From an optimization exercise on the open Yosys and OpenROAD flow, aimed at small area and a short achievable clock period; shortcuts taken in it are not production practice. RTL that was checked went through simulation tests only; none was proved equivalent to the original. The series may have gaps, and a smaller design here may also do less where the tests do not look. For runs 6 to 12, only the layout was checked, not whether the RTL still works. Power and IR drop assume default switching activity.

**flow/run.sh**
```bash
#!/bin/bash
# synth_recipe.tcl (not shown) runs the flow's synth.tcl, then flattens the netlist and writes it again
# the make line also repeats each setting of config.mk as NAME=value (left out here)
make -C /OpenROAD-flow-scripts/flow DESIGN_CONFIG=/design/flow/config.mk WORK_HOME=/design/flow/orfs CLKGATE_MAP_FILE= SYNTH_SCRIPT=/design/flow/synth_recipe.tcl finish
```
**flow/config.mk**
```make
export PLATFORM = sky130hd
export DESIGN_NAME = wallace_multiplier_16bit
export DESIGN_NICKNAME = wallace_multiplier_16bit
export VERILOG_FILES = /design/flow/design.v
export SDC_FILE = /design/flow/constraint.sdc
export NUM_CORES = 4
export LEC_CHECK = 0
export CAP_MARGIN = 20
export CORE_MARGIN = 2
export CORE_UTILIZATION = 60
export CTS_BUF_LIST = sky130_fd_sc_hd__clkbuf_8
export CTS_CLUSTER_SIZE = 20
export SETUP_SLACK_MARGIN = 1.0
export SLEW_MARGIN = 20
export SYNTH_HIERARCHICAL = 1
export SYNTH_MINIMUM_KEEP_SIZE = 0
```
**flow/constraint.sdc**
```tcl
create_clock -name core_clock -period 3.0 [get_ports {clk}]
set_input_delay 0.6000 -clock core_clock [delete_from_list [all_inputs] [get_ports {clk}]]
set_output_delay 0.6000 -clock core_clock [all_outputs]
set_load 0.01 [all_outputs]
```
**flow/design.v**
```verilog
module wallace_multiplier_16bit(
    input  wire        clk,
    input  wire        rst,
    input  wire [15:0] multiplicand,
    input  wire [15:0] multiplier,
    output reg  [31:0] result
);
reg q1_multiplicand_0;
reg q1_multiplicand_1;
reg q1_multiplicand_2;
reg q1_multiplicand_3;
reg q1_multiplicand_4;
reg q1_multiplicand_5;
reg q1_multiplicand_6;
reg q1_multiplicand_7;
reg q1_multiplicand_8;
reg q1_multiplicand_9;
reg q1_multiplicand_10;
reg q1_multiplicand_11;
reg q1_multiplicand_12;
reg q1_multiplicand_13;
reg q1_multiplicand_14;
reg q1_multiplicand_15;
reg q1_multiplier_0;
reg q1_multiplier_1;
reg q1_multiplier_2;
reg q1_multiplier_3;
reg q1_multiplier_4;
reg q1_multiplier_5;
reg q1_multiplier_6;
reg q1_multiplier_7;
reg q1_multiplier_8;
reg q1_multiplier_9;
reg q1_multiplier_10;
reg q1_multiplier_11;
reg q1_multiplier_12;
reg q1_multiplier_13;
reg q1_multiplier_14;
reg q1_multiplier_15;
reg q2_p33;
reg q2_s397;
reg q2_s399;
reg q2_s413;
reg q2_s401;
reg q2_s421;
reg q2_c402;
reg q2_s403;
reg q2_c422;
reg q2_s335;
reg q2_c386;
reg q2_s387;
reg q2_c404;
reg q2_s339;
reg q2_c388;
reg q2_s389;
reg q2_c338;
reg q2_c340;
reg q2_s341;
reg q2_s343;
reg q2_c390;
reg q2_c342;
reg q2_c344;
reg q2_s345;
reg q2_s347;
reg q2_s265;
reg q2_s267;
reg q2_s269;
reg q2_c346;
reg q2_c348;
reg q2_s349;
reg q2_c270;
reg q2_s273;
reg q2_s275;
reg q2_c350;
reg q2_s351;
reg q2_c276;
reg q2_s279;
reg q2_s281;
reg q2_c352;
reg q2_s353;
reg q2_c280;
reg q2_c282;
reg q2_s285;
reg q2_s287;
reg q2_c354;
reg q2_s355;
reg q2_c286;
reg q2_c288;
reg q2_s291;
reg q2_s293;
reg q2_c356;
reg q2_s357;
reg q2_c292;
reg q2_c294;
reg q2_s297;
reg q2_s299;
reg q2_c358;
reg q2_s359;
reg q2_c296;
reg q2_c298;
reg q2_c300;
reg q2_s301;
reg q2_s303;
reg q2_s305;
reg q2_c360;
reg q2_c304;
reg q2_c306;
reg q2_s309;
reg q2_s311;
reg q2_s361;
reg q2_c310;
reg q2_c312;
reg q2_s315;
reg q2_s317;
reg q2_c362;
reg q2_s363;
reg q2_c318;
reg q2_c364;
reg q2_s365;
reg q2_s367;
reg q2_s327;
reg q2_c366;
reg q2_c368;
reg q2_s369;
reg q2_s371;
reg q2_s329;
reg q2_c370;
reg q2_c372;
reg q2_s373;
reg q2_s375;
reg q2_s391;
reg q2_s405;
reg q2_c380;
reg q2_s381;
reg q2_c392;
reg q2_s393;
reg q2_c406;
reg q2_c394;
reg q2_s407;
reg q2_c408;
reg q2_s415;
reg q2_c416;
reg q2_s417;
reg q2_c418;
reg q2_s419;
reg q2_c420;
reg q2_r209_0;
reg q2_r209_1;
reg q2_k210;
reg q2_q1_multiplicand_0;
reg q2_q1_multiplicand_1;
reg q2_q1_multiplicand_2;
reg q2_q1_multiplicand_3;
reg q2_q1_multiplicand_4;
reg q2_q1_multiplicand_5;
reg q2_q1_multiplicand_6;
reg q2_q1_multiplicand_7;
reg q2_q1_multiplicand_8;
reg q2_q1_multiplicand_9;
reg q2_q1_multiplicand_10;
reg q2_q1_multiplicand_11;
reg q2_q1_multiplicand_12;
reg q2_q1_multiplicand_13;
reg q2_q1_multiplicand_14;
reg q2_q1_multiplicand_15;
reg q2_q1_multiplier_13;
reg q2_q1_multiplier_14;
reg q2_q1_multiplier_15;
reg q3_s605;
reg q3_s629;
reg q3_c630;
reg q3_s631;
reg q3_c632;
reg q3_s633;
reg q3_c634;
reg q3_s635;
reg q3_c636;
reg q3_s637;
reg q3_c614;
reg q3_s615;
reg q3_c638;
reg q3_c616;
reg q3_s617;
reg q3_s509;
reg q3_c570;
reg q3_s571;
reg q3_c618;
reg q3_s573;
reg q3_s619;
reg q3_s517;
reg q3_c574;
reg q3_s575;
reg q3_c620;
reg q3_s521;
reg q3_c576;
reg q3_s577;
reg q3_c522;
reg q3_s525;
reg q3_c578;
reg q3_s579;
reg q3_c526;
reg q3_s529;
reg q3_c580;
reg q3_s581;
reg q3_c530;
reg q3_s533;
reg q3_c582;
reg q3_s583;
reg q3_c534;
reg q3_s537;
reg q3_c584;
reg q3_s585;
reg q3_c538;
reg q3_s541;
reg q3_c586;
reg q3_s587;
reg q3_s545;
reg q3_c588;
reg q3_s589;
reg q3_s549;
reg q3_c590;
reg q3_s591;
reg q3_s553;
reg q3_c592;
reg q3_s593;
reg q3_c554;
reg q3_s555;
reg q3_c594;
reg q3_s595;
reg q3_s597;
reg q3_s621;
reg q3_s559;
reg q3_c598;
reg q3_s599;
reg q3_c622;
reg q3_c600;
reg q3_s623;
reg q3_c624;
reg q3_s625;
reg q3_p470;
reg q3_c626;
reg q3_q2_r209_0;
reg q3_q2_r209_1;
reg q3_r471_0;
reg q3_r471_1;
reg q3_r471_2;
reg q3_r627_0;
reg q3_k628;
reg q4_q3_c638;
reg q4_s641;
reg q4_c642;
reg q4_s643;
reg q4_s645;
reg q4_s681;
reg q4_c682;
reg q4_s683;
reg q4_c684;
reg q4_s685;
reg q4_c686;
reg q4_s687;
reg q4_c688;
reg q4_s689;
reg q4_c690;
reg q4_s691;
reg q4_c692;
reg q4_s693;
reg q4_c694;
reg q4_s695;
reg q4_c696;
reg q4_s697;
reg q4_c698;
reg q4_s699;
reg q4_c700;
reg q4_s701;
reg q4_c702;
reg q4_s703;
reg q4_c704;
reg q4_s705;
reg q4_c706;
reg q4_s707;
reg q4_c708;
reg q4_s709;
reg q4_c710;
reg q4_s711;
reg q4_c712;
reg q4_s713;
reg q4_c714;
reg q4_s715;
reg q4_c680;
reg q4_c716;
reg q4_q3_q2_r209_0;
reg q4_q3_q2_r209_1;
reg q4_q3_r471_0;
reg q4_q3_r471_1;
reg q4_q3_r471_2;
reg q4_q3_r627_0;
reg q4_r639_0;
reg q4_r639_1;
reg q4_r639_2;
reg q4_r639_3;
reg q4_r639_4;
reg q4_k640;
wire p1 = ~(q1_multiplicand_0 & q1_multiplier_0);
wire p2 = ~(q1_multiplicand_1 & q1_multiplier_0);
wire p3 = ~(q1_multiplicand_2 & q1_multiplier_0);
wire p4 = ~(q1_multiplicand_3 & q1_multiplier_0);
wire p5 = ~(q1_multiplicand_4 & q1_multiplier_0);
wire p6 = ~(q1_multiplicand_5 & q1_multiplier_0);
wire p7 = ~(q1_multiplicand_6 & q1_multiplier_0);
wire p8 = ~(q1_multiplicand_7 & q1_multiplier_0);
wire p9 = ~(q1_multiplicand_8 & q1_multiplier_0);
wire p10 = ~(q1_multiplicand_9 & q1_multiplier_0);
wire p11 = ~(q1_multiplicand_10 & q1_multiplier_0);
wire p12 = ~(q1_multiplicand_11 & q1_multiplier_0);
wire p13 = ~(q1_multiplicand_12 & q1_multiplier_0);
wire p14 = ~(q1_multiplicand_13 & q1_multiplier_0);
wire p15 = ~(q1_multiplicand_14 & q1_multiplier_0);
wire p16 = ~(q1_multiplicand_15 & q1_multiplier_0);
wire p17 = ~(q1_multiplicand_0 & q1_multiplier_1);
wire p18 = ~(q1_multiplicand_1 & q1_multiplier_1);
wire p19 = ~(q1_multiplicand_2 & q1_multiplier_1);
wire p20 = ~(q1_multiplicand_3 & q1_multiplier_1);
wire p21 = ~(q1_multiplicand_4 & q1_multiplier_1);
wire p22 = ~(q1_multiplicand_5 & q1_multiplier_1);
wire p23 = ~(q1_multiplicand_6 & q1_multiplier_1);
wire p24 = ~(q1_multiplicand_7 & q1_multiplier_1);
wire p25 = ~(q1_multiplicand_8 & q1_multiplier_1);
wire p26 = ~(q1_multiplicand_9 & q1_multiplier_1);
wire p27 = ~(q1_multiplicand_10 & q1_multiplier_1);
wire p28 = ~(q1_multiplicand_11 & q1_multiplier_1);
wire p29 = ~(q1_multiplicand_12 & q1_multiplier_1);
wire p30 = ~(q1_multiplicand_13 & q1_multiplier_1);
wire p31 = ~(q1_multiplicand_14 & q1_multiplier_1);
wire p32 = ~(q1_multiplicand_15 & q1_multiplier_1);
wire p33 = ~(q1_multiplicand_0 & q1_multiplier_2);
wire p34 = ~(q1_multiplicand_1 & q1_multiplier_2);
wire p35 = ~(q1_multiplicand_2 & q1_multiplier_2);
wire p36 = ~(q1_multiplicand_3 & q1_multiplier_2);
wire p37 = ~(q1_multiplicand_4 & q1_multiplier_2);
wire p38 = ~(q1_multiplicand_5 & q1_multiplier_2);
wire p39 = ~(q1_multiplicand_6 & q1_multiplier_2);
wire p40 = ~(q1_multiplicand_7 & q1_multiplier_2);
wire p41 = ~(q1_multiplicand_8 & q1_multiplier_2);
wire p42 = ~(q1_multiplicand_9 & q1_multiplier_2);
wire p43 = ~(q1_multiplicand_10 & q1_multiplier_2);
wire p44 = ~(q1_multiplicand_11 & q1_multiplier_2);
wire p45 = ~(q1_multiplicand_12 & q1_multiplier_2);
wire p46 = ~(q1_multiplicand_13 & q1_multiplier_2);
wire p47 = ~(q1_multiplicand_14 & q1_multiplier_2);
wire p48 = ~(q1_multiplicand_15 & q1_multiplier_2);
wire p49 = ~(q1_multiplicand_0 & q1_multiplier_3);
wire p50 = ~(q1_multiplicand_1 & q1_multiplier_3);
wire p51 = ~(q1_multiplicand_2 & q1_multiplier_3);
wire p52 = ~(q1_multiplicand_3 & q1_multiplier_3);
wire p53 = ~(q1_multiplicand_4 & q1_multiplier_3);
wire p54 = ~(q1_multiplicand_5 & q1_multiplier_3);
wire p55 = ~(q1_multiplicand_6 & q1_multiplier_3);
wire p56 = ~(q1_multiplicand_7 & q1_multiplier_3);
wire p57 = ~(q1_multiplicand_8 & q1_multiplier_3);
wire p58 = ~(q1_multiplicand_9 & q1_multiplier_3);
wire p59 = ~(q1_multiplicand_10 & q1_multiplier_3);
wire p60 = ~(q1_multiplicand_11 & q1_multiplier_3);
wire p61 = ~(q1_multiplicand_12 & q1_multiplier_3);
wire p62 = ~(q1_multiplicand_13 & q1_multiplier_3);
wire p63 = ~(q1_multiplicand_14 & q1_multiplier_3);
wire p64 = ~(q1_multiplicand_15 & q1_multiplier_3);
wire p65 = ~(q1_multiplicand_0 & q1_multiplier_4);
wire p66 = ~(q1_multiplicand_1 & q1_multiplier_4);
wire p67 = ~(q1_multiplicand_2 & q1_multiplier_4);
wire p68 = ~(q1_multiplicand_3 & q1_multiplier_4);
wire p69 = ~(q1_multiplicand_4 & q1_multiplier_4);
wire p70 = ~(q1_multiplicand_5 & q1_multiplier_4);
wire p71 = ~(q1_multiplicand_6 & q1_multiplier_4);
wire p72 = ~(q1_multiplicand_7 & q1_multiplier_4);
wire p73 = ~(q1_multiplicand_8 & q1_multiplier_4);
wire p74 = ~(q1_multiplicand_9 & q1_multiplier_4);
wire p75 = ~(q1_multiplicand_10 & q1_multiplier_4);
wire p76 = ~(q1_multiplicand_11 & q1_multiplier_4);
wire p77 = ~(q1_multiplicand_12 & q1_multiplier_4);
wire p78 = ~(q1_multiplicand_13 & q1_multiplier_4);
wire p79 = ~(q1_multiplicand_14 & q1_multiplier_4);
wire p80 = ~(q1_multiplicand_15 & q1_multiplier_4);
wire p81 = ~(q1_multiplicand_0 & q1_multiplier_5);
wire p82 = ~(q1_multiplicand_1 & q1_multiplier_5);
wire p83 = ~(q1_multiplicand_2 & q1_multiplier_5);
wire p84 = ~(q1_multiplicand_3 & q1_multiplier_5);
wire p85 = ~(q1_multiplicand_4 & q1_multiplier_5);
wire p86 = ~(q1_multiplicand_5 & q1_multiplier_5);
wire p87 = ~(q1_multiplicand_6 & q1_multiplier_5);
wire p88 = ~(q1_multiplicand_7 & q1_multiplier_5);
wire p89 = ~(q1_multiplicand_8 & q1_multiplier_5);
wire p90 = ~(q1_multiplicand_9 & q1_multiplier_5);
wire p91 = ~(q1_multiplicand_10 & q1_multiplier_5);
wire p92 = ~(q1_multiplicand_11 & q1_multiplier_5);
wire p93 = ~(q1_multiplicand_12 & q1_multiplier_5);
wire p94 = ~(q1_multiplicand_13 & q1_multiplier_5);
wire p95 = ~(q1_multiplicand_14 & q1_multiplier_5);
wire p96 = ~(q1_multiplicand_15 & q1_multiplier_5);
wire p97 = ~(q1_multiplicand_0 & q1_multiplier_6);
wire p98 = ~(q1_multiplicand_1 & q1_multiplier_6);
wire p99 = ~(q1_multiplicand_2 & q1_multiplier_6);
wire p100 = ~(q1_multiplicand_3 & q1_multiplier_6);
wire p101 = ~(q1_multiplicand_4 & q1_multiplier_6);
wire p102 = ~(q1_multiplicand_5 & q1_multiplier_6);
wire p103 = ~(q1_multiplicand_6 & q1_multiplier_6);
wire p104 = ~(q1_multiplicand_7 & q1_multiplier_6);
wire p105 = ~(q1_multiplicand_8 & q1_multiplier_6);
wire p106 = ~(q1_multiplicand_9 & q1_multiplier_6);
wire p107 = ~(q1_multiplicand_10 & q1_multiplier_6);
wire p108 = ~(q1_multiplicand_11 & q1_multiplier_6);
wire p109 = ~(q1_multiplicand_12 & q1_multiplier_6);
wire p110 = ~(q1_multiplicand_13 & q1_multiplier_6);
wire p111 = ~(q1_multiplicand_14 & q1_multiplier_6);
wire p112 = ~(q1_multiplicand_15 & q1_multiplier_6);
wire p113 = ~(q1_multiplicand_0 & q1_multiplier_7);
wire p114 = ~(q1_multiplicand_1 & q1_multiplier_7);
wire p115 = ~(q1_multiplicand_2 & q1_multiplier_7);
wire p116 = ~(q1_multiplicand_3 & q1_multiplier_7);
wire p117 = ~(q1_multiplicand_4 & q1_multiplier_7);
wire p118 = ~(q1_multiplicand_5 & q1_multiplier_7);
wire p119 = ~(q1_multiplicand_6 & q1_multiplier_7);
wire p120 = ~(q1_multiplicand_7 & q1_multiplier_7);
wire p121 = ~(q1_multiplicand_8 & q1_multiplier_7);
wire p122 = ~(q1_multiplicand_9 & q1_multiplier_7);
wire p123 = ~(q1_multiplicand_10 & q1_multiplier_7);
wire p124 = ~(q1_multiplicand_11 & q1_multiplier_7);
wire p125 = ~(q1_multiplicand_12 & q1_multiplier_7);
wire p126 = ~(q1_multiplicand_13 & q1_multiplier_7);
wire p127 = ~(q1_multiplicand_14 & q1_multiplier_7);
wire p128 = ~(q1_multiplicand_15 & q1_multiplier_7);
wire p129 = ~(q1_multiplicand_0 & q1_multiplier_8);
wire p130 = ~(q1_multiplicand_1 & q1_multiplier_8);
wire p131 = ~(q1_multiplicand_2 & q1_multiplier_8);
wire p132 = ~(q1_multiplicand_3 & q1_multiplier_8);
wire p133 = ~(q1_multiplicand_4 & q1_multiplier_8);
wire p134 = ~(q1_multiplicand_5 & q1_multiplier_8);
wire p135 = ~(q1_multiplicand_6 & q1_multiplier_8);
wire p136 = ~(q1_multiplicand_7 & q1_multiplier_8);
wire p137 = ~(q1_multiplicand_8 & q1_multiplier_8);
wire p138 = ~(q1_multiplicand_9 & q1_multiplier_8);
wire p139 = ~(q1_multiplicand_10 & q1_multiplier_8);
wire p140 = ~(q1_multiplicand_11 & q1_multiplier_8);
wire p141 = ~(q1_multiplicand_12 & q1_multiplier_8);
wire p142 = ~(q1_multiplicand_13 & q1_multiplier_8);
wire p143 = ~(q1_multiplicand_14 & q1_multiplier_8);
wire p144 = ~(q1_multiplicand_15 & q1_multiplier_8);
wire p145 = ~(q1_multiplicand_0 & q1_multiplier_9);
wire p146 = ~(q1_multiplicand_1 & q1_multiplier_9);
wire p147 = ~(q1_multiplicand_2 & q1_multiplier_9);
wire p148 = ~(q1_multiplicand_3 & q1_multiplier_9);
wire p149 = ~(q1_multiplicand_4 & q1_multiplier_9);
wire p150 = ~(q1_multiplicand_5 & q1_multiplier_9);
wire p151 = ~(q1_multiplicand_6 & q1_multiplier_9);
wire p152 = ~(q1_multiplicand_7 & q1_multiplier_9);
wire p153 = ~(q1_multiplicand_8 & q1_multiplier_9);
wire p154 = ~(q1_multiplicand_9 & q1_multiplier_9);
wire p155 = ~(q1_multiplicand_10 & q1_multiplier_9);
wire p156 = ~(q1_multiplicand_11 & q1_multiplier_9);
wire p157 = ~(q1_multiplicand_12 & q1_multiplier_9);
wire p158 = ~(q1_multiplicand_13 & q1_multiplier_9);
wire p159 = ~(q1_multiplicand_14 & q1_multiplier_9);
wire p160 = ~(q1_multiplicand_15 & q1_multiplier_9);
wire p161 = ~(q1_multiplicand_0 & q1_multiplier_10);
wire p162 = ~(q1_multiplicand_1 & q1_multiplier_10);
wire p163 = ~(q1_multiplicand_2 & q1_multiplier_10);
wire p164 = ~(q1_multiplicand_3 & q1_multiplier_10);
wire p165 = ~(q1_multiplicand_4 & q1_multiplier_10);
wire p166 = ~(q1_multiplicand_5 & q1_multiplier_10);
wire p167 = ~(q1_multiplicand_6 & q1_multiplier_10);
wire p168 = ~(q1_multiplicand_7 & q1_multiplier_10);
wire p169 = ~(q1_multiplicand_8 & q1_multiplier_10);
wire p170 = ~(q1_multiplicand_9 & q1_multiplier_10);
wire p171 = ~(q1_multiplicand_10 & q1_multiplier_10);
wire p172 = ~(q1_multiplicand_11 & q1_multiplier_10);
wire p173 = ~(q1_multiplicand_12 & q1_multiplier_10);
wire p174 = ~(q1_multiplicand_13 & q1_multiplier_10);
wire p175 = ~(q1_multiplicand_14 & q1_multiplier_10);
wire p176 = ~(q1_multiplicand_15 & q1_multiplier_10);
wire p177 = ~(q1_multiplicand_0 & q1_multiplier_11);
wire p178 = ~(q1_multiplicand_1 & q1_multiplier_11);
wire p179 = ~(q1_multiplicand_2 & q1_multiplier_11);
wire p180 = ~(q1_multiplicand_3 & q1_multiplier_11);
wire p181 = ~(q1_multiplicand_4 & q1_multiplier_11);
wire p182 = ~(q1_multiplicand_5 & q1_multiplier_11);
wire p183 = ~(q1_multiplicand_6 & q1_multiplier_11);
wire p184 = ~(q1_multiplicand_7 & q1_multiplier_11);
wire p185 = ~(q1_multiplicand_8 & q1_multiplier_11);
wire p186 = ~(q1_multiplicand_9 & q1_multiplier_11);
wire p187 = ~(q1_multiplicand_10 & q1_multiplier_11);
wire p188 = ~(q1_multiplicand_11 & q1_multiplier_11);
wire p189 = ~(q1_multiplicand_12 & q1_multiplier_11);
wire p190 = ~(q1_multiplicand_13 & q1_multiplier_11);
wire p191 = ~(q1_multiplicand_14 & q1_multiplier_11);
wire p192 = ~(q1_multiplicand_15 & q1_multiplier_11);
wire p193 = ~(q1_multiplicand_0 & q1_multiplier_12);
wire p194 = ~(q1_multiplicand_1 & q1_multiplier_12);
wire p195 = ~(q1_multiplicand_2 & q1_multiplier_12);
wire p196 = ~(q1_multiplicand_3 & q1_multiplier_12);
wire p197 = ~(q1_multiplicand_4 & q1_multiplier_12);
wire p198 = ~(q1_multiplicand_5 & q1_multiplier_12);
wire p199 = ~(q1_multiplicand_6 & q1_multiplier_12);
wire p200 = ~(q1_multiplicand_7 & q1_multiplier_12);
wire p201 = ~(q1_multiplicand_8 & q1_multiplier_12);
wire p202 = ~(q1_multiplicand_9 & q1_multiplier_12);
wire p203 = ~(q1_multiplicand_10 & q1_multiplier_12);
wire p204 = ~(q1_multiplicand_11 & q1_multiplier_12);
wire p205 = ~(q1_multiplicand_12 & q1_multiplier_12);
wire p206 = ~(q1_multiplicand_13 & q1_multiplier_12);
wire p207 = ~(q1_multiplicand_14 & q1_multiplier_12);
wire p208 = ~(q1_multiplicand_15 & q1_multiplier_12);
wire [1:0] r209;
wire k210;
assign {k210, r209} = {p2, p1} + {p17, 1'b1} + 1'b1;
wire s211, c212;
mul_fa u_s211 (.a(p11), .b(p26), .c(p41), .s(s211), .co(c212));
wire s213, c214;
mul_fa u_s213 (.a(p12), .b(p27), .c(p42), .s(s213), .co(c214));
wire s215, c216;
mul_fa u_s215 (.a(p57), .b(p72), .c(p87), .s(s215), .co(c216));
wire s217, c218;
mul_fa u_s217 (.a(p13), .b(p28), .c(p43), .s(s217), .co(c218));
wire s219, c220;
mul_fa u_s219 (.a(p58), .b(p73), .c(p88), .s(s219), .co(c220));
wire s221, c222;
mul_fa u_s221 (.a(p103), .b(p118), .c(p133), .s(s221), .co(c222));
wire s223, c224;
mul_fa u_s223 (.a(p14), .b(p29), .c(p44), .s(s223), .co(c224));
wire s225, c226;
mul_fa u_s225 (.a(p59), .b(p74), .c(p89), .s(s225), .co(c226));
wire s227, c228;
mul_fa u_s227 (.a(p104), .b(p119), .c(p134), .s(s227), .co(c228));
wire s229, c230;
mul_fa u_s229 (.a(p15), .b(p30), .c(p45), .s(s229), .co(c230));
wire s231, c232;
mul_fa u_s231 (.a(p60), .b(p75), .c(p90), .s(s231), .co(c232));
wire s233, c234;
mul_fa u_s233 (.a(p105), .b(p120), .c(p135), .s(s233), .co(c234));
wire s235, c236;
mul_fa u_s235 (.a(p16), .b(p31), .c(p46), .s(s235), .co(c236));
wire s237, c238;
mul_fa u_s237 (.a(p61), .b(p76), .c(p91), .s(s237), .co(c238));
wire s239, c240;
mul_fa u_s239 (.a(p106), .b(p121), .c(p136), .s(s239), .co(c240));
wire s241, c242;
mul_fa u_s241 (.a(p32), .b(p47), .c(p62), .s(s241), .co(c242));
wire s243, c244;
mul_fa u_s243 (.a(p77), .b(p92), .c(p107), .s(s243), .co(c244));
wire s245, c246;
mul_fa u_s245 (.a(p122), .b(p137), .c(p152), .s(s245), .co(c246));
wire s247, c248;
mul_fa u_s247 (.a(p48), .b(p63), .c(p78), .s(s247), .co(c248));
wire s249, c250;
mul_fa u_s249 (.a(p93), .b(p108), .c(p123), .s(s249), .co(c250));
wire s251, c252;
mul_fa u_s251 (.a(p64), .b(p79), .c(p94), .s(s251), .co(c252));
wire s253, c254;
mul_fa u_s253 (.a(p8), .b(p23), .c(p38), .s(s253), .co(c254));
wire s255, c256;
mul_fa u_s255 (.a(p9), .b(p24), .c(p39), .s(s255), .co(c256));
wire s257, c258;
mul_fa u_s257 (.a(p54), .b(p69), .c(p84), .s(s257), .co(c258));
wire s259, c260;
mul_fa u_s259 (.a(p10), .b(p25), .c(p40), .s(s259), .co(c260));
wire s261, c262;
mul_fa u_s261 (.a(p55), .b(p70), .c(p85), .s(s261), .co(c262));
wire s263, c264;
mul_fa u_s263 (.a(p100), .b(p115), .c(p130), .s(s263), .co(c264));
wire s265, c266;
mul_fa u_s265 (.a(p56), .b(p71), .c(p86), .s(s265), .co(c266));
wire s267, c268;
mul_fa u_s267 (.a(p101), .b(p116), .c(p131), .s(s267), .co(c268));
wire s269, c270;
mul_fa u_s269 (.a(p146), .b(p161), .c(s211), .s(s269), .co(c270));
wire s271, c272;
mul_fa u_s271 (.a(p102), .b(p117), .c(p132), .s(s271), .co(c272));
wire s273, c274;
mul_fa u_s273 (.a(p147), .b(p162), .c(p177), .s(s273), .co(c274));
wire s275, c276;
mul_fa u_s275 (.a(c212), .b(s213), .c(s215), .s(s275), .co(c276));
wire s277, c278;
mul_fa u_s277 (.a(p148), .b(p163), .c(p178), .s(s277), .co(c278));
wire s279, c280;
mul_fa u_s279 (.a(p193), .b(c214), .c(c216), .s(s279), .co(c280));
wire s281, c282;
mul_fa u_s281 (.a(s217), .b(s219), .c(s221), .s(s281), .co(c282));
wire s283, c284;
mul_fa u_s283 (.a(p149), .b(p164), .c(p179), .s(s283), .co(c284));
wire s285, c286;
mul_fa u_s285 (.a(p194), .b(c218), .c(c220), .s(s285), .co(c286));
wire s287, c288;
mul_fa u_s287 (.a(c222), .b(s223), .c(s225), .s(s287), .co(c288));
wire s289, c290;
mul_fa u_s289 (.a(p150), .b(p165), .c(p180), .s(s289), .co(c290));
wire s291, c292;
mul_fa u_s291 (.a(p195), .b(c224), .c(c226), .s(s291), .co(c292));
wire s293, c294;
mul_fa u_s293 (.a(c228), .b(s229), .c(s231), .s(s293), .co(c294));
wire s295, c296;
mul_fa u_s295 (.a(p151), .b(p166), .c(p181), .s(s295), .co(c296));
wire s297, c298;
mul_fa u_s297 (.a(p196), .b(c230), .c(c232), .s(s297), .co(c298));
wire s299, c300;
mul_fa u_s299 (.a(c234), .b(s235), .c(s237), .s(s299), .co(c300));
wire s301, c302;
mul_fa u_s301 (.a(p167), .b(p182), .c(p197), .s(s301), .co(c302));
wire s303, c304;
mul_fa u_s303 (.a(c236), .b(c238), .c(c240), .s(s303), .co(c304));
wire s305, c306;
mul_fa u_s305 (.a(s241), .b(s243), .c(s245), .s(s305), .co(c306));
wire s307, c308;
mul_fa u_s307 (.a(p138), .b(p153), .c(p168), .s(s307), .co(c308));
wire s309, c310;
mul_fa u_s309 (.a(p183), .b(p198), .c(c242), .s(s309), .co(c310));
wire s311, c312;
mul_fa u_s311 (.a(c244), .b(c246), .c(s247), .s(s311), .co(c312));
wire s313, c314;
mul_fa u_s313 (.a(p109), .b(p124), .c(p139), .s(s313), .co(c314));
wire s315, c316;
mul_fa u_s315 (.a(p154), .b(p169), .c(p184), .s(s315), .co(c316));
wire s317, c318;
mul_fa u_s317 (.a(p199), .b(c248), .c(c250), .s(s317), .co(c318));
wire s319, c320;
mul_fa u_s319 (.a(p80), .b(p95), .c(p110), .s(s319), .co(c320));
wire s321, c322;
mul_fa u_s321 (.a(p125), .b(p140), .c(p155), .s(s321), .co(c322));
wire s323, c324;
mul_fa u_s323 (.a(p170), .b(p185), .c(p200), .s(s323), .co(c324));
wire s325, c326;
mul_fa u_s325 (.a(p96), .b(p111), .c(p126), .s(s325), .co(c326));
wire s327, c328;
mul_fa u_s327 (.a(p141), .b(p156), .c(p171), .s(s327), .co(c328));
wire s329, c330;
mul_fa u_s329 (.a(p112), .b(p127), .c(p142), .s(s329), .co(c330));
wire s331, c332;
mul_fa u_s331 (.a(p6), .b(p21), .c(p36), .s(s331), .co(c332));
wire s333, c334;
mul_fa u_s333 (.a(p7), .b(p22), .c(p37), .s(s333), .co(c334));
wire s335, c336;
mul_fa u_s335 (.a(p52), .b(p67), .c(p82), .s(s335), .co(c336));
wire s337, c338;
mul_fa u_s337 (.a(p53), .b(p68), .c(p83), .s(s337), .co(c338));
wire s339, c340;
mul_fa u_s339 (.a(p98), .b(p113), .c(s253), .s(s339), .co(c340));
wire s341, c342;
mul_fa u_s341 (.a(p99), .b(p114), .c(p129), .s(s341), .co(c342));
wire s343, c344;
mul_fa u_s343 (.a(c254), .b(s255), .c(s257), .s(s343), .co(c344));
wire s345, c346;
mul_fa u_s345 (.a(p145), .b(c256), .c(c258), .s(s345), .co(c346));
wire s347, c348;
mul_fa u_s347 (.a(s259), .b(s261), .c(s263), .s(s347), .co(c348));
wire s349, c350;
mul_fa u_s349 (.a(c260), .b(c262), .c(c264), .s(s349), .co(c350));
wire s351, c352;
mul_fa u_s351 (.a(c266), .b(c268), .c(s271), .s(s351), .co(c352));
wire s353, c354;
mul_fa u_s353 (.a(c272), .b(c274), .c(s277), .s(s353), .co(c354));
wire s355, c356;
mul_fa u_s355 (.a(c278), .b(s227), .c(s283), .s(s355), .co(c356));
wire s357, c358;
mul_fa u_s357 (.a(c284), .b(s233), .c(s289), .s(s357), .co(c358));
wire s359, c360;
mul_fa u_s359 (.a(c290), .b(s239), .c(s295), .s(s359), .co(c360));
wire s361, c362;
mul_fa u_s361 (.a(c302), .b(s249), .c(s307), .s(s361), .co(c362));
wire s363, c364;
mul_fa u_s363 (.a(c308), .b(s251), .c(s313), .s(s363), .co(c364));
wire s365, c366;
mul_fa u_s365 (.a(c252), .b(c314), .c(c316), .s(s365), .co(c366));
wire s367, c368;
mul_fa u_s367 (.a(s319), .b(s321), .c(s323), .s(s367), .co(c368));
wire s369, c370;
mul_fa u_s369 (.a(p186), .b(p201), .c(c320), .s(s369), .co(c370));
wire s371, c372;
mul_fa u_s371 (.a(c322), .b(c324), .c(s325), .s(s371), .co(c372));
wire s373, c374;
mul_fa u_s373 (.a(p157), .b(p172), .c(p187), .s(s373), .co(c374));
wire s375, c376;
mul_fa u_s375 (.a(p202), .b(c326), .c(c328), .s(s375), .co(c376));
wire s377, c378;
mul_fa u_s377 (.a(p128), .b(p143), .c(p158), .s(s377), .co(c378));
wire s379, c380;
mul_fa u_s379 (.a(p173), .b(p188), .c(p203), .s(s379), .co(c380));
wire s381, c382;
mul_fa u_s381 (.a(p144), .b(p159), .c(p174), .s(s381), .co(c382));
wire s383, c384;
mul_fa u_s383 (.a(p5), .b(p20), .c(p35), .s(s383), .co(c384));
wire s385, c386;
mul_fa u_s385 (.a(p51), .b(p66), .c(p81), .s(s385), .co(c386));
wire s387, c388;
mul_fa u_s387 (.a(p97), .b(c332), .c(s333), .s(s387), .co(c388));
wire s389, c390;
mul_fa u_s389 (.a(c334), .b(c336), .c(s337), .s(s389), .co(c390));
wire s391, c392;
mul_fa u_s391 (.a(c330), .b(c374), .c(s377), .s(s391), .co(c392));
wire s393, c394;
mul_fa u_s393 (.a(p189), .b(p204), .c(c378), .s(s393), .co(c394));
wire s395, c396;
mul_fa u_s395 (.a(p160), .b(p175), .c(p190), .s(s395), .co(c396));
wire s397, c398;
mul_han u_s397 (.a(p3), .b(p18), .s(s397), .co(c398));
wire s399, c400;
mul_fa u_s399 (.a(p4), .b(p19), .c(p34), .s(s399), .co(c400));
wire s401, c402;
mul_fa u_s401 (.a(p50), .b(p65), .c(s383), .s(s401), .co(c402));
wire s403, c404;
mul_fa u_s403 (.a(c384), .b(s331), .c(s385), .s(s403), .co(c404));
wire s405, c406;
mul_han u_s405 (.a(s379), .b(c376), .s(s405), .co(c406));
wire s407, c408;
mul_fa u_s407 (.a(p205), .b(c382), .c(s395), .s(s407), .co(c408));
wire s409, c410;
mul_fa u_s409 (.a(p176), .b(p191), .c(p206), .s(s409), .co(c410));
wire s411, c412;
mul_han u_s411 (.a(p192), .b(p207), .s(s411), .co(c412));
wire s413, c414;
mul_han u_s413 (.a(p49), .b(c398), .s(s413), .co(c414));
wire s415, c416;
mul_han u_s415 (.a(c396), .b(s409), .s(s415), .co(c416));
wire s417, c418;
mul_han u_s417 (.a(s411), .b(c410), .s(s417), .co(c418));
wire s419, c420;
mul_han u_s419 (.a(p208), .b(c412), .s(s419), .co(c420));
wire s421, c422;
mul_han u_s421 (.a(c400), .b(c414), .s(s421), .co(c422));
wire p423 = ~(q2_q1_multiplicand_0 & q2_q1_multiplier_13);
wire p424 = ~(q2_q1_multiplicand_1 & q2_q1_multiplier_13);
wire p425 = ~(q2_q1_multiplicand_2 & q2_q1_multiplier_13);
wire p426 = ~(q2_q1_multiplicand_3 & q2_q1_multiplier_13);
wire p427 = ~(q2_q1_multiplicand_4 & q2_q1_multiplier_13);
wire p428 = ~(q2_q1_multiplicand_5 & q2_q1_multiplier_13);
wire p429 = ~(q2_q1_multiplicand_6 & q2_q1_multiplier_13);
wire p430 = ~(q2_q1_multiplicand_7 & q2_q1_multiplier_13);
wire p431 = ~(q2_q1_multiplicand_8 & q2_q1_multiplier_13);
wire p432 = ~(q2_q1_multiplicand_9 & q2_q1_multiplier_13);
wire p433 = ~(q2_q1_multiplicand_10 & q2_q1_multiplier_13);
wire p434 = ~(q2_q1_multiplicand_11 & q2_q1_multiplier_13);
wire p435 = ~(q2_q1_multiplicand_12 & q2_q1_multiplier_13);
wire p436 = ~(q2_q1_multiplicand_13 & q2_q1_multiplier_13);
wire p437 = ~(q2_q1_multiplicand_14 & q2_q1_multiplier_13);
wire p438 = ~(q2_q1_multiplicand_15 & q2_q1_multiplier_13);
wire p439 = ~(q2_q1_multiplicand_0 & q2_q1_multiplier_14);
wire p440 = ~(q2_q1_multiplicand_1 & q2_q1_multiplier_14);
wire p441 = ~(q2_q1_multiplicand_2 & q2_q1_multiplier_14);
wire p442 = ~(q2_q1_multiplicand_3 & q2_q1_multiplier_14);
wire p443 = ~(q2_q1_multiplicand_4 & q2_q1_multiplier_14);
wire p444 = ~(q2_q1_multiplicand_5 & q2_q1_multiplier_14);
wire p445 = ~(q2_q1_multiplicand_6 & q2_q1_multiplier_14);
wire p446 = ~(q2_q1_multiplicand_7 & q2_q1_multiplier_14);
wire p447 = ~(q2_q1_multiplicand_8 & q2_q1_multiplier_14);
wire p448 = ~(q2_q1_multiplicand_9 & q2_q1_multiplier_14);
wire p449 = ~(q2_q1_multiplicand_10 & q2_q1_multiplier_14);
wire p450 = ~(q2_q1_multiplicand_11 & q2_q1_multiplier_14);
wire p451 = ~(q2_q1_multiplicand_12 & q2_q1_multiplier_14);
wire p452 = ~(q2_q1_multiplicand_13 & q2_q1_multiplier_14);
wire p453 = ~(q2_q1_multiplicand_14 & q2_q1_multiplier_14);
wire p454 = ~(q2_q1_multiplicand_15 & q2_q1_multiplier_14);
wire p455 = ~(q2_q1_multiplicand_0 & q2_q1_multiplier_15);
wire p456 = ~(q2_q1_multiplicand_1 & q2_q1_multiplier_15);
wire p457 = ~(q2_q1_multiplicand_2 & q2_q1_multiplier_15);
wire p458 = ~(q2_q1_multiplicand_3 & q2_q1_multiplier_15);
wire p459 = ~(q2_q1_multiplicand_4 & q2_q1_multiplier_15);
wire p460 = ~(q2_q1_multiplicand_5 & q2_q1_multiplier_15);
wire p461 = ~(q2_q1_multiplicand_6 & q2_q1_multiplier_15);
wire p462 = ~(q2_q1_multiplicand_7 & q2_q1_multiplier_15);
wire p463 = ~(q2_q1_multiplicand_8 & q2_q1_multiplier_15);
wire p464 = ~(q2_q1_multiplicand_9 & q2_q1_multiplier_15);
wire p465 = ~(q2_q1_multiplicand_10 & q2_q1_multiplier_15);
wire p466 = ~(q2_q1_multiplicand_11 & q2_q1_multiplier_15);
wire p467 = ~(q2_q1_multiplicand_12 & q2_q1_multiplier_15);
wire p468 = ~(q2_q1_multiplicand_13 & q2_q1_multiplier_15);
wire p469 = ~(q2_q1_multiplicand_14 & q2_q1_multiplier_15);
wire p470 = ~(q2_q1_multiplicand_15 & q2_q1_multiplier_15);
wire [2:0] r471;
wire k472;
assign {k472, r471} = {q2_s401, q2_s399, q2_p33} + {q2_s421, q2_s413, q2_s397} + q2_k210;
wire s473, c474;
mul_fa u_s473 (.a(q2_c286), .b(q2_c288), .c(q2_s291), .s(s473), .co(c474));
wire s475, c476;
mul_fa u_s475 (.a(q2_c292), .b(q2_c294), .c(q2_s297), .s(s475), .co(c476));
wire s477, c478;
mul_fa u_s477 (.a(q2_s299), .b(q2_c358), .c(q2_s359), .s(s477), .co(c478));
wire s479, c480;
mul_fa u_s479 (.a(q2_c296), .b(q2_c298), .c(q2_c300), .s(s479), .co(c480));
wire s481, c482;
mul_fa u_s481 (.a(q2_s301), .b(q2_s303), .c(q2_s305), .s(s481), .co(c482));
wire s483, c484;
mul_fa u_s483 (.a(q2_c360), .b(p426), .c(p441), .s(s483), .co(c484));
wire s485, c486;
mul_fa u_s485 (.a(q2_c304), .b(q2_c306), .c(q2_s309), .s(s485), .co(c486));
wire s487, c488;
mul_fa u_s487 (.a(q2_s311), .b(q2_s361), .c(p427), .s(s487), .co(c488));
wire s489, c490;
mul_fa u_s489 (.a(q2_c310), .b(q2_c312), .c(q2_s315), .s(s489), .co(c490));
wire s491, c492;
mul_fa u_s491 (.a(q2_s317), .b(q2_c362), .c(q2_s363), .s(s491), .co(c492));
wire s493, c494;
mul_fa u_s493 (.a(q2_c318), .b(q2_c364), .c(q2_s365), .s(s493), .co(c494));
wire s495, c496;
mul_fa u_s495 (.a(q2_s327), .b(q2_c366), .c(q2_c368), .s(s495), .co(c496));
wire s497, c498;
mul_fa u_s497 (.a(q2_s329), .b(q2_c370), .c(q2_c372), .s(s497), .co(c498));
wire s499, c500;
mul_fa u_s499 (.a(q2_c380), .b(q2_s381), .c(q2_c392), .s(s499), .co(c500));
wire s501, c502;
mul_fa u_s501 (.a(q2_s265), .b(q2_s267), .c(q2_s269), .s(s501), .co(c502));
wire s503, c504;
mul_fa u_s503 (.a(q2_c270), .b(q2_s273), .c(q2_s275), .s(s503), .co(c504));
wire s505, c506;
mul_fa u_s505 (.a(q2_c276), .b(q2_s279), .c(q2_s281), .s(s505), .co(c506));
wire s507, c508;
mul_fa u_s507 (.a(q2_c280), .b(q2_c282), .c(q2_s285), .s(s507), .co(c508));
wire s509, c510;
mul_fa u_s509 (.a(q2_s287), .b(q2_c354), .c(q2_s355), .s(s509), .co(c510));
wire s511, c512;
mul_fa u_s511 (.a(q2_s293), .b(q2_c356), .c(q2_s357), .s(s511), .co(c512));
wire s513, c514;
mul_fa u_s513 (.a(p424), .b(p439), .c(s473), .s(s513), .co(c514));
wire s515, c516;
mul_fa u_s515 (.a(p425), .b(p440), .c(p455), .s(s515), .co(c516));
wire s517, c518;
mul_fa u_s517 (.a(c474), .b(s475), .c(s477), .s(s517), .co(c518));
wire s519, c520;
mul_fa u_s519 (.a(p456), .b(c476), .c(c478), .s(s519), .co(c520));
wire s521, c522;
mul_fa u_s521 (.a(s479), .b(s481), .c(s483), .s(s521), .co(c522));
wire s523, c524;
mul_fa u_s523 (.a(p442), .b(p457), .c(c480), .s(s523), .co(c524));
wire s525, c526;
mul_fa u_s525 (.a(c482), .b(s485), .c(c484), .s(s525), .co(c526));
wire s527, c528;
mul_fa u_s527 (.a(p428), .b(p443), .c(p458), .s(s527), .co(c528));
wire s529, c530;
mul_fa u_s529 (.a(c486), .b(s489), .c(s491), .s(s529), .co(c530));
wire s531, c532;
mul_fa u_s531 (.a(q2_s367), .b(p429), .c(p444), .s(s531), .co(c532));
wire s533, c534;
mul_fa u_s533 (.a(p459), .b(c490), .c(c492), .s(s533), .co(c534));
wire s535, c536;
mul_fa u_s535 (.a(q2_s369), .b(q2_s371), .c(p430), .s(s535), .co(c536));
wire s537, c538;
mul_fa u_s537 (.a(p445), .b(p460), .c(c494), .s(s537), .co(c538));
wire s539, c540;
mul_fa u_s539 (.a(q2_s373), .b(q2_s375), .c(p431), .s(s539), .co(c540));
wire s541, c542;
mul_fa u_s541 (.a(p446), .b(p461), .c(c496), .s(s541), .co(c542));
wire s543, c544;
mul_fa u_s543 (.a(q2_s391), .b(q2_s405), .c(p432), .s(s543), .co(c544));
wire s545, c546;
mul_fa u_s545 (.a(p447), .b(p462), .c(c498), .s(s545), .co(c546));
wire s547, c548;
mul_fa u_s547 (.a(q2_s393), .b(q2_c406), .c(p433), .s(s547), .co(c548));
wire s549, c550;
mul_fa u_s549 (.a(p448), .b(p463), .c(s499), .s(s549), .co(c550));
wire s551, c552;
mul_fa u_s551 (.a(q2_c394), .b(q2_s407), .c(p434), .s(s551), .co(c552));
wire s553, c554;
mul_fa u_s553 (.a(p449), .b(p464), .c(c500), .s(s553), .co(c554));
wire s555, c556;
mul_fa u_s555 (.a(q2_c408), .b(q2_s415), .c(p435), .s(s555), .co(c556));
wire s557, c558;
mul_fa u_s557 (.a(q2_c416), .b(q2_s417), .c(p436), .s(s557), .co(c558));
wire s559, c560;
mul_fa u_s559 (.a(q2_c418), .b(q2_s419), .c(p437), .s(s559), .co(c560));
wire s561, c562;
mul_fa u_s561 (.a(q2_c338), .b(q2_c340), .c(q2_s341), .s(s561), .co(c562));
wire s563, c564;
mul_fa u_s563 (.a(q2_c342), .b(q2_c344), .c(q2_s345), .s(s563), .co(c564));
wire s565, c566;
mul_fa u_s565 (.a(q2_c346), .b(q2_c348), .c(q2_s349), .s(s565), .co(c566));
wire s567, c568;
mul_fa u_s567 (.a(q2_c350), .b(q2_s351), .c(c502), .s(s567), .co(c568));
wire s569, c570;
mul_fa u_s569 (.a(q2_c352), .b(q2_s353), .c(c504), .s(s569), .co(c570));
wire s571, c572;
mul_fa u_s571 (.a(p423), .b(c506), .c(s507), .s(s571), .co(c572));
wire s573, c574;
mul_fa u_s573 (.a(c508), .b(c510), .c(s511), .s(s573), .co(c574));
wire s575, c576;
mul_fa u_s575 (.a(c512), .b(s515), .c(c514), .s(s575), .co(c576));
wire s577, c578;
mul_fa u_s577 (.a(c516), .b(c518), .c(s519), .s(s577), .co(c578));
wire s579, c580;
mul_fa u_s579 (.a(s487), .b(c520), .c(s523), .s(s579), .co(c580));
wire s581, c582;
mul_fa u_s581 (.a(c488), .b(s527), .c(c524), .s(s581), .co(c582));
wire s583, c584;
mul_fa u_s583 (.a(s493), .b(c528), .c(s531), .s(s583), .co(c584));
wire s585, c586;
mul_fa u_s585 (.a(s495), .b(c532), .c(s535), .s(s585), .co(c586));
wire s587, c588;
mul_fa u_s587 (.a(s497), .b(c536), .c(s539), .s(s587), .co(c588));
wire s589, c590;
mul_fa u_s589 (.a(c540), .b(s543), .c(c542), .s(s589), .co(c590));
wire s591, c592;
mul_fa u_s591 (.a(c544), .b(s547), .c(c546), .s(s591), .co(c592));
wire s593, c594;
mul_fa u_s593 (.a(c548), .b(s551), .c(c550), .s(s593), .co(c594));
wire s595, c596;
mul_fa u_s595 (.a(p450), .b(p465), .c(c552), .s(s595), .co(c596));
wire s597, c598;
mul_fa u_s597 (.a(p451), .b(p466), .c(c556), .s(s597), .co(c598));
wire s599, c600;
mul_fa u_s599 (.a(p452), .b(p467), .c(c558), .s(s599), .co(c600));
wire s601, c602;
mul_fa u_s601 (.a(q2_c420), .b(p438), .c(p453), .s(s601), .co(c602));
wire s603, c604;
mul_han u_s603 (.a(q2_c402), .b(q2_s403), .s(s603), .co(c604));
wire s605, c606;
mul_fa u_s605 (.a(q2_s335), .b(q2_c386), .c(q2_s387), .s(s605), .co(c606));
wire s607, c608;
mul_fa u_s607 (.a(q2_s339), .b(q2_c388), .c(q2_s389), .s(s607), .co(c608));
wire s609, c610;
mul_fa u_s609 (.a(q2_s343), .b(q2_c390), .c(s561), .s(s609), .co(c610));
wire s611, c612;
mul_fa u_s611 (.a(q2_s347), .b(c562), .c(s563), .s(s611), .co(c612));
wire s613, c614;
mul_fa u_s613 (.a(c564), .b(s501), .c(s565), .s(s613), .co(c614));
wire s615, c616;
mul_fa u_s615 (.a(c566), .b(s503), .c(s567), .s(s615), .co(c616));
wire s617, c618;
mul_fa u_s617 (.a(s505), .b(c568), .c(s569), .s(s617), .co(c618));
wire s619, c620;
mul_han u_s619 (.a(c572), .b(s513), .s(s619), .co(c620));
wire s621, c622;
mul_han u_s621 (.a(s557), .b(c596), .s(s621), .co(c622));
wire s623, c624;
mul_fa u_s623 (.a(p468), .b(c560), .c(s601), .s(s623), .co(c624));
wire s625, c626;
mul_fa u_s625 (.a(p454), .b(p469), .c(c602), .s(s625), .co(c626));
wire [0:0] r627;
wire k628;
assign {k628, r627} = {q2_c422} + {s603} + k472;
wire s629, c630;
mul_han u_s629 (.a(q2_c404), .b(c604), .s(s629), .co(c630));
wire s631, c632;
mul_han u_s631 (.a(c606), .b(s607), .s(s631), .co(c632));
wire s633, c634;
mul_han u_s633 (.a(c608), .b(s609), .s(s633), .co(c634));
wire s635, c636;
mul_han u_s635 (.a(c610), .b(s611), .s(s635), .co(c636));
wire s637, c638;
mul_han u_s637 (.a(c612), .b(s613), .s(s637), .co(c638));
wire [4:0] r639;
wire k640;
assign {k640, r639} = {q3_c636, q3_c634, q3_c632, q3_c630, q3_s605} + {q3_s637, q3_s635, q3_s633, q3_s631, q3_s629} + q3_k628;
wire s641, c642;
mul_han u_s641 (.a(q3_c614), .b(q3_s615), .s(s641), .co(c642));
wire s643, c644;
mul_han u_s643 (.a(q3_c616), .b(q3_s617), .s(s643), .co(c644));
wire s645, c646;
mul_fa u_s645 (.a(q3_s509), .b(q3_c570), .c(q3_s571), .s(s645), .co(c646));
wire s647, c648;
mul_han u_s647 (.a(q3_s573), .b(q3_s619), .s(s647), .co(c648));
wire s649, c650;
mul_fa u_s649 (.a(q3_s517), .b(q3_c574), .c(q3_s575), .s(s649), .co(c650));
wire s651, c652;
mul_fa u_s651 (.a(q3_s521), .b(q3_c576), .c(q3_s577), .s(s651), .co(c652));
wire s653, c654;
mul_fa u_s653 (.a(q3_c522), .b(q3_s525), .c(q3_c578), .s(s653), .co(c654));
wire s655, c656;
mul_fa u_s655 (.a(q3_c526), .b(q3_s529), .c(q3_c580), .s(s655), .co(c656));
wire s657, c658;
mul_fa u_s657 (.a(q3_c530), .b(q3_s533), .c(q3_c582), .s(s657), .co(c658));
wire s659, c660;
mul_fa u_s659 (.a(q3_c534), .b(q3_s537), .c(q3_c584), .s(s659), .co(c660));
wire s661, c662;
mul_fa u_s661 (.a(q3_c538), .b(q3_s541), .c(q3_c586), .s(s661), .co(c662));
wire s663, c664;
mul_fa u_s663 (.a(q3_s545), .b(q3_c588), .c(q3_s589), .s(s663), .co(c664));
wire s665, c666;
mul_fa u_s665 (.a(q3_s549), .b(q3_c590), .c(q3_s591), .s(s665), .co(c666));
wire s667, c668;
mul_fa u_s667 (.a(q3_s553), .b(q3_c592), .c(q3_s593), .s(s667), .co(c668));
wire s669, c670;
mul_fa u_s669 (.a(q3_c554), .b(q3_s555), .c(q3_c594), .s(s669), .co(c670));
wire s671, c672;
mul_han u_s671 (.a(q3_s597), .b(q3_s621), .s(s671), .co(c672));
wire s673, c674;
mul_fa u_s673 (.a(q3_s559), .b(q3_c598), .c(q3_s599), .s(s673), .co(c674));
wire s675, c676;
mul_han u_s675 (.a(q3_c600), .b(q3_s623), .s(s675), .co(c676));
wire s677, c678;
mul_han u_s677 (.a(q3_c624), .b(q3_s625), .s(s677), .co(c678));
wire s679, c680;
mul_han u_s679 (.a(q3_p470), .b(q3_c626), .s(s679), .co(c680));
wire s681, c682;
mul_han u_s681 (.a(q3_c618), .b(c644), .s(s681), .co(c682));
wire s683, c684;
mul_han u_s683 (.a(s647), .b(c646), .s(s683), .co(c684));
wire s685, c686;
mul_fa u_s685 (.a(q3_c620), .b(c648), .c(s649), .s(s685), .co(c686));
wire s687, c688;
mul_han u_s687 (.a(c650), .b(s651), .s(s687), .co(c688));
wire s689, c690;
mul_fa u_s689 (.a(q3_s579), .b(c652), .c(s653), .s(s689), .co(c690));
wire s691, c692;
mul_fa u_s691 (.a(q3_s581), .b(c654), .c(s655), .s(s691), .co(c692));
wire s693, c694;
mul_fa u_s693 (.a(q3_s583), .b(c656), .c(s657), .s(s693), .co(c694));
wire s695, c696;
mul_fa u_s695 (.a(q3_s585), .b(c658), .c(s659), .s(s695), .co(c696));
wire s697, c698;
mul_fa u_s697 (.a(q3_s587), .b(c660), .c(s661), .s(s697), .co(c698));
wire s699, c700;
mul_han u_s699 (.a(c662), .b(s663), .s(s699), .co(c700));
wire s701, c702;
mul_han u_s701 (.a(c664), .b(s665), .s(s701), .co(c702));
wire s703, c704;
mul_han u_s703 (.a(c666), .b(s667), .s(s703), .co(c704));
wire s705, c706;
mul_fa u_s705 (.a(q3_s595), .b(c668), .c(s669), .s(s705), .co(c706));
wire s707, c708;
mul_han u_s707 (.a(s671), .b(c670), .s(s707), .co(c708));
wire s709, c710;
mul_fa u_s709 (.a(q3_c622), .b(c672), .c(s673), .s(s709), .co(c710));
wire s711, c712;
mul_han u_s711 (.a(s675), .b(c674), .s(s711), .co(c712));
wire s713, c714;
mul_han u_s713 (.a(c676), .b(s677), .s(s713), .co(c714));
wire s715, c716;
mul_han u_s715 (.a(c678), .b(s679), .s(s715), .co(c716));
wire [20:0] r717;
wire k718;
assign {k718, r717} = {q4_c680, q4_c714, q4_c712, q4_c710, q4_c708, q4_c706, q4_c704, q4_c702, q4_c700, q4_c698, q4_c696, q4_c694, q4_c692, q4_c690, q4_c688, q4_c686, q4_c684, q4_c682, q4_s645, q4_c642, q4_q3_c638} + {q4_c716, q4_s715, q4_s713, q4_s711, q4_s709, q4_s707, q4_s705, q4_s703, q4_s701, q4_s699, q4_s697, q4_s695, q4_s693, q4_s691, q4_s689, q4_s687, q4_s685, q4_s683, q4_s681, q4_s643, q4_s641} + q4_k640;
always @(posedge clk) begin
    q1_multiplicand_0 <= multiplicand[0];
    q1_multiplicand_1 <= multiplicand[1];
    q1_multiplicand_2 <= multiplicand[2];
    q1_multiplicand_3 <= multiplicand[3];
    q1_multiplicand_4 <= multiplicand[4];
    q1_multiplicand_5 <= multiplicand[5];
    q1_multiplicand_6 <= multiplicand[6];
    q1_multiplicand_7 <= multiplicand[7];
    q1_multiplicand_8 <= multiplicand[8];
    q1_multiplicand_9 <= multiplicand[9];
    q1_multiplicand_10 <= multiplicand[10];
    q1_multiplicand_11 <= multiplicand[11];
    q1_multiplicand_12 <= multiplicand[12];
    q1_multiplicand_13 <= multiplicand[13];
    q1_multiplicand_14 <= multiplicand[14];
    q1_multiplicand_15 <= multiplicand[15];
    q1_multiplier_0 <= multiplier[0];
    q1_multiplier_1 <= multiplier[1];
    q1_multiplier_2 <= multiplier[2];
    q1_multiplier_3 <= multiplier[3];
    q1_multiplier_4 <= multiplier[4];
    q1_multiplier_5 <= multiplier[5];
    q1_multiplier_6 <= multiplier[6];
    q1_multiplier_7 <= multiplier[7];
    q1_multiplier_8 <= multiplier[8];
    q1_multiplier_9 <= multiplier[9];
    q1_multiplier_10 <= multiplier[10];
    q1_multiplier_11 <= multiplier[11];
    q1_multiplier_12 <= multiplier[12];
    q1_multiplier_13 <= multiplier[13];
    q1_multiplier_14 <= multiplier[14];
    q1_multiplier_15 <= multiplier[15];
end
always @(posedge clk) begin
    q2_p33 <= p33;
    q2_s397 <= s397;
    q2_s399 <= s399;
    q2_s413 <= s413;
    q2_s401 <= s401;
    q2_s421 <= s421;
    q2_c402 <= c402;
    q2_s403 <= s403;
    q2_c422 <= c422;
    q2_s335 <= s335;
    q2_c386 <= c386;
    q2_s387 <= s387;
    q2_c404 <= c404;
    q2_s339 <= s339;
    q2_c388 <= c388;
    q2_s389 <= s389;
    q2_c338 <= c338;
    q2_c340 <= c340;
    q2_s341 <= s341;
    q2_s343 <= s343;
    q2_c390 <= c390;
    q2_c342 <= c342;
    q2_c344 <= c344;
    q2_s345 <= s345;
    q2_s347 <= s347;
    q2_s265 <= s265;
    q2_s267 <= s267;
    q2_s269 <= s269;
    q2_c346 <= c346;
    q2_c348 <= c348;
    q2_s349 <= s349;
    q2_c270 <= c270;
    q2_s273 <= s273;
    q2_s275 <= s275;
    q2_c350 <= c350;
    q2_s351 <= s351;
    q2_c276 <= c276;
    q2_s279 <= s279;
    q2_s281 <= s281;
    q2_c352 <= c352;
    q2_s353 <= s353;
    q2_c280 <= c280;
    q2_c282 <= c282;
    q2_s285 <= s285;
    q2_s287 <= s287;
    q2_c354 <= c354;
    q2_s355 <= s355;
    q2_c286 <= c286;
    q2_c288 <= c288;
    q2_s291 <= s291;
    q2_s293 <= s293;
    q2_c356 <= c356;
    q2_s357 <= s357;
    q2_c292 <= c292;
    q2_c294 <= c294;
    q2_s297 <= s297;
    q2_s299 <= s299;
    q2_c358 <= c358;
    q2_s359 <= s359;
    q2_c296 <= c296;
    q2_c298 <= c298;
    q2_c300 <= c300;
    q2_s301 <= s301;
    q2_s303 <= s303;
    q2_s305 <= s305;
    q2_c360 <= c360;
    q2_c304 <= c304;
    q2_c306 <= c306;
    q2_s309 <= s309;
    q2_s311 <= s311;
    q2_s361 <= s361;
    q2_c310 <= c310;
    q2_c312 <= c312;
    q2_s315 <= s315;
    q2_s317 <= s317;
    q2_c362 <= c362;
    q2_s363 <= s363;
    q2_c318 <= c318;
    q2_c364 <= c364;
    q2_s365 <= s365;
    q2_s367 <= s367;
    q2_s327 <= s327;
    q2_c366 <= c366;
    q2_c368 <= c368;
    q2_s369 <= s369;
    q2_s371 <= s371;
    q2_s329 <= s329;
    q2_c370 <= c370;
    q2_c372 <= c372;
    q2_s373 <= s373;
    q2_s375 <= s375;
    q2_s391 <= s391;
    q2_s405 <= s405;
    q2_c380 <= c380;
    q2_s381 <= s381;
    q2_c392 <= c392;
    q2_s393 <= s393;
    q2_c406 <= c406;
    q2_c394 <= c394;
    q2_s407 <= s407;
    q2_c408 <= c408;
    q2_s415 <= s415;
    q2_c416 <= c416;
    q2_s417 <= s417;
    q2_c418 <= c418;
    q2_s419 <= s419;
    q2_c420 <= c420;
    q2_r209_0 <= r209[0];
    q2_r209_1 <= r209[1];
    q2_k210 <= k210;
    q2_q1_multiplicand_0 <= q1_multiplicand_0;
    q2_q1_multiplicand_1 <= q1_multiplicand_1;
    q2_q1_multiplicand_2 <= q1_multiplicand_2;
    q2_q1_multiplicand_3 <= q1_multiplicand_3;
    q2_q1_multiplicand_4 <= q1_multiplicand_4;
    q2_q1_multiplicand_5 <= q1_multiplicand_5;
    q2_q1_multiplicand_6 <= q1_multiplicand_6;
    q2_q1_multiplicand_7 <= q1_multiplicand_7;
    q2_q1_multiplicand_8 <= q1_multiplicand_8;
    q2_q1_multiplicand_9 <= q1_multiplicand_9;
    q2_q1_multiplicand_10 <= q1_multiplicand_10;
    q2_q1_multiplicand_11 <= q1_multiplicand_11;
    q2_q1_multiplicand_12 <= q1_multiplicand_12;
    q2_q1_multiplicand_13 <= q1_multiplicand_13;
    q2_q1_multiplicand_14 <= q1_multiplicand_14;
    q2_q1_multiplicand_15 <= q1_multiplicand_15;
    q2_q1_multiplier_13 <= q1_multiplier_13;
    q2_q1_multiplier_14 <= q1_multiplier_14;
    q2_q1_multiplier_15 <= q1_multiplier_15;
end
always @(posedge clk) begin
    q3_s605 <= s605;
    q3_s629 <= s629;
    q3_c630 <= c630;
    q3_s631 <= s631;
    q3_c632 <= c632;
    q3_s633 <= s633;
    q3_c634 <= c634;
    q3_s635 <= s635;
    q3_c636 <= c636;
    q3_s637 <= s637;
    q3_c614 <= c614;
    q3_s615 <= s615;
    q3_c638 <= c638;
    q3_c616 <= c616;
    q3_s617 <= s617;
    q3_s509 <= s509;
    q3_c570 <= c570;
    q3_s571 <= s571;
    q3_c618 <= c618;
    q3_s573 <= s573;
    q3_s619 <= s619;
    q3_s517 <= s517;
    q3_c574 <= c574;
    q3_s575 <= s575;
    q3_c620 <= c620;
    q3_s521 <= s521;
    q3_c576 <= c576;
    q3_s577 <= s577;
    q3_c522 <= c522;
    q3_s525 <= s525;
    q3_c578 <= c578;
    q3_s579 <= s579;
    q3_c526 <= c526;
    q3_s529 <= s529;
    q3_c580 <= c580;
    q3_s581 <= s581;
    q3_c530 <= c530;
    q3_s533 <= s533;
    q3_c582 <= c582;
    q3_s583 <= s583;
    q3_c534 <= c534;
    q3_s537 <= s537;
    q3_c584 <= c584;
    q3_s585 <= s585;
    q3_c538 <= c538;
    q3_s541 <= s541;
    q3_c586 <= c586;
    q3_s587 <= s587;
    q3_s545 <= s545;
    q3_c588 <= c588;
    q3_s589 <= s589;
    q3_s549 <= s549;
    q3_c590 <= c590;
    q3_s591 <= s591;
    q3_s553 <= s553;
    q3_c592 <= c592;
    q3_s593 <= s593;
    q3_c554 <= c554;
    q3_s555 <= s555;
    q3_c594 <= c594;
    q3_s595 <= s595;
    q3_s597 <= s597;
    q3_s621 <= s621;
    q3_s559 <= s559;
    q3_c598 <= c598;
    q3_s599 <= s599;
    q3_c622 <= c622;
    q3_c600 <= c600;
    q3_s623 <= s623;
    q3_c624 <= c624;
    q3_s625 <= s625;
    q3_p470 <= p470;
    q3_c626 <= c626;
    q3_q2_r209_0 <= q2_r209_0;
    q3_q2_r209_1 <= q2_r209_1;
    q3_r471_0 <= r471[0];
    q3_r471_1 <= r471[1];
    q3_r471_2 <= r471[2];
    q3_r627_0 <= r627[0];
    q3_k628 <= k628;
end
always @(posedge clk) begin
    q4_q3_c638 <= q3_c638;
    q4_s641 <= s641;
    q4_c642 <= c642;
    q4_s643 <= s643;
    q4_s645 <= s645;
    q4_s681 <= s681;
    q4_c682 <= c682;
    q4_s683 <= s683;
    q4_c684 <= c684;
    q4_s685 <= s685;
    q4_c686 <= c686;
    q4_s687 <= s687;
    q4_c688 <= c688;
    q4_s689 <= s689;
    q4_c690 <= c690;
    q4_s691 <= s691;
    q4_c692 <= c692;
    q4_s693 <= s693;
    q4_c694 <= c694;
    q4_s695 <= s695;
    q4_c696 <= c696;
    q4_s697 <= s697;
    q4_c698 <= c698;
    q4_s699 <= s699;
    q4_c700 <= c700;
    q4_s701 <= s701;
    q4_c702 <= c702;
    q4_s703 <= s703;
    q4_c704 <= c704;
    q4_s705 <= s705;
    q4_c706 <= c706;
    q4_s707 <= s707;
    q4_c708 <= c708;
    q4_s709 <= s709;
    q4_c710 <= c710;
    q4_s711 <= s711;
    q4_c712 <= c712;
    q4_s713 <= s713;
    q4_c714 <= c714;
    q4_s715 <= s715;
    q4_c680 <= c680;
    q4_c716 <= c716;
    q4_q3_q2_r209_0 <= q3_q2_r209_0;
    q4_q3_q2_r209_1 <= q3_q2_r209_1;
    q4_q3_r471_0 <= q3_r471_0;
    q4_q3_r471_1 <= q3_r471_1;
    q4_q3_r471_2 <= q3_r471_2;
    q4_q3_r627_0 <= q3_r627_0;
    q4_r639_0 <= r639[0];
    q4_r639_1 <= r639[1];
    q4_r639_2 <= r639[2];
    q4_r639_3 <= r639[3];
    q4_r639_4 <= r639[4];
    q4_k640 <= k640;
end
reg [3:0] vld;
wire [31:0] prod = {r717[20], r717[19], r717[18], r717[17], r717[16], r717[15], r717[14], r717[13], r717[12], r717[11], r717[10], r717[9], r717[8], r717[7], r717[6], r717[5], r717[4], r717[3], r717[2], r717[1], r717[0], q4_r639_4, q4_r639_3, q4_r639_2, q4_r639_1, q4_r639_0, q4_q3_r627_0, q4_q3_r471_2, q4_q3_r471_1, q4_q3_r471_0, q4_q3_q2_r209_1, q4_q3_q2_r209_0};
always @(posedge clk or posedge rst) begin
    if (rst) begin
        vld <= 4'd0;
        result <= 32'd0;
    end else begin
        vld <= {vld[2:0], 1'b1};
        result <= vld[3] ? ~prod : 32'd0;
    end
end
endmodule
module mul_fa(input wire a, input wire b, input wire c, output wire s, output wire co);
    assign s = a ^ b ^ c;
    assign co = (a & b) | (a & c) | (b & c);
endmodule
module mul_han(input wire a, input wire b, output wire s, output wire co);
    mul_xnor u_s (.a(a), .b(b), .y(s));
    mul_or u_c (.a(a), .b(b), .y(co));
endmodule
module mul_xnor(input wire a, input wire b, output wire y);
    assign y = ~(a ^ b);
endmodule
module mul_or(input wire a, input wire b, output wire y);
    assign y = a | b;
endmodule
```
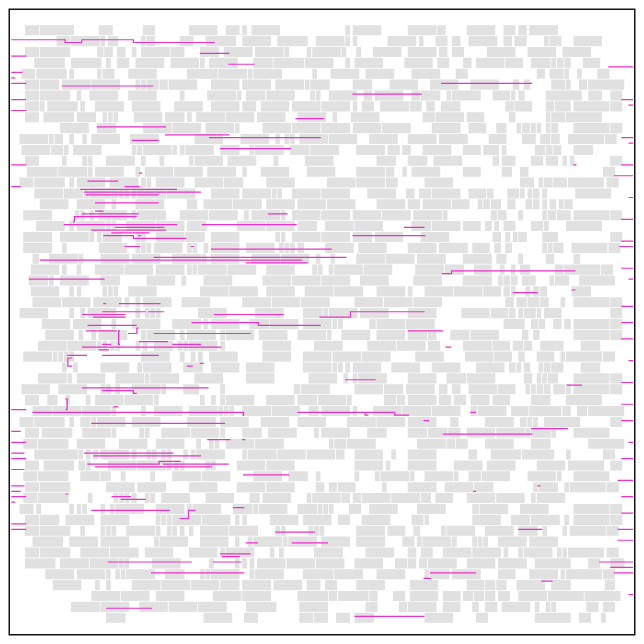
run_1/met3.png
Scale: 4 px per micron.
The longest straight run is 65.3 microns. 105 nets have wire on it. The layer holds 6.5% of the routed length. The layer carries 1620 microns of wire.

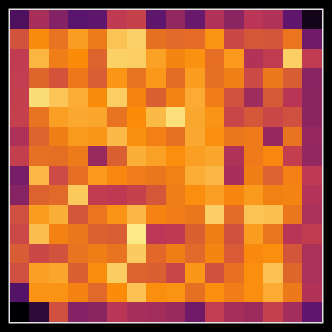
run_1/density.png
Scale: 2 px per micron. The die is cut into 16 by 16 equal tiles; black is low, pale yellow is high, 0 to 100% covered.
The fullest tile reaches 96%. The mean over all tiles is 64%. The densest ninth of the die: centre.

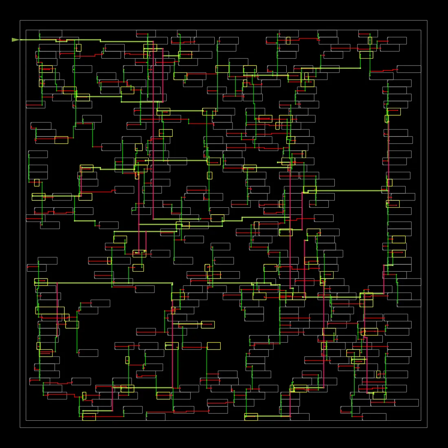
run_1/final_clocks.png
number of sinks on the clock net: 331
clk latency of the worst-skew pair: 0.58 ns
post-route clock skew: 0.0170 ns
number of CTS-inserted buffers: 52
clock buffer count: 63

==> results.txt, run 1 <==
Placed design:
- The final estimated routing congestion in global placement is 0.850.
- In this run the tool buffered the top-level ports with 65 buffer cells.
- Detailed placement finished with a half-perimeter wire length of about 18000 microns.
- OpenSTA, run right after detailed placement, puts the worst setup slack at 0.820 ns.

Synthesis:
- The cell area that synthesis handed to floorplanning was 13900 sq um.
- Counting flops with an async set or reset pin after synthesis yields a share of between 10% and 20%.
- The biggest area consumer among synthesized cells is sky130_fd_sc_hd__dfxtp_1.
- In the synthesized netlist, the number of instances is between 1000 and 1500.
- The synthesized design contains about 330 register bits.
- The most frequent cell after synthesis is sky130_fd_sc_hd__dfxtp_1.
- The synthesized area per cell is 12.4 sq um.
- The number of different library cells in the post-synthesis netlist is 42.
- Ranked by total cell area, the synthesized netlist is headed by sky130_fd_sc_hd__dfxtp_1 (43%), sky130_fd_sc_hd__fa_1 (29%), sky130_fd_sc_hd__nand2_1 (7.6%).
- The area fraction in and, or, nand and nor cells after synthesis is between 10% and 20%.
- The number of enable-type register cells in the synthesized netlist is 0.
- The portion of the post-synthesis area used by sequential elements is ~49%.
- The area share of fa/ha/maj cells after synthesis is 31.2%.
- The prevailing post-synth register cell is sky130_fd_sc_hd__dfxtp_1.
- The complex-gate fraction of the synthesized area is around 3.2%.
- By area, the combinational part of the netlist is dominated by adder cells.
- Ranked by instance count, the synthesized netlist is headed by sky130_fd_sc_hd__dfxtp_1 (295), sky130_fd_sc_hd__nand2_1 (279), sky130_fd_sc_hd__fa_1 (200).
- The mux contribution to synthesized area is less than 1%.
- The synthesized netlist devotes 2.72% of its cell area to XOR and XNOR gates.

Drt:
- The sum of met2 wire segment lengths after detailed routing is 10400 microns.
- The routed length on met1 is about 12000 microns.
- After detailed routing, no signal wire sits above met4.
- The routed layout has ~7700 vias.
- In this run, the number of DRC markers left after iteration 0 of detailed routing was 350.
- In this run the remaining antenna-violating nets after routing total 0.
- The routed length per placed instance is 16.3 microns.
- The final wirelength is 24900 microns.
- The first detailed-routing pass took 5 iterations.
- The length of routed met3 wiring is between 1500 and 2000 microns.

Layout:
- Of the cells placed in the final design, the portion with a size suffix greater than 1 is approximately 11%.
- The repair_antennas step left the layout with diodes totalling 0.
- For this run, the post-layout net count is 1458.
- The share of the core filled with cells in the final layout is 69.9%.
- In the final layout, the registers with the most flip-flops are result (32), vld (4).
- The flip-flop count of the largest register, all copies and words added is 32.
- The area added between synthesis and finish is 14.2%.
- Leaving out fill and tap cells, the most frequent cells in the layout are sky130_fd_sc_hd__nand2_1 (279), sky130_fd_sc_hd__dfxtp_1 (265), sky130_fd_sc_hd__fa_1 (198).

Clock network:
- The clock tree from TritonCTS is built.
- After clock tree synthesis, the clock-pin slew on the worst setup and hold paths is 0.06 ns.
- Counting along the longest clock path gives a buffer depth of 3.
- The number of levels the H-tree was split into is 2.

Global routing:
- Global routing finished with a remaining overflow of 0.
- The global routing stage identified its most utilized layer as met1.
- Entering global routing, the biggest net connects 37 pins.
- For met3 alone, demand over resource in global routing was under 10%.
- The global routing met2 resource utilization is 31.7%.
- The number of antenna violations at the first check in global routing came to 0.
- The first global-routing pass estimated 41300 microns of wire.
- The met1 track demand over resource in global routing is 33.8%.

Critical path:
- Walking the worst path, the cells encountered are fa_2, inv_2, fa_2, nand2b_4, a21oi_4, o211ai_2, nand4_1, a41o_1, mux2i_1.
- Counting stages on the worst path, the most repeated cell is sky130_fd_sc_hd__fa_2.
- For flop-to-flop paths, the worst setup slack is 0.99 ns.
- The startpoint identified for the worst register-to-register timing path is q4_k640.
- Grouping stages by cell kind, the critical path spends the most delay in adder cells.
- The arrival time reported for the critical path endpoint is ~2.5 ns.
- The worst setup path is captured at a flip-flop.
- The highest cell delay on the worst timing path is 0.39 ns.
- The destination of the worst register-to-register timing path is result[31].
- The critical path's slowest cell is sky130_fd_sc_hd__fa_2.
- STA classifies the critical path startpoint as a flip-flop.
- The buffering stage count on the worst path with inverters included is 1.
- Along the worst path, the maximum fanout reaches 4.
- The setup path with the least slack is of type reg2reg.

Timing:
- The smallest clock period supported by the final layout is computed as 2.01 ns.
- The transition time at the pin with the least slew margin is 0.661 ns.
- Headroom to the max-slew limit came out at 55.9%.
- Setup repair after global routing could not meet its margin everywhere.
- The final critical path takes up 66.9% of the cycle.
- Setup violations remaining at the end of the flow were counted as 0.
- The max-slew violation total from the final report is 0.
- The worst-case setup margin in the final layout is 0.992 ns.
- The highest clock frequency the design can meet is roughly 500 MHz.
- In the final timing run, aggregate negative setup slack is 0 ns.

Floorplan:
- The die extent in x is 156 microns.
- Once the floorplan was initialized, standard cells occupied 61.2% of the core.
- 66 I/O pins were placed.
- The area of the die is 24300 sq um.
- The region available for standard cell placement spans approximately 23000 sq um.

Min path:
- The tightest min-delay check is of the reg2reg type.
- The path with the worst hold slack has its endpoint at q3_q2_r209_0.
- The worst hold path cell count is 0.
- The launch instance of the worst min-delay path is q2_r209_0.

Power:
- Dividing total power by cell area gives a power density of 927 nW/um^2.
- For this design the static power due to leakage is 0.00645 uW.
- Across the VDD grid, the largest voltage drop is 0.431 mV.

Status:
- The flow ran to the end and the layout has no timing, DRC or antenna violations.

Flow run:
- The count of max-cap constraint violations is 0.
==> run 1: layout make-up <==
cell class | count | area [sq um]
inverters | 26 | 97.6
fillers | 1663 | 6810
multi-input cells | 712 | 6800
clock buffers | 63 | 867
well taps | 285 | 357
clock inverters | 32 | 174
flip-flops and latches | 331 | 6850
repair buffers | 75 | 686
==> run 1: worst register-to-register path, stage by stage (launching register included) <==
cell,delay [ns]
sky130_fd_sc_hd__dfxtp_2,0.32
sky130_fd_sc_hd__fa_2,0.39
sky130_fd_sc_hd__inv_2,0.06
sky130_fd_sc_hd__fa_2,0.18
sky130_fd_sc_hd__nand2b_4,0.13
sky130_fd_sc_hd__a21oi_4,0.06
sky130_fd_sc_hd__o211ai_2,0.20
sky130_fd_sc_hd__nand4_1,0.17
sky130_fd_sc_hd__a41o_1,0.26
sky130_fd_sc_hd__mux2i_1,0.11
==> run 1: Yosys stat by module (local to each module, per instance), a selection <==
module | cells inside | copies in the design | flip-flops and latches | area (sq um)
mul_or | 1 | 33 | 0 | 6.26
mul_xnor | 1 | 33 | 0 | 8.76
mul_fa | 1 | 193 | 0 | 20.0
wallace_multiplier_16bit | 861 | 1 | 331 | 9510
==> run 1: worst max-delay path by stage <==
stage | end | slack [ns] | cells after the start
after detailed placement | result[29] | 0.82 | 9
final | result[31] | 0.99 | 9
after global placement | q2_c406 | 0.85 | 4
after floorplan | q2_s281 | 1.02 | 5
after CTS | result[31] | 0.99 | 9
after global routing | result[31] | 0.85 | 9
==> run 1: stage by stage <==
step / power (uW) / area, sq um / cells / hold slack [ns]
detailed placement: 11100 / 14700 / 1427 / 0.312
global placement: 11000 / 14700 / 1427 / 0.312
finish: 14700 / 15800 / 1524 / 0.324
CTS: 14800 / 15800 / 1524 / 0.325
floorplan: 9640 / 13900 / 1120 / 0.310
global route: 15800 / 15800 / 1524 / 0.327
==> run 1: power breakdown <==
part	switching [uW]	internal, uW	total, uW
registers	591	5640	6230
logic	2490	2310	4790
clock network	1660	1990	3650
==> run 1: logic make-up after synthesis <==
logic type | count (synthesis)
fa+ha+maj | 226
simple gates | 368
mux | 8
flops | 331
compound gates | 66
xor+xnor | 43
buf+inv | 77
other cells | 1
==> run 1: what timing repair did <==
| action | in CTS | in global routing |
|---|---|---|
| gates resized for setup | 66 | 8 |
| pin swaps | 6 | 3 |
| setup endpoints to repair | 95 | 23 |
| buffers inserted | 2 | 0 |
| hold buffers | 0 | 0 |
==> run 2, diff against run 1 <==
--- a/flow/config.mk
+++ b/flow/config.mk
@@ -9,7 +9,8 @@
 export CORE_MARGIN = 2
 export CORE_UTILIZATION = 60
-export CTS_BUF_LIST = sky130_fd_sc_hd__clkbuf_8
-export CTS_CLUSTER_SIZE = 20
-export SETUP_SLACK_MARGIN = 1.0
+export CTS_BUF_LIST = sky130_fd_sc_hd__clkbuf_4 sky130_fd_sc_hd__clkbuf_8
+export CTS_CLUSTER_DIAMETER = 50
+export CTS_CLUSTER_SIZE = 12
+export SETUP_SLACK_MARGIN = 0.5
 export SLEW_MARGIN = 20
 export SYNTH_HIERARCHICAL = 1
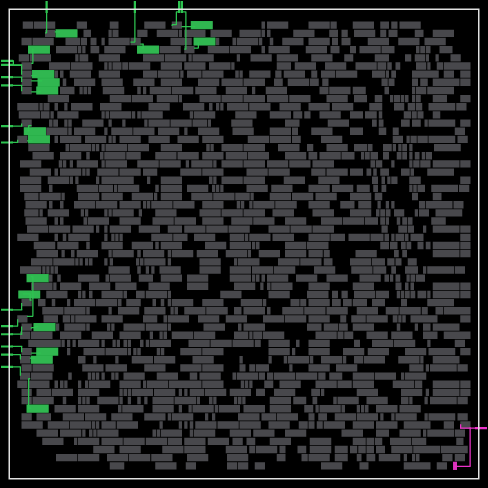
run_2/port_nets.png
Scale: 3 px per micron.
Green is multiplier, direction input, end cells 16, buffers 16, wire 172 microns. Magenta is rst, direction input, end cells 1, buffers 1, wire 24.7 microns.

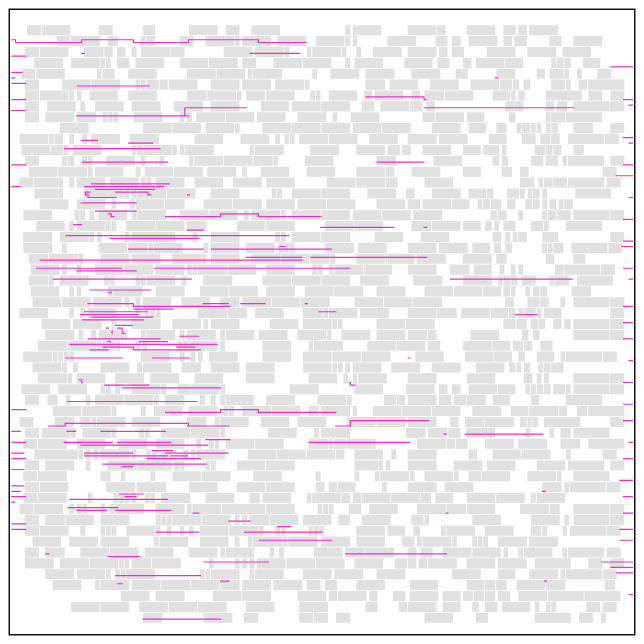
run_2/met3.png
Scale: 4 px per micron.
The layer carries 1860 microns of wire. The wires run mostly horizontal.

==> run 2 against run 1 <==
Compared with the run above:
- design area shrank 2.1%
- largest power group unchanged
- critical path type unchanged
- still clean
- critical endpoint is now result[29]
- worst setup slack lost 0.20 ns
- fmax shrank 8.9%
==> results.txt, run 2 <==
Timing:
- The max-slew violation total from the final report came to 0.
- The count of endpoints failing hold in the final timing report is 0.
- Setup violations remaining at the end of the flow were counted as 0.
- The worst pin sits at a relative slew slack of 47.4%.
- Clock skew on the completed layout was measured at 0.0181 ns.
- For the final routed database, the setup TNS stands at 0 ns.
- For the pin with the worst max-slew slack, the measured transition is 0.788 ns.
- The worst-case setup margin in the final layout is 0.796 ns.
- Setup repair after global routing left no endpoint under its margin.
- For this run, the top clock speed supported by timing is around 450 MHz.
- The time the final worst path needs with I/O delays and setup is 2.20 ns.
- The worst path uses 73.5% of the clock period.

Floorplan:
- The initial standard-cell utilization of the core is approximately 60%.
- The die extent in x is 156 microns.
- In this run the count of I/O pins placed on the die edge is 66.
- The core region is between 20000 and 25000 sq um.
- The area of the die is 24300 sq um.
- The number of rows in the core area is 55.
- The chip height is approximately 160 microns.

Clock network:
- The later pin in the worst-skew pair is clocked with a latency of ~0.55 ns.
- The clock edge transition at the registers on the reported setup and hold paths is 0.07 ns.
- In this run, post-CTS hold repair placed 0 buffers.
- Once the clock tree was built, the setup fixing pass inserted 0 buffers.
- The clock tree from TritonCTS is built.
- The sink count of the clock tree is 331.
- The total clock buffers created by CTS is 36.
- The number of levels the H-tree was split into is 2.
- The post-cts sizing count is 0.
- In this run the deepest clock path goes through 3 buffers.
- Clock tree synthesis selected as its root buffer the cell sky130_fd_sc_hd__clkbuf_8.

Layout:
- The top cell types in the final layout, fill and taps aside, are sky130_fd_sc_hd__dfxtp_1 (295), sky130_fd_sc_hd__nand2_1 (279), sky130_fd_sc_hd__fa_1 (200).
- Cells with a size suffix above 1 make up about 6.3% of the layout.
- The library cell used most frequently in the layout, excluding fill and tap cells, is sky130_fd_sc_hd__dfxtp_1.
- The area added between synthesis and finish is 11.7%.
- The design area is 15500 sq um.
- The register with the most flip-flops in the layout has 32 of them.
- In the final layout, the registers with the most flip-flops are result (32), vld (4).
- The repair_antennas step left the layout with diodes totalling 0.
- The count of nets after finishing is roughly 1400.
- The share of the core filled with cells in the final layout is 68.4%.
- More flip-flops sit in one register than any other, and that register is result.

Critical path:
- The arrival time reported for the critical path endpoint is ~2.7 ns.
- The required time at the endpoint of the critical path is between 3 and 4 ns.
- The signal on the critical path passes through fa_1, inv_1, fa_1, nand2b_1, a21oi_2, o211ai_2, nand4_1, a21boi_0, mux2i_1.
- The destination of the worst register-to-register timing path is result[29].
- The critical path's slowest cell is sky130_fd_sc_hd__fa_1.
- Among cell families on the critical path, the largest total delay comes from adder cells.
- The number of buffers and inverters on the critical path is 1.
- The setup path with the least slack is of type reg2reg.
- The category of the worst setup path launch point is a flip-flop.
- The number of cells on the worst reg-to-reg path is 9.
- By instance count, the cell type seen most on the critical path is sky130_fd_sc_hd__fa_1.
- The peak fanout along the critical path is 4.
- The startpoint identified for the worst register-to-register timing path is q4_q3_c638.
- The category of the worst setup path capture point is a flip-flop.
- In this design, the stage delay of the slowest critical-path cell is 0.43 ns.
- The register-to-register setup slack is 0.80 ns.

Drt:
- The DRC violation count after routing is 0.
- The detail route stage leaves a number of antenna-violating nets equal to 0.
- The routed layout has 7578 vias.
- The final wirelength is roughly 25000 microns.
- The number of iterations in the first detailed-routing pass is 5.
- The vias per cell is ~5.1.
- The first-iteration detailed-routing DRC count is 403.
- The routed length per placed instance is 16.6 microns.

Synthesis:
- The gate count after technology mapping is 1120.
- The synthesized design contains 0 enable-type register cells.
- The warning count from the yosys run is 7.
- By area the synthesized netlist is led by sky130_fd_sc_hd__dfxtp_1 (43%), sky130_fd_sc_hd__fa_1 (29%), sky130_fd_sc_hd__nand2_1 (7.6%).
- Sequential cells were found to cover between 40% and 50% of the synthesized design area.
- The share of the synthesized area in the top cell type is 42.6%.
- The synthesized design contains 331 register bits.
- The number of different library cells in the post-synthesis netlist is 42.
- The prevailing post-synth register cell is sky130_fd_sc_hd__dfxtp_1.
- The biggest area contributor in the post-synthesis netlist is sky130_fd_sc_hd__dfxtp_1.
- The synthesized area per cell is between 10 and 15 sq um.
- The most common cell in the synthesized netlist is sky130_fd_sc_hd__dfxtp_1.
- Of all flip-flops after synthesis, the portion carrying an async set or reset was 10.9%.
- The cell area that synthesis handed to floorplanning was about 14000 sq um.
- In the synthesized netlist, the cells that appear most often are sky130_fd_sc_hd__dfxtp_1 (295), sky130_fd_sc_hd__nand2_1 (279), sky130_fd_sc_hd__fa_1 (200).

Flow run:
- The count of max-cap constraint violations is 0.

Min path:
- The launch instance of the worst min-delay path is q3_r471_1.
- The worst hold path was traced through 0 stages.
- The worst hold path terminates at q4_q3_r471_1.
- The path class of the tightest hold or removal check is reg2reg.

Placed design:
- The count of input and output buffers is 65.
- The placed wire-length estimate after detailed placement is 18100 microns.
- The cell area after placement is 14700 sq um.
- The final estimated routing congestion in global placement is 0.850.
- The pre-CTS setup slack is just over 0.8 ns.

Global routing:
- After global routing the overflow that remains totals 0.
- The number of global-route vias before repair is 7879.
- The number of antenna violations at the first check in global routing was 0.
- The first global-routing pass estimated 40800 microns of wire.
- The overall fraction of global-route tracks in use is between 20 and 25%.
- Entering global routing, the biggest net connects 37 pins.

Status:
- The flow ran to the end and the layout has no timing, DRC or antenna violations.

Power:
- The total power per unit cell area is 911 nW/um^2.
- Summing internal, switching and leakage power gives 14100 uW.
- The highest ir drop seen on vdd is approximately 0.42 mV.
- Summed over all cells, the static leakage comes to between 0.006 and 0.007 uW.
run 2: changes by cell type in the layout (fill, tap and decap cells not counted), sizes merged:
| cell | delta |
|---|---|
| clkinvlp | -1 |
| inv | -19 |
| buf | -2 |
| clkbuf | -15 |
| bufinv | +2 |
| dlygate4sd2 | -32 |
| clkinv | -7 |
| clkdlybuf4s50 | +32 |
run 2: logic make-up (layout without fill, tap and decap cells):
| kind of cell | Yosys count | in the layout | share of synthesized area (%) |
|---|---|---|---|
| buffers and inverters | 77 | 154 | 2.14 |
| adder cells (fa/ha/maj) | 226 | 226 | 31.2 |
| AO/OA/AOI/OAI | 66 | 66 | 3.18 |
| XOR/XNOR | 43 | 43 | 2.72 |
| other | 1 | 1 | 0.0270 |
| AND/OR/NAND/NOR | 368 | 368 | 11.1 |
| multiplexers | 8 | 8 | 0.578 |
| flip-flops | 331 | 331 | 49.1 |
run 2: worst max path at each step:
stage / start / end / slack, ns / depth (start not counted)
after floorplan: q1_multiplier_3 / q2_s281 / 1.02 / 5
after global placement: q1_multiplicand_15 / q2_c406 / 0.85 / 4
after detailed placement: q4_q3_c638 / result[29] / 0.82 / 9
after CTS: q4_q3_c638 / result[29] / 0.80 / 9
after global routing: q4_q3_c638 / result[29] / 0.60 / 9
final: q4_q3_c638 / result[29] / 0.80 / 9
run 2: cell type report:
class                      instances  area [sq um]
clock buffer                      48           636
clock inverter                     7           121
fill                            1667          7150
inverter                          26          97.6
multi-input combinational        712          6760
sequential                       331          6810
tap                              285           357
timing repair buffer              73           711
run 2: routing by layer:
layer  track usage, %  share of wire, %  up-vias
li1                 -                 -     3567
met1             33.6                49     3697
met2             31.0                41      265
met3             5.64               7.6       49
met4             6.29               2.0        0
met5                0                 0        -
run 2: modules after synthesis (local to each module, per instance), excerpt:
module                    cells inside  cell area, sq um  flops+latches
wallace_multiplier_16bit           861              9510            331
mul_fa                               1              20.0              0
mul_xnor                             1              8.76              0
mul_or                               1              6.26              0
run 2: metrics by stage:
stage	hold slack, ns	std cells
6_report	0.329	1482
2_1_floorplan	0.310	1120
3_5_place_dp	0.312	1427
3_3_place_gp	0.312	1427
4_1_cts	0.330	1482
5_1_grt	0.337	1482
run 2: power breakdown:
group | internal, uW | switching, uW | leakage [uW]
logic | 2340 | 2440 | 0.00278
registers | 5630 | 594 | 0.00293
clock network | 1640 | 1470 | 0.000394
total | 9610 | 4500 | 0.00611
==> run 3, diff against run 2 <==
--- a/flow/config.mk
+++ b/flow/config.mk
@@ -12,5 +12,5 @@
 export CTS_CLUSTER_DIAMETER = 50
 export CTS_CLUSTER_SIZE = 12
-export SETUP_SLACK_MARGIN = 0.5
+export SETUP_SLACK_MARGIN = 1.3
 export SLEW_MARGIN = 20
 export SYNTH_HIERARCHICAL = 1
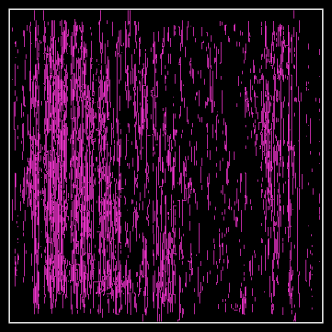
run_3/met2.png
Scale: 2 px per micron.
The wires run mostly vertical. The longest straight run is 97.6 microns. The layer carries 13000 microns of wire.

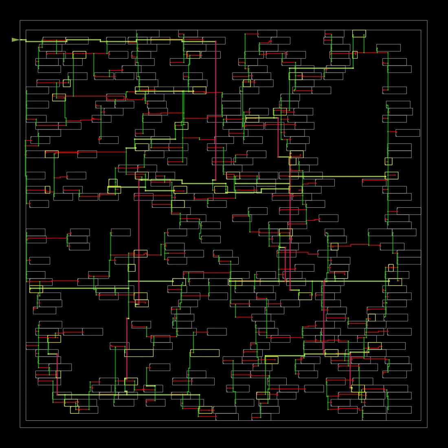
run_3/final_clocks.png
clk latency of the worst-skew pair: 0.55 ns
post-route clock skew: 0.0295 ns
power dissipated in the clock network: 2960 uW
clock buffer count: 46

==> run 3 against run 2 <==
Compared with the run above:
- critical endpoint unchanged
- clock-buffer cell count fell by 2
- critical path depth did not move
- register-to-register slack improved by 0.17 ns
- critical path type unchanged
- total power is 3.3% higher
- clock skew is 0.011 ns higher
- sequential share of layout area is 3.6 points lower
==> results.txt, run 3 <==
Critical path:
- STA classifies the critical path endpoint as a flip-flop.
- The critical path goes through fa_2, inv_2, fa_2, nand2b_4, a21oi_4, o211ai_2, nand4_1, a21boi_1, mux2i_1.
- The buffering stage count on the worst path with inverters included is 1.
- The startpoint identified for the worst register-to-register timing path is q4_q3_c638.
- The highest cell delay on the worst timing path is 0.41 ns.
- The critical path's slowest cell is sky130_fd_sc_hd__fa_2.
- The path type of the worst setup path is reg2reg.
- For flop-to-flop paths, the worst setup slack is 0.96 ns.
- The family with the most delay on the worst path is adder cells.
- The worst setup path startpoint is q4_q3_c638.
- The worst register-to-register path ends at result[29].
- Measured in cells, the most critical reg-to-reg path has a length of 9.
- The library cell appearing most often on the critical path is sky130_fd_sc_hd__fa_2.
- The arrival time reported for the critical path endpoint is 2.49 ns.
- STA classifies the critical path startpoint as a flip-flop.
- The critical path runs through a total of 9 cells.
- For the worst setup path, the data required time is 3.46 ns.
- Along the worst path, the maximum fanout reaches 3.

Drt:
- The DRC violation count after routing is 0.
- Wires add up to 29400 microns.
- In the final routed layout, each cell accounts on average for 18.5 microns.
- The number of iterations in the first detailed-routing pass is 4.
- Using the TritonRoute via totals, the vias-per-cell ratio works out to 5.15.
- The total number of vias is 8216.
- The detailed router finished its first iteration with 540 violations.
- The detail route stage leaves a number of antenna-violating nets equal to 0.

Floorplan:
- The initial standard-cell utilization of the core is 61.2%.
- The core region is around 23000 sq um.
- The number of rows in the core area is 55.
- The die extent in x is roughly 160 microns.
- The die covers ~24000 sq um.
- The chip height is 156 microns.
- The count of pins on the block boundary is 66.

Synthesis:
- The warning count from the yosys run is 7.
- The gate count after technology mapping is 1120.
- The prevailing post-synth register cell is sky130_fd_sc_hd__dfxtp_1.
- The biggest area consumer among synthesized cells is sky130_fd_sc_hd__dfxtp_1.
- The synthesized netlist occupies a cell area of between 10000 and 15000 sq um.
- The synthesized area per cell is 12.4 sq um.
- The number of enable-type register cells in the synthesized netlist is 0.
- The most frequent cell after synthesis is sky130_fd_sc_hd__dfxtp_1.
- Sequential cells were found to cover between 40% and 50% of the synthesized design area.
- The flop and latch count out of synthesis is approximately 330.
- The synthesized netlist contains 42 unique library cells.
- By count the netlist is led by sky130_fd_sc_hd__dfxtp_1 (295), sky130_fd_sc_hd__nand2_1 (279), sky130_fd_sc_hd__fa_1 (200).
- By area the synthesized netlist is led by sky130_fd_sc_hd__dfxtp_1 (43%), sky130_fd_sc_hd__fa_1 (29%), sky130_fd_sc_hd__nand2_1 (7.6%).
- The share of the synthesized area in the top cell type is between 40% and 50%.
- Counting flops with an async set or reset pin after synthesis yields a share of 10.9%.

Layout:
- The largest registers in the layout are result (32), vld (4).
- From synthesis to final layout, the design area changed by 24.0%.
- The library cells used most frequently in the layout, excluding fill and tap cells, are sky130_fd_sc_hd__dfxtp_1 (249), sky130_fd_sc_hd__nand2_1 (236), sky130_fd_sc_hd__fa_1 (155).
- The share of the core filled with cells in the final layout is 75.9%.
- Cells with a size suffix above 1 make up between 20% and 30% of the layout.
- Leaving out fill and tap cells, the most frequent cell in the layout is sky130_fd_sc_hd__dfxtp_1.
- The multi-input logic area is 7230 sq um.
- After the flow finishes, the layout carries non-filler instances totaling approximately 1600.
- The number of antenna diodes in the final layout is 0.
- The register with the most flip-flops in the layout has 32 of them.
- The final layout contains 1551 nets.
- The register with the most flip-flops is result.
- Counting the fill cells in the layout gives 1398.
- Registers take just under 7000 sq um.

Timing:
- For the pin with the worst max-slew slack, the measured transition is 0.709 ns.
- The count of endpoints failing hold in the final timing report is 0.
- The max-slew violation total from the final report is 0.
- The final critical path takes up 67.9% of the cycle.
- For this run, the top clock speed supported by timing is about 500 MHz.
- Subtracting the final worst setup slack from the clock period gives between 2 and 2.5 ns.
- The worst-case setup margin in the final layout is 0.964 ns.
- Setup violations remaining at the end of the flow were counted as 0.
- The worst slew margin relative to its limit is 52.7%.
- The post-route worst hold slack is 0.326 ns.
- The summed negative setup slack over all endpoints is 0 ns.
- Setup repair after global routing could not meet its margin everywhere.

Power:
- In this run the power spent charging and discharging nets is 4840 uW.
- The total power per unit cell area is roughly 850 nW/um^2.
- The cell leakage power is 0.00698 uW.
- The sequential cell fraction of total power is between 40% and 50%.
- The clock network fraction of total power is between 20% and 30%.
- The switching part of the total power is between 30% and 40%.
- The logic gate share of total power is 37.1%.
- The internal power of the cells totals 9740 uW.
- The highest ir drop seen on vdd is between 0.4 and 0.5 mV.

Clock network:
- The clock tree from TritonCTS is built.
- The total clock buffers created by CTS is 36.
- The maximum clock path buffer count is 3.
- The clock net in this run drives a total of ~330 sinks.
- The buffer cell driving the clock tree root is sky130_fd_sc_hd__clkbuf_8.
- The number of levels the H-tree was split into is 2.
- After clock tree synthesis, the clock-pin slew on the worst setup and hold paths is around 0.080 ns.
- After clock tree synthesis, the flow added hold-fix buffers numbering 0.

Min path:
- The worst hold-check path type is reg2reg.
- The worst hold path was traced through 0 stages.
- The endpoint of the worst hold-timing path is q4_q3_r471_2.
- The launch instance of the worst min-delay path is q3_r471_2.

Global routing:
- The maximum number of pins on one net before global-route repair is 37.
- The number of global-route vias before repair is 8418.
- Global routing used 23.5% of the available tracks.
- The total overflow left after global routing is 0.
- The number of antenna violations at the first check in global routing was 0.
- The global-route wire length before repair is approximately 44000 microns.

Placed design:
- The cell count after placement is 1430.
- The final estimated routing congestion in global placement is about 0.83.
- In this run the tool buffered the top-level ports with 65 buffer cells.
- Detailed placement finished with a half-perimeter wire length of between 15000 and 20000 microns.
- The pre-CTS setup slack is 0.822 ns.

Flow run:
- The count of max-cap constraint violations is 0.

Status:
- The flow ran to the end and the layout has no timing, DRC or antenna violations.
[run 3: cell counts after synthesis]
Identical to the previous run, type by type.
[run 3: worst max-delay path by stage]
stage | slack [ns] | to
final | 0.96 | result[29]
after global routing | 0.84 | result[24]
after CTS | 0.97 | result[29]
after detailed placement | 0.82 | q2_s347
after global placement | 0.84 | q2_s347
after floorplan | 1.19 | result[27]
[run 3: timing repair]
item | CTS | global route
resized for setup | 250 | 103
setup buffers | 51 | 54
pin swaps | 36 | 52
gates cloned | 2 | 1
endpoints found under the setup margin | 173 | 82
[run 3: logic make-up (layout without fill, tap and decap cells)]
logic type      count (synthesis)  count (layout)  synth area share (%)
compound gates                 66              66                  3.18
xor+xnor                       43              43                  2.72
fa+ha+maj                     226             226                  31.2
buf+inv                        77             266                  2.14
flops                         331             331                  49.1
mux                             8               8                 0.578
other cells                     1               1                0.0270
simple gates                  368             368                  11.1
[run 3: through the flow]
stage	power (uW)	cell area (sq um)
final	14600	17200
after global routing	15700	17200
after CTS	14300	16300
after detailed placement	11200	14900
after global placement	11100	14900
after floorplan	9800	14400
[run 3: area by class of cell]
class                   instances  share of cell area, %
multi-input cells             712                   42.1
flip-flops and latches        331                   40.4
repair buffers                184                   10.8
clock buffers                  46                   3.47
well taps                     285                   2.07
clock inverters                10                  0.655
inverters                      26                  0.568
[run 3: Yosys stat by module, one instance, submodules excluded, excerpt]
| module | area, sq um | cells | flip-flops and latches |
|---|---|---|---|
| mul_or | 6.26 | 1 | 0 |
| mul_fa | 20.0 | 1 | 0 |
| wallace_multiplier_16bit | 9510 | 861 | 331 |
| mul_xnor | 8.76 | 1 | 0 |
[run 3: layer usage]
layer  GRT usage (%)  vias to the layer above  share of wire [%]
li1                -                     3800                  -
met1            33.9                     3961                 44
met2            35.2                      360                 44
met3            6.03                       95                8.0
met4            8.08                        0                3.9
met5               0                        -                  0
[run 3: power by group through the flow]
stage / combinational (uW) / clock [uW] / sequential [uW]
2_1_floorplan: 3580 / 0 / 6210
5_1_grt: 6120 / 3220 / 6320
3_3_place_gp: 4780 / 0 / 6320
4_1_cts: 5000 / 3040 / 6230
6_report: 5410 / 2960 / 6200
3_5_place_dp: 4880 / 0 / 6350
==> run 4, diff against run 3 <==
--- a/flow/config.mk
+++ b/flow/config.mk
@@ -12,5 +12,5 @@
 export CTS_CLUSTER_DIAMETER = 50
 export CTS_CLUSTER_SIZE = 12
-export SETUP_SLACK_MARGIN = 1.3
+export SETUP_SLACK_MARGIN = 1.0
 export SLEW_MARGIN = 20
 export SYNTH_HIERARCHICAL = 1
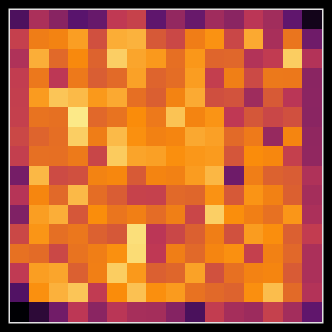
run_4/density.png
Scale: 2 px per micron. The die is cut into 16 by 16 equal tiles; black is low, pale yellow is high, 0 to 100% covered.
The densest ninth of the die: centre. 26% of the tiles are over 75% full. The mean over all tiles is 62%.

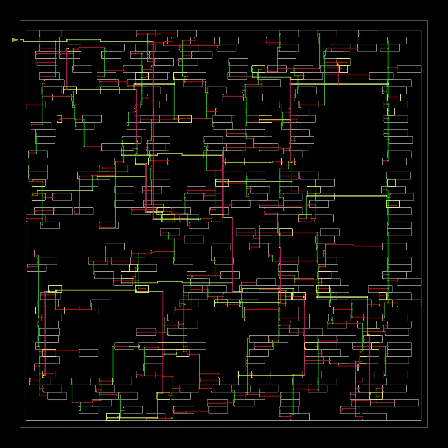
run_4/final_clocks.png
power dissipated in the clock network: 3100 uW
Seq cells: 331
clock buffer count: 48
number of CTS-inserted buffers: 36

==> run 4 against run 3 <==
Compared with the run above:
- non-clock buffer count fell by 109
- utilization fell by 7.2 points
- routed wire length fell by 16%
- flip-flop and latch count did not move
- highest routed layer unchanged
==> results.txt, run 4 <==
Synthesis:
- The most frequent cell after synthesis is sky130_fd_sc_hd__dfxtp_1.
- The number of enable-type register cells in the synthesized netlist is 0.
- Ranked by total cell area, the synthesized netlist is headed by sky130_fd_sc_hd__dfxtp_1 (43%), sky130_fd_sc_hd__fa_1 (29%), sky130_fd_sc_hd__nand2_1 (7.6%).
- The share of the Yosys chip area taken by registers is between 40% and 50%.
- The most used flip-flop cell after synthesis is sky130_fd_sc_hd__dfxtp_1.
- The synthesized area per cell is 12.4 sq um.
- The warning count from the yosys run is 7.
- After synthesis, the most frequently instantiated cells are sky130_fd_sc_hd__dfxtp_1 (295), sky130_fd_sc_hd__nand2_1 (279), sky130_fd_sc_hd__fa_1 (200).
- The synthesized netlist contains 42 unique library cells.
- After synthesis, the share of flip-flops with an asynchronous set or reset is 10.9%.
- Summed over all instances, the cell type with the most area after synthesis is sky130_fd_sc_hd__dfxtp_1.
- The flop and latch count out of synthesis is 331.
- The cell area that synthesis handed to floorplanning was between 10000 and 15000 sq um.
- In the synthesized netlist, the number of instances is 1120.
- After synthesis, the largest area contributor takes up 42.6% of total cell area.

Placed design:
- The final estimated routing congestion in global placement is 0.850.
- The HPWL after detailed placement is 18100 microns.
- OpenSTA, run right after detailed placement, puts the worst setup slack at ~0.82 ns.
- The count of input and output buffers is 65.

Critical path:
- In this design, the largest share of critical-path delay is due to adder cells.
- The arrival time reported for the critical path endpoint is 2.43 ns.
- The number of cells on the worst reg-to-reg path is 9.
- The critical path's slowest cell is sky130_fd_sc_hd__fa_2.
- Traced cell by cell, the critical path runs through fa_2, inv_2, fa_2, nand2b_4, a21oi_4, o211ai_2, nand4_1, a41o_1, mux2i_1.
- The startpoint identified for the worst register-to-register timing path is q4_k640.
- The setup path with the least slack is of type reg2reg.
- STA puts the critical path data required time at 3.43 ns.
- The library cell appearing most often on the critical path is sky130_fd_sc_hd__fa_2.
- The register-to-register setup slack is 1.0 ns.
- The buffering stage count on the worst path with inverters included is 1.
- The worst setup path startpoint is q4_k640.
- The endpoint identified for the worst register-to-register timing path is result[31].
- The critical path ends at result[31].
- STA classifies the critical path endpoint as a flip-flop.
- The number of stages on the worst setup path is 9.
- The peak fanout along the critical path is 4.
- The highest cell delay on the worst timing path is 0.39 ns.
- The category of the worst setup path launch point is a flip-flop.

Layout:
- The library cell used most frequently in the layout, excluding fill and tap cells, is sky130_fd_sc_hd__nand2_1.
- The repair_antennas step left the layout with diodes totalling 0.
- The flip-flop count of the largest register, all copies and words added is 32.
- The fraction of final layout cells with drive strength greater than 1 is 9.67%.
- The count of nets after finishing is between 1000 and 1500.
- The top cell types in the final layout, fill and taps aside, are sky130_fd_sc_hd__nand2_1 (279), sky130_fd_sc_hd__dfxtp_1 (264), sky130_fd_sc_hd__fa_1 (198).
- In the final layout, the registers with the most flip-flops are result (32), vld (4).
- The register with the most flip-flops is result.
- The area added between synthesis and finish is 12.2%.

Floorplan:
- The initial standard-cell utilization of the core is roughly 60%.
- The number of rows in the core area is 55.
- The die is 156 microns wide.
- For this design the top-level I/O count stands at 66.
- The floorplan step set the die height to about 160 microns.
- The die covers 24300 sq um.
- The total core area is around 23000 sq um.

Global routing:
- The total congestion overflow is 0.
- The global-route wire length before repair is 40800 microns.
- Entering global routing, the biggest net connects 37 pins.
- Across every metal layer, demand over resource in global routing totals 21.9%.
- The number of antenna violations at the first check in global routing is 0.
- The number of global-route vias before repair is slightly below 8000.

Timing:
- Setup repair after global routing could not meet its margin everywhere.
- Headroom to the max-slew limit came out at approximately 56%.
- At the pin with the least slew margin, the transition time is roughly 0.67 ns.
- The time the final worst path needs with I/O delays and setup is between 2 and 2.5 ns.
- The worst-case setup margin in the final layout is 0.997 ns.
- The max-slew violation total from the final report is 0.
- The clock arrives with roughly 0.017 ns of skew.
- Summed over all failing endpoints, the final setup total negative slack is 0 ns.
- In the finished design, the share of the clock period the worst path needs comes to 66.8%.
- The count of endpoints failing hold in the final timing report came to 0.
- The total setup violations reported at the end of the flow is 0.
- Derived from the worst setup path, the maximum achievable clock frequency is 499 MHz.

Drt:
- The number of iterations in the first detailed-routing pass is 4.
- The final route contains 7567 vias.
- The DRC violation count after routing is 0.
- In the final routed layout, each cell accounts on average for 16.6 microns.
- The number of nets still failing antenna checks after routing is 0.
- In the routed layout, each cell is associated on average with a via count of 5.10.
- The first-iteration detailed-routing DRC count is 360.
- The final wirelength is 24600 microns.

Clock network:
- For this design, the CTS-stage hold fixing added 0 buffers.
- TritonCTS built the clock tree.
- The clock edge transition at the registers on the reported setup and hold paths is 0.08 ns.
- The sink count of the clock tree is 331.
- Clock latency on the worst-skew pair, taken at its later pin, is 0.55 ns.
- The H-tree generated during clock tree synthesis spans 2 levels.
- The buffer cell driving the clock tree root is sky130_fd_sc_hd__clkbuf_8.
- The clock passes through at most 3 buffers.

Status:
- The run finished with no timing, DRC or antenna violations.

Flow run:
- The tool flagged a number of max-cap violations equal to 0.

Power:
- Across the VDD grid, the largest voltage drop is 0.419 mV.
- The cell leakage power is 0.00623 uW.
- Dividing total power by cell area gives a power density of between 900 and 1000 nW/um^2.
- The completed layout was analyzed and its total power is 14100 uW.

Min path:
- The worst hold-check path type is reg2reg.
==> run 4: how the worst min path moves through the flow <==
stage                startpoint                  end  slack [ns]  cells past startpoint
2_1_floorplan  q1_multiplier_13  q2_q1_multiplier_13        0.31                      0
3_3_place_gp   q1_multiplier_14  q2_q1_multiplier_14        0.31                      0
3_5_place_dp          q3_r471_1         q4_q3_r471_1        0.31                      0
4_1_cts               q3_r471_1         q4_q3_r471_1        0.33                      0
5_1_grt            q3_q2_r209_0      q4_q3_q2_r209_0        0.34                      0
6_report       q1_multiplier_13  q2_q1_multiplier_13        0.33                      0
==> run 4: where the power goes <==
part           leakage [uW]  switching (uW)  total, uW  internal (uW)
combinational       0.00290            2500       4810           2310
sequential          0.00293             591       6220           5630
clock              0.000394            1470       3100           1640
==> run 4: cell families after synthesis <==
group / Yosys count / synth area share, %
AND/OR/NAND/NOR: 368 / 11.1
flip-flops: 331 / 49.1
adder cells (fa/ha/maj): 226 / 31.2
buffers and inverters: 77 / 2.14
AO/OA/AOI/OAI: 66 / 3.18
XOR/XNOR: 43 / 2.72
multiplexers: 8 / 0.578
other: 1 / 0.0270
==> run 4: per-module statistics from Yosys, one instance, submodules excluded, a selection <==
module                    flip-flops and latches  cell area (sq um)
mul_or                                         0               6.26
mul_xnor                                       0               8.76
mul_fa                                         0               20.0
wallace_multiplier_16bit                     331               9510
==> run 4: layer usage <==
metal	track usage, %	up-vias	wire length (microns)
li1	-	3572	-
met1	33.5	3702	12300
met2	31.1	242	10200
met3	5.75	51	1690
met4	6.25	0	514
met5	0	-	0
==> run 4: layout make-up <==
cell class / count / area, sq um
Fill cell: 1668 / 7090
Sequential cell: 331 / 6850
Multi-Input combinational cell: 712 / 6810
Timing Repair Buffer: 75 / 686
Clock buffer: 48 / 636
Tap cell: 285 / 357
Clock inverter: 7 / 121
Inverter: 26 / 97.6
==> run 4: per-stage QoR <==
step                instances  utilization, %  hold slack, ns  area, sq um
floorplan                1120               -           0.310        13900
global placement         1427            65.1           0.312        14700
detailed placement       1427            65.1           0.312        14700
CTS                      1484            68.6           0.330        15500
global route             1484            68.7           0.337        15600
finish                   1484            68.7           0.326        15600
==> run 4: repair_timing <==
item                       CTS  global route
gates resized for setup     66            10
setup endpoints to repair   95            25
cloned                       0             0
setup buffers                2             0
pin swaps                    6             3
==> run 5, diff against run 4 <==
==> flow/flow/run.sh (new file) <==
#!/bin/bash
# Standard ORFS layout (standard.sh) with plain buf_1 cells as the
# port buffers instead of the delay cells buffer_ports picks by default.
set -euo pipefail
export BUFFER_PORTS_ARGS="-buffer_cell sky130_fd_sc_hd__buf_1"
bash standard.sh > standard_flow.log 2>&1
==> flow/standard.sh (new file) <==
#!/bin/bash
# synth_recipe.tcl (not shown) runs the flow's synth.tcl, then flattens the netlist and writes it again
# the make line also repeats each setting of config.mk as NAME=value (left out here)
make -C /OpenROAD-flow-scripts/flow DESIGN_CONFIG=/design/flow/config.mk WORK_HOME=/design/flow/orfs CLKGATE_MAP_FILE= SYNTH_SCRIPT=/design/flow/synth_recipe.tcl "${@:-finish}"
removed: flow/run.sh
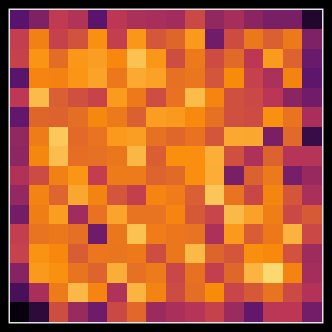
run_5/density.png
Scale: 2 px per micron. The die is cut into 16 by 16 equal tiles; black is low, pale yellow is high, 0 to 100% covered.
20% of the tiles are over 75% full. The mean over all tiles is 61%. The fullest tile reaches 92%. 0.40% of the tiles are nearly empty.

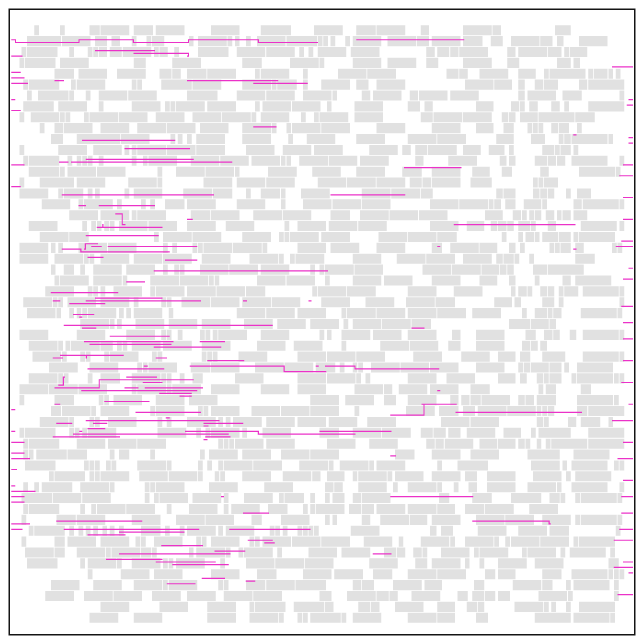
run_5/met3.png
Scale: 4 px per micron.
The layer holds 6.5% of the routed length. 101 nets have wire on it. The longest straight run is 52.0 microns.

==> run 5 against run 4 <==
Compared with the run above:
- fmax down 2.6%
- final cell count barely moved
- area after synthesis unchanged
- via count shrank 0.11%
- clock-buffer cell count increased by 1
- non-clock buffer count decreased by 2
- critical path type unchanged
- still clean
- global-route usage increased by 0.51 points
- design area fell by 2.7%
- largest cell class unchanged
- largest power group unchanged
- register-to-register slack got worse by 0.05 ns
- highest routed layer unchanged
==> results.txt, run 5 <==
Global routing:
- The met1 track demand over resource in global routing is between 30% and 40%.
- The total congestion overflow is 0.
- Across every metal layer, demand over resource in global routing totals 22.4%.
- The first global-routing pass estimated 42000 microns of wire.
- The global routing met2 resource utilization is 32.4%.

Clock network:
- Counting along the longest clock path gives a buffer depth of 3.
- Clock-pin slew was measured on the worst setup and hold paths at 0.08 ns.
- The number of levels the H-tree was split into is 2.
- The buffer cell driving the clock tree root is sky130_fd_sc_hd__clkbuf_8.
- The total clock buffers created by CTS is 36.
- The number of buffers inserted for hold repair after clock tree synthesis is 0.

Floorplan:
- The number of rows in the core area is 55.
- The region available for standard cell placement spans 22600 sq um.
- The die extent in x is 156 microns.
- The die is 156 microns tall.
- In this run the count of I/O pins placed on the die edge is 66.

Synthesis:
- Yosys printed 7 warnings.
- The most frequent cell after synthesis is sky130_fd_sc_hd__dfxtp_1.
- Yosys attributes the largest share of cell area to sky130_fd_sc_hd__dfxtp_1 (43%), sky130_fd_sc_hd__fa_1 (29%), sky130_fd_sc_hd__nand2_1 (7.6%).
- After synthesis the cells add up to 13900 sq um.
- After synthesis, the share of flip-flops with an asynchronous set or reset is 10.9%.
- The synthesized area per cell is roughly 12 sq um.
- The biggest area consumer among synthesized cells is sky130_fd_sc_hd__dfxtp_1.
- Sequential elements use roughly half of the synthesized area.
- The share of the synthesized area in the top cell type is 42.6%.
- The prevailing post-synth register cell is sky130_fd_sc_hd__dfxtp_1.

Drt:
- The routed length per placed instance is 17.0 microns.
- The pre-antenna-repair detailed-routing pass consisted of 5 iterations.
- Using the TritonRoute via totals, the vias-per-cell ratio works out to ~5.1.
- The DRC violation count after routing is 0.
- The routed layout has 7559 vias.
- The number of nets still failing antenna checks after routing is 0.

Critical path:
- The critical path goes through fa_2, inv_2, fa_2, nand2b_4, a21oi_4, o211ai_2, nand4_1, a41o_1, mux2i_1.
- The endpoint identified for the worst register-to-register timing path is result[31].
- Along the worst path, the maximum fanout reaches 4.
- The worst setup path is of the reg2reg kind.
- By instance count, the cell type seen most on the critical path is sky130_fd_sc_hd__fa_2.
- The category of the worst setup path launch point is a flip-flop.
- For the worst setup path, the data required time is around 3.4 ns.
- The arrival time reported for the critical path endpoint is 2.48 ns.
- The register-to-register setup slack is 0.94 ns.
- In this design, the stage delay of the slowest critical-path cell is a little under 0.4 ns.
- The buffering stage count on the worst path with inverters included is 1.
- The launching point of the worst reg2reg path is q4_k640.

Layout:
- In the final layout, the share of cells above drive strength 1 is a little under a tenth.
- Leaving out fill and tap cells, the most frequent cells in the layout are sky130_fd_sc_hd__nand2_1 (279), sky130_fd_sc_hd__dfxtp_1 (265), sky130_fd_sc_hd__fa_1 (198).
- The register with the most flip-flops in the layout has 32 of them.
- The multi-input logic area is 6810 sq um.
- The number of antenna cells inserted is 0.
- The final-layout fill cell count is 1719.
- Counting flops per register, the top entry is result.
- Registers take 6850 sq um.
- The largest registers in the layout are result (32), vld (4).
- The count of nets after finishing is approximately 1400.
- The area growth from synthesis to layout is 9.11%.
- Leaving out fill and tap cells, the most frequent cell in the layout is sky130_fd_sc_hd__nand2_1.

Timing:
- For the pin with the worst max-slew slack, the measured transition is 0.659 ns.
- Setup repair after global routing could not meet its margin everywhere.
- The worst setup skew after layout is 0.0195 ns.
- The total setup violations reported at the end of the flow is 0.
- The max-slew violation total from the final report is 0.
- Measured against its own limit, the worst slew margin works out to ~56%.
- The post-route worst hold slack is 0.121 ns.
- After routing, the total negative slack on setup checks comes to 0 ns.

Placed design:
- The congestion estimate from routability-driven global placement came to 0.832.
- The count of input and output buffers is 65.

Power:
- The highest ir drop seen on vdd is 0.397 mV.
- The cell leakage power is 0.00592 uW.

Min path:
- The worst hold-check path type is in2async.

Status:
- The flow ran to the end and the layout has no timing, DRC or antenna violations.
-- run 5: per-module statistics from Yosys, one instance, submodules excluded, excerpt --
module	cell area, sq um	times used	flip-flops and latches
wallace_multiplier_16bit	9510	1	331
mul_fa	20.0	193	0
mul_xnor	8.76	33	0
mul_or	6.26	33	0
-- run 5: worst max-delay path by stage --
| stage | endpoint | cells after the start | from |
|---|---|---|---|
| after CTS | result[29] | 9 | q4_k640 |
| after global placement | q2_c406 | 4 | q1_multiplier_9 |
| after global routing | result[29] | 9 | q4_k640 |
| final | result[31] | 9 | q4_k640 |
| after detailed placement | result[29] | 9 | q4_q3_c638 |
| after floorplan | q2_s281 | 5 | q1_multiplier_3 |
-- run 5: power by group --
part           switching [uW]  total [uW]  leakage (uW)  internal [uW]
Clock                    1470        2940      0.000364           1470
Sequential                600        6230       0.00294           5630
Combinational            2490        4700       0.00262           2200
Total                    4570       13900       0.00592           9300
-- run 5: logic make-up after synthesis --
family,count (synthesis),share of synthesized area (%)
and+or+nand+nor,368,11.1
DFF,331,49.1
adders and majority gates,226,31.2
buffers and inverters,77,2.14
AOI/OAI and AO/OA,66,3.18
xor gates and xnor gates,43,2.72
muxes,8,0.578
other,1,0.0270
-- run 5: stage by stage --
step	util (%)	total power, uW	std cells	setup WS (ns)
after CTS	66.7	14000	1483	0.923
after global routing	66.8	15000	1483	0.787
after detailed placement	63.2	11000	1426	0.733
final	66.8	13900	1483	0.943
after global placement	63.2	10800	1426	0.854
after floorplan	-	9640	1120	1.02
-- run 5: worst min-delay path: stages --
cell and delay (ns):
sky130_fd_sc_hd__buf_1 0.07, sky130_fd_sc_hd__inv_1 0.04, sky130_fd_sc_hd__buf_4 0.36
-- run 5: final cells by class --
class	instances	area share, %
Clock inverter	7	0.505
Inverter	26	0.645
Multi-Input combinational cell	712	45.0
Tap cell	285	2.36
Timing Repair Buffer	73	2.01
Sequential cell	331	45.3
Clock buffer	49	4.21
-- run 5: what timing repair did --
action	CTS	global route
hold endpoints to repair	0	0
setup buffers	1	0
gates resized for setup	35	8
pin swaps	6	4
setup endpoints to repair	72	24
-- run 5: per-layer routing --
layer / share of wire (%) / up-vias
li1: - / 3564
met1: 49 / 3689
met2: 42 / 260
met5: 0 / -
met4: 2.5 / 0
met3: 6.5 / 46
--- run 6 (changed files replaced; the others as in run 5) ---
removed: flow/flow/run.sh
removed: flow/standard.sh
==> flow/design.v <==
module wallace_multiplier_16bit(
    input  wire        clk,
    input  wire        rst,
    input  wire [15:0] multiplicand,
    input  wire [15:0] multiplier,
    output reg  [31:0] result
);
reg q1_multiplicand_0;
reg q1_multiplicand_1;
reg q1_multiplicand_2;
reg q1_multiplicand_3;
reg q1_multiplicand_4;
reg q1_multiplicand_5;
reg q1_multiplicand_6;
reg q1_multiplicand_7;
reg q1_multiplicand_8;
reg q1_multiplicand_9;
reg q1_multiplicand_10;
reg q1_multiplicand_11;
reg q1_multiplicand_12;
reg q1_multiplicand_13;
reg q1_multiplicand_14;
reg q1_multiplicand_15;
reg q1_multiplier_0;
reg q1_multiplier_1;
reg q1_multiplier_2;
reg q1_multiplier_3;
reg q1_multiplier_4;
reg q1_multiplier_5;
reg q1_multiplier_6;
reg q1_multiplier_7;
reg q1_multiplier_8;
reg q1_multiplier_9;
reg q1_multiplier_10;
reg q1_multiplier_11;
reg q1_multiplier_12;
reg q1_multiplier_13;
reg q1_multiplier_14;
reg q1_multiplier_15;
reg q2_p33;
reg q2_s398;
reg q2_s400;
reg q2_s416;
reg q2_c417;
reg q2_s418;
reg q2_c419;
reg q2_s420;
reg q2_s336;
reg q2_c387;
reg q2_s388;
reg q2_c405;
reg q2_c421;
reg q2_s390;
reg q2_s406;
reg q2_c339;
reg q2_c341;
reg q2_s342;
reg q2_s344;
reg q2_c391;
reg q2_c407;
reg q2_c343;
reg q2_c345;
reg q2_s346;
reg q2_s348;
reg q2_s266;
reg q2_s268;
reg q2_s270;
reg q2_c347;
reg q2_c349;
reg q2_s350;
reg q2_c271;
reg q2_s274;
reg q2_s276;
reg q2_c351;
reg q2_s352;
reg q2_c277;
reg q2_s280;
reg q2_s282;
reg q2_c353;
reg q2_s354;
reg q2_c281;
reg q2_c283;
reg q2_s286;
reg q2_s288;
reg q2_c355;
reg q2_s356;
reg q2_c287;
reg q2_c289;
reg q2_s292;
reg q2_s294;
reg q2_c357;
reg q2_s358;
reg q2_c293;
reg q2_c295;
reg q2_s298;
reg q2_s300;
reg q2_c359;
reg q2_s360;
reg q2_c297;
reg q2_c299;
reg q2_c301;
reg q2_s302;
reg q2_s304;
reg q2_s306;
reg q2_c361;
reg q2_c305;
reg q2_c307;
reg q2_s310;
reg q2_s312;
reg q2_s362;
reg q2_c311;
reg q2_c313;
reg q2_s316;
reg q2_s318;
reg q2_c363;
reg q2_s364;
reg q2_c319;
reg q2_c365;
reg q2_s366;
reg q2_s368;
reg q2_s328;
reg q2_c367;
reg q2_c369;
reg q2_s370;
reg q2_s372;
reg q2_s330;
reg q2_c371;
reg q2_c373;
reg q2_s374;
reg q2_s376;
reg q2_s392;
reg q2_s408;
reg q2_c381;
reg q2_s382;
reg q2_c393;
reg q2_s394;
reg q2_c409;
reg q2_c395;
reg q2_s410;
reg q2_c411;
reg q2_s422;
reg q2_c423;
reg q2_s424;
reg q2_c425;
reg q2_s426;
reg q2_c427;
reg q2_r209_0;
reg q2_r209_1;
reg q2_k210;
reg q2_q1_multiplicand_0;
reg q2_q1_multiplicand_1;
reg q2_q1_multiplicand_2;
reg q2_q1_multiplicand_3;
reg q2_q1_multiplicand_4;
reg q2_q1_multiplicand_5;
reg q2_q1_multiplicand_6;
reg q2_q1_multiplicand_7;
reg q2_q1_multiplicand_8;
reg q2_q1_multiplicand_9;
reg q2_q1_multiplicand_10;
reg q2_q1_multiplicand_11;
reg q2_q1_multiplicand_12;
reg q2_q1_multiplicand_13;
reg q2_q1_multiplicand_14;
reg q2_q1_multiplicand_15;
reg q2_q1_multiplier_13;
reg q2_q1_multiplier_14;
reg q2_q1_multiplier_15;
reg q3_c612;
reg q3_s613;
reg q3_c614;
reg q3_s640;
reg q3_c641;
reg q3_s642;
reg q3_c643;
reg q3_s644;
reg q3_c620;
reg q3_s621;
reg q3_c645;
reg q3_c622;
reg q3_s623;
reg q3_c624;
reg q3_s625;
reg q3_c626;
reg q3_s627;
reg q3_s525;
reg q3_c582;
reg q3_s583;
reg q3_c628;
reg q3_s529;
reg q3_c584;
reg q3_s585;
reg q3_c530;
reg q3_s533;
reg q3_c586;
reg q3_s587;
reg q3_c534;
reg q3_s537;
reg q3_c588;
reg q3_s589;
reg q3_c538;
reg q3_s541;
reg q3_c590;
reg q3_s591;
reg q3_c542;
reg q3_s545;
reg q3_c592;
reg q3_s593;
reg q3_c546;
reg q3_s549;
reg q3_c594;
reg q3_s595;
reg q3_s597;
reg q3_s629;
reg q3_s557;
reg q3_c598;
reg q3_s599;
reg q3_c630;
reg q3_s561;
reg q3_c600;
reg q3_s601;
reg q3_c562;
reg q3_s563;
reg q3_c602;
reg q3_s603;
reg q3_s605;
reg q3_s631;
reg q3_s567;
reg q3_c606;
reg q3_s607;
reg q3_c632;
reg q3_c608;
reg q3_s633;
reg q3_c634;
reg q3_s635;
reg q3_p475;
reg q3_c636;
reg q3_q2_r209_0;
reg q3_q2_r209_1;
reg q3_r476_0;
reg q3_r476_1;
reg q3_r476_2;
reg q3_r476_3;
reg q3_r637_0;
reg q3_k638;
reg q4_c650;
reg q4_s651;
reg q4_c652;
reg q4_s653;
reg q4_c654;
reg q4_s655;
reg q4_s657;
reg q4_s692;
reg q4_c693;
reg q4_s694;
reg q4_c695;
reg q4_s696;
reg q4_c697;
reg q4_s698;
reg q4_c699;
reg q4_s700;
reg q4_c701;
reg q4_s702;
reg q4_c703;
reg q4_s704;
reg q4_c705;
reg q4_s706;
reg q4_c707;
reg q4_s708;
reg q4_c709;
reg q4_s710;
reg q4_c711;
reg q4_s712;
reg q4_c713;
reg q4_s714;
reg q4_c715;
reg q4_s716;
reg q4_c717;
reg q4_s718;
reg q4_c719;
reg q4_s720;
reg q4_c721;
reg q4_s722;
reg q4_c688;
reg q4_c723;
reg q4_q3_q2_r209_0;
reg q4_q3_q2_r209_1;
reg q4_q3_r476_0;
reg q4_q3_r476_1;
reg q4_q3_r476_2;
reg q4_q3_r476_3;
reg q4_q3_r637_0;
reg q4_r646_0;
reg q4_r646_1;
reg q4_r646_2;
reg q4_r646_3;
reg q4_r689_0;
reg q4_k690;
wire p1 = ~(q1_multiplicand_0 & q1_multiplier_0);
wire p2 = ~(q1_multiplicand_1 & q1_multiplier_0);
wire p3 = ~(q1_multiplicand_2 & q1_multiplier_0);
wire p4 = ~(q1_multiplicand_3 & q1_multiplier_0);
wire p5 = ~(q1_multiplicand_4 & q1_multiplier_0);
wire p6 = ~(q1_multiplicand_5 & q1_multiplier_0);
wire p7 = ~(q1_multiplicand_6 & q1_multiplier_0);
wire p8 = ~(q1_multiplicand_7 & q1_multiplier_0);
wire p9 = ~(q1_multiplicand_8 & q1_multiplier_0);
wire p10 = ~(q1_multiplicand_9 & q1_multiplier_0);
wire p11 = ~(q1_multiplicand_10 & q1_multiplier_0);
wire p12 = ~(q1_multiplicand_11 & q1_multiplier_0);
wire p13 = ~(q1_multiplicand_12 & q1_multiplier_0);
wire p14 = ~(q1_multiplicand_13 & q1_multiplier_0);
wire p15 = ~(q1_multiplicand_14 & q1_multiplier_0);
wire p16 = ~(q1_multiplicand_15 & q1_multiplier_0);
wire p17 = ~(q1_multiplicand_0 & q1_multiplier_1);
wire p18 = ~(q1_multiplicand_1 & q1_multiplier_1);
wire p19 = ~(q1_multiplicand_2 & q1_multiplier_1);
wire p20 = ~(q1_multiplicand_3 & q1_multiplier_1);
wire p21 = ~(q1_multiplicand_4 & q1_multiplier_1);
wire p22 = ~(q1_multiplicand_5 & q1_multiplier_1);
wire p23 = ~(q1_multiplicand_6 & q1_multiplier_1);
wire p24 = ~(q1_multiplicand_7 & q1_multiplier_1);
wire p25 = ~(q1_multiplicand_8 & q1_multiplier_1);
wire p26 = ~(q1_multiplicand_9 & q1_multiplier_1);
wire p27 = ~(q1_multiplicand_10 & q1_multiplier_1);
wire p28 = ~(q1_multiplicand_11 & q1_multiplier_1);
wire p29 = ~(q1_multiplicand_12 & q1_multiplier_1);
wire p30 = ~(q1_multiplicand_13 & q1_multiplier_1);
wire p31 = ~(q1_multiplicand_14 & q1_multiplier_1);
wire p32 = ~(q1_multiplicand_15 & q1_multiplier_1);
wire p33 = ~(q1_multiplicand_0 & q1_multiplier_2);
wire p34 = ~(q1_multiplicand_1 & q1_multiplier_2);
wire p35 = ~(q1_multiplicand_2 & q1_multiplier_2);
wire p36 = ~(q1_multiplicand_3 & q1_multiplier_2);
wire p37 = ~(q1_multiplicand_4 & q1_multiplier_2);
wire p38 = ~(q1_multiplicand_5 & q1_multiplier_2);
wire p39 = ~(q1_multiplicand_6 & q1_multiplier_2);
wire p40 = ~(q1_multiplicand_7 & q1_multiplier_2);
wire p41 = ~(q1_multiplicand_8 & q1_multiplier_2);
wire p42 = ~(q1_multiplicand_9 & q1_multiplier_2);
wire p43 = ~(q1_multiplicand_10 & q1_multiplier_2);
wire p44 = ~(q1_multiplicand_11 & q1_multiplier_2);
wire p45 = ~(q1_multiplicand_12 & q1_multiplier_2);
wire p46 = ~(q1_multiplicand_13 & q1_multiplier_2);
wire p47 = ~(q1_multiplicand_14 & q1_multiplier_2);
wire p48 = ~(q1_multiplicand_15 & q1_multiplier_2);
wire p49 = ~(q1_multiplicand_0 & q1_multiplier_3);
wire p50 = ~(q1_multiplicand_1 & q1_multiplier_3);
wire p51 = ~(q1_multiplicand_2 & q1_multiplier_3);
wire p52 = ~(q1_multiplicand_3 & q1_multiplier_3);
wire p53 = ~(q1_multiplicand_4 & q1_multiplier_3);
wire p54 = ~(q1_multiplicand_5 & q1_multiplier_3);
wire p55 = ~(q1_multiplicand_6 & q1_multiplier_3);
wire p56 = ~(q1_multiplicand_7 & q1_multiplier_3);
wire p57 = ~(q1_multiplicand_8 & q1_multiplier_3);
wire p58 = ~(q1_multiplicand_9 & q1_multiplier_3);
wire p59 = ~(q1_multiplicand_10 & q1_multiplier_3);
wire p60 = ~(q1_multiplicand_11 & q1_multiplier_3);
wire p61 = ~(q1_multiplicand_12 & q1_multiplier_3);
wire p62 = ~(q1_multiplicand_13 & q1_multiplier_3);
wire p63 = ~(q1_multiplicand_14 & q1_multiplier_3);
wire p64 = ~(q1_multiplicand_15 & q1_multiplier_3);
wire p65 = ~(q1_multiplicand_0 & q1_multiplier_4);
wire p66 = ~(q1_multiplicand_1 & q1_multiplier_4);
wire p67 = ~(q1_multiplicand_2 & q1_multiplier_4);
wire p68 = ~(q1_multiplicand_3 & q1_multiplier_4);
wire p69 = ~(q1_multiplicand_4 & q1_multiplier_4);
wire p70 = ~(q1_multiplicand_5 & q1_multiplier_4);
wire p71 = ~(q1_multiplicand_6 & q1_multiplier_4);
wire p72 = ~(q1_multiplicand_7 & q1_multiplier_4);
wire p73 = ~(q1_multiplicand_8 & q1_multiplier_4);
wire p74 = ~(q1_multiplicand_9 & q1_multiplier_4);
wire p75 = ~(q1_multiplicand_10 & q1_multiplier_4);
wire p76 = ~(q1_multiplicand_11 & q1_multiplier_4);
wire p77 = ~(q1_multiplicand_12 & q1_multiplier_4);
wire p78 = ~(q1_multiplicand_13 & q1_multiplier_4);
wire p79 = ~(q1_multiplicand_14 & q1_multiplier_4);
wire p80 = ~(q1_multiplicand_15 & q1_multiplier_4);
wire p81 = ~(q1_multiplicand_0 & q1_multiplier_5);
wire p82 = ~(q1_multiplicand_1 & q1_multiplier_5);
wire p83 = ~(q1_multiplicand_2 & q1_multiplier_5);
wire p84 = ~(q1_multiplicand_3 & q1_multiplier_5);
wire p85 = ~(q1_multiplicand_4 & q1_multiplier_5);
wire p86 = ~(q1_multiplicand_5 & q1_multiplier_5);
wire p87 = ~(q1_multiplicand_6 & q1_multiplier_5);
wire p88 = ~(q1_multiplicand_7 & q1_multiplier_5);
wire p89 = ~(q1_multiplicand_8 & q1_multiplier_5);
wire p90 = ~(q1_multiplicand_9 & q1_multiplier_5);
wire p91 = ~(q1_multiplicand_10 & q1_multiplier_5);
wire p92 = ~(q1_multiplicand_11 & q1_multiplier_5);
wire p93 = ~(q1_multiplicand_12 & q1_multiplier_5);
wire p94 = ~(q1_multiplicand_13 & q1_multiplier_5);
wire p95 = ~(q1_multiplicand_14 & q1_multiplier_5);
wire p96 = ~(q1_multiplicand_15 & q1_multiplier_5);
wire p97 = ~(q1_multiplicand_0 & q1_multiplier_6);
wire p98 = ~(q1_multiplicand_1 & q1_multiplier_6);
wire p99 = ~(q1_multiplicand_2 & q1_multiplier_6);
wire p100 = ~(q1_multiplicand_3 & q1_multiplier_6);
wire p101 = ~(q1_multiplicand_4 & q1_multiplier_6);
wire p102 = ~(q1_multiplicand_5 & q1_multiplier_6);
wire p103 = ~(q1_multiplicand_6 & q1_multiplier_6);
wire p104 = ~(q1_multiplicand_7 & q1_multiplier_6);
wire p105 = ~(q1_multiplicand_8 & q1_multiplier_6);
wire p106 = ~(q1_multiplicand_9 & q1_multiplier_6);
wire p107 = ~(q1_multiplicand_10 & q1_multiplier_6);
wire p108 = ~(q1_multiplicand_11 & q1_multiplier_6);
wire p109 = ~(q1_multiplicand_12 & q1_multiplier_6);
wire p110 = ~(q1_multiplicand_13 & q1_multiplier_6);
wire p111 = ~(q1_multiplicand_14 & q1_multiplier_6);
wire p112 = ~(q1_multiplicand_15 & q1_multiplier_6);
wire p113 = ~(q1_multiplicand_0 & q1_multiplier_7);
wire p114 = ~(q1_multiplicand_1 & q1_multiplier_7);
wire p115 = ~(q1_multiplicand_2 & q1_multiplier_7);
wire p116 = ~(q1_multiplicand_3 & q1_multiplier_7);
wire p117 = ~(q1_multiplicand_4 & q1_multiplier_7);
wire p118 = ~(q1_multiplicand_5 & q1_multiplier_7);
wire p119 = ~(q1_multiplicand_6 & q1_multiplier_7);
wire p120 = ~(q1_multiplicand_7 & q1_multiplier_7);
wire p121 = ~(q1_multiplicand_8 & q1_multiplier_7);
wire p122 = ~(q1_multiplicand_9 & q1_multiplier_7);
wire p123 = ~(q1_multiplicand_10 & q1_multiplier_7);
wire p124 = ~(q1_multiplicand_11 & q1_multiplier_7);
wire p125 = ~(q1_multiplicand_12 & q1_multiplier_7);
wire p126 = ~(q1_multiplicand_13 & q1_multiplier_7);
wire p127 = ~(q1_multiplicand_14 & q1_multiplier_7);
wire p128 = ~(q1_multiplicand_15 & q1_multiplier_7);
wire p129 = ~(q1_multiplicand_0 & q1_multiplier_8);
wire p130 = ~(q1_multiplicand_1 & q1_multiplier_8);
wire p131 = ~(q1_multiplicand_2 & q1_multiplier_8);
wire p132 = ~(q1_multiplicand_3 & q1_multiplier_8);
wire p133 = ~(q1_multiplicand_4 & q1_multiplier_8);
wire p134 = ~(q1_multiplicand_5 & q1_multiplier_8);
wire p135 = ~(q1_multiplicand_6 & q1_multiplier_8);
wire p136 = ~(q1_multiplicand_7 & q1_multiplier_8);
wire p137 = ~(q1_multiplicand_8 & q1_multiplier_8);
wire p138 = ~(q1_multiplicand_9 & q1_multiplier_8);
wire p139 = ~(q1_multiplicand_10 & q1_multiplier_8);
wire p140 = ~(q1_multiplicand_11 & q1_multiplier_8);
wire p141 = ~(q1_multiplicand_12 & q1_multiplier_8);
wire p142 = ~(q1_multiplicand_13 & q1_multiplier_8);
wire p143 = ~(q1_multiplicand_14 & q1_multiplier_8);
wire p144 = ~(q1_multiplicand_15 & q1_multiplier_8);
wire p145 = ~(q1_multiplicand_0 & q1_multiplier_9);
wire p146 = ~(q1_multiplicand_1 & q1_multiplier_9);
wire p147 = ~(q1_multiplicand_2 & q1_multiplier_9);
wire p148 = ~(q1_multiplicand_3 & q1_multiplier_9);
wire p149 = ~(q1_multiplicand_4 & q1_multiplier_9);
wire p150 = ~(q1_multiplicand_5 & q1_multiplier_9);
wire p151 = ~(q1_multiplicand_6 & q1_multiplier_9);
wire p152 = ~(q1_multiplicand_7 & q1_multiplier_9);
wire p153 = ~(q1_multiplicand_8 & q1_multiplier_9);
wire p154 = ~(q1_multiplicand_9 & q1_multiplier_9);
wire p155 = ~(q1_multiplicand_10 & q1_multiplier_9);
wire p156 = ~(q1_multiplicand_11 & q1_multiplier_9);
wire p157 = ~(q1_multiplicand_12 & q1_multiplier_9);
wire p158 = ~(q1_multiplicand_13 & q1_multiplier_9);
wire p159 = ~(q1_multiplicand_14 & q1_multiplier_9);
wire p160 = ~(q1_multiplicand_15 & q1_multiplier_9);
wire p161 = ~(q1_multiplicand_0 & q1_multiplier_10);
wire p162 = ~(q1_multiplicand_1 & q1_multiplier_10);
wire p163 = ~(q1_multiplicand_2 & q1_multiplier_10);
wire p164 = ~(q1_multiplicand_3 & q1_multiplier_10);
wire p165 = ~(q1_multiplicand_4 & q1_multiplier_10);
wire p166 = ~(q1_multiplicand_5 & q1_multiplier_10);
wire p167 = ~(q1_multiplicand_6 & q1_multiplier_10);
wire p168 = ~(q1_multiplicand_7 & q1_multiplier_10);
wire p169 = ~(q1_multiplicand_8 & q1_multiplier_10);
wire p170 = ~(q1_multiplicand_9 & q1_multiplier_10);
wire p171 = ~(q1_multiplicand_10 & q1_multiplier_10);
wire p172 = ~(q1_multiplicand_11 & q1_multiplier_10);
wire p173 = ~(q1_multiplicand_12 & q1_multiplier_10);
wire p174 = ~(q1_multiplicand_13 & q1_multiplier_10);
wire p175 = ~(q1_multiplicand_14 & q1_multiplier_10);
wire p176 = ~(q1_multiplicand_15 & q1_multiplier_10);
wire p177 = ~(q1_multiplicand_0 & q1_multiplier_11);
wire p178 = ~(q1_multiplicand_1 & q1_multiplier_11);
wire p179 = ~(q1_multiplicand_2 & q1_multiplier_11);
wire p180 = ~(q1_multiplicand_3 & q1_multiplier_11);
wire p181 = ~(q1_multiplicand_4 & q1_multiplier_11);
wire p182 = ~(q1_multiplicand_5 & q1_multiplier_11);
wire p183 = ~(q1_multiplicand_6 & q1_multiplier_11);
wire p184 = ~(q1_multiplicand_7 & q1_multiplier_11);
wire p185 = ~(q1_multiplicand_8 & q1_multiplier_11);
wire p186 = ~(q1_multiplicand_9 & q1_multiplier_11);
wire p187 = ~(q1_multiplicand_10 & q1_multiplier_11);
wire p188 = ~(q1_multiplicand_11 & q1_multiplier_11);
wire p189 = ~(q1_multiplicand_12 & q1_multiplier_11);
wire p190 = ~(q1_multiplicand_13 & q1_multiplier_11);
wire p191 = ~(q1_multiplicand_14 & q1_multiplier_11);
wire p192 = ~(q1_multiplicand_15 & q1_multiplier_11);
wire p193 = ~(q1_multiplicand_0 & q1_multiplier_12);
wire p194 = ~(q1_multiplicand_1 & q1_multiplier_12);
wire p195 = ~(q1_multiplicand_2 & q1_multiplier_12);
wire p196 = ~(q1_multiplicand_3 & q1_multiplier_12);
wire p197 = ~(q1_multiplicand_4 & q1_multiplier_12);
wire p198 = ~(q1_multiplicand_5 & q1_multiplier_12);
wire p199 = ~(q1_multiplicand_6 & q1_multiplier_12);
wire p200 = ~(q1_multiplicand_7 & q1_multiplier_12);
wire p201 = ~(q1_multiplicand_8 & q1_multiplier_12);
wire p202 = ~(q1_multiplicand_9 & q1_multiplier_12);
wire p203 = ~(q1_multiplicand_10 & q1_multiplier_12);
wire p204 = ~(q1_multiplicand_11 & q1_multiplier_12);
wire p205 = ~(q1_multiplicand_12 & q1_multiplier_12);
wire p206 = ~(q1_multiplicand_13 & q1_multiplier_12);
wire p207 = ~(q1_multiplicand_14 & q1_multiplier_12);
wire p208 = ~(q1_multiplicand_15 & q1_multiplier_12);
wire [1:0] r209;
wire k210;
wire a211_g0 = p1 & 1'b1;
wire a211_p0 = p1 ^ 1'b1;
wire a211_g1 = p2 & p17;
wire a211_p1 = p2 ^ p17;
wire a211_G0_1 = a211_g0 | (a211_p0 & 1'b1);
wire a211_G1_2 = a211_g1 | (a211_p1 & a211_G0_1);
assign r209[0] = a211_p0 ^ 1'b1;
assign r209[1] = a211_p1 ^ a211_G0_1;
assign k210 = a211_G1_2;
wire s212, c213;
mul_fa u_s212 (.a(p11), .b(p26), .c(p41), .s(s212), .co(c213));
wire s214, c215;
mul_fa u_s214 (.a(p12), .b(p27), .c(p42), .s(s214), .co(c215));
wire s216, c217;
mul_fa u_s216 (.a(p57), .b(p72), .c(p87), .s(s216), .co(c217));
wire s218, c219;
mul_fa u_s218 (.a(p13), .b(p28), .c(p43), .s(s218), .co(c219));
wire s220, c221;
mul_fa u_s220 (.a(p58), .b(p73), .c(p88), .s(s220), .co(c221));
wire s222, c223;
mul_fa u_s222 (.a(p103), .b(p118), .c(p133), .s(s222), .co(c223));
wire s224, c225;
mul_fa u_s224 (.a(p14), .b(p29), .c(p44), .s(s224), .co(c225));
wire s226, c227;
mul_fa u_s226 (.a(p59), .b(p74), .c(p89), .s(s226), .co(c227));
wire s228, c229;
mul_fa u_s228 (.a(p104), .b(p119), .c(p134), .s(s228), .co(c229));
wire s230, c231;
mul_fa u_s230 (.a(p15), .b(p30), .c(p45), .s(s230), .co(c231));
wire s232, c233;
mul_fa u_s232 (.a(p60), .b(p75), .c(p90), .s(s232), .co(c233));
wire s234, c235;
mul_fa u_s234 (.a(p105), .b(p120), .c(p135), .s(s234), .co(c235));
wire s236, c237;
mul_fa u_s236 (.a(p16), .b(p31), .c(p46), .s(s236), .co(c237));
wire s238, c239;
mul_fa u_s238 (.a(p61), .b(p76), .c(p91), .s(s238), .co(c239));
wire s240, c241;
mul_fa u_s240 (.a(p106), .b(p121), .c(p136), .s(s240), .co(c241));
wire s242, c243;
mul_fa u_s242 (.a(p32), .b(p47), .c(p62), .s(s242), .co(c243));
wire s244, c245;
mul_fa u_s244 (.a(p77), .b(p92), .c(p107), .s(s244), .co(c245));
wire s246, c247;
mul_fa u_s246 (.a(p122), .b(p137), .c(p152), .s(s246), .co(c247));
wire s248, c249;
mul_fa u_s248 (.a(p48), .b(p63), .c(p78), .s(s248), .co(c249));
wire s250, c251;
mul_fa u_s250 (.a(p93), .b(p108), .c(p123), .s(s250), .co(c251));
wire s252, c253;
mul_fa u_s252 (.a(p64), .b(p79), .c(p94), .s(s252), .co(c253));
wire s254, c255;
mul_fa u_s254 (.a(p8), .b(p23), .c(p38), .s(s254), .co(c255));
wire s256, c257;
mul_fa u_s256 (.a(p9), .b(p24), .c(p39), .s(s256), .co(c257));
wire s258, c259;
mul_fa u_s258 (.a(p54), .b(p69), .c(p84), .s(s258), .co(c259));
wire s260, c261;
mul_fa u_s260 (.a(p10), .b(p25), .c(p40), .s(s260), .co(c261));
wire s262, c263;
mul_fa u_s262 (.a(p55), .b(p70), .c(p85), .s(s262), .co(c263));
wire s264, c265;
mul_fa u_s264 (.a(p100), .b(p115), .c(p130), .s(s264), .co(c265));
wire s266, c267;
mul_fa u_s266 (.a(p56), .b(p71), .c(p86), .s(s266), .co(c267));
wire s268, c269;
mul_fa u_s268 (.a(p101), .b(p116), .c(p131), .s(s268), .co(c269));
wire s270, c271;
mul_fa u_s270 (.a(p146), .b(p161), .c(s212), .s(s270), .co(c271));
wire s272, c273;
mul_fa u_s272 (.a(p102), .b(p117), .c(p132), .s(s272), .co(c273));
wire s274, c275;
mul_fa u_s274 (.a(p147), .b(p162), .c(p177), .s(s274), .co(c275));
wire s276, c277;
mul_fa u_s276 (.a(c213), .b(s214), .c(s216), .s(s276), .co(c277));
wire s278, c279;
mul_fa u_s278 (.a(p148), .b(p163), .c(p178), .s(s278), .co(c279));
wire s280, c281;
mul_fa u_s280 (.a(p193), .b(c215), .c(c217), .s(s280), .co(c281));
wire s282, c283;
mul_fa u_s282 (.a(s218), .b(s220), .c(s222), .s(s282), .co(c283));
wire s284, c285;
mul_fa u_s284 (.a(p149), .b(p164), .c(p179), .s(s284), .co(c285));
wire s286, c287;
mul_fa u_s286 (.a(p194), .b(c219), .c(c221), .s(s286), .co(c287));
wire s288, c289;
mul_fa u_s288 (.a(c223), .b(s224), .c(s226), .s(s288), .co(c289));
wire s290, c291;
mul_fa u_s290 (.a(p150), .b(p165), .c(p180), .s(s290), .co(c291));
wire s292, c293;
mul_fa u_s292 (.a(p195), .b(c225), .c(c227), .s(s292), .co(c293));
wire s294, c295;
mul_fa u_s294 (.a(c229), .b(s230), .c(s232), .s(s294), .co(c295));
wire s296, c297;
mul_fa u_s296 (.a(p151), .b(p166), .c(p181), .s(s296), .co(c297));
wire s298, c299;
mul_fa u_s298 (.a(p196), .b(c231), .c(c233), .s(s298), .co(c299));
wire s300, c301;
mul_fa u_s300 (.a(c235), .b(s236), .c(s238), .s(s300), .co(c301));
wire s302, c303;
mul_fa u_s302 (.a(p167), .b(p182), .c(p197), .s(s302), .co(c303));
wire s304, c305;
mul_fa u_s304 (.a(c237), .b(c239), .c(c241), .s(s304), .co(c305));
wire s306, c307;
mul_fa u_s306 (.a(s242), .b(s244), .c(s246), .s(s306), .co(c307));
wire s308, c309;
mul_fa u_s308 (.a(p138), .b(p153), .c(p168), .s(s308), .co(c309));
wire s310, c311;
mul_fa u_s310 (.a(p183), .b(p198), .c(c243), .s(s310), .co(c311));
wire s312, c313;
mul_fa u_s312 (.a(c245), .b(c247), .c(s248), .s(s312), .co(c313));
wire s314, c315;
mul_fa u_s314 (.a(p109), .b(p124), .c(p139), .s(s314), .co(c315));
wire s316, c317;
mul_fa u_s316 (.a(p154), .b(p169), .c(p184), .s(s316), .co(c317));
wire s318, c319;
mul_fa u_s318 (.a(p199), .b(c249), .c(c251), .s(s318), .co(c319));
wire s320, c321;
mul_fa u_s320 (.a(p80), .b(p95), .c(p110), .s(s320), .co(c321));
wire s322, c323;
mul_fa u_s322 (.a(p125), .b(p140), .c(p155), .s(s322), .co(c323));
wire s324, c325;
mul_fa u_s324 (.a(p170), .b(p185), .c(p200), .s(s324), .co(c325));
wire s326, c327;
mul_fa u_s326 (.a(p96), .b(p111), .c(p126), .s(s326), .co(c327));
wire s328, c329;
mul_fa u_s328 (.a(p141), .b(p156), .c(p171), .s(s328), .co(c329));
wire s330, c331;
mul_fa u_s330 (.a(p112), .b(p127), .c(p142), .s(s330), .co(c331));
wire s332, c333;
mul_fa u_s332 (.a(p6), .b(p21), .c(p36), .s(s332), .co(c333));
wire s334, c335;
mul_fa u_s334 (.a(p7), .b(p22), .c(p37), .s(s334), .co(c335));
wire s336, c337;
mul_fa u_s336 (.a(p52), .b(p67), .c(p82), .s(s336), .co(c337));
wire s338, c339;
mul_fa u_s338 (.a(p53), .b(p68), .c(p83), .s(s338), .co(c339));
wire s340, c341;
mul_fa u_s340 (.a(p98), .b(p113), .c(s254), .s(s340), .co(c341));
wire s342, c343;
mul_fa u_s342 (.a(p99), .b(p114), .c(p129), .s(s342), .co(c343));
wire s344, c345;
mul_fa u_s344 (.a(c255), .b(s256), .c(s258), .s(s344), .co(c345));
wire s346, c347;
mul_fa u_s346 (.a(p145), .b(c257), .c(c259), .s(s346), .co(c347));
wire s348, c349;
mul_fa u_s348 (.a(s260), .b(s262), .c(s264), .s(s348), .co(c349));
wire s350, c351;
mul_fa u_s350 (.a(c261), .b(c263), .c(c265), .s(s350), .co(c351));
wire s352, c353;
mul_fa u_s352 (.a(c267), .b(c269), .c(s272), .s(s352), .co(c353));
wire s354, c355;
mul_fa u_s354 (.a(c273), .b(c275), .c(s278), .s(s354), .co(c355));
wire s356, c357;
mul_fa u_s356 (.a(c279), .b(s228), .c(s284), .s(s356), .co(c357));
wire s358, c359;
mul_fa u_s358 (.a(c285), .b(s234), .c(s290), .s(s358), .co(c359));
wire s360, c361;
mul_fa u_s360 (.a(c291), .b(s240), .c(s296), .s(s360), .co(c361));
wire s362, c363;
mul_fa u_s362 (.a(c303), .b(s250), .c(s308), .s(s362), .co(c363));
wire s364, c365;
mul_fa u_s364 (.a(c309), .b(s252), .c(s314), .s(s364), .co(c365));
wire s366, c367;
mul_fa u_s366 (.a(c253), .b(c315), .c(c317), .s(s366), .co(c367));
wire s368, c369;
mul_fa u_s368 (.a(s320), .b(s322), .c(s324), .s(s368), .co(c369));
wire s370, c371;
mul_fa u_s370 (.a(p186), .b(p201), .c(c321), .s(s370), .co(c371));
wire s372, c373;
mul_fa u_s372 (.a(c323), .b(c325), .c(s326), .s(s372), .co(c373));
wire s374, c375;
mul_fa u_s374 (.a(p157), .b(p172), .c(p187), .s(s374), .co(c375));
wire s376, c377;
mul_fa u_s376 (.a(p202), .b(c327), .c(c329), .s(s376), .co(c377));
wire s378, c379;
mul_fa u_s378 (.a(p128), .b(p143), .c(p158), .s(s378), .co(c379));
wire s380, c381;
mul_fa u_s380 (.a(p173), .b(p188), .c(p203), .s(s380), .co(c381));
wire s382, c383;
mul_fa u_s382 (.a(p144), .b(p159), .c(p174), .s(s382), .co(c383));
wire s384, c385;
mul_fa u_s384 (.a(p5), .b(p20), .c(p35), .s(s384), .co(c385));
wire s386, c387;
mul_fa u_s386 (.a(p51), .b(p66), .c(p81), .s(s386), .co(c387));
wire s388, c389;
mul_fa u_s388 (.a(p97), .b(c333), .c(s334), .s(s388), .co(c389));
wire s390, c391;
mul_fa u_s390 (.a(c335), .b(c337), .c(s338), .s(s390), .co(c391));
wire s392, c393;
mul_fa u_s392 (.a(c331), .b(c375), .c(s378), .s(s392), .co(c393));
wire s394, c395;
mul_fa u_s394 (.a(p189), .b(p204), .c(c379), .s(s394), .co(c395));
wire s396, c397;
mul_fa u_s396 (.a(p160), .b(p175), .c(p190), .s(s396), .co(c397));
wire s398, c399;
mul_han u_s398 (.a(p3), .b(p18), .s(s398), .co(c399));
wire s400, c401;
mul_fa u_s400 (.a(p4), .b(p19), .c(p34), .s(s400), .co(c401));
wire s402, c403;
mul_fa u_s402 (.a(p50), .b(p65), .c(s384), .s(s402), .co(c403));
wire s404, c405;
mul_fa u_s404 (.a(c385), .b(s332), .c(s386), .s(s404), .co(c405));
wire s406, c407;
mul_han u_s406 (.a(c389), .b(s340), .s(s406), .co(c407));
wire s408, c409;
mul_han u_s408 (.a(s380), .b(c377), .s(s408), .co(c409));
wire s410, c411;
mul_fa u_s410 (.a(p205), .b(c383), .c(s396), .s(s410), .co(c411));
wire s412, c413;
mul_fa u_s412 (.a(p176), .b(p191), .c(p206), .s(s412), .co(c413));
wire s414, c415;
mul_han u_s414 (.a(p192), .b(p207), .s(s414), .co(c415));
wire s416, c417;
mul_han u_s416 (.a(p49), .b(c399), .s(s416), .co(c417));
wire s418, c419;
mul_han u_s418 (.a(c401), .b(s402), .s(s418), .co(c419));
wire s420, c421;
mul_han u_s420 (.a(c403), .b(s404), .s(s420), .co(c421));
wire s422, c423;
mul_han u_s422 (.a(c397), .b(s412), .s(s422), .co(c423));
wire s424, c425;
mul_han u_s424 (.a(s414), .b(c413), .s(s424), .co(c425));
wire s426, c427;
mul_han u_s426 (.a(p208), .b(c415), .s(s426), .co(c427));
wire p428 = ~(q2_q1_multiplicand_0 & q2_q1_multiplier_13);
wire p429 = ~(q2_q1_multiplicand_1 & q2_q1_multiplier_13);
wire p430 = ~(q2_q1_multiplicand_2 & q2_q1_multiplier_13);
wire p431 = ~(q2_q1_multiplicand_3 & q2_q1_multiplier_13);
wire p432 = ~(q2_q1_multiplicand_4 & q2_q1_multiplier_13);
wire p433 = ~(q2_q1_multiplicand_5 & q2_q1_multiplier_13);
wire p434 = ~(q2_q1_multiplicand_6 & q2_q1_multiplier_13);
wire p435 = ~(q2_q1_multiplicand_7 & q2_q1_multiplier_13);
wire p436 = ~(q2_q1_multiplicand_8 & q2_q1_multiplier_13);
wire p437 = ~(q2_q1_multiplicand_9 & q2_q1_multiplier_13);
wire p438 = ~(q2_q1_multiplicand_10 & q2_q1_multiplier_13);
wire p439 = ~(q2_q1_multiplicand_11 & q2_q1_multiplier_13);
wire p440 = ~(q2_q1_multiplicand_12 & q2_q1_multiplier_13);
wire p441 = ~(q2_q1_multiplicand_13 & q2_q1_multiplier_13);
wire p442 = ~(q2_q1_multiplicand_14 & q2_q1_multiplier_13);
wire p443 = ~(q2_q1_multiplicand_15 & q2_q1_multiplier_13);
wire p444 = ~(q2_q1_multiplicand_0 & q2_q1_multiplier_14);
wire p445 = ~(q2_q1_multiplicand_1 & q2_q1_multiplier_14);
wire p446 = ~(q2_q1_multiplicand_2 & q2_q1_multiplier_14);
wire p447 = ~(q2_q1_multiplicand_3 & q2_q1_multiplier_14);
wire p448 = ~(q2_q1_multiplicand_4 & q2_q1_multiplier_14);
wire p449 = ~(q2_q1_multiplicand_5 & q2_q1_multiplier_14);
wire p450 = ~(q2_q1_multiplicand_6 & q2_q1_multiplier_14);
wire p451 = ~(q2_q1_multiplicand_7 & q2_q1_multiplier_14);
wire p452 = ~(q2_q1_multiplicand_8 & q2_q1_multiplier_14);
wire p453 = ~(q2_q1_multiplicand_9 & q2_q1_multiplier_14);
wire p454 = ~(q2_q1_multiplicand_10 & q2_q1_multiplier_14);
wire p455 = ~(q2_q1_multiplicand_11 & q2_q1_multiplier_14);
wire p456 = ~(q2_q1_multiplicand_12 & q2_q1_multiplier_14);
wire p457 = ~(q2_q1_multiplicand_13 & q2_q1_multiplier_14);
wire p458 = ~(q2_q1_multiplicand_14 & q2_q1_multiplier_14);
wire p459 = ~(q2_q1_multiplicand_15 & q2_q1_multiplier_14);
wire p460 = ~(q2_q1_multiplicand_0 & q2_q1_multiplier_15);
wire p461 = ~(q2_q1_multiplicand_1 & q2_q1_multiplier_15);
wire p462 = ~(q2_q1_multiplicand_2 & q2_q1_multiplier_15);
wire p463 = ~(q2_q1_multiplicand_3 & q2_q1_multiplier_15);
wire p464 = ~(q2_q1_multiplicand_4 & q2_q1_multiplier_15);
wire p465 = ~(q2_q1_multiplicand_5 & q2_q1_multiplier_15);
wire p466 = ~(q2_q1_multiplicand_6 & q2_q1_multiplier_15);
wire p467 = ~(q2_q1_multiplicand_7 & q2_q1_multiplier_15);
wire p468 = ~(q2_q1_multiplicand_8 & q2_q1_multiplier_15);
wire p469 = ~(q2_q1_multiplicand_9 & q2_q1_multiplier_15);
wire p470 = ~(q2_q1_multiplicand_10 & q2_q1_multiplier_15);
wire p471 = ~(q2_q1_multiplicand_11 & q2_q1_multiplier_15);
wire p472 = ~(q2_q1_multiplicand_12 & q2_q1_multiplier_15);
wire p473 = ~(q2_q1_multiplicand_13 & q2_q1_multiplier_15);
wire p474 = ~(q2_q1_multiplicand_14 & q2_q1_multiplier_15);
wire p475 = ~(q2_q1_multiplicand_15 & q2_q1_multiplier_15);
wire [3:0] r476;
wire k477;
wire a478_g0 = q2_p33 & q2_s398;
wire a478_p0 = q2_p33 ^ q2_s398;
wire a478_g1 = q2_s400 & q2_s416;
wire a478_p1 = q2_s400 ^ q2_s416;
wire a478_g2 = q2_c417 & q2_s418;
wire a478_p2 = q2_c417 ^ q2_s418;
wire a478_g3 = q2_c419 & q2_s420;
wire a478_p3 = q2_c419 ^ q2_s420;
wire a478_G0_1 = a478_g0 | (a478_p0 & q2_k210);
wire a478_G0_3 = a478_g2 | (a478_p2 & a478_g1);
wire a478_P0_3 = a478_p2 & a478_p1;
wire a478_G1_2 = a478_g1 | (a478_p1 & a478_G0_1);
wire a478_G1_3 = a478_G0_3 | (a478_P0_3 & a478_G0_1);
wire a478_G2_4 = a478_g3 | (a478_p3 & a478_G1_3);
assign r476[0] = a478_p0 ^ q2_k210;
assign r476[1] = a478_p1 ^ a478_G0_1;
assign r476[2] = a478_p2 ^ a478_G1_2;
assign r476[3] = a478_p3 ^ a478_G1_3;
assign k477 = a478_G2_4;
wire s479, c480;
mul_fa u_s479 (.a(q2_c287), .b(q2_c289), .c(q2_s292), .s(s479), .co(c480));
wire s481, c482;
mul_fa u_s481 (.a(q2_c293), .b(q2_c295), .c(q2_s298), .s(s481), .co(c482));
wire s483, c484;
mul_fa u_s483 (.a(q2_s300), .b(q2_c359), .c(q2_s360), .s(s483), .co(c484));
wire s485, c486;
mul_fa u_s485 (.a(q2_c297), .b(q2_c299), .c(q2_c301), .s(s485), .co(c486));
wire s487, c488;
mul_fa u_s487 (.a(q2_s302), .b(q2_s304), .c(q2_s306), .s(s487), .co(c488));
wire s489, c490;
mul_fa u_s489 (.a(q2_c361), .b(p431), .c(p446), .s(s489), .co(c490));
wire s491, c492;
mul_fa u_s491 (.a(q2_c305), .b(q2_c307), .c(q2_s310), .s(s491), .co(c492));
wire s493, c494;
mul_fa u_s493 (.a(q2_s312), .b(q2_s362), .c(p432), .s(s493), .co(c494));
wire s495, c496;
mul_fa u_s495 (.a(q2_c311), .b(q2_c313), .c(q2_s316), .s(s495), .co(c496));
wire s497, c498;
mul_fa u_s497 (.a(q2_s318), .b(q2_c363), .c(q2_s364), .s(s497), .co(c498));
wire s499, c500;
mul_fa u_s499 (.a(q2_c319), .b(q2_c365), .c(q2_s366), .s(s499), .co(c500));
wire s501, c502;
mul_fa u_s501 (.a(q2_s328), .b(q2_c367), .c(q2_c369), .s(s501), .co(c502));
wire s503, c504;
mul_fa u_s503 (.a(q2_s330), .b(q2_c371), .c(q2_c373), .s(s503), .co(c504));
wire s505, c506;
mul_fa u_s505 (.a(q2_c381), .b(q2_s382), .c(q2_c393), .s(s505), .co(c506));
wire s507, c508;
mul_fa u_s507 (.a(q2_c339), .b(q2_c341), .c(q2_s342), .s(s507), .co(c508));
wire s509, c510;
mul_fa u_s509 (.a(q2_s266), .b(q2_s268), .c(q2_s270), .s(s509), .co(c510));
wire s511, c512;
mul_fa u_s511 (.a(q2_c271), .b(q2_s274), .c(q2_s276), .s(s511), .co(c512));
wire s513, c514;
mul_fa u_s513 (.a(q2_c277), .b(q2_s280), .c(q2_s282), .s(s513), .co(c514));
wire s515, c516;
mul_fa u_s515 (.a(q2_c281), .b(q2_c283), .c(q2_s286), .s(s515), .co(c516));
wire s517, c518;
mul_fa u_s517 (.a(q2_s288), .b(q2_c355), .c(q2_s356), .s(s517), .co(c518));
wire s519, c520;
mul_fa u_s519 (.a(q2_s294), .b(q2_c357), .c(q2_s358), .s(s519), .co(c520));
wire s521, c522;
mul_fa u_s521 (.a(p429), .b(p444), .c(s479), .s(s521), .co(c522));
wire s523, c524;
mul_fa u_s523 (.a(p430), .b(p445), .c(p460), .s(s523), .co(c524));
wire s525, c526;
mul_fa u_s525 (.a(c480), .b(s481), .c(s483), .s(s525), .co(c526));
wire s527, c528;
mul_fa u_s527 (.a(p461), .b(c482), .c(c484), .s(s527), .co(c528));
wire s529, c530;
mul_fa u_s529 (.a(s485), .b(s487), .c(s489), .s(s529), .co(c530));
wire s531, c532;
mul_fa u_s531 (.a(p447), .b(p462), .c(c486), .s(s531), .co(c532));
wire s533, c534;
mul_fa u_s533 (.a(c488), .b(s491), .c(c490), .s(s533), .co(c534));
wire s535, c536;
mul_fa u_s535 (.a(p433), .b(p448), .c(p463), .s(s535), .co(c536));
wire s537, c538;
mul_fa u_s537 (.a(c492), .b(s495), .c(s497), .s(s537), .co(c538));
wire s539, c540;
mul_fa u_s539 (.a(q2_s368), .b(p434), .c(p449), .s(s539), .co(c540));
wire s541, c542;
mul_fa u_s541 (.a(p464), .b(c496), .c(c498), .s(s541), .co(c542));
wire s543, c544;
mul_fa u_s543 (.a(q2_s370), .b(q2_s372), .c(p435), .s(s543), .co(c544));
wire s545, c546;
mul_fa u_s545 (.a(p450), .b(p465), .c(c500), .s(s545), .co(c546));
wire s547, c548;
mul_fa u_s547 (.a(q2_s374), .b(q2_s376), .c(p436), .s(s547), .co(c548));
wire s549, c550;
mul_fa u_s549 (.a(p451), .b(p466), .c(c502), .s(s549), .co(c550));
wire s551, c552;
mul_fa u_s551 (.a(q2_s392), .b(q2_s408), .c(p437), .s(s551), .co(c552));
wire s553, c554;
mul_fa u_s553 (.a(p452), .b(p467), .c(c504), .s(s553), .co(c554));
wire s555, c556;
mul_fa u_s555 (.a(q2_s394), .b(q2_c409), .c(p438), .s(s555), .co(c556));
wire s557, c558;
mul_fa u_s557 (.a(p453), .b(p468), .c(s505), .s(s557), .co(c558));
wire s559, c560;
mul_fa u_s559 (.a(q2_c395), .b(q2_s410), .c(p439), .s(s559), .co(c560));
wire s561, c562;
mul_fa u_s561 (.a(p454), .b(p469), .c(c506), .s(s561), .co(c562));
wire s563, c564;
mul_fa u_s563 (.a(q2_c411), .b(q2_s422), .c(p440), .s(s563), .co(c564));
wire s565, c566;
mul_fa u_s565 (.a(q2_c423), .b(q2_s424), .c(p441), .s(s565), .co(c566));
wire s567, c568;
mul_fa u_s567 (.a(q2_c425), .b(q2_s426), .c(p442), .s(s567), .co(c568));
wire s569, c570;
mul_fa u_s569 (.a(q2_s336), .b(q2_c387), .c(q2_s388), .s(s569), .co(c570));
wire s571, c572;
mul_fa u_s571 (.a(q2_c343), .b(q2_c345), .c(q2_s346), .s(s571), .co(c572));
wire s573, c574;
mul_fa u_s573 (.a(q2_c347), .b(q2_c349), .c(q2_s350), .s(s573), .co(c574));
wire s575, c576;
mul_fa u_s575 (.a(q2_c351), .b(q2_s352), .c(c510), .s(s575), .co(c576));
wire s577, c578;
mul_fa u_s577 (.a(q2_c353), .b(q2_s354), .c(c512), .s(s577), .co(c578));
wire s579, c580;
mul_fa u_s579 (.a(p428), .b(c514), .c(s515), .s(s579), .co(c580));
wire s581, c582;
mul_fa u_s581 (.a(c516), .b(c518), .c(s519), .s(s581), .co(c582));
wire s583, c584;
mul_fa u_s583 (.a(c520), .b(s523), .c(c522), .s(s583), .co(c584));
wire s585, c586;
mul_fa u_s585 (.a(c524), .b(c526), .c(s527), .s(s585), .co(c586));
wire s587, c588;
mul_fa u_s587 (.a(s493), .b(c528), .c(s531), .s(s587), .co(c588));
wire s589, c590;
mul_fa u_s589 (.a(c494), .b(s535), .c(c532), .s(s589), .co(c590));
wire s591, c592;
mul_fa u_s591 (.a(s499), .b(c536), .c(s539), .s(s591), .co(c592));
wire s593, c594;
mul_fa u_s593 (.a(s501), .b(c540), .c(s543), .s(s593), .co(c594));
wire s595, c596;
mul_fa u_s595 (.a(s503), .b(c544), .c(s547), .s(s595), .co(c596));
wire s597, c598;
mul_fa u_s597 (.a(c548), .b(s551), .c(c550), .s(s597), .co(c598));
wire s599, c600;
mul_fa u_s599 (.a(c552), .b(s555), .c(c554), .s(s599), .co(c600));
wire s601, c602;
mul_fa u_s601 (.a(c556), .b(s559), .c(c558), .s(s601), .co(c602));
wire s603, c604;
mul_fa u_s603 (.a(p455), .b(p470), .c(c560), .s(s603), .co(c604));
wire s605, c606;
mul_fa u_s605 (.a(p456), .b(p471), .c(c564), .s(s605), .co(c606));
wire s607, c608;
mul_fa u_s607 (.a(p457), .b(p472), .c(c566), .s(s607), .co(c608));
wire s609, c610;
mul_fa u_s609 (.a(q2_c427), .b(p443), .c(p458), .s(s609), .co(c610));
wire s611, c612;
mul_han u_s611 (.a(q2_c405), .b(q2_c421), .s(s611), .co(c612));
wire s613, c614;
mul_fa u_s613 (.a(q2_s390), .b(q2_s406), .c(c570), .s(s613), .co(c614));
wire s615, c616;
mul_fa u_s615 (.a(q2_s344), .b(q2_c391), .c(q2_c407), .s(s615), .co(c616));
wire s617, c618;
mul_fa u_s617 (.a(q2_s348), .b(c508), .c(s571), .s(s617), .co(c618));
wire s619, c620;
mul_fa u_s619 (.a(c572), .b(s509), .c(s573), .s(s619), .co(c620));
wire s621, c622;
mul_fa u_s621 (.a(c574), .b(s511), .c(s575), .s(s621), .co(c622));
wire s623, c624;
mul_fa u_s623 (.a(s513), .b(c576), .c(s577), .s(s623), .co(c624));
wire s625, c626;
mul_fa u_s625 (.a(s517), .b(c578), .c(s579), .s(s625), .co(c626));
wire s627, c628;
mul_fa u_s627 (.a(c580), .b(s521), .c(s581), .s(s627), .co(c628));
wire s629, c630;
mul_han u_s629 (.a(s553), .b(c596), .s(s629), .co(c630));
wire s631, c632;
mul_han u_s631 (.a(s565), .b(c604), .s(s631), .co(c632));
wire s633, c634;
mul_fa u_s633 (.a(p473), .b(c568), .c(s609), .s(s633), .co(c634));
wire s635, c636;
mul_fa u_s635 (.a(p459), .b(p474), .c(c610), .s(s635), .co(c636));
wire [0:0] r637;
wire k638;
wire a639_g0 = s569 & s611;
wire a639_p0 = s569 ^ s611;
wire a639_G0_1 = a639_g0 | (a639_p0 & k477);
assign r637[0] = a639_p0 ^ k477;
assign k638 = a639_G0_1;
wire s640, c641;
mul_han u_s640 (.a(s507), .b(s615), .s(s640), .co(c641));
wire s642, c643;
mul_han u_s642 (.a(c616), .b(s617), .s(s642), .co(c643));
wire s644, c645;
mul_han u_s644 (.a(c618), .b(s619), .s(s644), .co(c645));
wire [3:0] r646;
wire k647;
wire a648_g0 = q3_c612 & q3_s613;
wire a648_p0 = q3_c612 ^ q3_s613;
wire a648_g1 = q3_c614 & q3_s640;
wire a648_p1 = q3_c614 ^ q3_s640;
wire a648_g2 = q3_c641 & q3_s642;
wire a648_p2 = q3_c641 ^ q3_s642;
wire a648_g3 = q3_c643 & q3_s644;
wire a648_p3 = q3_c643 ^ q3_s644;
wire a648_G0_1 = a648_g0 | (a648_p0 & q3_k638);
wire a648_G0_3 = a648_g2 | (a648_p2 & a648_g1);
wire a648_P0_3 = a648_p2 & a648_p1;
wire a648_G1_2 = a648_g1 | (a648_p1 & a648_G0_1);
wire a648_G1_3 = a648_G0_3 | (a648_P0_3 & a648_G0_1);
wire a648_G2_4 = a648_g3 | (a648_p3 & a648_G1_3);
assign r646[0] = a648_p0 ^ q3_k638;
assign r646[1] = a648_p1 ^ a648_G0_1;
assign r646[2] = a648_p2 ^ a648_G1_2;
assign r646[3] = a648_p3 ^ a648_G1_3;
assign k647 = a648_G2_4;
wire s649, c650;
mul_han u_s649 (.a(q3_c620), .b(q3_s621), .s(s649), .co(c650));
wire s651, c652;
mul_han u_s651 (.a(q3_c622), .b(q3_s623), .s(s651), .co(c652));
wire s653, c654;
mul_han u_s653 (.a(q3_c624), .b(q3_s625), .s(s653), .co(c654));
wire s655, c656;
mul_han u_s655 (.a(q3_c626), .b(q3_s627), .s(s655), .co(c656));
wire s657, c658;
mul_fa u_s657 (.a(q3_s525), .b(q3_c582), .c(q3_s583), .s(s657), .co(c658));
wire s659, c660;
mul_fa u_s659 (.a(q3_s529), .b(q3_c584), .c(q3_s585), .s(s659), .co(c660));
wire s661, c662;
mul_fa u_s661 (.a(q3_c530), .b(q3_s533), .c(q3_c586), .s(s661), .co(c662));
wire s663, c664;
mul_fa u_s663 (.a(q3_c534), .b(q3_s537), .c(q3_c588), .s(s663), .co(c664));
wire s665, c666;
mul_fa u_s665 (.a(q3_c538), .b(q3_s541), .c(q3_c590), .s(s665), .co(c666));
wire s667, c668;
mul_fa u_s667 (.a(q3_c542), .b(q3_s545), .c(q3_c592), .s(s667), .co(c668));
wire s669, c670;
mul_fa u_s669 (.a(q3_c546), .b(q3_s549), .c(q3_c594), .s(s669), .co(c670));
wire s671, c672;
mul_han u_s671 (.a(q3_s597), .b(q3_s629), .s(s671), .co(c672));
wire s673, c674;
mul_fa u_s673 (.a(q3_s557), .b(q3_c598), .c(q3_s599), .s(s673), .co(c674));
wire s675, c676;
mul_fa u_s675 (.a(q3_s561), .b(q3_c600), .c(q3_s601), .s(s675), .co(c676));
wire s677, c678;
mul_fa u_s677 (.a(q3_c562), .b(q3_s563), .c(q3_c602), .s(s677), .co(c678));
wire s679, c680;
mul_han u_s679 (.a(q3_s605), .b(q3_s631), .s(s679), .co(c680));
wire s681, c682;
mul_fa u_s681 (.a(q3_s567), .b(q3_c606), .c(q3_s607), .s(s681), .co(c682));
wire s683, c684;
mul_han u_s683 (.a(q3_c608), .b(q3_s633), .s(s683), .co(c684));
wire s685, c686;
mul_han u_s685 (.a(q3_c634), .b(q3_s635), .s(s685), .co(c686));
wire s687, c688;
mul_han u_s687 (.a(q3_p475), .b(q3_c636), .s(s687), .co(c688));
wire [0:0] r689;
wire k690;
wire a691_g0 = q3_c645 & s649;
wire a691_p0 = q3_c645 ^ s649;
wire a691_G0_1 = a691_g0 | (a691_p0 & k647);
assign r689[0] = a691_p0 ^ k647;
assign k690 = a691_G0_1;
wire s692, c693;
mul_han u_s692 (.a(q3_c628), .b(c656), .s(s692), .co(c693));
wire s694, c695;
mul_han u_s694 (.a(c658), .b(s659), .s(s694), .co(c695));
wire s696, c697;
mul_fa u_s696 (.a(q3_s587), .b(c660), .c(s661), .s(s696), .co(c697));
wire s698, c699;
mul_fa u_s698 (.a(q3_s589), .b(c662), .c(s663), .s(s698), .co(c699));
wire s700, c701;
mul_fa u_s700 (.a(q3_s591), .b(c664), .c(s665), .s(s700), .co(c701));
wire s702, c703;
mul_fa u_s702 (.a(q3_s593), .b(c666), .c(s667), .s(s702), .co(c703));
wire s704, c705;
mul_fa u_s704 (.a(q3_s595), .b(c668), .c(s669), .s(s704), .co(c705));
wire s706, c707;
mul_han u_s706 (.a(s671), .b(c670), .s(s706), .co(c707));
wire s708, c709;
mul_fa u_s708 (.a(q3_c630), .b(c672), .c(s673), .s(s708), .co(c709));
wire s710, c711;
mul_han u_s710 (.a(c674), .b(s675), .s(s710), .co(c711));
wire s712, c713;
mul_fa u_s712 (.a(q3_s603), .b(c676), .c(s677), .s(s712), .co(c713));
wire s714, c715;
mul_han u_s714 (.a(s679), .b(c678), .s(s714), .co(c715));
wire s716, c717;
mul_fa u_s716 (.a(q3_c632), .b(c680), .c(s681), .s(s716), .co(c717));
wire s718, c719;
mul_han u_s718 (.a(s683), .b(c682), .s(s718), .co(c719));
wire s720, c721;
mul_han u_s720 (.a(c684), .b(s685), .s(s720), .co(c721));
wire s722, c723;
mul_han u_s722 (.a(c686), .b(s687), .s(s722), .co(c723));
wire [19:0] r724;
wire k725;
wire a726_g0 = q4_c650 & q4_s651;
wire a726_p0 = q4_c650 ^ q4_s651;
wire a726_g1 = q4_c652 & q4_s653;
wire a726_p1 = q4_c652 ^ q4_s653;
wire a726_g2 = q4_c654 & q4_s655;
wire a726_p2 = q4_c654 ^ q4_s655;
wire a726_g3 = q4_s657 & q4_s692;
wire a726_p3 = q4_s657 ^ q4_s692;
wire a726_g4 = q4_c693 & q4_s694;
wire a726_p4 = q4_c693 ^ q4_s694;
wire a726_g5 = q4_c695 & q4_s696;
wire a726_p5 = q4_c695 ^ q4_s696;
wire a726_g6 = q4_c697 & q4_s698;
wire a726_p6 = q4_c697 ^ q4_s698;
wire a726_g7 = q4_c699 & q4_s700;
wire a726_p7 = q4_c699 ^ q4_s700;
wire a726_g8 = q4_c701 & q4_s702;
wire a726_p8 = q4_c701 ^ q4_s702;
wire a726_g9 = q4_c703 & q4_s704;
wire a726_p9 = q4_c703 ^ q4_s704;
wire a726_g10 = q4_c705 & q4_s706;
wire a726_p10 = q4_c705 ^ q4_s706;
wire a726_g11 = q4_c707 & q4_s708;
wire a726_p11 = q4_c707 ^ q4_s708;
wire a726_g12 = q4_c709 & q4_s710;
wire a726_p12 = q4_c709 ^ q4_s710;
wire a726_g13 = q4_c711 & q4_s712;
wire a726_p13 = q4_c711 ^ q4_s712;
wire a726_g14 = q4_c713 & q4_s714;
wire a726_p14 = q4_c713 ^ q4_s714;
wire a726_g15 = q4_c715 & q4_s716;
wire a726_p15 = q4_c715 ^ q4_s716;
wire a726_g16 = q4_c717 & q4_s718;
wire a726_p16 = q4_c717 ^ q4_s718;
wire a726_g17 = q4_c719 & q4_s720;
wire a726_p17 = q4_c719 ^ q4_s720;
wire a726_g18 = q4_c721 & q4_s722;
wire a726_p18 = q4_c721 ^ q4_s722;
wire a726_g19 = q4_c688 & q4_c723;
wire a726_p19 = q4_c688 ^ q4_c723;
wire a726_G0_1 = a726_g0 | (a726_p0 & q4_k690);
wire a726_G0_3 = a726_g2 | (a726_p2 & a726_g1);
wire a726_P0_3 = a726_p2 & a726_p1;
wire a726_G0_5 = a726_g4 | (a726_p4 & a726_g3);
wire a726_P0_5 = a726_p4 & a726_p3;
wire a726_G0_7 = a726_g6 | (a726_p6 & a726_g5);
wire a726_P0_7 = a726_p6 & a726_p5;
wire a726_G0_9 = a726_g8 | (a726_p8 & a726_g7);
wire a726_P0_9 = a726_p8 & a726_p7;
wire a726_G0_11 = a726_g10 | (a726_p10 & a726_g9);
wire a726_P0_11 = a726_p10 & a726_p9;
wire a726_G0_13 = a726_g12 | (a726_p12 & a726_g11);
wire a726_P0_13 = a726_p12 & a726_p11;
wire a726_G0_15 = a726_g14 | (a726_p14 & a726_g13);
wire a726_P0_15 = a726_p14 & a726_p13;
wire a726_G0_17 = a726_g16 | (a726_p16 & a726_g15);
wire a726_P0_17 = a726_p16 & a726_p15;
wire a726_G0_19 = a726_g18 | (a726_p18 & a726_g17);
wire a726_P0_19 = a726_p18 & a726_p17;
wire a726_G1_2 = a726_g1 | (a726_p1 & a726_G0_1);
wire a726_G1_3 = a726_G0_3 | (a726_P0_3 & a726_G0_1);
wire a726_G1_6 = a726_g5 | (a726_p5 & a726_G0_5);
wire a726_P1_6 = a726_p5 & a726_P0_5;
wire a726_G1_7 = a726_G0_7 | (a726_P0_7 & a726_G0_5);
wire a726_P1_7 = a726_P0_7 & a726_P0_5;
wire a726_G1_10 = a726_g9 | (a726_p9 & a726_G0_9);
wire a726_P1_10 = a726_p9 & a726_P0_9;
wire a726_G1_11 = a726_G0_11 | (a726_P0_11 & a726_G0_9);
wire a726_P1_11 = a726_P0_11 & a726_P0_9;
wire a726_G1_14 = a726_g13 | (a726_p13 & a726_G0_13);
wire a726_P1_14 = a726_p13 & a726_P0_13;
wire a726_G1_15 = a726_G0_15 | (a726_P0_15 & a726_G0_13);
wire a726_P1_15 = a726_P0_15 & a726_P0_13;
wire a726_G1_18 = a726_g17 | (a726_p17 & a726_G0_17);
wire a726_P1_18 = a726_p17 & a726_P0_17;
wire a726_G1_19 = a726_G0_19 | (a726_P0_19 & a726_G0_17);
wire a726_P1_19 = a726_P0_19 & a726_P0_17;
wire a726_G2_4 = a726_g3 | (a726_p3 & a726_G1_3);
wire a726_G2_5 = a726_G0_5 | (a726_P0_5 & a726_G1_3);
wire a726_G2_6 = a726_G1_6 | (a726_P1_6 & a726_G1_3);
wire a726_G2_7 = a726_G1_7 | (a726_P1_7 & a726_G1_3);
wire a726_G2_12 = a726_g11 | (a726_p11 & a726_G1_11);
wire a726_P2_12 = a726_p11 & a726_P1_11;
wire a726_G2_13 = a726_G0_13 | (a726_P0_13 & a726_G1_11);
wire a726_P2_13 = a726_P0_13 & a726_P1_11;
wire a726_G2_14 = a726_G1_14 | (a726_P1_14 & a726_G1_11);
wire a726_P2_14 = a726_P1_14 & a726_P1_11;
wire a726_G2_15 = a726_G1_15 | (a726_P1_15 & a726_G1_11);
wire a726_P2_15 = a726_P1_15 & a726_P1_11;
wire a726_G2_20 = a726_g19 | (a726_p19 & a726_G1_19);
wire a726_P2_20 = a726_p19 & a726_P1_19;
wire a726_G3_8 = a726_g7 | (a726_p7 & a726_G2_7);
wire a726_G3_9 = a726_G0_9 | (a726_P0_9 & a726_G2_7);
wire a726_G3_10 = a726_G1_10 | (a726_P1_10 & a726_G2_7);
wire a726_G3_11 = a726_G1_11 | (a726_P1_11 & a726_G2_7);
wire a726_G3_12 = a726_G2_12 | (a726_P2_12 & a726_G2_7);
wire a726_G3_13 = a726_G2_13 | (a726_P2_13 & a726_G2_7);
wire a726_G3_14 = a726_G2_14 | (a726_P2_14 & a726_G2_7);
wire a726_G3_15 = a726_G2_15 | (a726_P2_15 & a726_G2_7);
wire a726_G4_16 = a726_g15 | (a726_p15 & a726_G3_15);
wire a726_G4_17 = a726_G0_17 | (a726_P0_17 & a726_G3_15);
wire a726_G4_18 = a726_G1_18 | (a726_P1_18 & a726_G3_15);
wire a726_G4_19 = a726_G1_19 | (a726_P1_19 & a726_G3_15);
wire a726_G4_20 = a726_G2_20 | (a726_P2_20 & a726_G3_15);
assign r724[0] = a726_p0 ^ q4_k690;
assign r724[1] = a726_p1 ^ a726_G0_1;
assign r724[2] = a726_p2 ^ a726_G1_2;
assign r724[3] = a726_p3 ^ a726_G1_3;
assign r724[4] = a726_p4 ^ a726_G2_4;
assign r724[5] = a726_p5 ^ a726_G2_5;
assign r724[6] = a726_p6 ^ a726_G2_6;
assign r724[7] = a726_p7 ^ a726_G2_7;
assign r724[8] = a726_p8 ^ a726_G3_8;
assign r724[9] = a726_p9 ^ a726_G3_9;
assign r724[10] = a726_p10 ^ a726_G3_10;
assign r724[11] = a726_p11 ^ a726_G3_11;
assign r724[12] = a726_p12 ^ a726_G3_12;
assign r724[13] = a726_p13 ^ a726_G3_13;
assign r724[14] = a726_p14 ^ a726_G3_14;
assign r724[15] = a726_p15 ^ a726_G3_15;
assign r724[16] = a726_p16 ^ a726_G4_16;
assign r724[17] = a726_p17 ^ a726_G4_17;
assign r724[18] = a726_p18 ^ a726_G4_18;
assign r724[19] = a726_p19 ^ a726_G4_19;
assign k725 = a726_G4_20;
always @(posedge clk) begin
    q1_multiplicand_0 <= multiplicand[0];
    q1_multiplicand_1 <= multiplicand[1];
    q1_multiplicand_2 <= multiplicand[2];
    q1_multiplicand_3 <= multiplicand[3];
    q1_multiplicand_4 <= multiplicand[4];
    q1_multiplicand_5 <= multiplicand[5];
    q1_multiplicand_6 <= multiplicand[6];
    q1_multiplicand_7 <= multiplicand[7];
    q1_multiplicand_8 <= multiplicand[8];
    q1_multiplicand_9 <= multiplicand[9];
    q1_multiplicand_10 <= multiplicand[10];
    q1_multiplicand_11 <= multiplicand[11];
    q1_multiplicand_12 <= multiplicand[12];
    q1_multiplicand_13 <= multiplicand[13];
    q1_multiplicand_14 <= multiplicand[14];
    q1_multiplicand_15 <= multiplicand[15];
    q1_multiplier_0 <= multiplier[0];
    q1_multiplier_1 <= multiplier[1];
    q1_multiplier_2 <= multiplier[2];
    q1_multiplier_3 <= multiplier[3];
    q1_multiplier_4 <= multiplier[4];
    q1_multiplier_5 <= multiplier[5];
    q1_multiplier_6 <= multiplier[6];
    q1_multiplier_7 <= multiplier[7];
    q1_multiplier_8 <= multiplier[8];
    q1_multiplier_9 <= multiplier[9];
    q1_multiplier_10 <= multiplier[10];
    q1_multiplier_11 <= multiplier[11];
    q1_multiplier_12 <= multiplier[12];
    q1_multiplier_13 <= multiplier[13];
    q1_multiplier_14 <= multiplier[14];
    q1_multiplier_15 <= multiplier[15];
end
always @(posedge clk) begin
    q2_p33 <= p33;
    q2_s398 <= s398;
    q2_s400 <= s400;
    q2_s416 <= s416;
    q2_c417 <= c417;
    q2_s418 <= s418;
    q2_c419 <= c419;
    q2_s420 <= s420;
    q2_s336 <= s336;
    q2_c387 <= c387;
    q2_s388 <= s388;
    q2_c405 <= c405;
    q2_c421 <= c421;
    q2_s390 <= s390;
    q2_s406 <= s406;
    q2_c339 <= c339;
    q2_c341 <= c341;
    q2_s342 <= s342;
    q2_s344 <= s344;
    q2_c391 <= c391;
    q2_c407 <= c407;
    q2_c343 <= c343;
    q2_c345 <= c345;
    q2_s346 <= s346;
    q2_s348 <= s348;
    q2_s266 <= s266;
    q2_s268 <= s268;
    q2_s270 <= s270;
    q2_c347 <= c347;
    q2_c349 <= c349;
    q2_s350 <= s350;
    q2_c271 <= c271;
    q2_s274 <= s274;
    q2_s276 <= s276;
    q2_c351 <= c351;
    q2_s352 <= s352;
    q2_c277 <= c277;
    q2_s280 <= s280;
    q2_s282 <= s282;
    q2_c353 <= c353;
    q2_s354 <= s354;
    q2_c281 <= c281;
    q2_c283 <= c283;
    q2_s286 <= s286;
    q2_s288 <= s288;
    q2_c355 <= c355;
    q2_s356 <= s356;
    q2_c287 <= c287;
    q2_c289 <= c289;
    q2_s292 <= s292;
    q2_s294 <= s294;
    q2_c357 <= c357;
    q2_s358 <= s358;
    q2_c293 <= c293;
    q2_c295 <= c295;
    q2_s298 <= s298;
    q2_s300 <= s300;
    q2_c359 <= c359;
    q2_s360 <= s360;
    q2_c297 <= c297;
    q2_c299 <= c299;
    q2_c301 <= c301;
    q2_s302 <= s302;
    q2_s304 <= s304;
    q2_s306 <= s306;
    q2_c361 <= c361;
    q2_c305 <= c305;
    q2_c307 <= c307;
    q2_s310 <= s310;
    q2_s312 <= s312;
    q2_s362 <= s362;
    q2_c311 <= c311;
    q2_c313 <= c313;
    q2_s316 <= s316;
    q2_s318 <= s318;
    q2_c363 <= c363;
    q2_s364 <= s364;
    q2_c319 <= c319;
    q2_c365 <= c365;
    q2_s366 <= s366;
    q2_s368 <= s368;
    q2_s328 <= s328;
    q2_c367 <= c367;
    q2_c369 <= c369;
    q2_s370 <= s370;
    q2_s372 <= s372;
    q2_s330 <= s330;
    q2_c371 <= c371;
    q2_c373 <= c373;
    q2_s374 <= s374;
    q2_s376 <= s376;
    q2_s392 <= s392;
    q2_s408 <= s408;
    q2_c381 <= c381;
    q2_s382 <= s382;
    q2_c393 <= c393;
    q2_s394 <= s394;
    q2_c409 <= c409;
    q2_c395 <= c395;
    q2_s410 <= s410;
    q2_c411 <= c411;
    q2_s422 <= s422;
    q2_c423 <= c423;
    q2_s424 <= s424;
    q2_c425 <= c425;
    q2_s426 <= s426;
    q2_c427 <= c427;
    q2_r209_0 <= r209[0];
    q2_r209_1 <= r209[1];
    q2_k210 <= k210;
    q2_q1_multiplicand_0 <= q1_multiplicand_0;
    q2_q1_multiplicand_1 <= q1_multiplicand_1;
    q2_q1_multiplicand_2 <= q1_multiplicand_2;
    q2_q1_multiplicand_3 <= q1_multiplicand_3;
    q2_q1_multiplicand_4 <= q1_multiplicand_4;
    q2_q1_multiplicand_5 <= q1_multiplicand_5;
    q2_q1_multiplicand_6 <= q1_multiplicand_6;
    q2_q1_multiplicand_7 <= q1_multiplicand_7;
    q2_q1_multiplicand_8 <= q1_multiplicand_8;
    q2_q1_multiplicand_9 <= q1_multiplicand_9;
    q2_q1_multiplicand_10 <= q1_multiplicand_10;
    q2_q1_multiplicand_11 <= q1_multiplicand_11;
    q2_q1_multiplicand_12 <= q1_multiplicand_12;
    q2_q1_multiplicand_13 <= q1_multiplicand_13;
    q2_q1_multiplicand_14 <= q1_multiplicand_14;
    q2_q1_multiplicand_15 <= q1_multiplicand_15;
    q2_q1_multiplier_13 <= q1_multiplier_13;
    q2_q1_multiplier_14 <= q1_multiplier_14;
    q2_q1_multiplier_15 <= q1_multiplier_15;
end
always @(posedge clk) begin
    q3_c612 <= c612;
    q3_s613 <= s613;
    q3_c614 <= c614;
    q3_s640 <= s640;
    q3_c641 <= c641;
    q3_s642 <= s642;
    q3_c643 <= c643;
    q3_s644 <= s644;
    q3_c620 <= c620;
    q3_s621 <= s621;
    q3_c645 <= c645;
    q3_c622 <= c622;
    q3_s623 <= s623;
    q3_c624 <= c624;
    q3_s625 <= s625;
    q3_c626 <= c626;
    q3_s627 <= s627;
    q3_s525 <= s525;
    q3_c582 <= c582;
    q3_s583 <= s583;
    q3_c628 <= c628;
    q3_s529 <= s529;
    q3_c584 <= c584;
    q3_s585 <= s585;
    q3_c530 <= c530;
    q3_s533 <= s533;
    q3_c586 <= c586;
    q3_s587 <= s587;
    q3_c534 <= c534;
    q3_s537 <= s537;
    q3_c588 <= c588;
    q3_s589 <= s589;
    q3_c538 <= c538;
    q3_s541 <= s541;
    q3_c590 <= c590;
    q3_s591 <= s591;
    q3_c542 <= c542;
    q3_s545 <= s545;
    q3_c592 <= c592;
    q3_s593 <= s593;
    q3_c546 <= c546;
    q3_s549 <= s549;
    q3_c594 <= c594;
    q3_s595 <= s595;
    q3_s597 <= s597;
    q3_s629 <= s629;
    q3_s557 <= s557;
    q3_c598 <= c598;
    q3_s599 <= s599;
    q3_c630 <= c630;
    q3_s561 <= s561;
    q3_c600 <= c600;
    q3_s601 <= s601;
    q3_c562 <= c562;
    q3_s563 <= s563;
    q3_c602 <= c602;
    q3_s603 <= s603;
    q3_s605 <= s605;
    q3_s631 <= s631;
    q3_s567 <= s567;
    q3_c606 <= c606;
    q3_s607 <= s607;
    q3_c632 <= c632;
    q3_c608 <= c608;
    q3_s633 <= s633;
    q3_c634 <= c634;
    q3_s635 <= s635;
    q3_p475 <= p475;
    q3_c636 <= c636;
    q3_q2_r209_0 <= q2_r209_0;
    q3_q2_r209_1 <= q2_r209_1;
    q3_r476_0 <= r476[0];
    q3_r476_1 <= r476[1];
    q3_r476_2 <= r476[2];
    q3_r476_3 <= r476[3];
    q3_r637_0 <= r637[0];
    q3_k638 <= k638;
end
always @(posedge clk) begin
    q4_c650 <= c650;
    q4_s651 <= s651;
    q4_c652 <= c652;
    q4_s653 <= s653;
    q4_c654 <= c654;
    q4_s655 <= s655;
    q4_s657 <= s657;
    q4_s692 <= s692;
    q4_c693 <= c693;
    q4_s694 <= s694;
    q4_c695 <= c695;
    q4_s696 <= s696;
    q4_c697 <= c697;
    q4_s698 <= s698;
    q4_c699 <= c699;
    q4_s700 <= s700;
    q4_c701 <= c701;
    q4_s702 <= s702;
    q4_c703 <= c703;
    q4_s704 <= s704;
    q4_c705 <= c705;
    q4_s706 <= s706;
    q4_c707 <= c707;
    q4_s708 <= s708;
    q4_c709 <= c709;
    q4_s710 <= s710;
    q4_c711 <= c711;
    q4_s712 <= s712;
    q4_c713 <= c713;
    q4_s714 <= s714;
    q4_c715 <= c715;
    q4_s716 <= s716;
    q4_c717 <= c717;
    q4_s718 <= s718;
    q4_c719 <= c719;
    q4_s720 <= s720;
    q4_c721 <= c721;
    q4_s722 <= s722;
    q4_c688 <= c688;
    q4_c723 <= c723;
    q4_q3_q2_r209_0 <= q3_q2_r209_0;
    q4_q3_q2_r209_1 <= q3_q2_r209_1;
    q4_q3_r476_0 <= q3_r476_0;
    q4_q3_r476_1 <= q3_r476_1;
    q4_q3_r476_2 <= q3_r476_2;
    q4_q3_r476_3 <= q3_r476_3;
    q4_q3_r637_0 <= q3_r637_0;
    q4_r646_0 <= r646[0];
    q4_r646_1 <= r646[1];
    q4_r646_2 <= r646[2];
    q4_r646_3 <= r646[3];
    q4_r689_0 <= r689[0];
    q4_k690 <= k690;
end
reg [3:0] vld;
wire [31:0] prod = {r724[19], r724[18], r724[17], r724[16], r724[15], r724[14], r724[13], r724[12], r724[11], r724[10], r724[9], r724[8], r724[7], r724[6], r724[5], r724[4], r724[3], r724[2], r724[1], r724[0], q4_r689_0, q4_r646_3, q4_r646_2, q4_r646_1, q4_r646_0, q4_q3_r637_0, q4_q3_r476_3, q4_q3_r476_2, q4_q3_r476_1, q4_q3_r476_0, q4_q3_q2_r209_1, q4_q3_q2_r209_0};
always @(posedge clk or posedge rst) begin
    if (rst) begin
        vld <= 4'd0;
        result <= 32'd0;
    end else begin
        vld <= {vld[2:0], 1'b1};
        result <= vld[3] ? ~prod : 32'd0;
    end
end
endmodule
module mul_fa(input wire a, input wire b, input wire c, output wire s, output wire co);
    assign s = a ^ b ^ c;
    assign co = (a & b) | (a & c) | (b & c);
endmodule
module mul_ha(input wire a, input wire b, output wire s, output wire co);
    assign s = a ^ b;
    assign co = a & b;
endmodule
module mul_han(input wire a, input wire b, output wire s, output wire co);
    mul_xnor u_s (.a(a), .b(b), .y(s));
    mul_or u_c (.a(a), .b(b), .y(co));
endmodule
module mul_xnor(input wire a, input wire b, output wire y);
    assign y = ~(a ^ b);
endmodule
module mul_or(input wire a, input wire b, output wire y);
    assign y = a | b;
endmodule
==> flow/run.sh <==
#!/bin/bash
# synth_recipe.tcl (not shown) runs the flow's synth.tcl, then flattens the netlist and writes it again
# the make line also repeats each setting of config.mk as NAME=value (left out here)
make -C /OpenROAD-flow-scripts/flow DESIGN_CONFIG=/design/flow/config.mk WORK_HOME=/design/flow/orfs CLKGATE_MAP_FILE= SYNTH_SCRIPT=/design/flow/synth_recipe.tcl finish
==> flow/config.mk <==
export PLATFORM = sky130hd
export DESIGN_NAME = wallace_multiplier_16bit
export DESIGN_NICKNAME = wallace_multiplier_16bit
export VERILOG_FILES = /design/flow/design.v
export SDC_FILE = /design/flow/constraint.sdc
export NUM_CORES = 4
export LEC_CHECK = 0
export CAP_MARGIN = 20
export CORE_MARGIN = 2
export CORE_UTILIZATION = 60
export CTS_BUF_LIST = sky130_fd_sc_hd__clkbuf_4 sky130_fd_sc_hd__clkbuf_8
export CTS_CLUSTER_DIAMETER = 50
export CTS_CLUSTER_SIZE = 12
export SETUP_SLACK_MARGIN = 1.05
export SLEW_MARGIN = 20
export SYNTH_HIERARCHICAL = 1
export SYNTH_MINIMUM_KEEP_SIZE = 0
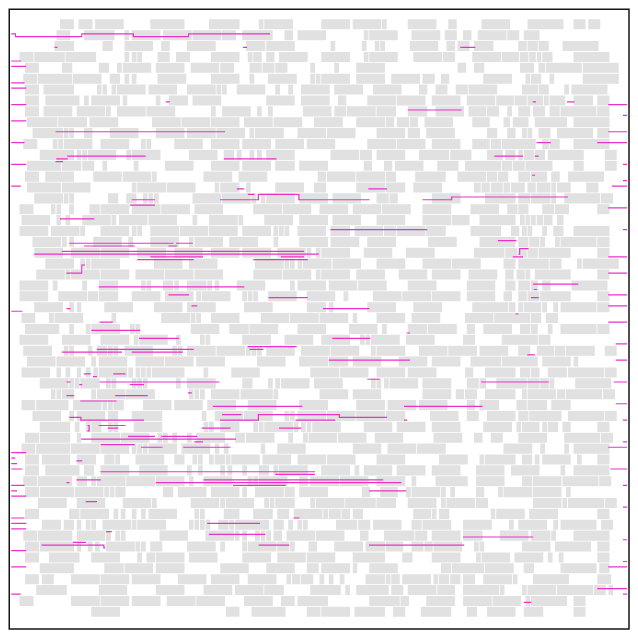
run_6/met3.png
Scale: 4 px per micron.
The longest straight run is 70.8 microns. 111 nets have wire on it. The wires run mostly horizontal.

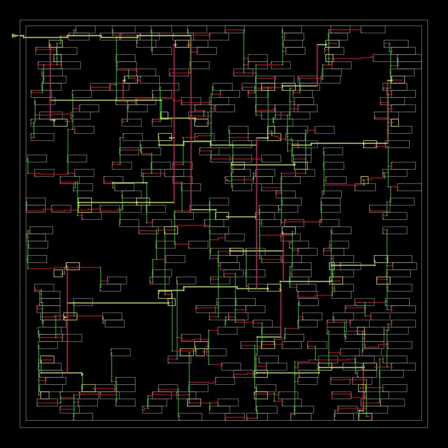
run_6/final_clocks.png
number of sinks on the clock net: 327
clk latency of the worst-skew pair: 0.54 ns
power dissipated in the clock network: 2710 uW
clock buffer count: 45
Seq cells: 327

==> run 6 against run 5 <==
Compared with the run above:
- still clean on timing, DRC and antenna
- largest cell class is now multi-input combinational cells
- clock-buffer cell count fell by 4
- critical endpoint is now result[27]
- final cell count barely moved
- sequential share of layout area down 2.1 points
==> results.txt, run 6 <==
Timing:
- The post-route worst hold slack is 0.329 ns.
- The time the final worst path needs with I/O delays and setup is 2.24 ns.
- Setup repair after global routing could not meet its margin everywhere.
- The summed negative setup slack over all endpoints is 0 ns.
- The worst-case setup margin in the final layout is 0.756 ns.
- The highest clock frequency the design can meet is 446 MHz.
- Of the available clock period, the critical path in the final layout requires 74.8%.
- The worst slew margin relative to its limit is 62.2%.

Layout:
- Relative to the synthesized area, the layout overhead comes to 16.3%.
- The final-layout fill cell count is 1606.
- In the layout the commonest cells are sky130_fd_sc_hd__nand2_1 (259), sky130_fd_sc_hd__dfxtp_1 (244), sky130_fd_sc_hd__fa_1 (196).
- The register with the most flip-flops is result.
- The flip-flop count of the largest register, all copies and words added is 32.
- Leaving out fill and tap cells, the most frequent cell in the layout is sky130_fd_sc_hd__nand2_1.
- The count of nets after finishing is 1445.
- Once layout is done, the placed cells without fillers occupy between 15000 and 20000 sq um.
- The fraction of final layout cells with drive strength greater than 1 is 17.5%.
- The post-route non-filler standard cell count is 1482.

Floorplan:
- For this configuration, the core starts out at a cell density of between 60% and 70%.
- 66 I/O pins were placed.
- From bottom edge to top edge, the die measures 155 microns.
- The number of rows in the core area is 55.
- The area of the die is about 24000 sq um.

Min path:
- Counting instances, the worst hold path has a depth of 0.
- The path class of the tightest hold or removal check is reg2reg.
- The endpoint of the worst hold-timing path is q2_q1_multiplier_14.

Synthesis:
- In the post-synthesis netlist, the biggest area contributors are sky130_fd_sc_hd__dfxtp_1 (43%), sky130_fd_sc_hd__fa_1 (30%), sky130_fd_sc_hd__nand2_1 (7.2%).
- The synthesized netlist occupies a cell area of between 10000 and 15000 sq um.
- The number of different library cells in the post-synthesis netlist is 43.
- By instance count, the leading cell after synthesis is sky130_fd_sc_hd__dfxtp_1.
- Counting every instance in the synthesized netlist gives 1076.
- After synthesis, the share of flip-flops with an asynchronous set or reset is 11.0%.
- The number of enable-type register cells in the synthesized netlist is 0.
- The share of synthesized area in the top cell type comes to around 43%.

Global routing:
- The global-route wire length before repair is 41500 microns.
- The met1 track demand over resource in global routing is 32.2%.
- The total overflow left after global routing is 0.
- The global routing met2 resource utilization is 34.3%.
- The number of antenna violations at the first check in global routing is 0.

Flow run:
- The count of max-cap constraint violations is 0.

Power:
- The clock network fraction of total power is a little under a fifth.
- The internal power consumption is 9510 uW.
- Of the total power, the share spent switching nets is 32.7%.
- The analysis attributes to net switching a power of 4620 uW.
- The cell leakage power is around 0.0063 uW.
- The highest ir drop seen on vdd is roughly 0.35 mV.
- The share of total power dissipated in combinational logic is between 30% and 40%.
- After layout, the design draws a total of between 10000 and 15000 uW.

Drt:
- The first-iteration detailed-routing DRC count is 350.
- The first detailed-routing pass ran for 4 iterations.
- The routed length on met1 is between 10000 and 15000 microns.
- The total number of vias is between 7000 and 8000.
- The sum of met2 wire segment lengths after detailed routing is 11200 microns.
- The routed length per placed instance is between 15 and 20 microns.
- The length of routed met3 wiring is between 1000 and 1500 microns.
- The number of nets still failing antenna checks after routing is 0.
- After detailed routing, the total wire length is 25500 microns.

Critical path:
- The peak fanout along the critical path is 5.
- The critical path's slowest cell is sky130_fd_sc_hd__fa_2.
- The required time at the endpoint of the critical path is 3.46 ns.
- In this run the critical register-to-register path is captured at result[27].
- For the worst setup path, the data arrival time is 2.71 ns.
- The register-to-register setup slack is 0.76 ns.
- The highest cell delay on the worst timing path is 0.42 ns.
- The category of the worst setup path capture point is a flip-flop.
- The startpoint identified for the worst register-to-register timing path is q4_s702.
- The path type of the worst setup path is reg2reg.
- STA classifies the critical path startpoint as a flip-flop.

Placed design:
- The wire-length estimate of the detail-placed layout is 18400 microns.
- The number of placed instances, taps included, is 1398.
- Routability-driven placement finished with a final weighted congestion of between 0.8 and 0.9.
- The pre-CTS setup slack is 0.698 ns.
- The count of input and output buffers is 65.

Clock network:
- The total clock buffers created by CTS is 35.
- In this run the number of H-tree levels came out at 2.
- The buffer cell driving the clock tree root is sky130_fd_sc_hd__clkbuf_8.

Status:
- The flow ran to the end and the layout has no timing, DRC or antenna violations.
[run 6: cell count changes after synthesis, moves of 4 or more]
cell                       change
sky130_fd_sc_hd__mux2i_1       -7
sky130_fd_sc_hd__nand2_1      -19
sky130_fd_sc_hd__a21oi_1      -10
sky130_fd_sc_hd__nor2_1        +6
sky130_fd_sc_hd__o21ai_1       -5
sky130_fd_sc_hd__dfxtp_1       -4
sky130_fd_sc_hd__nand2b_1      -5
sky130_fd_sc_hd__fa_1          +6
[run 6: cell type report]
class,instances,area [sq um],area share (%)
clock inverters,7,53.8,0.340
flip-flops and latches,327,6830,43.2
clock buffers,45,582,3.68
inverters,30,113,0.712
repair buffers,118,1040,6.60
well taps,285,357,2.25
multi-input cells,670,6840,43.3
[run 6: worst max-delay path by stage]
stage                 start    endpoint  slack [ns]
floorplan           q4_s710  result[27]        0.90
global placement    q4_s655  result[27]        0.75
finish              q4_s702  result[27]        0.76
CTS                 q4_s655  result[28]        0.86
global route        q4_k690  result[27]        0.66
detailed placement  q4_c697  result[27]        0.70
[run 6: timing repair]
item	CTS	global route
gates resized for setup	110	41
pin swaps	26	20
endpoints found under the setup margin	129	36
setup buffers	18	14
[run 6: worst max-delay path, delay by kind of cell, from the launching register on]
kind	cells	cell delay (ns)
compound gates	3	0.66
fa+ha+maj	2	0.72
flops	1	0.34
simple gates	3	0.45
[run 6: power groups by stage]
stage / clock network [uW] / registers [uW] / logic, uW
global route: 2980 / 6360 / 5870
floorplan: 0 / 6150 / 3020
CTS: 2800 / 6240 / 4830
detailed placement: 0 / 6280 / 4420
finish: 2710 / 6230 / 5180
global placement: 0 / 6240 / 4320
[run 6: kinds of logic (layout without fill, tap and decap cells)]
| logic type | count (synthesis) | count (layout) | synth area share (%) |
|---|---|---|---|
| xor+xnor | 42 | 42 | 2.71 |
| compound gates | 40 | 40 | 2.00 |
| mux | 2 | 2 | 0.156 |
| fa+ha+maj | 229 | 229 | 32.4 |
| other cells | 1 | 1 | 0.0276 |
| simple gates | 356 | 356 | 11.0 |
| flops | 327 | 327 | 49.5 |
| buf+inv | 79 | 200 | 2.18 |
[run 6: per-module statistics from Yosys, one instance, submodules excluded, excerpt]
module	flip-flops and latches	times used	cell area, sq um
wallace_multiplier_16bit	327	1	9240
mul_fa	0	193	20.0
mul_xnor	0	33	8.76
mul_or	0	33	6.26
==> run 7, diff against run 6 <==
--- a/flow/design.v
+++ b/flow/design.v
@@ -513,6 +513,6 @@
 wire a211_G0_1 = a211_g0 | (a211_p0 & 1'b1);
 wire a211_G1_2 = a211_g1 | (a211_p1 & a211_G0_1);
-assign r209[0] = a211_p0 ^ 1'b1;
-assign r209[1] = a211_p1 ^ a211_G0_1;
+mul_xor u_a211_x0 (.a(a211_p0), .b(1'b1), .y(r209[0]));
+mul_xor u_a211_x1 (.a(a211_p1), .b(a211_G0_1), .y(r209[1]));
 assign k210 = a211_G1_2;
 wire s212, c213;
@@ -796,8 +796,8 @@
 wire a478_G1_3 = a478_G0_3 | (a478_P0_3 & a478_G0_1);
 wire a478_G2_4 = a478_g3 | (a478_p3 & a478_G1_3);
-assign r476[0] = a478_p0 ^ q2_k210;
-assign r476[1] = a478_p1 ^ a478_G0_1;
-assign r476[2] = a478_p2 ^ a478_G1_2;
-assign r476[3] = a478_p3 ^ a478_G1_3;
+mul_xor u_a478_x0 (.a(a478_p0), .b(q2_k210), .y(r476[0]));
+mul_xor u_a478_x1 (.a(a478_p1), .b(a478_G0_1), .y(r476[1]));
+mul_xor u_a478_x2 (.a(a478_p2), .b(a478_G1_2), .y(r476[2]));
+mul_xor u_a478_x3 (.a(a478_p3), .b(a478_G1_3), .y(r476[3]));
 assign k477 = a478_G2_4;
 wire s479, c480;
@@ -964,5 +964,5 @@
 wire a639_p0 = s569 ^ s611;
 wire a639_G0_1 = a639_g0 | (a639_p0 & k477);
-assign r637[0] = a639_p0 ^ k477;
+mul_xor u_a639_x0 (.a(a639_p0), .b(k477), .y(r637[0]));
 assign k638 = a639_G0_1;
 wire s640, c641;
@@ -988,8 +988,8 @@
 wire a648_G1_3 = a648_G0_3 | (a648_P0_3 & a648_G0_1);
 wire a648_G2_4 = a648_g3 | (a648_p3 & a648_G1_3);
-assign r646[0] = a648_p0 ^ q3_k638;
-assign r646[1] = a648_p1 ^ a648_G0_1;
-assign r646[2] = a648_p2 ^ a648_G1_2;
-assign r646[3] = a648_p3 ^ a648_G1_3;
+mul_xor u_a648_x0 (.a(a648_p0), .b(q3_k638), .y(r646[0]));
+mul_xor u_a648_x1 (.a(a648_p1), .b(a648_G0_1), .y(r646[1]));
+mul_xor u_a648_x2 (.a(a648_p2), .b(a648_G1_2), .y(r646[2]));
+mul_xor u_a648_x3 (.a(a648_p3), .b(a648_G1_3), .y(r646[3]));
 assign k647 = a648_G2_4;
 wire s649, c650;
@@ -1038,5 +1038,5 @@
 wire a691_p0 = q3_c645 ^ s649;
 wire a691_G0_1 = a691_g0 | (a691_p0 & k647);
-assign r689[0] = a691_p0 ^ k647;
+mul_xor u_a691_x0 (.a(a691_p0), .b(k647), .y(r689[0]));
 assign k690 = a691_G0_1;
 wire s692, c693;
@@ -1178,24 +1178,24 @@
 wire a726_G4_19 = a726_G1_19 | (a726_P1_19 & a726_G3_15);
 wire a726_G4_20 = a726_G2_20 | (a726_P2_20 & a726_G3_15);
-assign r724[0] = a726_p0 ^ q4_k690;
-assign r724[1] = a726_p1 ^ a726_G0_1;
-assign r724[2] = a726_p2 ^ a726_G1_2;
-assign r724[3] = a726_p3 ^ a726_G1_3;
-assign r724[4] = a726_p4 ^ a726_G2_4;
-assign r724[5] = a726_p5 ^ a726_G2_5;
-assign r724[6] = a726_p6 ^ a726_G2_6;
-assign r724[7] = a726_p7 ^ a726_G2_7;
-assign r724[8] = a726_p8 ^ a726_G3_8;
-assign r724[9] = a726_p9 ^ a726_G3_9;
-assign r724[10] = a726_p10 ^ a726_G3_10;
-assign r724[11] = a726_p11 ^ a726_G3_11;
-assign r724[12] = a726_p12 ^ a726_G3_12;
-assign r724[13] = a726_p13 ^ a726_G3_13;
-assign r724[14] = a726_p14 ^ a726_G3_14;
-assign r724[15] = a726_p15 ^ a726_G3_15;
-assign r724[16] = a726_p16 ^ a726_G4_16;
-assign r724[17] = a726_p17 ^ a726_G4_17;
-assign r724[18] = a726_p18 ^ a726_G4_18;
-assign r724[19] = a726_p19 ^ a726_G4_19;
+mul_xor u_a726_x0 (.a(a726_p0), .b(q4_k690), .y(r724[0]));
+mul_xor u_a726_x1 (.a(a726_p1), .b(a726_G0_1), .y(r724[1]));
+mul_xor u_a726_x2 (.a(a726_p2), .b(a726_G1_2), .y(r724[2]));
+mul_xor u_a726_x3 (.a(a726_p3), .b(a726_G1_3), .y(r724[3]));
+mul_xor u_a726_x4 (.a(a726_p4), .b(a726_G2_4), .y(r724[4]));
+mul_xor u_a726_x5 (.a(a726_p5), .b(a726_G2_5), .y(r724[5]));
+mul_xor u_a726_x6 (.a(a726_p6), .b(a726_G2_6), .y(r724[6]));
+mul_xor u_a726_x7 (.a(a726_p7), .b(a726_G2_7), .y(r724[7]));
+mul_xor u_a726_x8 (.a(a726_p8), .b(a726_G3_8), .y(r724[8]));
+mul_xor u_a726_x9 (.a(a726_p9), .b(a726_G3_9), .y(r724[9]));
+mul_xor u_a726_x10 (.a(a726_p10), .b(a726_G3_10), .y(r724[10]));
+mul_xor u_a726_x11 (.a(a726_p11), .b(a726_G3_11), .y(r724[11]));
+mul_xor u_a726_x12 (.a(a726_p12), .b(a726_G3_12), .y(r724[12]));
+mul_xor u_a726_x13 (.a(a726_p13), .b(a726_G3_13), .y(r724[13]));
+mul_xor u_a726_x14 (.a(a726_p14), .b(a726_G3_14), .y(r724[14]));
+mul_xor u_a726_x15 (.a(a726_p15), .b(a726_G3_15), .y(r724[15]));
+mul_xor u_a726_x16 (.a(a726_p16), .b(a726_G4_16), .y(r724[16]));
+mul_xor u_a726_x17 (.a(a726_p17), .b(a726_G4_17), .y(r724[17]));
+mul_xor u_a726_x18 (.a(a726_p18), .b(a726_G4_18), .y(r724[18]));
+mul_xor u_a726_x19 (.a(a726_p19), .b(a726_G4_19), .y(r724[19]));
 assign k725 = a726_G4_20;
 always @(posedge clk) begin
@@ -1514,4 +1514,7 @@
     assign co = (a & b) | (a & c) | (b & c);
 endmodule
+module mul_xor(input wire a, input wire b, output wire y);
+    assign y = a ^ b;
+endmodule
 module mul_ha(input wire a, input wire b, output wire s, output wire co);
     assign s = a ^ b;
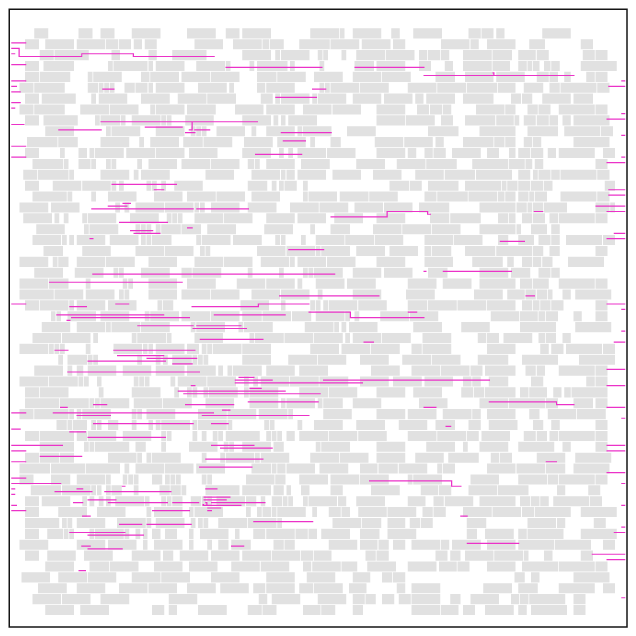
run_7/met3.png
Scale: 4 px per micron.
The longest straight run is 60.5 microns. 128 nets have wire on it.

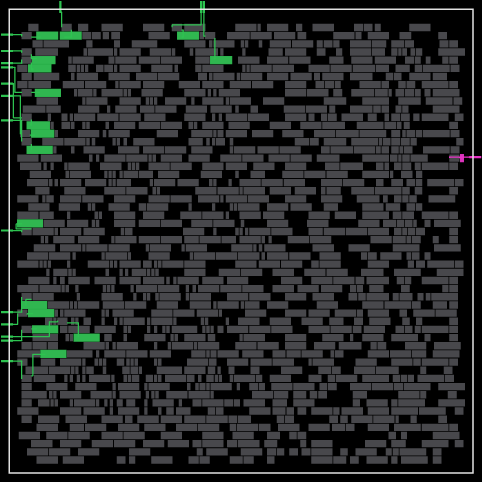
run_7/port_nets.png
Scale: 3 px per micron.
Green is multiplier, direction input, end cells 16, buffers 16, wire 219 microns. Magenta is rst, direction input, end cells 1, buffers 1, wire 8.00 microns.

==> run 7 against run 6 <==
Compared with the run above:
- non-clock buffer count decreased by 11
- critical path depth is 1 higher
- synthesized cell count decreased by 2.2%
- utilization rose by 0.72 points
- routed wire length is 2.4% lower
- sequential share of layout area up 0.49 points
- still clean
- global-route usage decreased by 0.33 points
- via count down 3.2%
- largest power group unchanged
==> results.txt, run 7 <==
Critical path:
- Across all register-to-register paths, the minimum setup slack is 0.91 ns.
- The number of cells on the worst reg-to-reg path is 9.
- STA puts the critical path data arrival time at 2.49 ns.
- The destination of the worst register-to-register timing path is result[29].
- The category of the worst setup path capture point is a flip-flop.
- At the worst endpoint, the required time is between 3 and 4 ns.
- The worst setup path is of the reg2reg kind.
- The worst setup path is launched from a flip-flop.
- The startpoint identified for the worst register-to-register timing path is q4_c703.
- The peak fanout along the critical path is 5.
- The worst setup path startpoint is q4_c703.
- The critical path capture point is result[29].

Clock network:
- The number of buffers inserted for hold repair after clock tree synthesis is 0.
- The clock drives about 330 sinks.
- Clock tree synthesis selected as its root buffer the cell sky130_fd_sc_hd__clkbuf_8.
- Clock latency on the worst-skew pair, taken at its later pin, is 0.54 ns.
- The number of levels the H-tree was split into is 2.
- The clock tree from TritonCTS is built.
- The maximum clock path buffer count is 3.
- The clock edge transition at the registers on the reported setup and hold paths is 0.07 ns.
- In this run, CTS created clock tree buffers numbering 35.

Placed design:
- The placed instances occupy a cell area of 14400 sq um.
- After detailed placement, the design holds a cell count of 1363.
- The count of input and output buffers is 65.
- Timing analysis after detailed placement gives a worst setup slack of 0.757 ns.
- At the end of routability-driven placement, the weighted congestion stood at between 0.8 and 0.9.
- The placed wire-length estimate after detailed placement is 17800 microns.

Timing:
- The worst-case setup margin in the final layout is between 0.9 and 1 ns.
- The count of endpoints failing hold in the final timing report is 0.
- At the pin with the least slew margin, the transition time is 0.714 ns.
- For the final routed database, the setup TNS stands at 0 ns.
- The ratio of final minimum period to clock period is 69.5%.
- Setup violations remaining at the end of the flow were counted as 0.
- For this run, the top clock speed supported by timing is around 480 MHz.
- The post-route worst hold slack is 0.328 ns.
- Setup repair after global routing could not meet its margin everywhere.
- The max-slew violation total from the final report came to 0.
- The worst slew margin relative to its limit is ~52%.
- The time the final worst path needs with I/O delays and setup is 2.09 ns.
- For the final database, setup skew stands at 0.0285 ns.

Power:
- The switching power total is roughly 4500 uW.
- In this run switching power makes up 32.1% of total power.
- Sequential cells burn 45.0% of the power.
- The cell leakage power is 0.00624 uW.
- The highest ir drop seen on vdd is 0.403 mV.
- The clock network is responsible for between 15 and 20% of the overall power.
- Power comes to roughly 14000 uW.
- Dividing total power by cell area gives a power density of 893 nW/um^2.
- Internal power comes to 9480 uW.
- Per report_power, the combinational group accounts for 35.3% of the total.

Drt:
- After detailed routing, the average wire length per cell comes to 17.2 microns.
- The first-iteration detailed-routing DRC count is between 300 and 400.
- After detailed routing, the number of vias per cell comes to between 5 and 6.
- After detailed routing, the number of remaining DRC violations is 0.
- For this block, the via count after detailed routing is 7321.
- The first TritonRoute pass finished after 5 iterations.
- The count of nets left with antenna violations once routing finished came out at 0.
- After detailed routing, the total wire length is 24900 microns.

Global routing:
- The global-route wire length before repair is 41000 microns.
- The number of global-route vias before repair is just under 8000.
- The number of antenna violations at the first check in global routing is 0.
- The maximum number of pins on one net before global-route repair is 37.
- For this run, the total global-route usage over all layers was measured as 22.2%.
- After global routing the overflow that remains totals 0.

Synthesis:
- The most frequent cell after synthesis is sky130_fd_sc_hd__dfxtp_1.
- After synthesis the netlist holds a flip-flop and latch count of about 330.
- Summing every instance area after synthesis gives roughly 14000 sq um.
- The biggest area contributor in the post-synthesis netlist is sky130_fd_sc_hd__dfxtp_1.
- The synthesized area per cell is 12.8 sq um.
- Counting instances in the post-synthesis netlist gives the leading cell types as sky130_fd_sc_hd__dfxtp_1 (291), sky130_fd_sc_hd__nand2_1 (259), sky130_fd_sc_hd__fa_1 (193).
- The share of the synthesized area in the top cell type is 43.1%.
- Counting every instance in the synthesized netlist gives 1052.
- The portion of the post-synthesis area used by sequential elements is 49.8%.
- The share of flip-flops with an asynchronous set or reset is 11.0%.
- Counting flops with a built-in enable in the synthesized netlist gives 0.
- The number of different library cells in the post-synthesis netlist is 32.
- Ranked by total cell area, the synthesized netlist is headed by sky130_fd_sc_hd__dfxtp_1 (43%), sky130_fd_sc_hd__fa_1 (29%), sky130_fd_sc_hd__nand2_1 (7.2%).
- Yosys printed 7 warnings.
- In the synthesized netlist the dominant register cell turns out to be sky130_fd_sc_hd__dfxtp_1.

Layout:
- The flip-flop count of the largest register, all copies and words added is 32.
- Measured on the finished design, the core utilization comes to 71.2%.
- The area added between synthesis and finish is 15.7%.
- The design area is ~16000 sq um.
- The library cell used most frequently in the layout, excluding fill and tap cells, is sky130_fd_sc_hd__nand2_1.
- The top cell types in the final layout, fill and taps aside, are sky130_fd_sc_hd__nand2_1 (258), sky130_fd_sc_hd__dfxtp_1 (245), sky130_fd_sc_hd__fa_1 (193).
- The filler cells instantiated in the layout total 1567.
- The register with the most flip-flops is result.
- The post-route non-filler standard cell count is 1447.
- The largest registers in the layout are result (32), vld (4).
- The number of antenna cells inserted is 0.
- Summing all multi-input logic gate instances after layout gives 6830 sq um.
- The post-route netlist has between 10 and 15% of its cells at a drive strength greater than 1.
- In the final layout, flip-flops and latches occupy 6830 sq um.
- The count of nets after finishing is approximately 1400.

Min path:
- The worst hold-check path type is reg2reg.
- The worst hold path cell count is 0.
- For hold timing, the worst endpoint is q4_q3_q2_r209_0.
- The launch instance of the worst min-delay path is q3_q2_r209_0.

Floorplan:
- The area of the die is 23700 sq um.
- The count of pins on the block boundary is 66.
- The die is 154 microns wide.
- The initial standard-cell utilization of the core is 61.5%.
- In this run the standard cell core region covers 22000 sq um.
- Row generation in the floorplan step produced 54 rows.
- From bottom edge to top edge, the die measures 154 microns.

Flow run:
- The count of max-cap constraint violations is 0.

Status:
- The run finished with no timing, DRC or antenna violations.
## run 7: what timing repair did
item                                   CTS  global route
endpoints found under the hold margin    0             0
resized for setup                       95            28
setup endpoints to repair              122            17
pin swaps                               14            12
setup buffers                            7            22
## run 7: worst max-delay path: stages (launching register included)
cell and delay (ns):
sky130_fd_sc_hd__dfxtp_2 0.34, sky130_fd_sc_hd__ha_4 0.29, sky130_fd_sc_hd__and4_4 0.24, sky130_fd_sc_hd__nand2_4 0.04
sky130_fd_sc_hd__or3_4 0.38, sky130_fd_sc_hd__a41o_4 0.27, sky130_fd_sc_hd__buf_4 0.14, sky130_fd_sc_hd__nand2b_4 0.05
sky130_fd_sc_hd__xor2_1 0.15, sky130_fd_sc_hd__nor2b_1 0.06
## run 7: cell families (layout without fill, tap and decap cells)
| group | Yosys count | count (layout) | synth area share (%) |
|---|---|---|---|
| AO/OA/AOI/OAI | 42 | 42 | 2.15 |
| XOR/XNOR | 66 | 66 | 4.28 |
| adder cells (fa/ha/maj) | 223 | 223 | 31.4 |
| buffers and inverters | 53 | 166 | 1.47 |
| flip-flops | 327 | 327 | 49.8 |
| other | 1 | 3 | 0.0277 |
| AND/OR/NAND/NOR | 340 | 340 | 10.9 |
## run 7: power groups by stage
stage / clock network [uW] / registers [uW] / logic [uW]
after global placement: 0 / 6270 / 4320
after global routing: 3020 / 6400 / 5600
after detailed placement: 0 / 6300 / 4410
after floorplan: 0 / 6150 / 3120
after CTS: 2840 / 6300 / 4660
final: 2750 / 6280 / 4930
## run 7: modules after synthesis (local to each module, per instance), excerpt
module | flops+latches | copies in the design | cell area [sq um]
mul_xor | 0 | 32 | 8.76
wallace_multiplier_16bit | 327 | 1 | 8870
mul_or | 0 | 33 | 6.26
mul_fa | 0 | 193 | 20.0
mul_xnor | 0 | 33 | 8.76
## run 7: layout make-up
cell class | count | area share (%)
sequential | 327 | 43.6
multi-input combinational | 674 | 43.6
timing repair buffer | 107 | 6.21
clock buffer | 46 | 3.81
tap | 280 | 2.24
clock inverter | 9 | 0.352
inverter | 4 | 0.0960
## run 7: per-layer routing
| metal | vias up | track usage, % | routed length (microns) |
|---|---|---|---|
| met2 | 276 | 31.9 | 10500 |
| met4 | 0 | 5.83 | 421 |
| li1 | 3421 | - | - |
| met1 | 3587 | 35.2 | 12400 |
| met5 | - | 0 | 0 |
| met3 | 37 | 3.86 | 1620 |
--- run 8: outline of the changes from run 7 ---
flow/design.v: 1532 -> 1545 lines; modules unchanged: 6
  wallace_multiplier_16bit: edited, 1511 -> 1524 lines
--- a/flow/config.mk
+++ b/flow/config.mk
@@ -12,5 +12,5 @@
 export CTS_CLUSTER_DIAMETER = 50
 export CTS_CLUSTER_SIZE = 12
-export SETUP_SLACK_MARGIN = 1.05
+export SETUP_SLACK_MARGIN = 1.1
 export SLEW_MARGIN = 20
 export SYNTH_HIERARCHICAL = 1
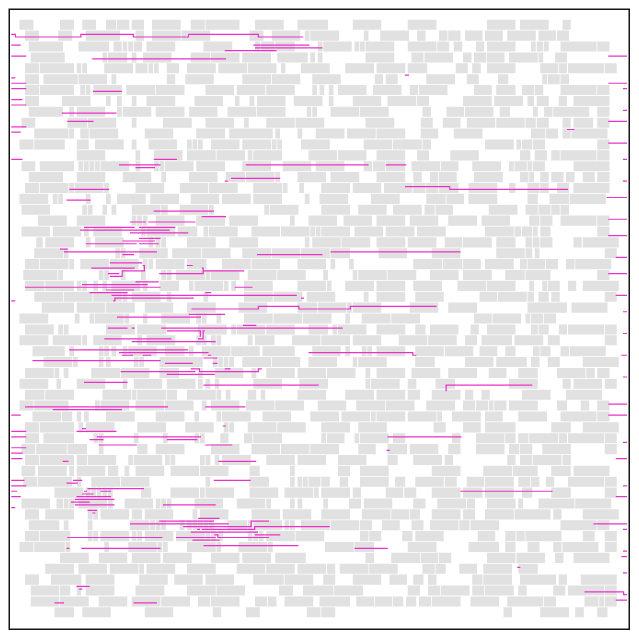
run_8/met3.png
Scale: 4 px per micron.
112 nets have wire on it. The layer carries 1770 microns of wire. The longest straight run is 46.0 microns. The wires run mostly horizontal. The layer holds 7.2% of the routed length.

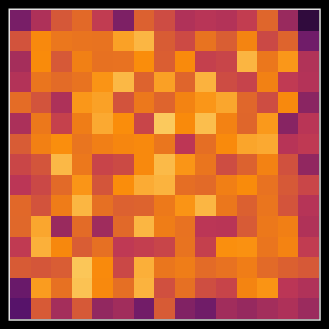
run_8/density.png
Scale: 2 px per micron. The die is cut into 15 by 15 equal tiles; black is low, pale yellow is high, 0 to 100% covered.
19% of the tiles are over 75% full. The mean over all tiles is 63%. The fullest tile reaches 88%. The densest ninth of the die: centre.

==> run 8 against run 7 <==
Compared with the run above:
- utilization down 2.8 points
- routed wire length is 1.7% lower
- clock power increased by 11%
- final cell count decreased by 1.1%
- register-to-register slack improved by 0.20 ns
- clock skew down 0.010 ns
- die area grew 0.75%
- via count decreased by 0.23%
- sequential share of layout area up 1.1 points
- worst hold slack lost 0.0014 ns
- critical endpoint is now q3_s579
- largest power group unchanged
==> results.txt, run 8 <==
Synthesis:
- The number of different library cells used by synthesis comes to 34.
- Ranked by total cell area, the synthesized netlist is headed by sky130_fd_sc_hd__dfxtp_1 (43%), sky130_fd_sc_hd__fa_1 (28%), sky130_fd_sc_hd__nand2_1 (7.2%).
- Yosys mapped a number of flops with a built-in enable equal to 0.
- The Yosys step of the flow raised 7 warnings.
- Counting instances in the post-synthesis netlist gives the leading cell types as sky130_fd_sc_hd__dfxtp_1 (294), sky130_fd_sc_hd__nand2_1 (260), sky130_fd_sc_hd__fa_1 (193).
- The summed instance area of the synthesized netlist is 13600 sq um.
- The flop and latch count out of synthesis is 330.
- The portion of the post-synthesis area used by sequential elements is approximately 50%.
- In the synthesized netlist the dominant register cell turns out to be sky130_fd_sc_hd__dfxtp_1.
- The synthesized area per cell is 12.8 sq um.
- The gate count after technology mapping is 1060.

Timing:
- The transition time at the pin with the least slew margin is 0.748 ns.
- In this run the tightest slew margin relative to its limit is between 50 and 60%.
- Clock skew on the completed layout was measured at about 0.018 ns.
- The max-slew violation total from the final report is 0.
- The ratio of final minimum period to clock period is a little over three fifths.
- Setup violations remaining at the end of the flow were counted as 0.
- The count of endpoints failing hold in the final timing report came to 0.
- For the final routed database, the setup TNS stands at 0 ns.

Critical path:
- The setup check on the worst reg-to-reg path leaves a slack of 1.12 ns.
- Along the worst path, the maximum fanout reaches 1.
- The slowest stage of the critical path is the sky130_fd_sc_hd__fa_1 cell.
- The worst setup path is launched from a flip-flop.
- The critical path is of the reg2reg type.
- The family with the most delay on the worst path is adder cells.
- The category of the worst setup path capture point is a flip-flop.
- In this run the critical register-to-register path is launched from q2_s300.

Drt:
- The number of iterations in the first detailed-routing pass is 5.
- The vias per cell is 5.10.
- The detailed router finished its first iteration with 402 violations.
- The routed length per placed instance is 17.1 microns.
- Detailed routing inserted a total of roughly 7300 vias.

Power:
- The switching part of the total power is 31.5%.
- For this design the total switching power over the nets is 4300 uW.
- The clock network burns 22.4% of the power.
- For this design the static power due to leakage is a little over 0.006 uW.
- The share of total power dissipated in combinational logic is 30.5%.
- VDD sags by at most 0.457 mV.

Global routing:
- The overall fraction of global-route tracks in use is 22.1%.
- The total congestion overflow is 0.
- The number of global-route vias before repair is roughly 7700.
- The maximum number of pins on one net before global-route repair is 37.
- The number of antenna violations at the first check in global routing is 0.

Min path:
- The path class of the tightest hold or removal check is reg2reg.
- The worst hold path cell count is 0.
- The path with the worst hold slack has its endpoint at q2_q1_multiplier_13.

Status:
- The flow ran to the end and the layout has no timing, DRC or antenna violations.

Floorplan:
- The number of rows in the core area is 55.
- The area of the die is 23900 sq um.
- The die extent in x is 155 microns.
- Once the floorplan was initialized, standard cells occupied a little over 60% of the core.
- The count of pins on the block boundary is between 60 and 70.
- In this run the standard cell core region covers 22400 sq um.

Placed design:
- The congestion estimate from routability-driven global placement came to 0.860.

Layout:
- The flip-flop count of the largest register, all copies and words added is 32.
- Once layout is complete, the utilization of the core stands at between 60% and 70%.
- The finished cells cover 15400 sq um.
- For this run, the number of standard cells in the final layout without fillers is 1431.
- The largest registers in the layout are result (32), vld (4).
- The library cells used most frequently in the layout, excluding fill and tap cells, are sky130_fd_sc_hd__nand2_1 (260), sky130_fd_sc_hd__dfxtp_1 (260), sky130_fd_sc_hd__fa_1 (190).

Clock network:
- Counting the buffers created by CTS gives 37.
- The clock drives 330 sinks.
- The clock edge transition at the registers on the reported setup and hold paths is roughly 0.07 ns.

Flow run:
- The tool flagged a number of max-cap violations equal to 0.
==> run 8: cell count changes after synthesis, moves of 3 or more <==
cell                      previous run  this run
sky130_fd_sc_hd__a21o_1             23        20
sky130_fd_sc_hd__dfxtp_1           291       294
sky130_fd_sc_hd__inv_1               4         8
sky130_fd_sc_hd__o31ai_1             0         3
==> run 8: what timing repair did <==
action | CTS | global route
pin swaps | 1 | 7
gates resized for setup | 66 | 27
endpoints found under the setup margin | 132 | 25
cloned | 0 | 0
setup buffers | 1 | 1
==> run 8: final cells by class <==
class	count	share of cell area, %
Clock inverter	10	0.733
Sequential cell	330	44.7
Multi-Input combinational cell	675	43.5
Tap cell	285	2.32
Inverter	8	0.196
Timing Repair Buffer	73	4.37
Clock buffer	50	4.12
==> run 8: per-stage QoR <==
stage | setup WS [ns] | hold WS [ns]
floorplan | 1.06 | 0.310
global placement | 0.758 | 0.310
detailed placement | 0.741 | 0.312
CTS | 1.04 | 0.326
global route | 1.08 | 0.331
finish | 1.12 | 0.326
==> run 8: power by group through the flow <==
stage | Clock, uW | Combinational (uW) | Sequential, uW
detailed placement | 0 | 4210 | 6560
global placement | 0 | 4130 | 6520
floorplan | 0 | 2880 | 6380
global route | 3330 | 4930 | 6590
CTS | 3150 | 4170 | 6460
finish | 3060 | 4170 | 6450
==> run 8: cell families after synthesis <==
logic type,count (synthesis),share of synthesized area (%)
compound gates,42,2.26
flops,330,49.8
buf+inv,57,1.57
simple gates,340,10.8
xor+xnor,66,4.24
fa+ha+maj,224,31.2
other cells,1,0.0275
==> run 8: how the worst max path moves through the flow <==
stage / from / endpoint / slack, ns / cells past startpoint
global route: q4_pp723 / result[28] / 1.08 / 7
global placement: q1_multiplier_8 / q2_c407 / 0.76 / 4
CTS: q1_multiplier_8 / q2_c407 / 1.04 / 4
detailed placement: q1_multiplier_8 / q2_c407 / 0.74 / 4
finish: q2_s300 / q3_s579 / 1.12 / 3
floorplan: q2_q1_multiplier_13 / q3_c624 / 1.06 / 6
==> run 8: layer usage <==
metal | up-vias | part of all wire (%) | global-route usage, %
li1 | 3374 | - | -
met1 | 3576 | 49 | 34.6
met2 | 294 | 41 | 31.5
met3 | 60 | 7.2 | 4.23
met4 | 0 | 2.4 | 7.10
met5 | - | 0 | 0
==> run 9, diff against run 8 <==
==> flow/flow/run.sh (new file) <==
#!/bin/bash
# Standard ORFS layout (standard.sh) with two changes:
#  - plain buf_1 cells as the port buffers (buffer_ports picks delay cells by default);
#  - clock tree synthesis without dummy load cells.
set -euo pipefail
export BUFFER_PORTS_ARGS="-buffer_cell sky130_fd_sc_hd__buf_1"
export CTS_ARGS="-sink_clustering_enable -repair_clock_nets -dont_use_dummy_load -sink_clustering_size 12 -sink_clustering_max_diameter 50 -buf_list {sky130_fd_sc_hd__clkbuf_4 sky130_fd_sc_hd__clkbuf_8}"
bash standard.sh > standard_flow.log 2>&1
==> flow/standard.sh (new file) <==
#!/bin/bash
# synth_recipe.tcl (not shown) runs the flow's synth.tcl, then flattens the netlist and writes it again
# the make line also repeats each setting of config.mk as NAME=value (left out here)
make -C /OpenROAD-flow-scripts/flow DESIGN_CONFIG=/design/flow/config.mk WORK_HOME=/design/flow/orfs CLKGATE_MAP_FILE= SYNTH_SCRIPT=/design/flow/synth_recipe.tcl "${@:-finish}"
removed: flow/run.sh
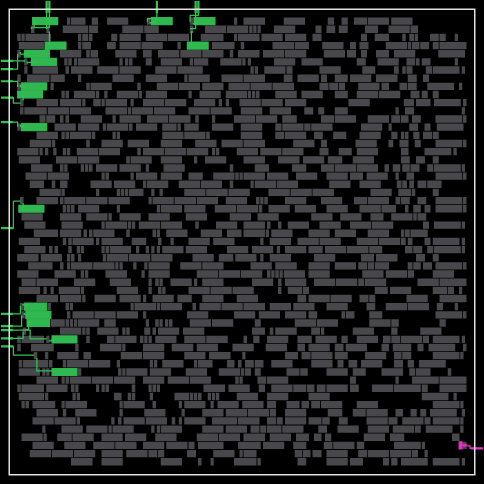
run_9/port_nets.png
Scale: 3 px per micron.
Green is multiplier, direction input, end cells 16, buffers 16, wire 172 microns. Magenta is rst, direction input, end cells 1, buffers 1, wire 6.50 microns.

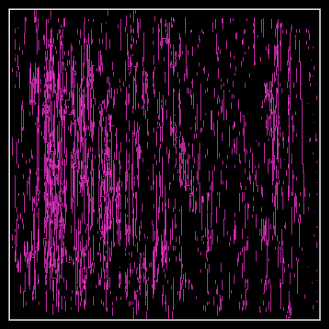
run_9/met2.png
Scale: 2 px per micron.
The wires run mostly vertical. The longest straight run is 57.1 microns. The layer carries 9740 microns of wire. 1088 nets have wire on it. The layer holds 41% of the routed length.

==> run 9 against run 8 <==
Compared with the run above:
- still clean
- utilization decreased by 2.8 points
- via count decreased by 2.6%
- sequential share of layout area grew 1.9 points
- register-to-register slack improved by 0.03 ns
- fmax grew 1.5%
- largest cell class unchanged
- largest power group unchanged
- highest routed layer unchanged
==> results.txt, run 9 <==
Critical path:
- The category of the worst setup path launch point is a flip-flop.
- Walking the worst path, the cells encountered are and3_1, a22o_4, a22o_1, or2_4, a31o_1, xor2_1, nor2b_1.
- The path type of the worst setup path is reg2reg.
- The arrival time reported for the critical path endpoint is 2.29 ns.
- STA classifies the critical path endpoint as a flip-flop.
- In this design, the stage delay of the slowest critical-path cell is roughly 0.34 ns.
- The critical path's slowest cell is sky130_fd_sc_hd__dfxtp_1.
- The buffering stage count on the worst path with inverters included is 0.
- Data on the critical path is required at its endpoint by 3.44 ns.
- Along the worst path, the maximum fanout reaches 3.

Drt:
- The first-iteration detailed-routing DRC count is 343.
- The total number of vias is 7117.
- The number of iterations in the first detailed-routing pass is 4.
- The vias per cell is 5.05.
- Once detail routing completed, the nets flagged for antenna violations numbered 0.
- The routed length per placed instance is 17.0 microns.

Timing:
- Measured against its own limit, the worst slew margin works out to 53.4%.
- The max-slew violation total from the final report was 0.
- The summed negative setup slack over all endpoints is 0 ns.
- The highest clock frequency the design can meet is between 500 and 600 MHz.
- Of the available clock period, the critical path in the final layout requires 61.9%.
- The worst-case setup margin in the final layout is 1.14 ns.
- Setup repair after global routing could not meet its margin everywhere.
- The worst path in the final design needs a cycle of between 1.5 and 2 ns, including I/O delays and setup.
- The post-route worst hold slack is 0.134 ns.
- The total setup violations reported at the end of the flow is 0.
- The count of endpoints failing hold in the final timing report is 0.
- The transition time at the pin with the least slew margin is 0.699 ns.

Status:
- The run finished with no timing, DRC or antenna violations.

Power:
- The overall power consumption is ~13000 uW.
- For this design the static power due to leakage is 0.00571 uW.
- Internal power comes to 8790 uW.
- Summed over all nets, the switching power comes to 4110 uW.
- The total power per unit cell area is 876 nW/um^2.
- Sequential cells burn 49.9% of the power.
- Net switching is 31.9% of the power.
- The clock network fraction of total power is 18.7%.
- The logic gate share of total power is between 30% and 40%.
- Across the VDD grid, the largest voltage drop is roughly 0.42 mV.

Clock network:
- The clock tree from TritonCTS is built.
- The clock edge transition at the registers on the reported setup and hold paths is 0.08 ns.
- The number of levels the H-tree was split into is 2.
- The insertion delay to the later sink of the worst-skew pair is 0.52 ns.
- The number of buffers inserted for hold repair after clock tree synthesis is 0.
- For this design, the sink count on the clock tree is 330.
- The total clock buffers created by CTS is 36.
- Counting along the longest clock path gives a buffer depth of 3.

Synthesis:
- Sorting the synthesized cells by area gives the leading types as sky130_fd_sc_hd__dfxtp_1 (43%), sky130_fd_sc_hd__fa_1 (28%), sky130_fd_sc_hd__nand2_1 (7.2%).
- Summing every instance area after synthesis gives around 14000 sq um.
- Synthesis inferred 330 register bits.
- The warning count from the yosys run is 7.
- Counting every instance in the synthesized netlist gives 1060.
- The number of enable-type register cells in the synthesized netlist is 0.
- The biggest area consumer among synthesized cells is sky130_fd_sc_hd__dfxtp_1.
- The portion of the post-synthesis area used by sequential elements is 49.8%.
- For this run, the leading register cell type out of synthesis is sky130_fd_sc_hd__dfxtp_1.
- In this run the biggest area consumer among cell types represents between 40% and 50% of the synthesized area.
- The number of different library cells in the post-synthesis netlist is 34.
- Yosys instantiated no cell more often than sky130_fd_sc_hd__dfxtp_1.
- The share of flip-flops with an asynchronous set or reset is 10.9%.
- The synthesized area per cell is about 13 sq um.

Layout:
- Once layout is complete, the utilization of the core stands at 65.6%.
- Counting flops per register, the top entry is result.
- Summing all multi-input logic gate instances after layout gives 6650 sq um.
- The flip-flop count of the largest register, all copies and words added is 32.
- The layout has 1722 filler cells.
- The count of nets after finishing is between 1000 and 1500.
- The fraction of final layout cells with drive strength greater than 1 is 7.47%.
- The number of antenna diodes in the final layout is 0.
- Relative to the synthesized area, the layout overhead comes to 8.11%.
- Summing all flip-flop and latch instances after layout gives 6870 sq um.
- The library cells used most frequently in the layout, excluding fill and tap cells, are sky130_fd_sc_hd__dfxtp_1 (263), sky130_fd_sc_hd__nand2_1 (260), sky130_fd_sc_hd__fa_1 (191).

Placed design:
- The count of input and output buffers is 65.
- The pre-CTS setup slack is 0.783 ns.
- The cell count after placement is approximately 1400.
- The placed wire-length estimate after detailed placement is 17400 microns.

Floorplan:
- Pin placement for this block handled 66 I/O pins.
- The die extent in x is 155 microns.
- The area of the die is 23900 sq um.
- The initial standard-cell utilization of the core is 60.7%.
- The number of rows in the core area is 55.
- The chip height is 155 microns.
- The total core area is 22400 sq um.

Global routing:
- The maximum number of pins on one net before global-route repair is 37.
- The number of antenna violations at the first check in global routing was 0.
- The total congestion overflow is 0.
- The overall fraction of global-route tracks in use is 21.7%.
- The number of global-route vias before repair came to between 7000 and 8000.

Flow run:
- The count of max-cap constraint violations is 0.

Min path:
- The worst hold-check path type is in2async.
-- run 9: cell counts after synthesis --
No cell type changed its count.
-- run 9: final cells by class --
type / instances / share of cell area [%]
timing repair buffer: 75 / 2.19
tap: 285 / 2.42
inverter: 8 / 0.204
sequential: 330 / 46.7
clock buffer: 36 / 3.37
multi-input combinational: 675 / 45.1
-- run 9: per-module statistics from Yosys, one instance, submodules excluded, a selection --
module,times used,flops+latches,area (sq um),cells
mul_ha,21,0,12.5,1
mul_xnor,34,0,8.76,1
mul_fa,193,0,20.0,1
mul_or,34,0,6.26,1
mul_xor,32,0,8.76,1
wallace_multiplier_16bit,1,330,8700,746
-- run 9: worst paths after layout --
path,startpoint,endpoint,slack [ns],depth (start not counted)
worst min register to register,q3_q2_r209_1,q4_q3_q2_r209_1,0.33,0
worst max register to register,q4_pp729,result[28],1.14,7
worst min-delay path,rst,result[6],0.13,3
worst max-delay path,q4_pp729,result[28],1.14,7
min in group core_clock,multiplier[3],q1_multiplier_3,0.16,1
max in group asynchronous,rst,result[24],2.55,3
-- run 9: kinds of logic (layout without fill, tap and decap cells) --
| family | after synthesis | in the layout | share of synthesized area (%) |
|---|---|---|---|
| compound gates | 42 | 42 | 2.26 |
| xor+xnor | 66 | 66 | 4.24 |
| fa+ha+maj | 224 | 224 | 31.2 |
| buf+inv | 57 | 119 | 1.57 |
| flops | 330 | 330 | 49.8 |
| other cells | 1 | 3 | 0.0275 |
| simple gates | 340 | 340 | 10.8 |
-- run 9: per-layer routing --
metal / share of wire, % / GRT usage (%)
met1: 50 / 33.8
met2: 41 / 30.8
met3: 7.5 / 4.48
met4: 1.8 / 6.97
met5: 0 / 0
-- run 9: power by group through the flow --
| stage | registers [uW] | clock network, uW | logic, uW |
|---|---|---|---|
| after floorplan | 6380 | 0 | 2880 |
| after global placement | 6520 | 0 | 3960 |
| after detailed placement | 6550 | 0 | 4040 |
| after CTS | 6460 | 2520 | 4090 |
| after global routing | 6580 | 2700 | 4780 |
| final | 6440 | 2410 | 4050 |
-- run 9: what timing repair did --
item | 4_1_cts | 5_1_grt
resized for setup | 32 | 24
setup endpoints to repair | 101 | 35
pin swaps | 0 | 2
setup buffers | 0 | 1
cloned | 0 | 0
==> run 10, diff against run 9 <==
==> flow/flow/run.sh (replaced) <==
#!/bin/bash
# Standard ORFS layout (standard.sh) with two changes:
#  - plain buf_1 cells as the port buffers (buffer_ports picks delay cells by default);
#  - clock tree synthesis without dummy load cells.
set -euo pipefail
export BUFFER_PORTS_ARGS="-buffer_cell sky130_fd_sc_hd__buf_1"
export CTS_ARGS="-sink_clustering_enable -repair_clock_nets -dont_use_dummy_load -sink_clustering_size 16 -sink_clustering_max_diameter 60 -buf_list {sky130_fd_sc_hd__clkbuf_4 sky130_fd_sc_hd__clkbuf_8}"
bash standard.sh > standard_flow.log 2>&1
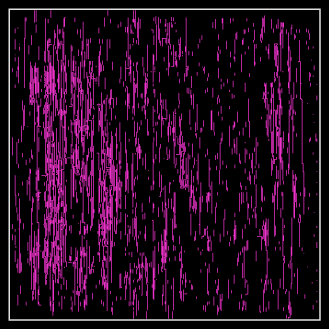
run_10/met2.png
Scale: 2 px per micron.
The layer holds 40% of the routed length. The layer carries 9560 microns of wire. 1096 nets have wire on it. The wires run mostly vertical. The longest straight run is 48.3 microns.

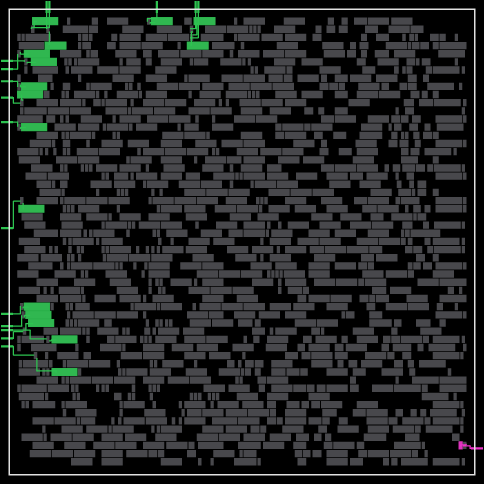
run_10/port_nets.png
Scale: 3 px per micron.
Green is multiplier, direction input, end cells 16, buffers 16, wire 182 microns. Magenta is rst, direction input, end cells 1, buffers 1, wire 6.50 microns.

==> run 10 against run 9 <==
Compared with the run above:
- still clean on timing, DRC and antenna
- fmax is 0.99% lower
- combinational power up 2%
- critical path depth decreased by 4
- clock skew increased by 0.018 ns
- final cell count shrank 0.28%
- global-route usage shrank 0.43 points
- via count rose by 0.37%
- sequential power about the same
- total power is 2.1% lower
- register-to-register slack got worse by 0.02 ns
- clock power shrank 14%
- critical path type unchanged
- largest cell class unchanged
==> results.txt, run 10 <==
Floorplan:
- The die extent in x is 155 microns.
- The floorplan step defined a core boundary enclosing 22400 sq um.
- The die covers 23900 sq um.
- The initialized floorplan defines between 50 and 60 standard-cell rows.
- For this design the top-level I/O count stands at 66.
- The initial standard-cell utilization of the core is about three fifths.
- The die is 155 microns tall.

Critical path:
- The required time at the endpoint of the critical path is 3.40 ns.
- STA classifies the critical path startpoint as a flip-flop.
- Traced cell by cell, the critical path runs through fa_1, fa_1, fa_1.
- The critical path's slowest cell is sky130_fd_sc_hd__fa_1.
- The path type of the worst setup path is reg2reg.
- The library cell appearing most often on the critical path is sky130_fd_sc_hd__fa_1.
- The arrival time reported for the critical path endpoint is 2.27 ns.
- The highest cell delay on the worst timing path is 0.51 ns.
- The category of the worst setup path capture point is a flip-flop.
- Of all nets on the critical path, the largest fanout is 1.

Drt:
- The final wirelength is 23800 microns.
- The routed length per placed instance is 17.0 microns.
- The DRC violation count after routing is 0.
- The number of iterations in the first detailed-routing pass is 5.
- The total number of vias is 7143.
- In this run, the number of DRC markers left after iteration 0 of detailed routing was 371.
- Once detail routing completed, the nets flagged for antenna violations numbered 0.
- The vias per cell is 5.08.

Synthesis:
- The gate count after technology mapping is between 1000 and 1500.
- The share of flip-flops with an asynchronous set or reset is between 10 and 15%.
- Sequential cells were found to cover 49.8% of the synthesized design area.
- In this run the cell area of the synthesized design comes to about 14000 sq um.
- Yosys attributes the largest share of cell area to sky130_fd_sc_hd__dfxtp_1 (43%), sky130_fd_sc_hd__fa_1 (28%), sky130_fd_sc_hd__nand2_1 (7.2%).
- The most frequent cell after synthesis is sky130_fd_sc_hd__dfxtp_1.
- In the synthesized netlist, the cells that appear most often are sky130_fd_sc_hd__dfxtp_1 (294), sky130_fd_sc_hd__nand2_1 (260), sky130_fd_sc_hd__fa_1 (193).
- A synthesized cell averages 12.8 sq um.
- The share of the synthesized area in the top cell type is 43.2%.
- The flop and latch count out of synthesis is 330.
- The synthesized netlist contains 34 unique library cells.
- In this run, synthesis inferred 0 flip-flops with an integrated enable.
- For this run, the number of Yosys warnings is 7.
- The biggest area consumer among synthesized cells is sky130_fd_sc_hd__dfxtp_1.
- Among all flip-flop cells after synthesis, the most frequent one is sky130_fd_sc_hd__dfxtp_1.

Layout:
- The largest registers in the layout are result (32), vld (4).
- The top cell types in the final layout, fill and taps aside, are sky130_fd_sc_hd__nand2_1 (260), sky130_fd_sc_hd__dfxtp_1 (260), sky130_fd_sc_hd__fa_1 (191).
- The area added between synthesis and finish is 8.00%.
- The register with the most flip-flops in the layout has 32 of them.
- The count of nets after finishing is 1380.
- The register with the most flip-flops is result.
- The finished layout holds 1405 standard cells, fillers aside.
- The fraction of final layout cells with drive strength greater than 1 is 7.95%.
- The repair_antennas step left the layout with diodes totalling 0.

Clock network:
- The number of levels the H-tree was split into is 1.
- The clock tree from TritonCTS is built.
- The insertion delay to the later sink of the worst-skew pair is 0.57 ns.
- After clock tree synthesis, the clock-pin slew on the worst setup and hold paths is 0.10 ns.
- The sink count of the clock tree is 330.
- The total clock buffers created by CTS is 27.
- The tree is rooted in a sky130_fd_sc_hd__clkbuf_8.
- The maximum clock path buffer count is 3.

Placed design:
- The placed wire-length estimate after detailed placement is 17400 microns.
- The count of buffers added on input and output ports is 65.
- The congestion estimate from routability-driven global placement came to 0.870.
- The pre-CTS setup slack is approximately 0.8 ns.
- The cell count after placement is 1372.

Timing:
- The time the final worst path needs with I/O delays and setup is 1.87 ns.
- In the finished design, the share of the clock period the worst path needs comes to 62.5%.
- Across the routed clock network, the largest skew measured is 0.0493 ns.
- For the pin with the worst max-slew slack, the measured transition is 0.694 ns.
- The highest clock frequency the design can meet is 534 MHz.
- Setup repair after global routing left no endpoint under its margin.
- Setup violations remaining at the end of the flow were counted as 0.
- Summed over all failing endpoints, the final setup total negative slack is 0 ns.
- The worst-case setup margin in the final layout is 1.13 ns.
- The count of endpoints failing hold in the final timing report came to 0.
- The worst slew margin relative to its limit is 53.7%.
- The max-slew violation total from the final report is 0.

Global routing:
- The global-route wire length before repair is about 40000 microns.
- The overall fraction of global-route tracks in use is 21.3%.
- The number of antenna violations at the first check in global routing is 0.
- The number of global-route vias before repair is 7484.
- Global routing finished with a remaining overflow of 0.
- The maximum number of pins on one net before global-route repair is 37.

Power:
- VDD sags by at most ~0.39 mV.
- For this design the static power due to leakage is roughly 0.0057 uW.
- Overall power consumption after layout is estimated at 12600 uW.
- The total power per unit cell area is 859 nW/um^2.

Status:
- The flow ran to the end and the layout has no timing, DRC or antenna violations.

Min path:
- The min-delay analysis places its worst path in the category in2async.

Flow run:
- The count of max-cap constraint violations is 0.
==> run 10: power by group <==
group / switching (uW) / internal, uW / leakage, uW
clock: 1270 / 802 / 0.000194
sequential: 745 / 5700 / 0.00294
combinational: 2070 / 2050 / 0.00256
total: 4090 / 8550 / 0.00569
==> run 10: area by class of cell <==
class,instances,area [sq um]
inverter,8,30.0
clock buffer,27,372
tap,285,357
multi-input combinational,675,6690
sequential,330,6890
timing repair buffer,80,369
fill,1720,7730
==> run 10: per-stage QoR <==
step                utilization (%)  cell area [sq um]  hold WS (ns)
finish                         65.6              14700        0.0871
floorplan                         -              13600         0.310
CTS                            64.8              14500        0.0694
detailed placement             62.9              14100         0.313
global route                   65.6              14700        0.0683
global placement               62.9              14100         0.310
==> run 10: worst max-delay path: cells and delay by family (launching register included) <==
family                   cells  cell delay (ns)
adder cells (fa/ha/maj)      3             1.39
flip-flops                   1             0.33
==> run 10: final timing paths <==
path,from,endpoint,slack [ns],cells after the start
max,q2_s266,q3_s617,1.13,3
min,rst,result[17],0.09,3
max reg2reg,q2_s266,q3_s617,1.13,3
min reg2reg,q3_r472_1,q4_q3_r472_1,0.32,0
max in group asynchronous,rst,result[15],2.60,3
min in group core_clock,multiplier[13],q1_multiplier_13,0.11,1
==> run 10: logic make-up (layout without fill, tap and decap cells) <==
group                      count (synthesis)  after routing  synth area share, %
AOI/OAI and AO/OA                         42             42                 2.26
xor gates and xnor gates                  66             66                 4.24
adders and majority gates                224            224                 31.2
buffers and inverters                     57            115                 1.57
DFF                                      330            330                 49.8
other                                      1              3               0.0275
and+or+nand+nor                          340            340                 10.8
==> run 10: timing repair <==
item / in CTS / in global routing
hold buffers: 0 / 0
cloned: 0 / 0
setup endpoints to repair: 99 / 35
setup buffers: 0 / 6
gates resized for setup: 34 / 37
pin swaps: 0 / 5
==> run 10: per-module statistics from Yosys, one instance, submodules excluded, excerpt <==
module	cells	flip-flops and latches	copies in the design	area (sq um)
wallace_multiplier_16bit	746	330	1	8700
mul_xor	1	0	32	8.76
mul_ha	1	0	21	12.5
mul_xnor	1	0	34	8.76
mul_fa	1	0	193	20.0
mul_or	1	0	34	6.26
==> run 10: routing by layer <==
layer	share of wire [%]	track usage [%]	routed length (microns)	vias to the layer above
met5	0	0	0	-
met3	7.1	4.09	1700	48
met2	40	30.3	9560	247
met4	2.0	5.47	480	0
met1	51	33.8	12100	3499
li1	-	-	-	3349
==> run 11, diff against run 10 <==
==> flow/flow/run.sh (replaced) <==
#!/bin/bash
# Standard ORFS layout (standard.sh) with two changes:
#  - plain buf_1 cells as the port buffers (buffer_ports picks delay cells by default);
#  - clock tree synthesis without dummy load cells.
set -euo pipefail
export BUFFER_PORTS_ARGS="-buffer_cell sky130_fd_sc_hd__buf_1"
export CTS_ARGS="-sink_clustering_enable -repair_clock_nets -dont_use_dummy_load -sink_clustering_size 10 -sink_clustering_max_diameter 40 -buf_list {sky130_fd_sc_hd__clkbuf_4}"
bash standard.sh > standard_flow.log 2>&1
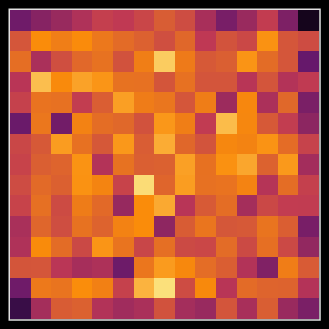
run_11/density.png
Scale: 2 px per micron. The die is cut into 15 by 15 equal tiles; black is low, pale yellow is high, 0 to 100% covered.
The fullest tile reaches 93%. 12% of the tiles are over 75% full. The mean over all tiles is 60%.

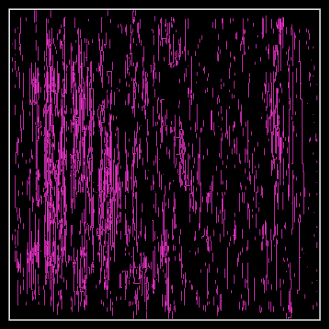
run_11/met2.png
Scale: 2 px per micron.
The wires run mostly vertical. The layer holds 41% of the routed length. 1106 nets have wire on it. The layer carries 9760 microns of wire.

==> run 11 against run 10 <==
Compared with the run above:
- synthesized cell count did not move
- critical endpoint is now q2_s368
- combinational power barely moved
- clock-buffer cell count up 17
- clock power is 6% lower
- non-clock buffer count stayed put
- die area is the same
- sequential share of layout area rose by 0.060 points
- global-route usage up 0.35 points
- worst hold slack got worse by 0.044 ns
- critical path type unchanged
- routed wire length is 0.63% higher
- utilization is 0.27 points lower
==> results.txt, run 11 <==
Status:
- The run finished with no timing, DRC or antenna violations.

Floorplan:
- The count of pins on the block boundary is between 60 and 70.
- The area of the die is 23900 sq um.
- The floorplan step set the die height to 155 microns.
- The floorplan has 55 rows.
- The total core area is 22400 sq um.
- The initial standard-cell utilization of the core is 60.7%.
- The die is around 150 microns wide.

Timing:
- Headroom to the max-slew limit came out at 53.6%.
- The max-slew violation total from the final report is 0.
- Adding up every negative setup slack in the final design gives 0 ns.
- Timing would allow up to 530 MHz.
- Between clock sinks in the finished design, the worst skew comes to 0.0455 ns.
- The post-route worst hold slack is 0.0426 ns.
- The worst-case setup margin in the final layout is 1.11 ns.
- For the finished layout, the period the worst path requires is approximately 1.9 ns.
- For the pin with the worst max-slew slack, the measured transition is 0.696 ns.
- The total setup violations reported at the end of the flow is 0.
- The worst path uses 62.9% of the clock period.
- The count of endpoints failing hold in the final timing report came to 0.
- Setup repair after global routing could not meet its margin everywhere.

Layout:
- The top cell types in the final layout, fill and taps aside, are sky130_fd_sc_hd__nand2_1 (260), sky130_fd_sc_hd__dfxtp_1 (260), sky130_fd_sc_hd__fa_1 (190).
- Relative to the synthesized area, the layout overhead comes to 7.55%.
- The design area is 14600 sq um.
- Counting flops per register, the top entry is result.
- In the final layout, flip-flops and latches occupy 6870 sq um.
- In the final layout, the share of cells above drive strength 1 is 9.15%.
- After filler insertion, the fill cell instance count of the layout stands at 1736.
- At the end of the flow the core is filled with cells to 65.3%.
- The register with the most flip-flops in the layout has 32 of them.
- In the final layout, the registers with the most flip-flops are result (32), vld (4).
- After the last flow step, the layout net total stands at between 1000 and 1500.
- The multi-input logic area is 6690 sq um.
- The post-route non-filler standard cell count is 1423.

Flow run:
- The count of max-cap constraint violations is 0.

Global routing:
- After global routing the overflow that remains totals 0.
- The number of antenna violations at the first check in global routing is 1.
- The number of global-route vias before repair is 7635.
- The global-route wire length before repair is 40000 microns.
- The overall fraction of global-route tracks in use is 21.6%.
- The maximum number of pins on one net before global-route repair is 37.

Synthesis:
- In the synthesized netlist the dominant register cell turns out to be sky130_fd_sc_hd__dfxtp_1.
- After synthesis, the netlist uses 34 different library cells.
- After synthesis, the mean cell area works out to about 13 sq um.
- The synthesized design devotes to its leading area cell type 43.2% of total area.
- The number of enable-type register cells in the synthesized netlist is 0.
- The most frequent cell after synthesis is sky130_fd_sc_hd__dfxtp_1.
- The gate count after technology mapping is 1060.
- The warning count from the yosys run is 7.
- sky130_fd_sc_hd__dfxtp_1 takes more of the synthesized area than any other cell.
- After synthesis, the most frequently instantiated cells are sky130_fd_sc_hd__dfxtp_1 (294), sky130_fd_sc_hd__nand2_1 (260), sky130_fd_sc_hd__fa_1 (193).
- For this run, asynchronously set or reset flops after synthesis account for roughly 11%.
- The flop and latch count out of synthesis is 330.
- By area the synthesized netlist is led by sky130_fd_sc_hd__dfxtp_1 (43%), sky130_fd_sc_hd__fa_1 (28%), sky130_fd_sc_hd__nand2_1 (7.2%).
- The portion of the post-synthesis area used by sequential elements is 49.8%.
- In this run the cell area of the synthesized design comes to between 10000 and 15000 sq um.

Min path:
- In this run the worst hold path is classified as in2reg.
- The worst hold path cell count is 1.

Placed design:
- The final estimated routing congestion in global placement is 0.870.
- Counting tap cells, the placed design contains a total of roughly 1400 instances.
- Detailed placement finished with a half-perimeter wire length of 17400 microns.
- Summing all placed instances gives a cell area of 14100 sq um.
- The count of input and output buffers is 65.
- Before CTS, the worst setup slack after placement is between 0.7 and 0.8 ns.

Power:
- The share of total power dissipated in the clock network is 15.6%.
- The dominant power group is sequential cells.
- The clock network power consumption is 1950 uW.
- The sequential cell fraction of total power is 51.6%.
- Summed over all nets, the switching power comes to 4080 uW.
- The combinational-cell power consumption is between 4000 and 5000 uW.
- The internal power consumption is 8430 uW.
- The logic gate share of total power is around a third.
- Power spread over the standard cell area amounts to 854 nW/um^2.
- The highest ir drop seen on vdd is 0.388 mV.
- Sequential cells consume a total of 6450 uW.
- Overall power consumption after layout is estimated at roughly 13000 uW.
- Net switching is 32.6% of the power.
- The cell leakage power is 0.00568 uW.

Critical path:
- The category of the worst setup path capture point is a flip-flop.
- The required time at the endpoint of the critical path is 3.48 ns.
- Data arrives at the worst endpoint at approximately 2.4 ns.
- The path type of the worst setup path is reg2reg.
- The number of cells on the worst reg-to-reg path is 3.
- In this run the worst path has a maximum fanout of 16.
- The category of the worst setup path launch point is a flip-flop.

Drt:
- The first-iteration detailed-routing DRC count is 335.
- The first detailed-routing pass took 4 iterations.
- The final layout contains routed wiring with a total length of 24000 microns.
- The vias per cell is 5.08.
- For this run, design rule violations remaining after detail routing come to 0.
- The routed length per placed instance is 16.8 microns.
- The count of nets left with antenna violations once routing finished came out at 0.
- Summing over every cut layer, the via total after detailed routing is 7227.

Clock network:
- After clock tree synthesis, the clock-pin slew on the worst setup and hold paths is 0.10 ns.
- TritonCTS built the clock tree.
- The total clock buffers created by CTS is 44.
- The number of levels the H-tree was split into is 2.
- The clock drives 330 sinks.
- In this run the clock root is driven by a sky130_fd_sc_hd__clkbuf_4.
- The clock passes through at most 3 buffers.
- The later pin in the worst-skew pair is clocked with a latency of 0.64 ns.
-- run 11: cell counts after synthesis --
Identical to the previous run, type by type.
-- run 11: logic make-up (layout without fill, tap and decap cells) --
| logic type | after synthesis | in the layout | synth area share (%) |
|---|---|---|---|
| AOI/OAI and AO/OA | 42 | 42 | 2.26 |
| and+or+nand+nor | 340 | 340 | 10.8 |
| adders and majority gates | 224 | 224 | 31.2 |
| other | 1 | 4 | 0.0275 |
| buffers and inverters | 57 | 132 | 1.57 |
| xor gates and xnor gates | 66 | 66 | 4.24 |
| DFF | 330 | 330 | 49.8 |
-- run 11: per-module statistics from Yosys, one instance, submodules excluded, excerpt --
module | cells inside | cell area [sq um] | times used | flip-flops and latches
wallace_multiplier_16bit | 746 | 8700 | 1 | 330
mul_or | 1 | 6.26 | 34 | 0
mul_xor | 1 | 8.76 | 32 | 0
mul_xnor | 1 | 8.76 | 34 | 0
mul_fa | 1 | 20.0 | 193 | 0
mul_ha | 1 | 12.5 | 21 | 0
-- run 11: path summary, 6_finish.rpt --
path,from,endpoint,slack [ns]
max,q1_multiplier_4,q2_s368,1.11
min,multiplicand[5],q1_multiplicand_5,0.04
max reg2reg,q1_multiplier_4,q2_s368,1.11
min reg2reg,q3_r472_2,q4_q3_r472_2,0.31
max in group asynchronous,rst,result[21],2.11
min in group asynchronous,rst,result[9],0.57
-- run 11: repair_timing --
item / in CTS / in global routing
endpoints found under the setup margin: 95 / 33
hold endpoints to repair: 38 / 0
setup buffers: 0 / 3
gates resized for setup: 33 / 31
hold buffers: 3 / 0
pin swaps: 2 / 6
-- run 11: routing by layer --
| metal | vias up | share of wire, % | track usage, % |
|---|---|---|---|
| met5 | - | 0 | 0 |
| met4 | 0 | 2.2 | 6.88 |
| met3 | 47 | 7.4 | 4.90 |
| met2 | 245 | 41 | 31.0 |
| met1 | 3528 | 50 | 33.2 |
| li1 | 3407 | - | - |
-- run 11: final cells by class --
cell class | instances | share of cell area [%]
sequential | 330 | 46.9
multi-input combinational | 675 | 45.7
timing repair buffer | 80 | 2.49
tap | 285 | 2.43
clock buffer | 44 | 2.26
inverter | 8 | 0.205
antenna | 1 | 0.0171
-- run 11: worst max-delay path: stages (launching register included) --
cell                      delay, ns
sky130_fd_sc_hd__dfxtp_2       0.60
sky130_fd_sc_hd__nand2_1       0.14
sky130_fd_sc_hd__fa_1          0.53
sky130_fd_sc_hd__fa_1          0.47
==> run 12: too many edits to list; what changed since run 11 <==
flow/design.v: 1545 -> 1543 lines; modules unchanged: 6
  wallace_multiplier_16bit: edited, 1524 -> 1522 lines
==> flow/run.sh (new file) <==
#!/bin/bash
# synth_recipe.tcl (not shown) runs the flow's synth.tcl, then flattens the netlist and writes it again
# the make line also repeats each setting of config.mk as NAME=value (left out here)
make -C /OpenROAD-flow-scripts/flow DESIGN_CONFIG=/design/flow/config.mk WORK_HOME=/design/flow/orfs CLKGATE_MAP_FILE= SYNTH_SCRIPT=/design/flow/synth_recipe.tcl finish
--- a/flow/config.mk
+++ b/flow/config.mk
@@ -12,5 +12,5 @@
 export CTS_CLUSTER_DIAMETER = 50
 export CTS_CLUSTER_SIZE = 12
-export SETUP_SLACK_MARGIN = 1.1
+export SETUP_SLACK_MARGIN = 1.15
 export SLEW_MARGIN = 20
 export SYNTH_HIERARCHICAL = 1
removed: flow/flow/run.sh
removed: flow/standard.sh
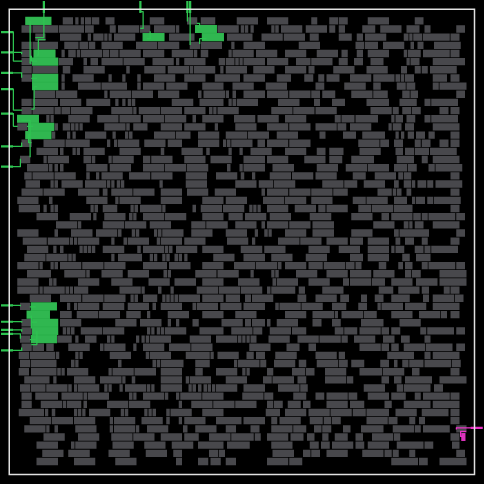
run_12/port_nets.png
Scale: 3 px per micron.
Magenta is rst, direction input, end cells 1, buffers 1, wire 10.0 microns. Green is multiplier, direction input, end cells 16, buffers 16, wire 186 microns.

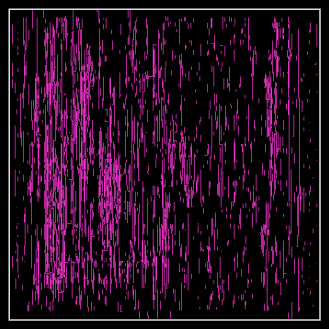
run_12/met2.png
Scale: 2 px per micron.
The wires run mostly vertical. The longest straight run is 52.5 microns.

==> run 12 against run 11 <==
Compared with the run above:
- still clean
- routed wire length barely moved
- worst setup slack gained 0.040 ns
- total power grew 8.5%
- largest power group unchanged
==> results.txt, run 12 <==
Layout:
- The area added between synthesis and finish is 13.6%.
- Ranked by flip-flop count, first place goes to result.
- The largest registers in the layout are result (32), vld (4).
- The number of antenna cells inserted is 0.
- Cells with a size suffix above 1 make up 11.8% of the layout.
- In the layout the commonest cells are sky130_fd_sc_hd__nand2_1 (260), sky130_fd_sc_hd__dfxtp_1 (254), sky130_fd_sc_hd__fa_1 (183).
- The commonest non-fill, non-tap cell in the layout is sky130_fd_sc_hd__nand2_1.
- The post-route non-filler standard cell count is 1433.

Min path:
- The endpoint of the worst hold-timing path is q2_q1_multiplier_13.
- The worst hold path begins at q1_multiplier_13.
- The worst hold-check path type is reg2reg.
- Along the worst hold path, the cell count comes to 0.

Synthesis:
- The gate count after technology mapping is 1058.
- After synthesis, the most frequently instantiated cells are sky130_fd_sc_hd__dfxtp_1 (294), sky130_fd_sc_hd__nand2_1 (260), sky130_fd_sc_hd__fa_1 (193).
- The summed instance area of the synthesized netlist is 13600 sq um.
- The share of flip-flops with an asynchronous set or reset is 10.9%.
- Sequential cells were found to cover 49.9% of the synthesized design area.
- The synthesized design contains 330 register bits.
- Counting flops with a built-in enable in the synthesized netlist gives 0.
- By area the synthesized netlist is led by sky130_fd_sc_hd__dfxtp_1 (43%), sky130_fd_sc_hd__fa_1 (28%), sky130_fd_sc_hd__nand2_1 (7.2%).
- The synthesized area per cell is about 13 sq um.
- Among all cell types in the netlist, the one instantiated most often is sky130_fd_sc_hd__dfxtp_1.
- Yosys mapped the design onto 34 distinct sky130hd cell types.
- The synthesized design spends more area on one cell type than any other, namely sky130_fd_sc_hd__dfxtp_1.
- The warning count from the yosys run is 7.

Timing:
- In the final timing run, aggregate negative setup slack is 0 ns.
- The count of endpoints failing hold in the final timing report is 0.
- The time the final worst path needs with I/O delays and setup is 1.85 ns.
- Headroom to the max-slew limit came out at 51.9%.
- Setup repair after global routing could not meet its margin everywhere.
- At the pin with the least slew margin, the transition time is 0.722 ns.
- Setup violations remaining at the end of the flow were counted as 0.
- For the final database, setup skew stands at 0.0212 ns.
- Timing would allow up to 541 MHz.

Critical path:
- The library cell appearing most often on the critical path is sky130_fd_sc_hd__fa_1.
- The buffering stage count on the worst path with inverters included is 0.
- The critical path goes through fa_2, fa_1, fa_1.
- The critical path is of the reg2reg type.
- The worst register-to-register path has a depth of 3.
- The destination of the worst register-to-register timing path is q3_s617.
- The startpoint identified for the worst register-to-register timing path is q2_s266.
- In this run the worst path has a maximum fanout of 1.
- At the worst endpoint, the arrival time is 2.24 ns.
- Setup slack on the worst reg-to-reg path comes out at 1.15 ns.
- The highest cell delay on the worst timing path is about 0.54 ns.
- At the worst endpoint, the required time is 3.39 ns.
- The category of the worst setup path launch point is a flip-flop.
- For this design, the slowest cell found on the critical path is sky130_fd_sc_hd__fa_1.
- The worst setup path is captured at a flip-flop.

Drt:
- Wires add up to 24000 microns.
- After detailed routing, the number of remaining DRC violations is 0.
- In this run the remaining antenna-violating nets after routing total 0.
- The first TritonRoute pass finished after 5 iterations.
- The first-iteration detailed-routing DRC count is 350.
- The final route contains 7198 vias.
- After detailed routing, the average wire length per cell comes to roughly 17 microns.

Clock network:
- The total clock buffers created by CTS is 36.
- The maximum clock path buffer count is 3.
- TritonCTS built the clock tree.
- Buffers inserted to repair hold after CTS numbered 0.
- The insertion delay to the later sink of the worst-skew pair is 0.54 ns.
- The tree is rooted in a sky130_fd_sc_hd__clkbuf_8.
- The clock edge transition at the registers on the reported setup and hold paths is 0.07 ns.

Power:
- The cell leakage power is 0.00613 uW.
- The worst-case IR drop observed on VDD is 0.399 mV.
- The total power per unit cell area is 878 nW/um^2.

Floorplan:
- The die extent in x is ~150 microns.
- The total core area is approximately 22000 sq um.
- The count of pins on the block boundary is 66.
- The initial standard-cell utilization of the core is between 60% and 70%.
- The chip height is 155 microns.
- The number of rows in the core area is 55.
- The die covers between 20000 and 25000 sq um.

Global routing:
- For this run, global-route usage on met1 was measured as 33.2%.
- In the global route stage, met3 resource usage came out at 5.21%.
- Global routing used 21.7% of the available tracks.
- The number of global-route vias before repair is 7499.
- The global routing met2 resource utilization is 31.1%.
- The total congestion overflow is 0.
- met1 is the most crowded layer.
- The maximum number of pins on one net before global-route repair is 37.
- The first global-routing pass estimated between 30000 and 40000 microns of wire.

Placed design:
- Input and output buffers added on the ports amount to 65.
- The cell count after placement is 1368.
- Routability-driven placement finished with a final weighted congestion of 0.839.
- Summed over all nets, the half-perimeter wirelength after detailed placement is 17400 microns.

Status:
- The run finished with no timing, DRC or antenna violations.

Flow run:
- Max-cap violations in this run came to 0.
[run 12: where the power goes]
group	switching (uW)	internal [uW]
Sequential	738	5710
Clock	1420	1410
Combinational	2090	2190
[run 12: timing repair]
item	CTS	global route
setup endpoints to repair	142	53
buffers inserted	2	7
resized for setup	73	53
pin swaps	7	14
[run 12: Yosys stat by module, one instance, submodules excluded, a selection]
module,copies in the design,cells,cell area [sq um]
mul_ha,21,1,12.5
mul_xnor,33,1,8.76
mul_or,33,1,6.26
mul_xor,32,1,8.76
wallace_multiplier_16bit,1,746,8700
mul_fa,193,1,20.0
[run 12: stage by stage]
step / setup slack, ns / area [sq um] / total power, uW / hold WS [ns] / util (%)
after global placement: 0.825 / 14500 / 10600 / 0.310 / 64.6
after detailed placement: 0.799 / 14500 / 10800 / 0.312 / 64.6
after global routing: 1.10 / 15500 / 14700 / 0.340 / 68.9
after floorplan: 1.16 / 13700 / 9260 / 0.310 / -
final: 1.15 / 15500 / 13600 / 0.327 / 68.9
after CTS: 1.05 / 15200 / 13600 / 0.328 / 67.8
[run 12: layout make-up]
type | instances | area, sq um
Clock inverter | 6 | 67.6
Multi-Input combinational cell | 673 | 6710
Tap cell | 285 | 357
Inverter | 8 | 30.0
Sequential cell | 330 | 6900
Clock buffer | 50 | 613
Timing Repair Buffer | 81 | 776
Fill cell | 1679 | 6980
[run 12: how the worst max path moves through the flow]
stage | from | to | slack [ns] | depth (start not counted)
floorplan | q2_q1_multiplier_15 | q3_s579 | 1.16 | 5
CTS | q1_multiplicand_15 | q2_c407 | 1.05 | 4
global route | q4_pp721 | result[28] | 1.10 | 7
global placement | q1_multiplier_6 | q2_c407 | 0.82 | 4
finish | q2_s266 | q3_s617 | 1.15 | 3
detailed placement | q1_multiplicand_15 | q2_c407 | 0.80 | 4
[run 12: kinds of logic after synthesis]
kind of cell,count (synthesis),synth area share (%)
other,1,0.0276
and+or+nand+nor,339,10.8
adders and majority gates,224,31.3
DFF,330,49.9
AOI/OAI and AO/OA,42,2.26
xor gates and xnor gates,65,4.19
buffers and inverters,57,1.57
[run 12: layer usage]
layer / vias up / wire, microns
li1: 3379 / -
met1: 3523 / 11500
met2: 263 / 10100
met3: 33 / 1940
met4: 0 / 380
met5: - / 0
==> run 13, diff against run 12 <==
--- a/flow/design.v
+++ b/flow/design.v
@@ -517,5 +517,5 @@
 wire a211_G0_1 = a211_g0 | (a211_p0 & 1'b1);
 wire a211_G1_2 = a211_g1 | (a211_p1 & a211_G0_1);
-mul_xor u_a211_x0 (.a(a211_p0), .b(1'b1), .y(r209[0]));
+assign r209[0] = a211_p0 ^ 1'b1;
 mul_xor u_a211_x1 (.a(a211_p1), .b(a211_G0_1), .y(r209[1]));
 assign k210 = a211_G1_2;
@@ -1509,13 +1509,13 @@
     q4_k643 <= k643;
 end
-reg [3:0] vld;
 wire [31:0] prod = {r763[20], r763[19], r763[18], r763[17], r763[16], r763[15], r763[14], r763[13], r763[12], r763[11], r763[10], r763[9], r763[8], r763[7], r763[6], r763[5], r763[4], r763[3], r763[2], r763[1], r763[0], q4_r642_4, q4_r642_3, q4_r642_2, q4_r642_1, q4_r642_0, q4_q3_r629_0, q4_q3_r472_2, q4_q3_r472_1, q4_q3_r472_0, q4_q3_q2_r209_1, q4_q3_q2_r209_0};
+reg [3:0] vld_n;
 always @(posedge clk or posedge rst) begin
     if (rst) begin
-        vld <= 4'd0;
+        vld_n <= 4'hf;
         result <= 32'd0;
     end else begin
-        vld <= {vld[2:0], 1'b1};
-        result <= vld[3] ? ~prod : 32'd0;
+        vld_n <= {vld_n[2:0], 1'b0};
+        result <= ~(prod | {32{vld_n[3]}});
     end
 end
==> flow/flow/run.sh (new file) <==
#!/bin/bash
# Standard ORFS layout (standard.sh) with two changes:
#  - plain buf_1 cells as the port buffers (buffer_ports picks delay cells by default);
#  - clock tree synthesis without dummy load cells.
set -euo pipefail
export BUFFER_PORTS_ARGS="-buffer_cell sky130_fd_sc_hd__buf_1"
export CTS_ARGS="-sink_clustering_enable -repair_clock_nets -dont_use_dummy_load -sink_clustering_size 12 -sink_clustering_max_diameter 50 -buf_list {sky130_fd_sc_hd__clkbuf_4 sky130_fd_sc_hd__clkbuf_8}"
bash standard.sh > standard_flow.log 2>&1
==> flow/standard.sh (new file) <==
#!/bin/bash
# synth_recipe.tcl (not shown) runs the flow's synth.tcl, then flattens the netlist and writes it again
# the make line also repeats each setting of config.mk as NAME=value (left out here)
make -C /OpenROAD-flow-scripts/flow DESIGN_CONFIG=/design/flow/config.mk WORK_HOME=/design/flow/orfs CLKGATE_MAP_FILE= SYNTH_SCRIPT=/design/flow/synth_recipe.tcl "${@:-finish}"
--- a/flow/config.mk
+++ b/flow/config.mk
@@ -8,5 +8,5 @@
 export CAP_MARGIN = 20
 export CORE_MARGIN = 2
-export CORE_UTILIZATION = 60
+export CORE_UTILIZATION = 75
 export CTS_BUF_LIST = sky130_fd_sc_hd__clkbuf_4 sky130_fd_sc_hd__clkbuf_8
 export CTS_CLUSTER_DIAMETER = 50
removed: flow/run.sh
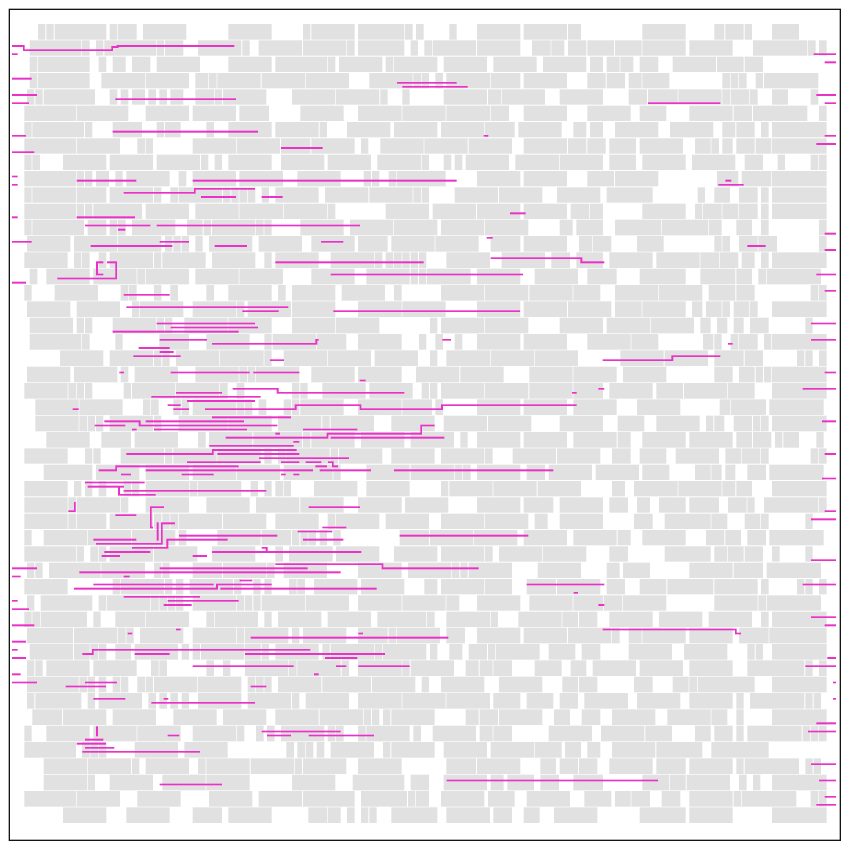
run_13/met3.png
Scale: 6 px per micron.
The wires run mostly horizontal. The layer carries 1910 microns of wire. The layer holds 7.9% of the routed length.

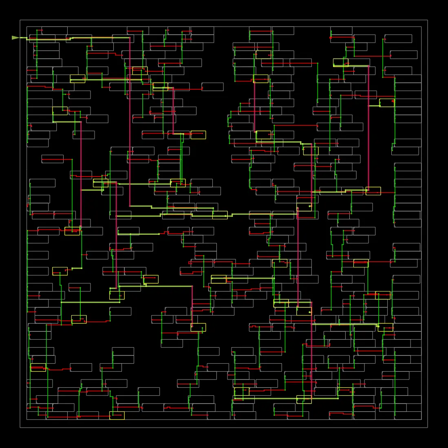
run_13/final_clocks.png
Seq cells: 330
clock buffer count: 34
power dissipated in the clock network: 2320 uW
clk latency of the worst-skew pair: 0.52 ns
number of CTS-inserted buffers: 34

==> run 13 against run 12 <==
Compared with the run above:
- register-to-register slack about the same
- total power down 4.7%
- via count up 1.7%
- global-route usage up 4.5 points
- fmax up 0.66%
- critical endpoint is now result[30]
- worst hold slack worse by 0.16 ns
- sequential share of layout area up 2.5 points
- critical path depth up 4
- largest cell class unchanged
- still clean on timing, DRC and antenna
- area after synthesis down 0.61%
- clock skew up 0.036 ns
==> results.txt, run 13 <==
Status:
- The flow ran to the end and the layout has no timing, DRC or antenna violations.

Drt:
- The count of nets left with antenna violations once routing finished came out at 0.
- The total number of vias is 7323.
- Summed over all layers, the routed wires come to 24200 microns.
- Before antenna repair, the detailed router went through 5 iterations.

Timing:
- Based on the critical path, the design can be clocked at up to 545 MHz.
- Setup repair after global routing could not meet its margin everywhere.
- The time the final worst path needs with I/O delays and setup is between 1.5 and 2 ns.
- The transition time at the pin with the least slew margin is around 0.72 ns.
- The worst-case setup margin in the final layout is about 1.2 ns.
- The worst setup skew after layout is 0.0567 ns.
- The total setup violations reported at the end of the flow is 0.
- The worst slew margin relative to its limit is 52.2%.
- The count of endpoints failing hold in the final timing report was 0.
- The ratio of final minimum period to clock period is 61.2%.
- The max-slew violation total from the final report is 0.

Synthesis:
- Counting flops with a built-in enable in the synthesized netlist gives 0.
- The number of different library cells in the post-synthesis netlist is 34.
- Of the total synthesized cell area, the portion taken by full adders, half adders and majority gates is between 30% and 40%.
- The synthesized design devotes to its leading area cell type 43.5% of total area.
- The area fraction in and, or, nand and nor cells after synthesis is 10.3%.
- The complex-gate fraction of the synthesized area is under 10%.
- The summed instance area of the synthesized netlist is 13500 sq um.
- The gate count after technology mapping is between 1000 and 1500.
- The most frequent cell after synthesis is sky130_fd_sc_hd__dfxtp_1.
- The combinational family with the most area after synthesis is adder cells.
- After synthesis the netlist holds a flip-flop and latch count of 330.
- Yosys printed 7 warnings.
- The synthesized area per cell is 12.8 sq um.
- In the synthesized netlist the dominant register cell turns out to be sky130_fd_sc_hd__dfxtp_1.
- The XOR/XNOR share of the synthesized area is 4.15%.
- The portion of the post-synthesis area used by sequential elements is about half.
- By count the netlist is led by sky130_fd_sc_hd__dfxtp_1 (294), sky130_fd_sc_hd__nand2_1 (261), sky130_fd_sc_hd__fa_1 (193).

Layout:
- The filler cells instantiated in the layout total 1014.
- With fillers left out, the area of the finished cells amounts to 14600 sq um.
- Leaving out fill and tap cells, the most frequent cells in the layout are sky130_fd_sc_hd__nand2_1 (261), sky130_fd_sc_hd__dfxtp_1 (255), sky130_fd_sc_hd__fa_1 (185).
- The number of antenna cells inserted is 0.
- In the final layout, the registers with the most flip-flops are result (32), vld_n (4).
- From synthesis to final layout, the design area changed by 8.12%.
- The share of the core filled with cells in the final layout is about 82%.

Floorplan:
- The floorplan step set the die width to 138 microns.
- The die is approximately 140 microns tall.
- The initial utilization of the core area, before any placement, comes to ~76%.
- 66 I/O pins were placed.

Clock network:
- The longest clock path from root to sink contains 3 buffers.
- The clock tree from TritonCTS is built.
- The number of levels the H-tree was split into is 2.
- After clock tree synthesis, the clock-pin slew on the worst setup and hold paths is 0.07 ns.
- The number of buffers inserted for hold repair after clock tree synthesis is 0.
- The sink count of the clock tree is 330.

Critical path:
- Traced cell by cell, the critical path runs through a21o_1, a22o_1, a22o_1, nor3_2, o31ai_2, xor2_1, nor2_1.
- The library cell appearing most often on the critical path is sky130_fd_sc_hd__a22o_1.
- The slowest stage of the critical path is the sky130_fd_sc_hd__dfxtp_2 cell.
- STA classifies the critical path endpoint as a flip-flop.
- The path type of the worst setup path is reg2reg.
- The required time at the endpoint of the critical path is 3.37 ns.
- The worst setup path is launched from a flip-flop.

Power:
- The design draws 12900 uW.
- The total power per unit cell area is around 880 nW/um^2.
- VDD sags by at most 0.579 mV.
- Summed over all cells, the static leakage comes to 0.00570 uW.

Placed design:
- In this run, placement finished with an instance count of between 1000 and 1500.
- The final estimated routing congestion in global placement is around 0.87.
- Summed over all nets, the half-perimeter wirelength after detailed placement is 17300 microns.
- After detailed placement, the total cell area comes to 13900 sq um.

Min path:
- The worst hold path belongs to the class in2async.

Global routing:
- The total congestion overflow is 0.
- The number of antenna violations at the first check in global routing was 0.
- The number of global-route vias before repair is 7848.
- Entering global routing, the biggest net connects 33 pins.
- Across every metal layer, demand over resource in global routing totals a little over a quarter.

Flow run:
- The count of max-cap constraint violations is 0.
-- run 13: cell count changes after synthesis --
cell	previous run	this run
sky130_fd_sc_hd__and2_1	4	3
sky130_fd_sc_hd__conb_1	1	2
sky130_fd_sc_hd__dfrtp_1	36	32
sky130_fd_sc_hd__dfstp_2	0	4
sky130_fd_sc_hd__nand2_1	260	261
sky130_fd_sc_hd__nor2_1	1	33
sky130_fd_sc_hd__nor2b_1	32	0
sky130_fd_sc_hd__xor2_1	32	31
-- run 13: critical path: cells and delay by family, from the launching register on --
kind	cells	cell delay [ns]
compound gates	4	0.84
simple gates	2	0.37
xor+xnor	1	0.17
flops	1	0.32
-- run 13: cells by family after synthesis --
logic type                 count (synthesis)
and+or+nand+nor                          339
DFF                                      330
adders and majority gates                224
xor gates and xnor gates                  64
buffers and inverters                     57
AOI/OAI and AO/OA                         42
other                                      2
-- run 13: cell type report --
type | count | area (sq um) | area share, %
clock buffer | 34 | 468 | 3.20
inverter | 8 | 30.0 | 0.205
multi-input combinational | 671 | 6570 | 44.9
sequential | 330 | 6900 | 47.2
tap | 229 | 287 | 1.96
timing repair buffer | 80 | 369 | 2.52
-- run 13: power breakdown --
| part | internal, uW | leakage (uW) | switching, uW | total (uW) |
|---|---|---|---|---|
| clock | 1010 | 0.000244 | 1310 | 2320 |
| combinational | 2070 | 0.00253 | 2080 | 4150 |
| sequential | 5710 | 0.00293 | 753 | 6460 |
| total | 8790 | 0.00570 | 4140 | 12900 |
-- run 13: layer usage --
metal	global-route usage, %	vias to the layer above	wire (microns)
li1	-	3353	-
met1	36.6	3578	10700
met2	40.8	331	11000
met3	6.27	59	1910
met4	10.0	2	621
met5	1.75	-	47
-- run 13: path summary, 6_finish.rpt --
kind                                        from             endpoint  slack (ns)  cells after the start
min in group core_clock            multiplier[9]      q1_multiplier_9        0.17                      1
worst min-delay path                         rst           result[14]        0.16                      2
worst min register to register  q1_multiplier_14  q2_q1_multiplier_14        0.33                      0
worst max-delay path                    q4_pp721           result[30]        1.16                      7
max in group asynchronous                    rst           result[21]        2.17                      3
worst max register to register          q4_pp721           result[30]        1.16                      7
-- run 13: repair_timing --
item	4_1_cts	5_1_grt
pin swaps	6	10
buffers inserted	3	8
resized for setup	44	36
setup endpoints to repair	110	42

Check on run 13: ideal ports give 1.165 ns setup slack; a clkbuf_16 on the clock port and buf_2 on the inputs give 1.165 ns; moving port delays by the midpoint clock arrival (0.536 ns) as well gives 1.165 ns.
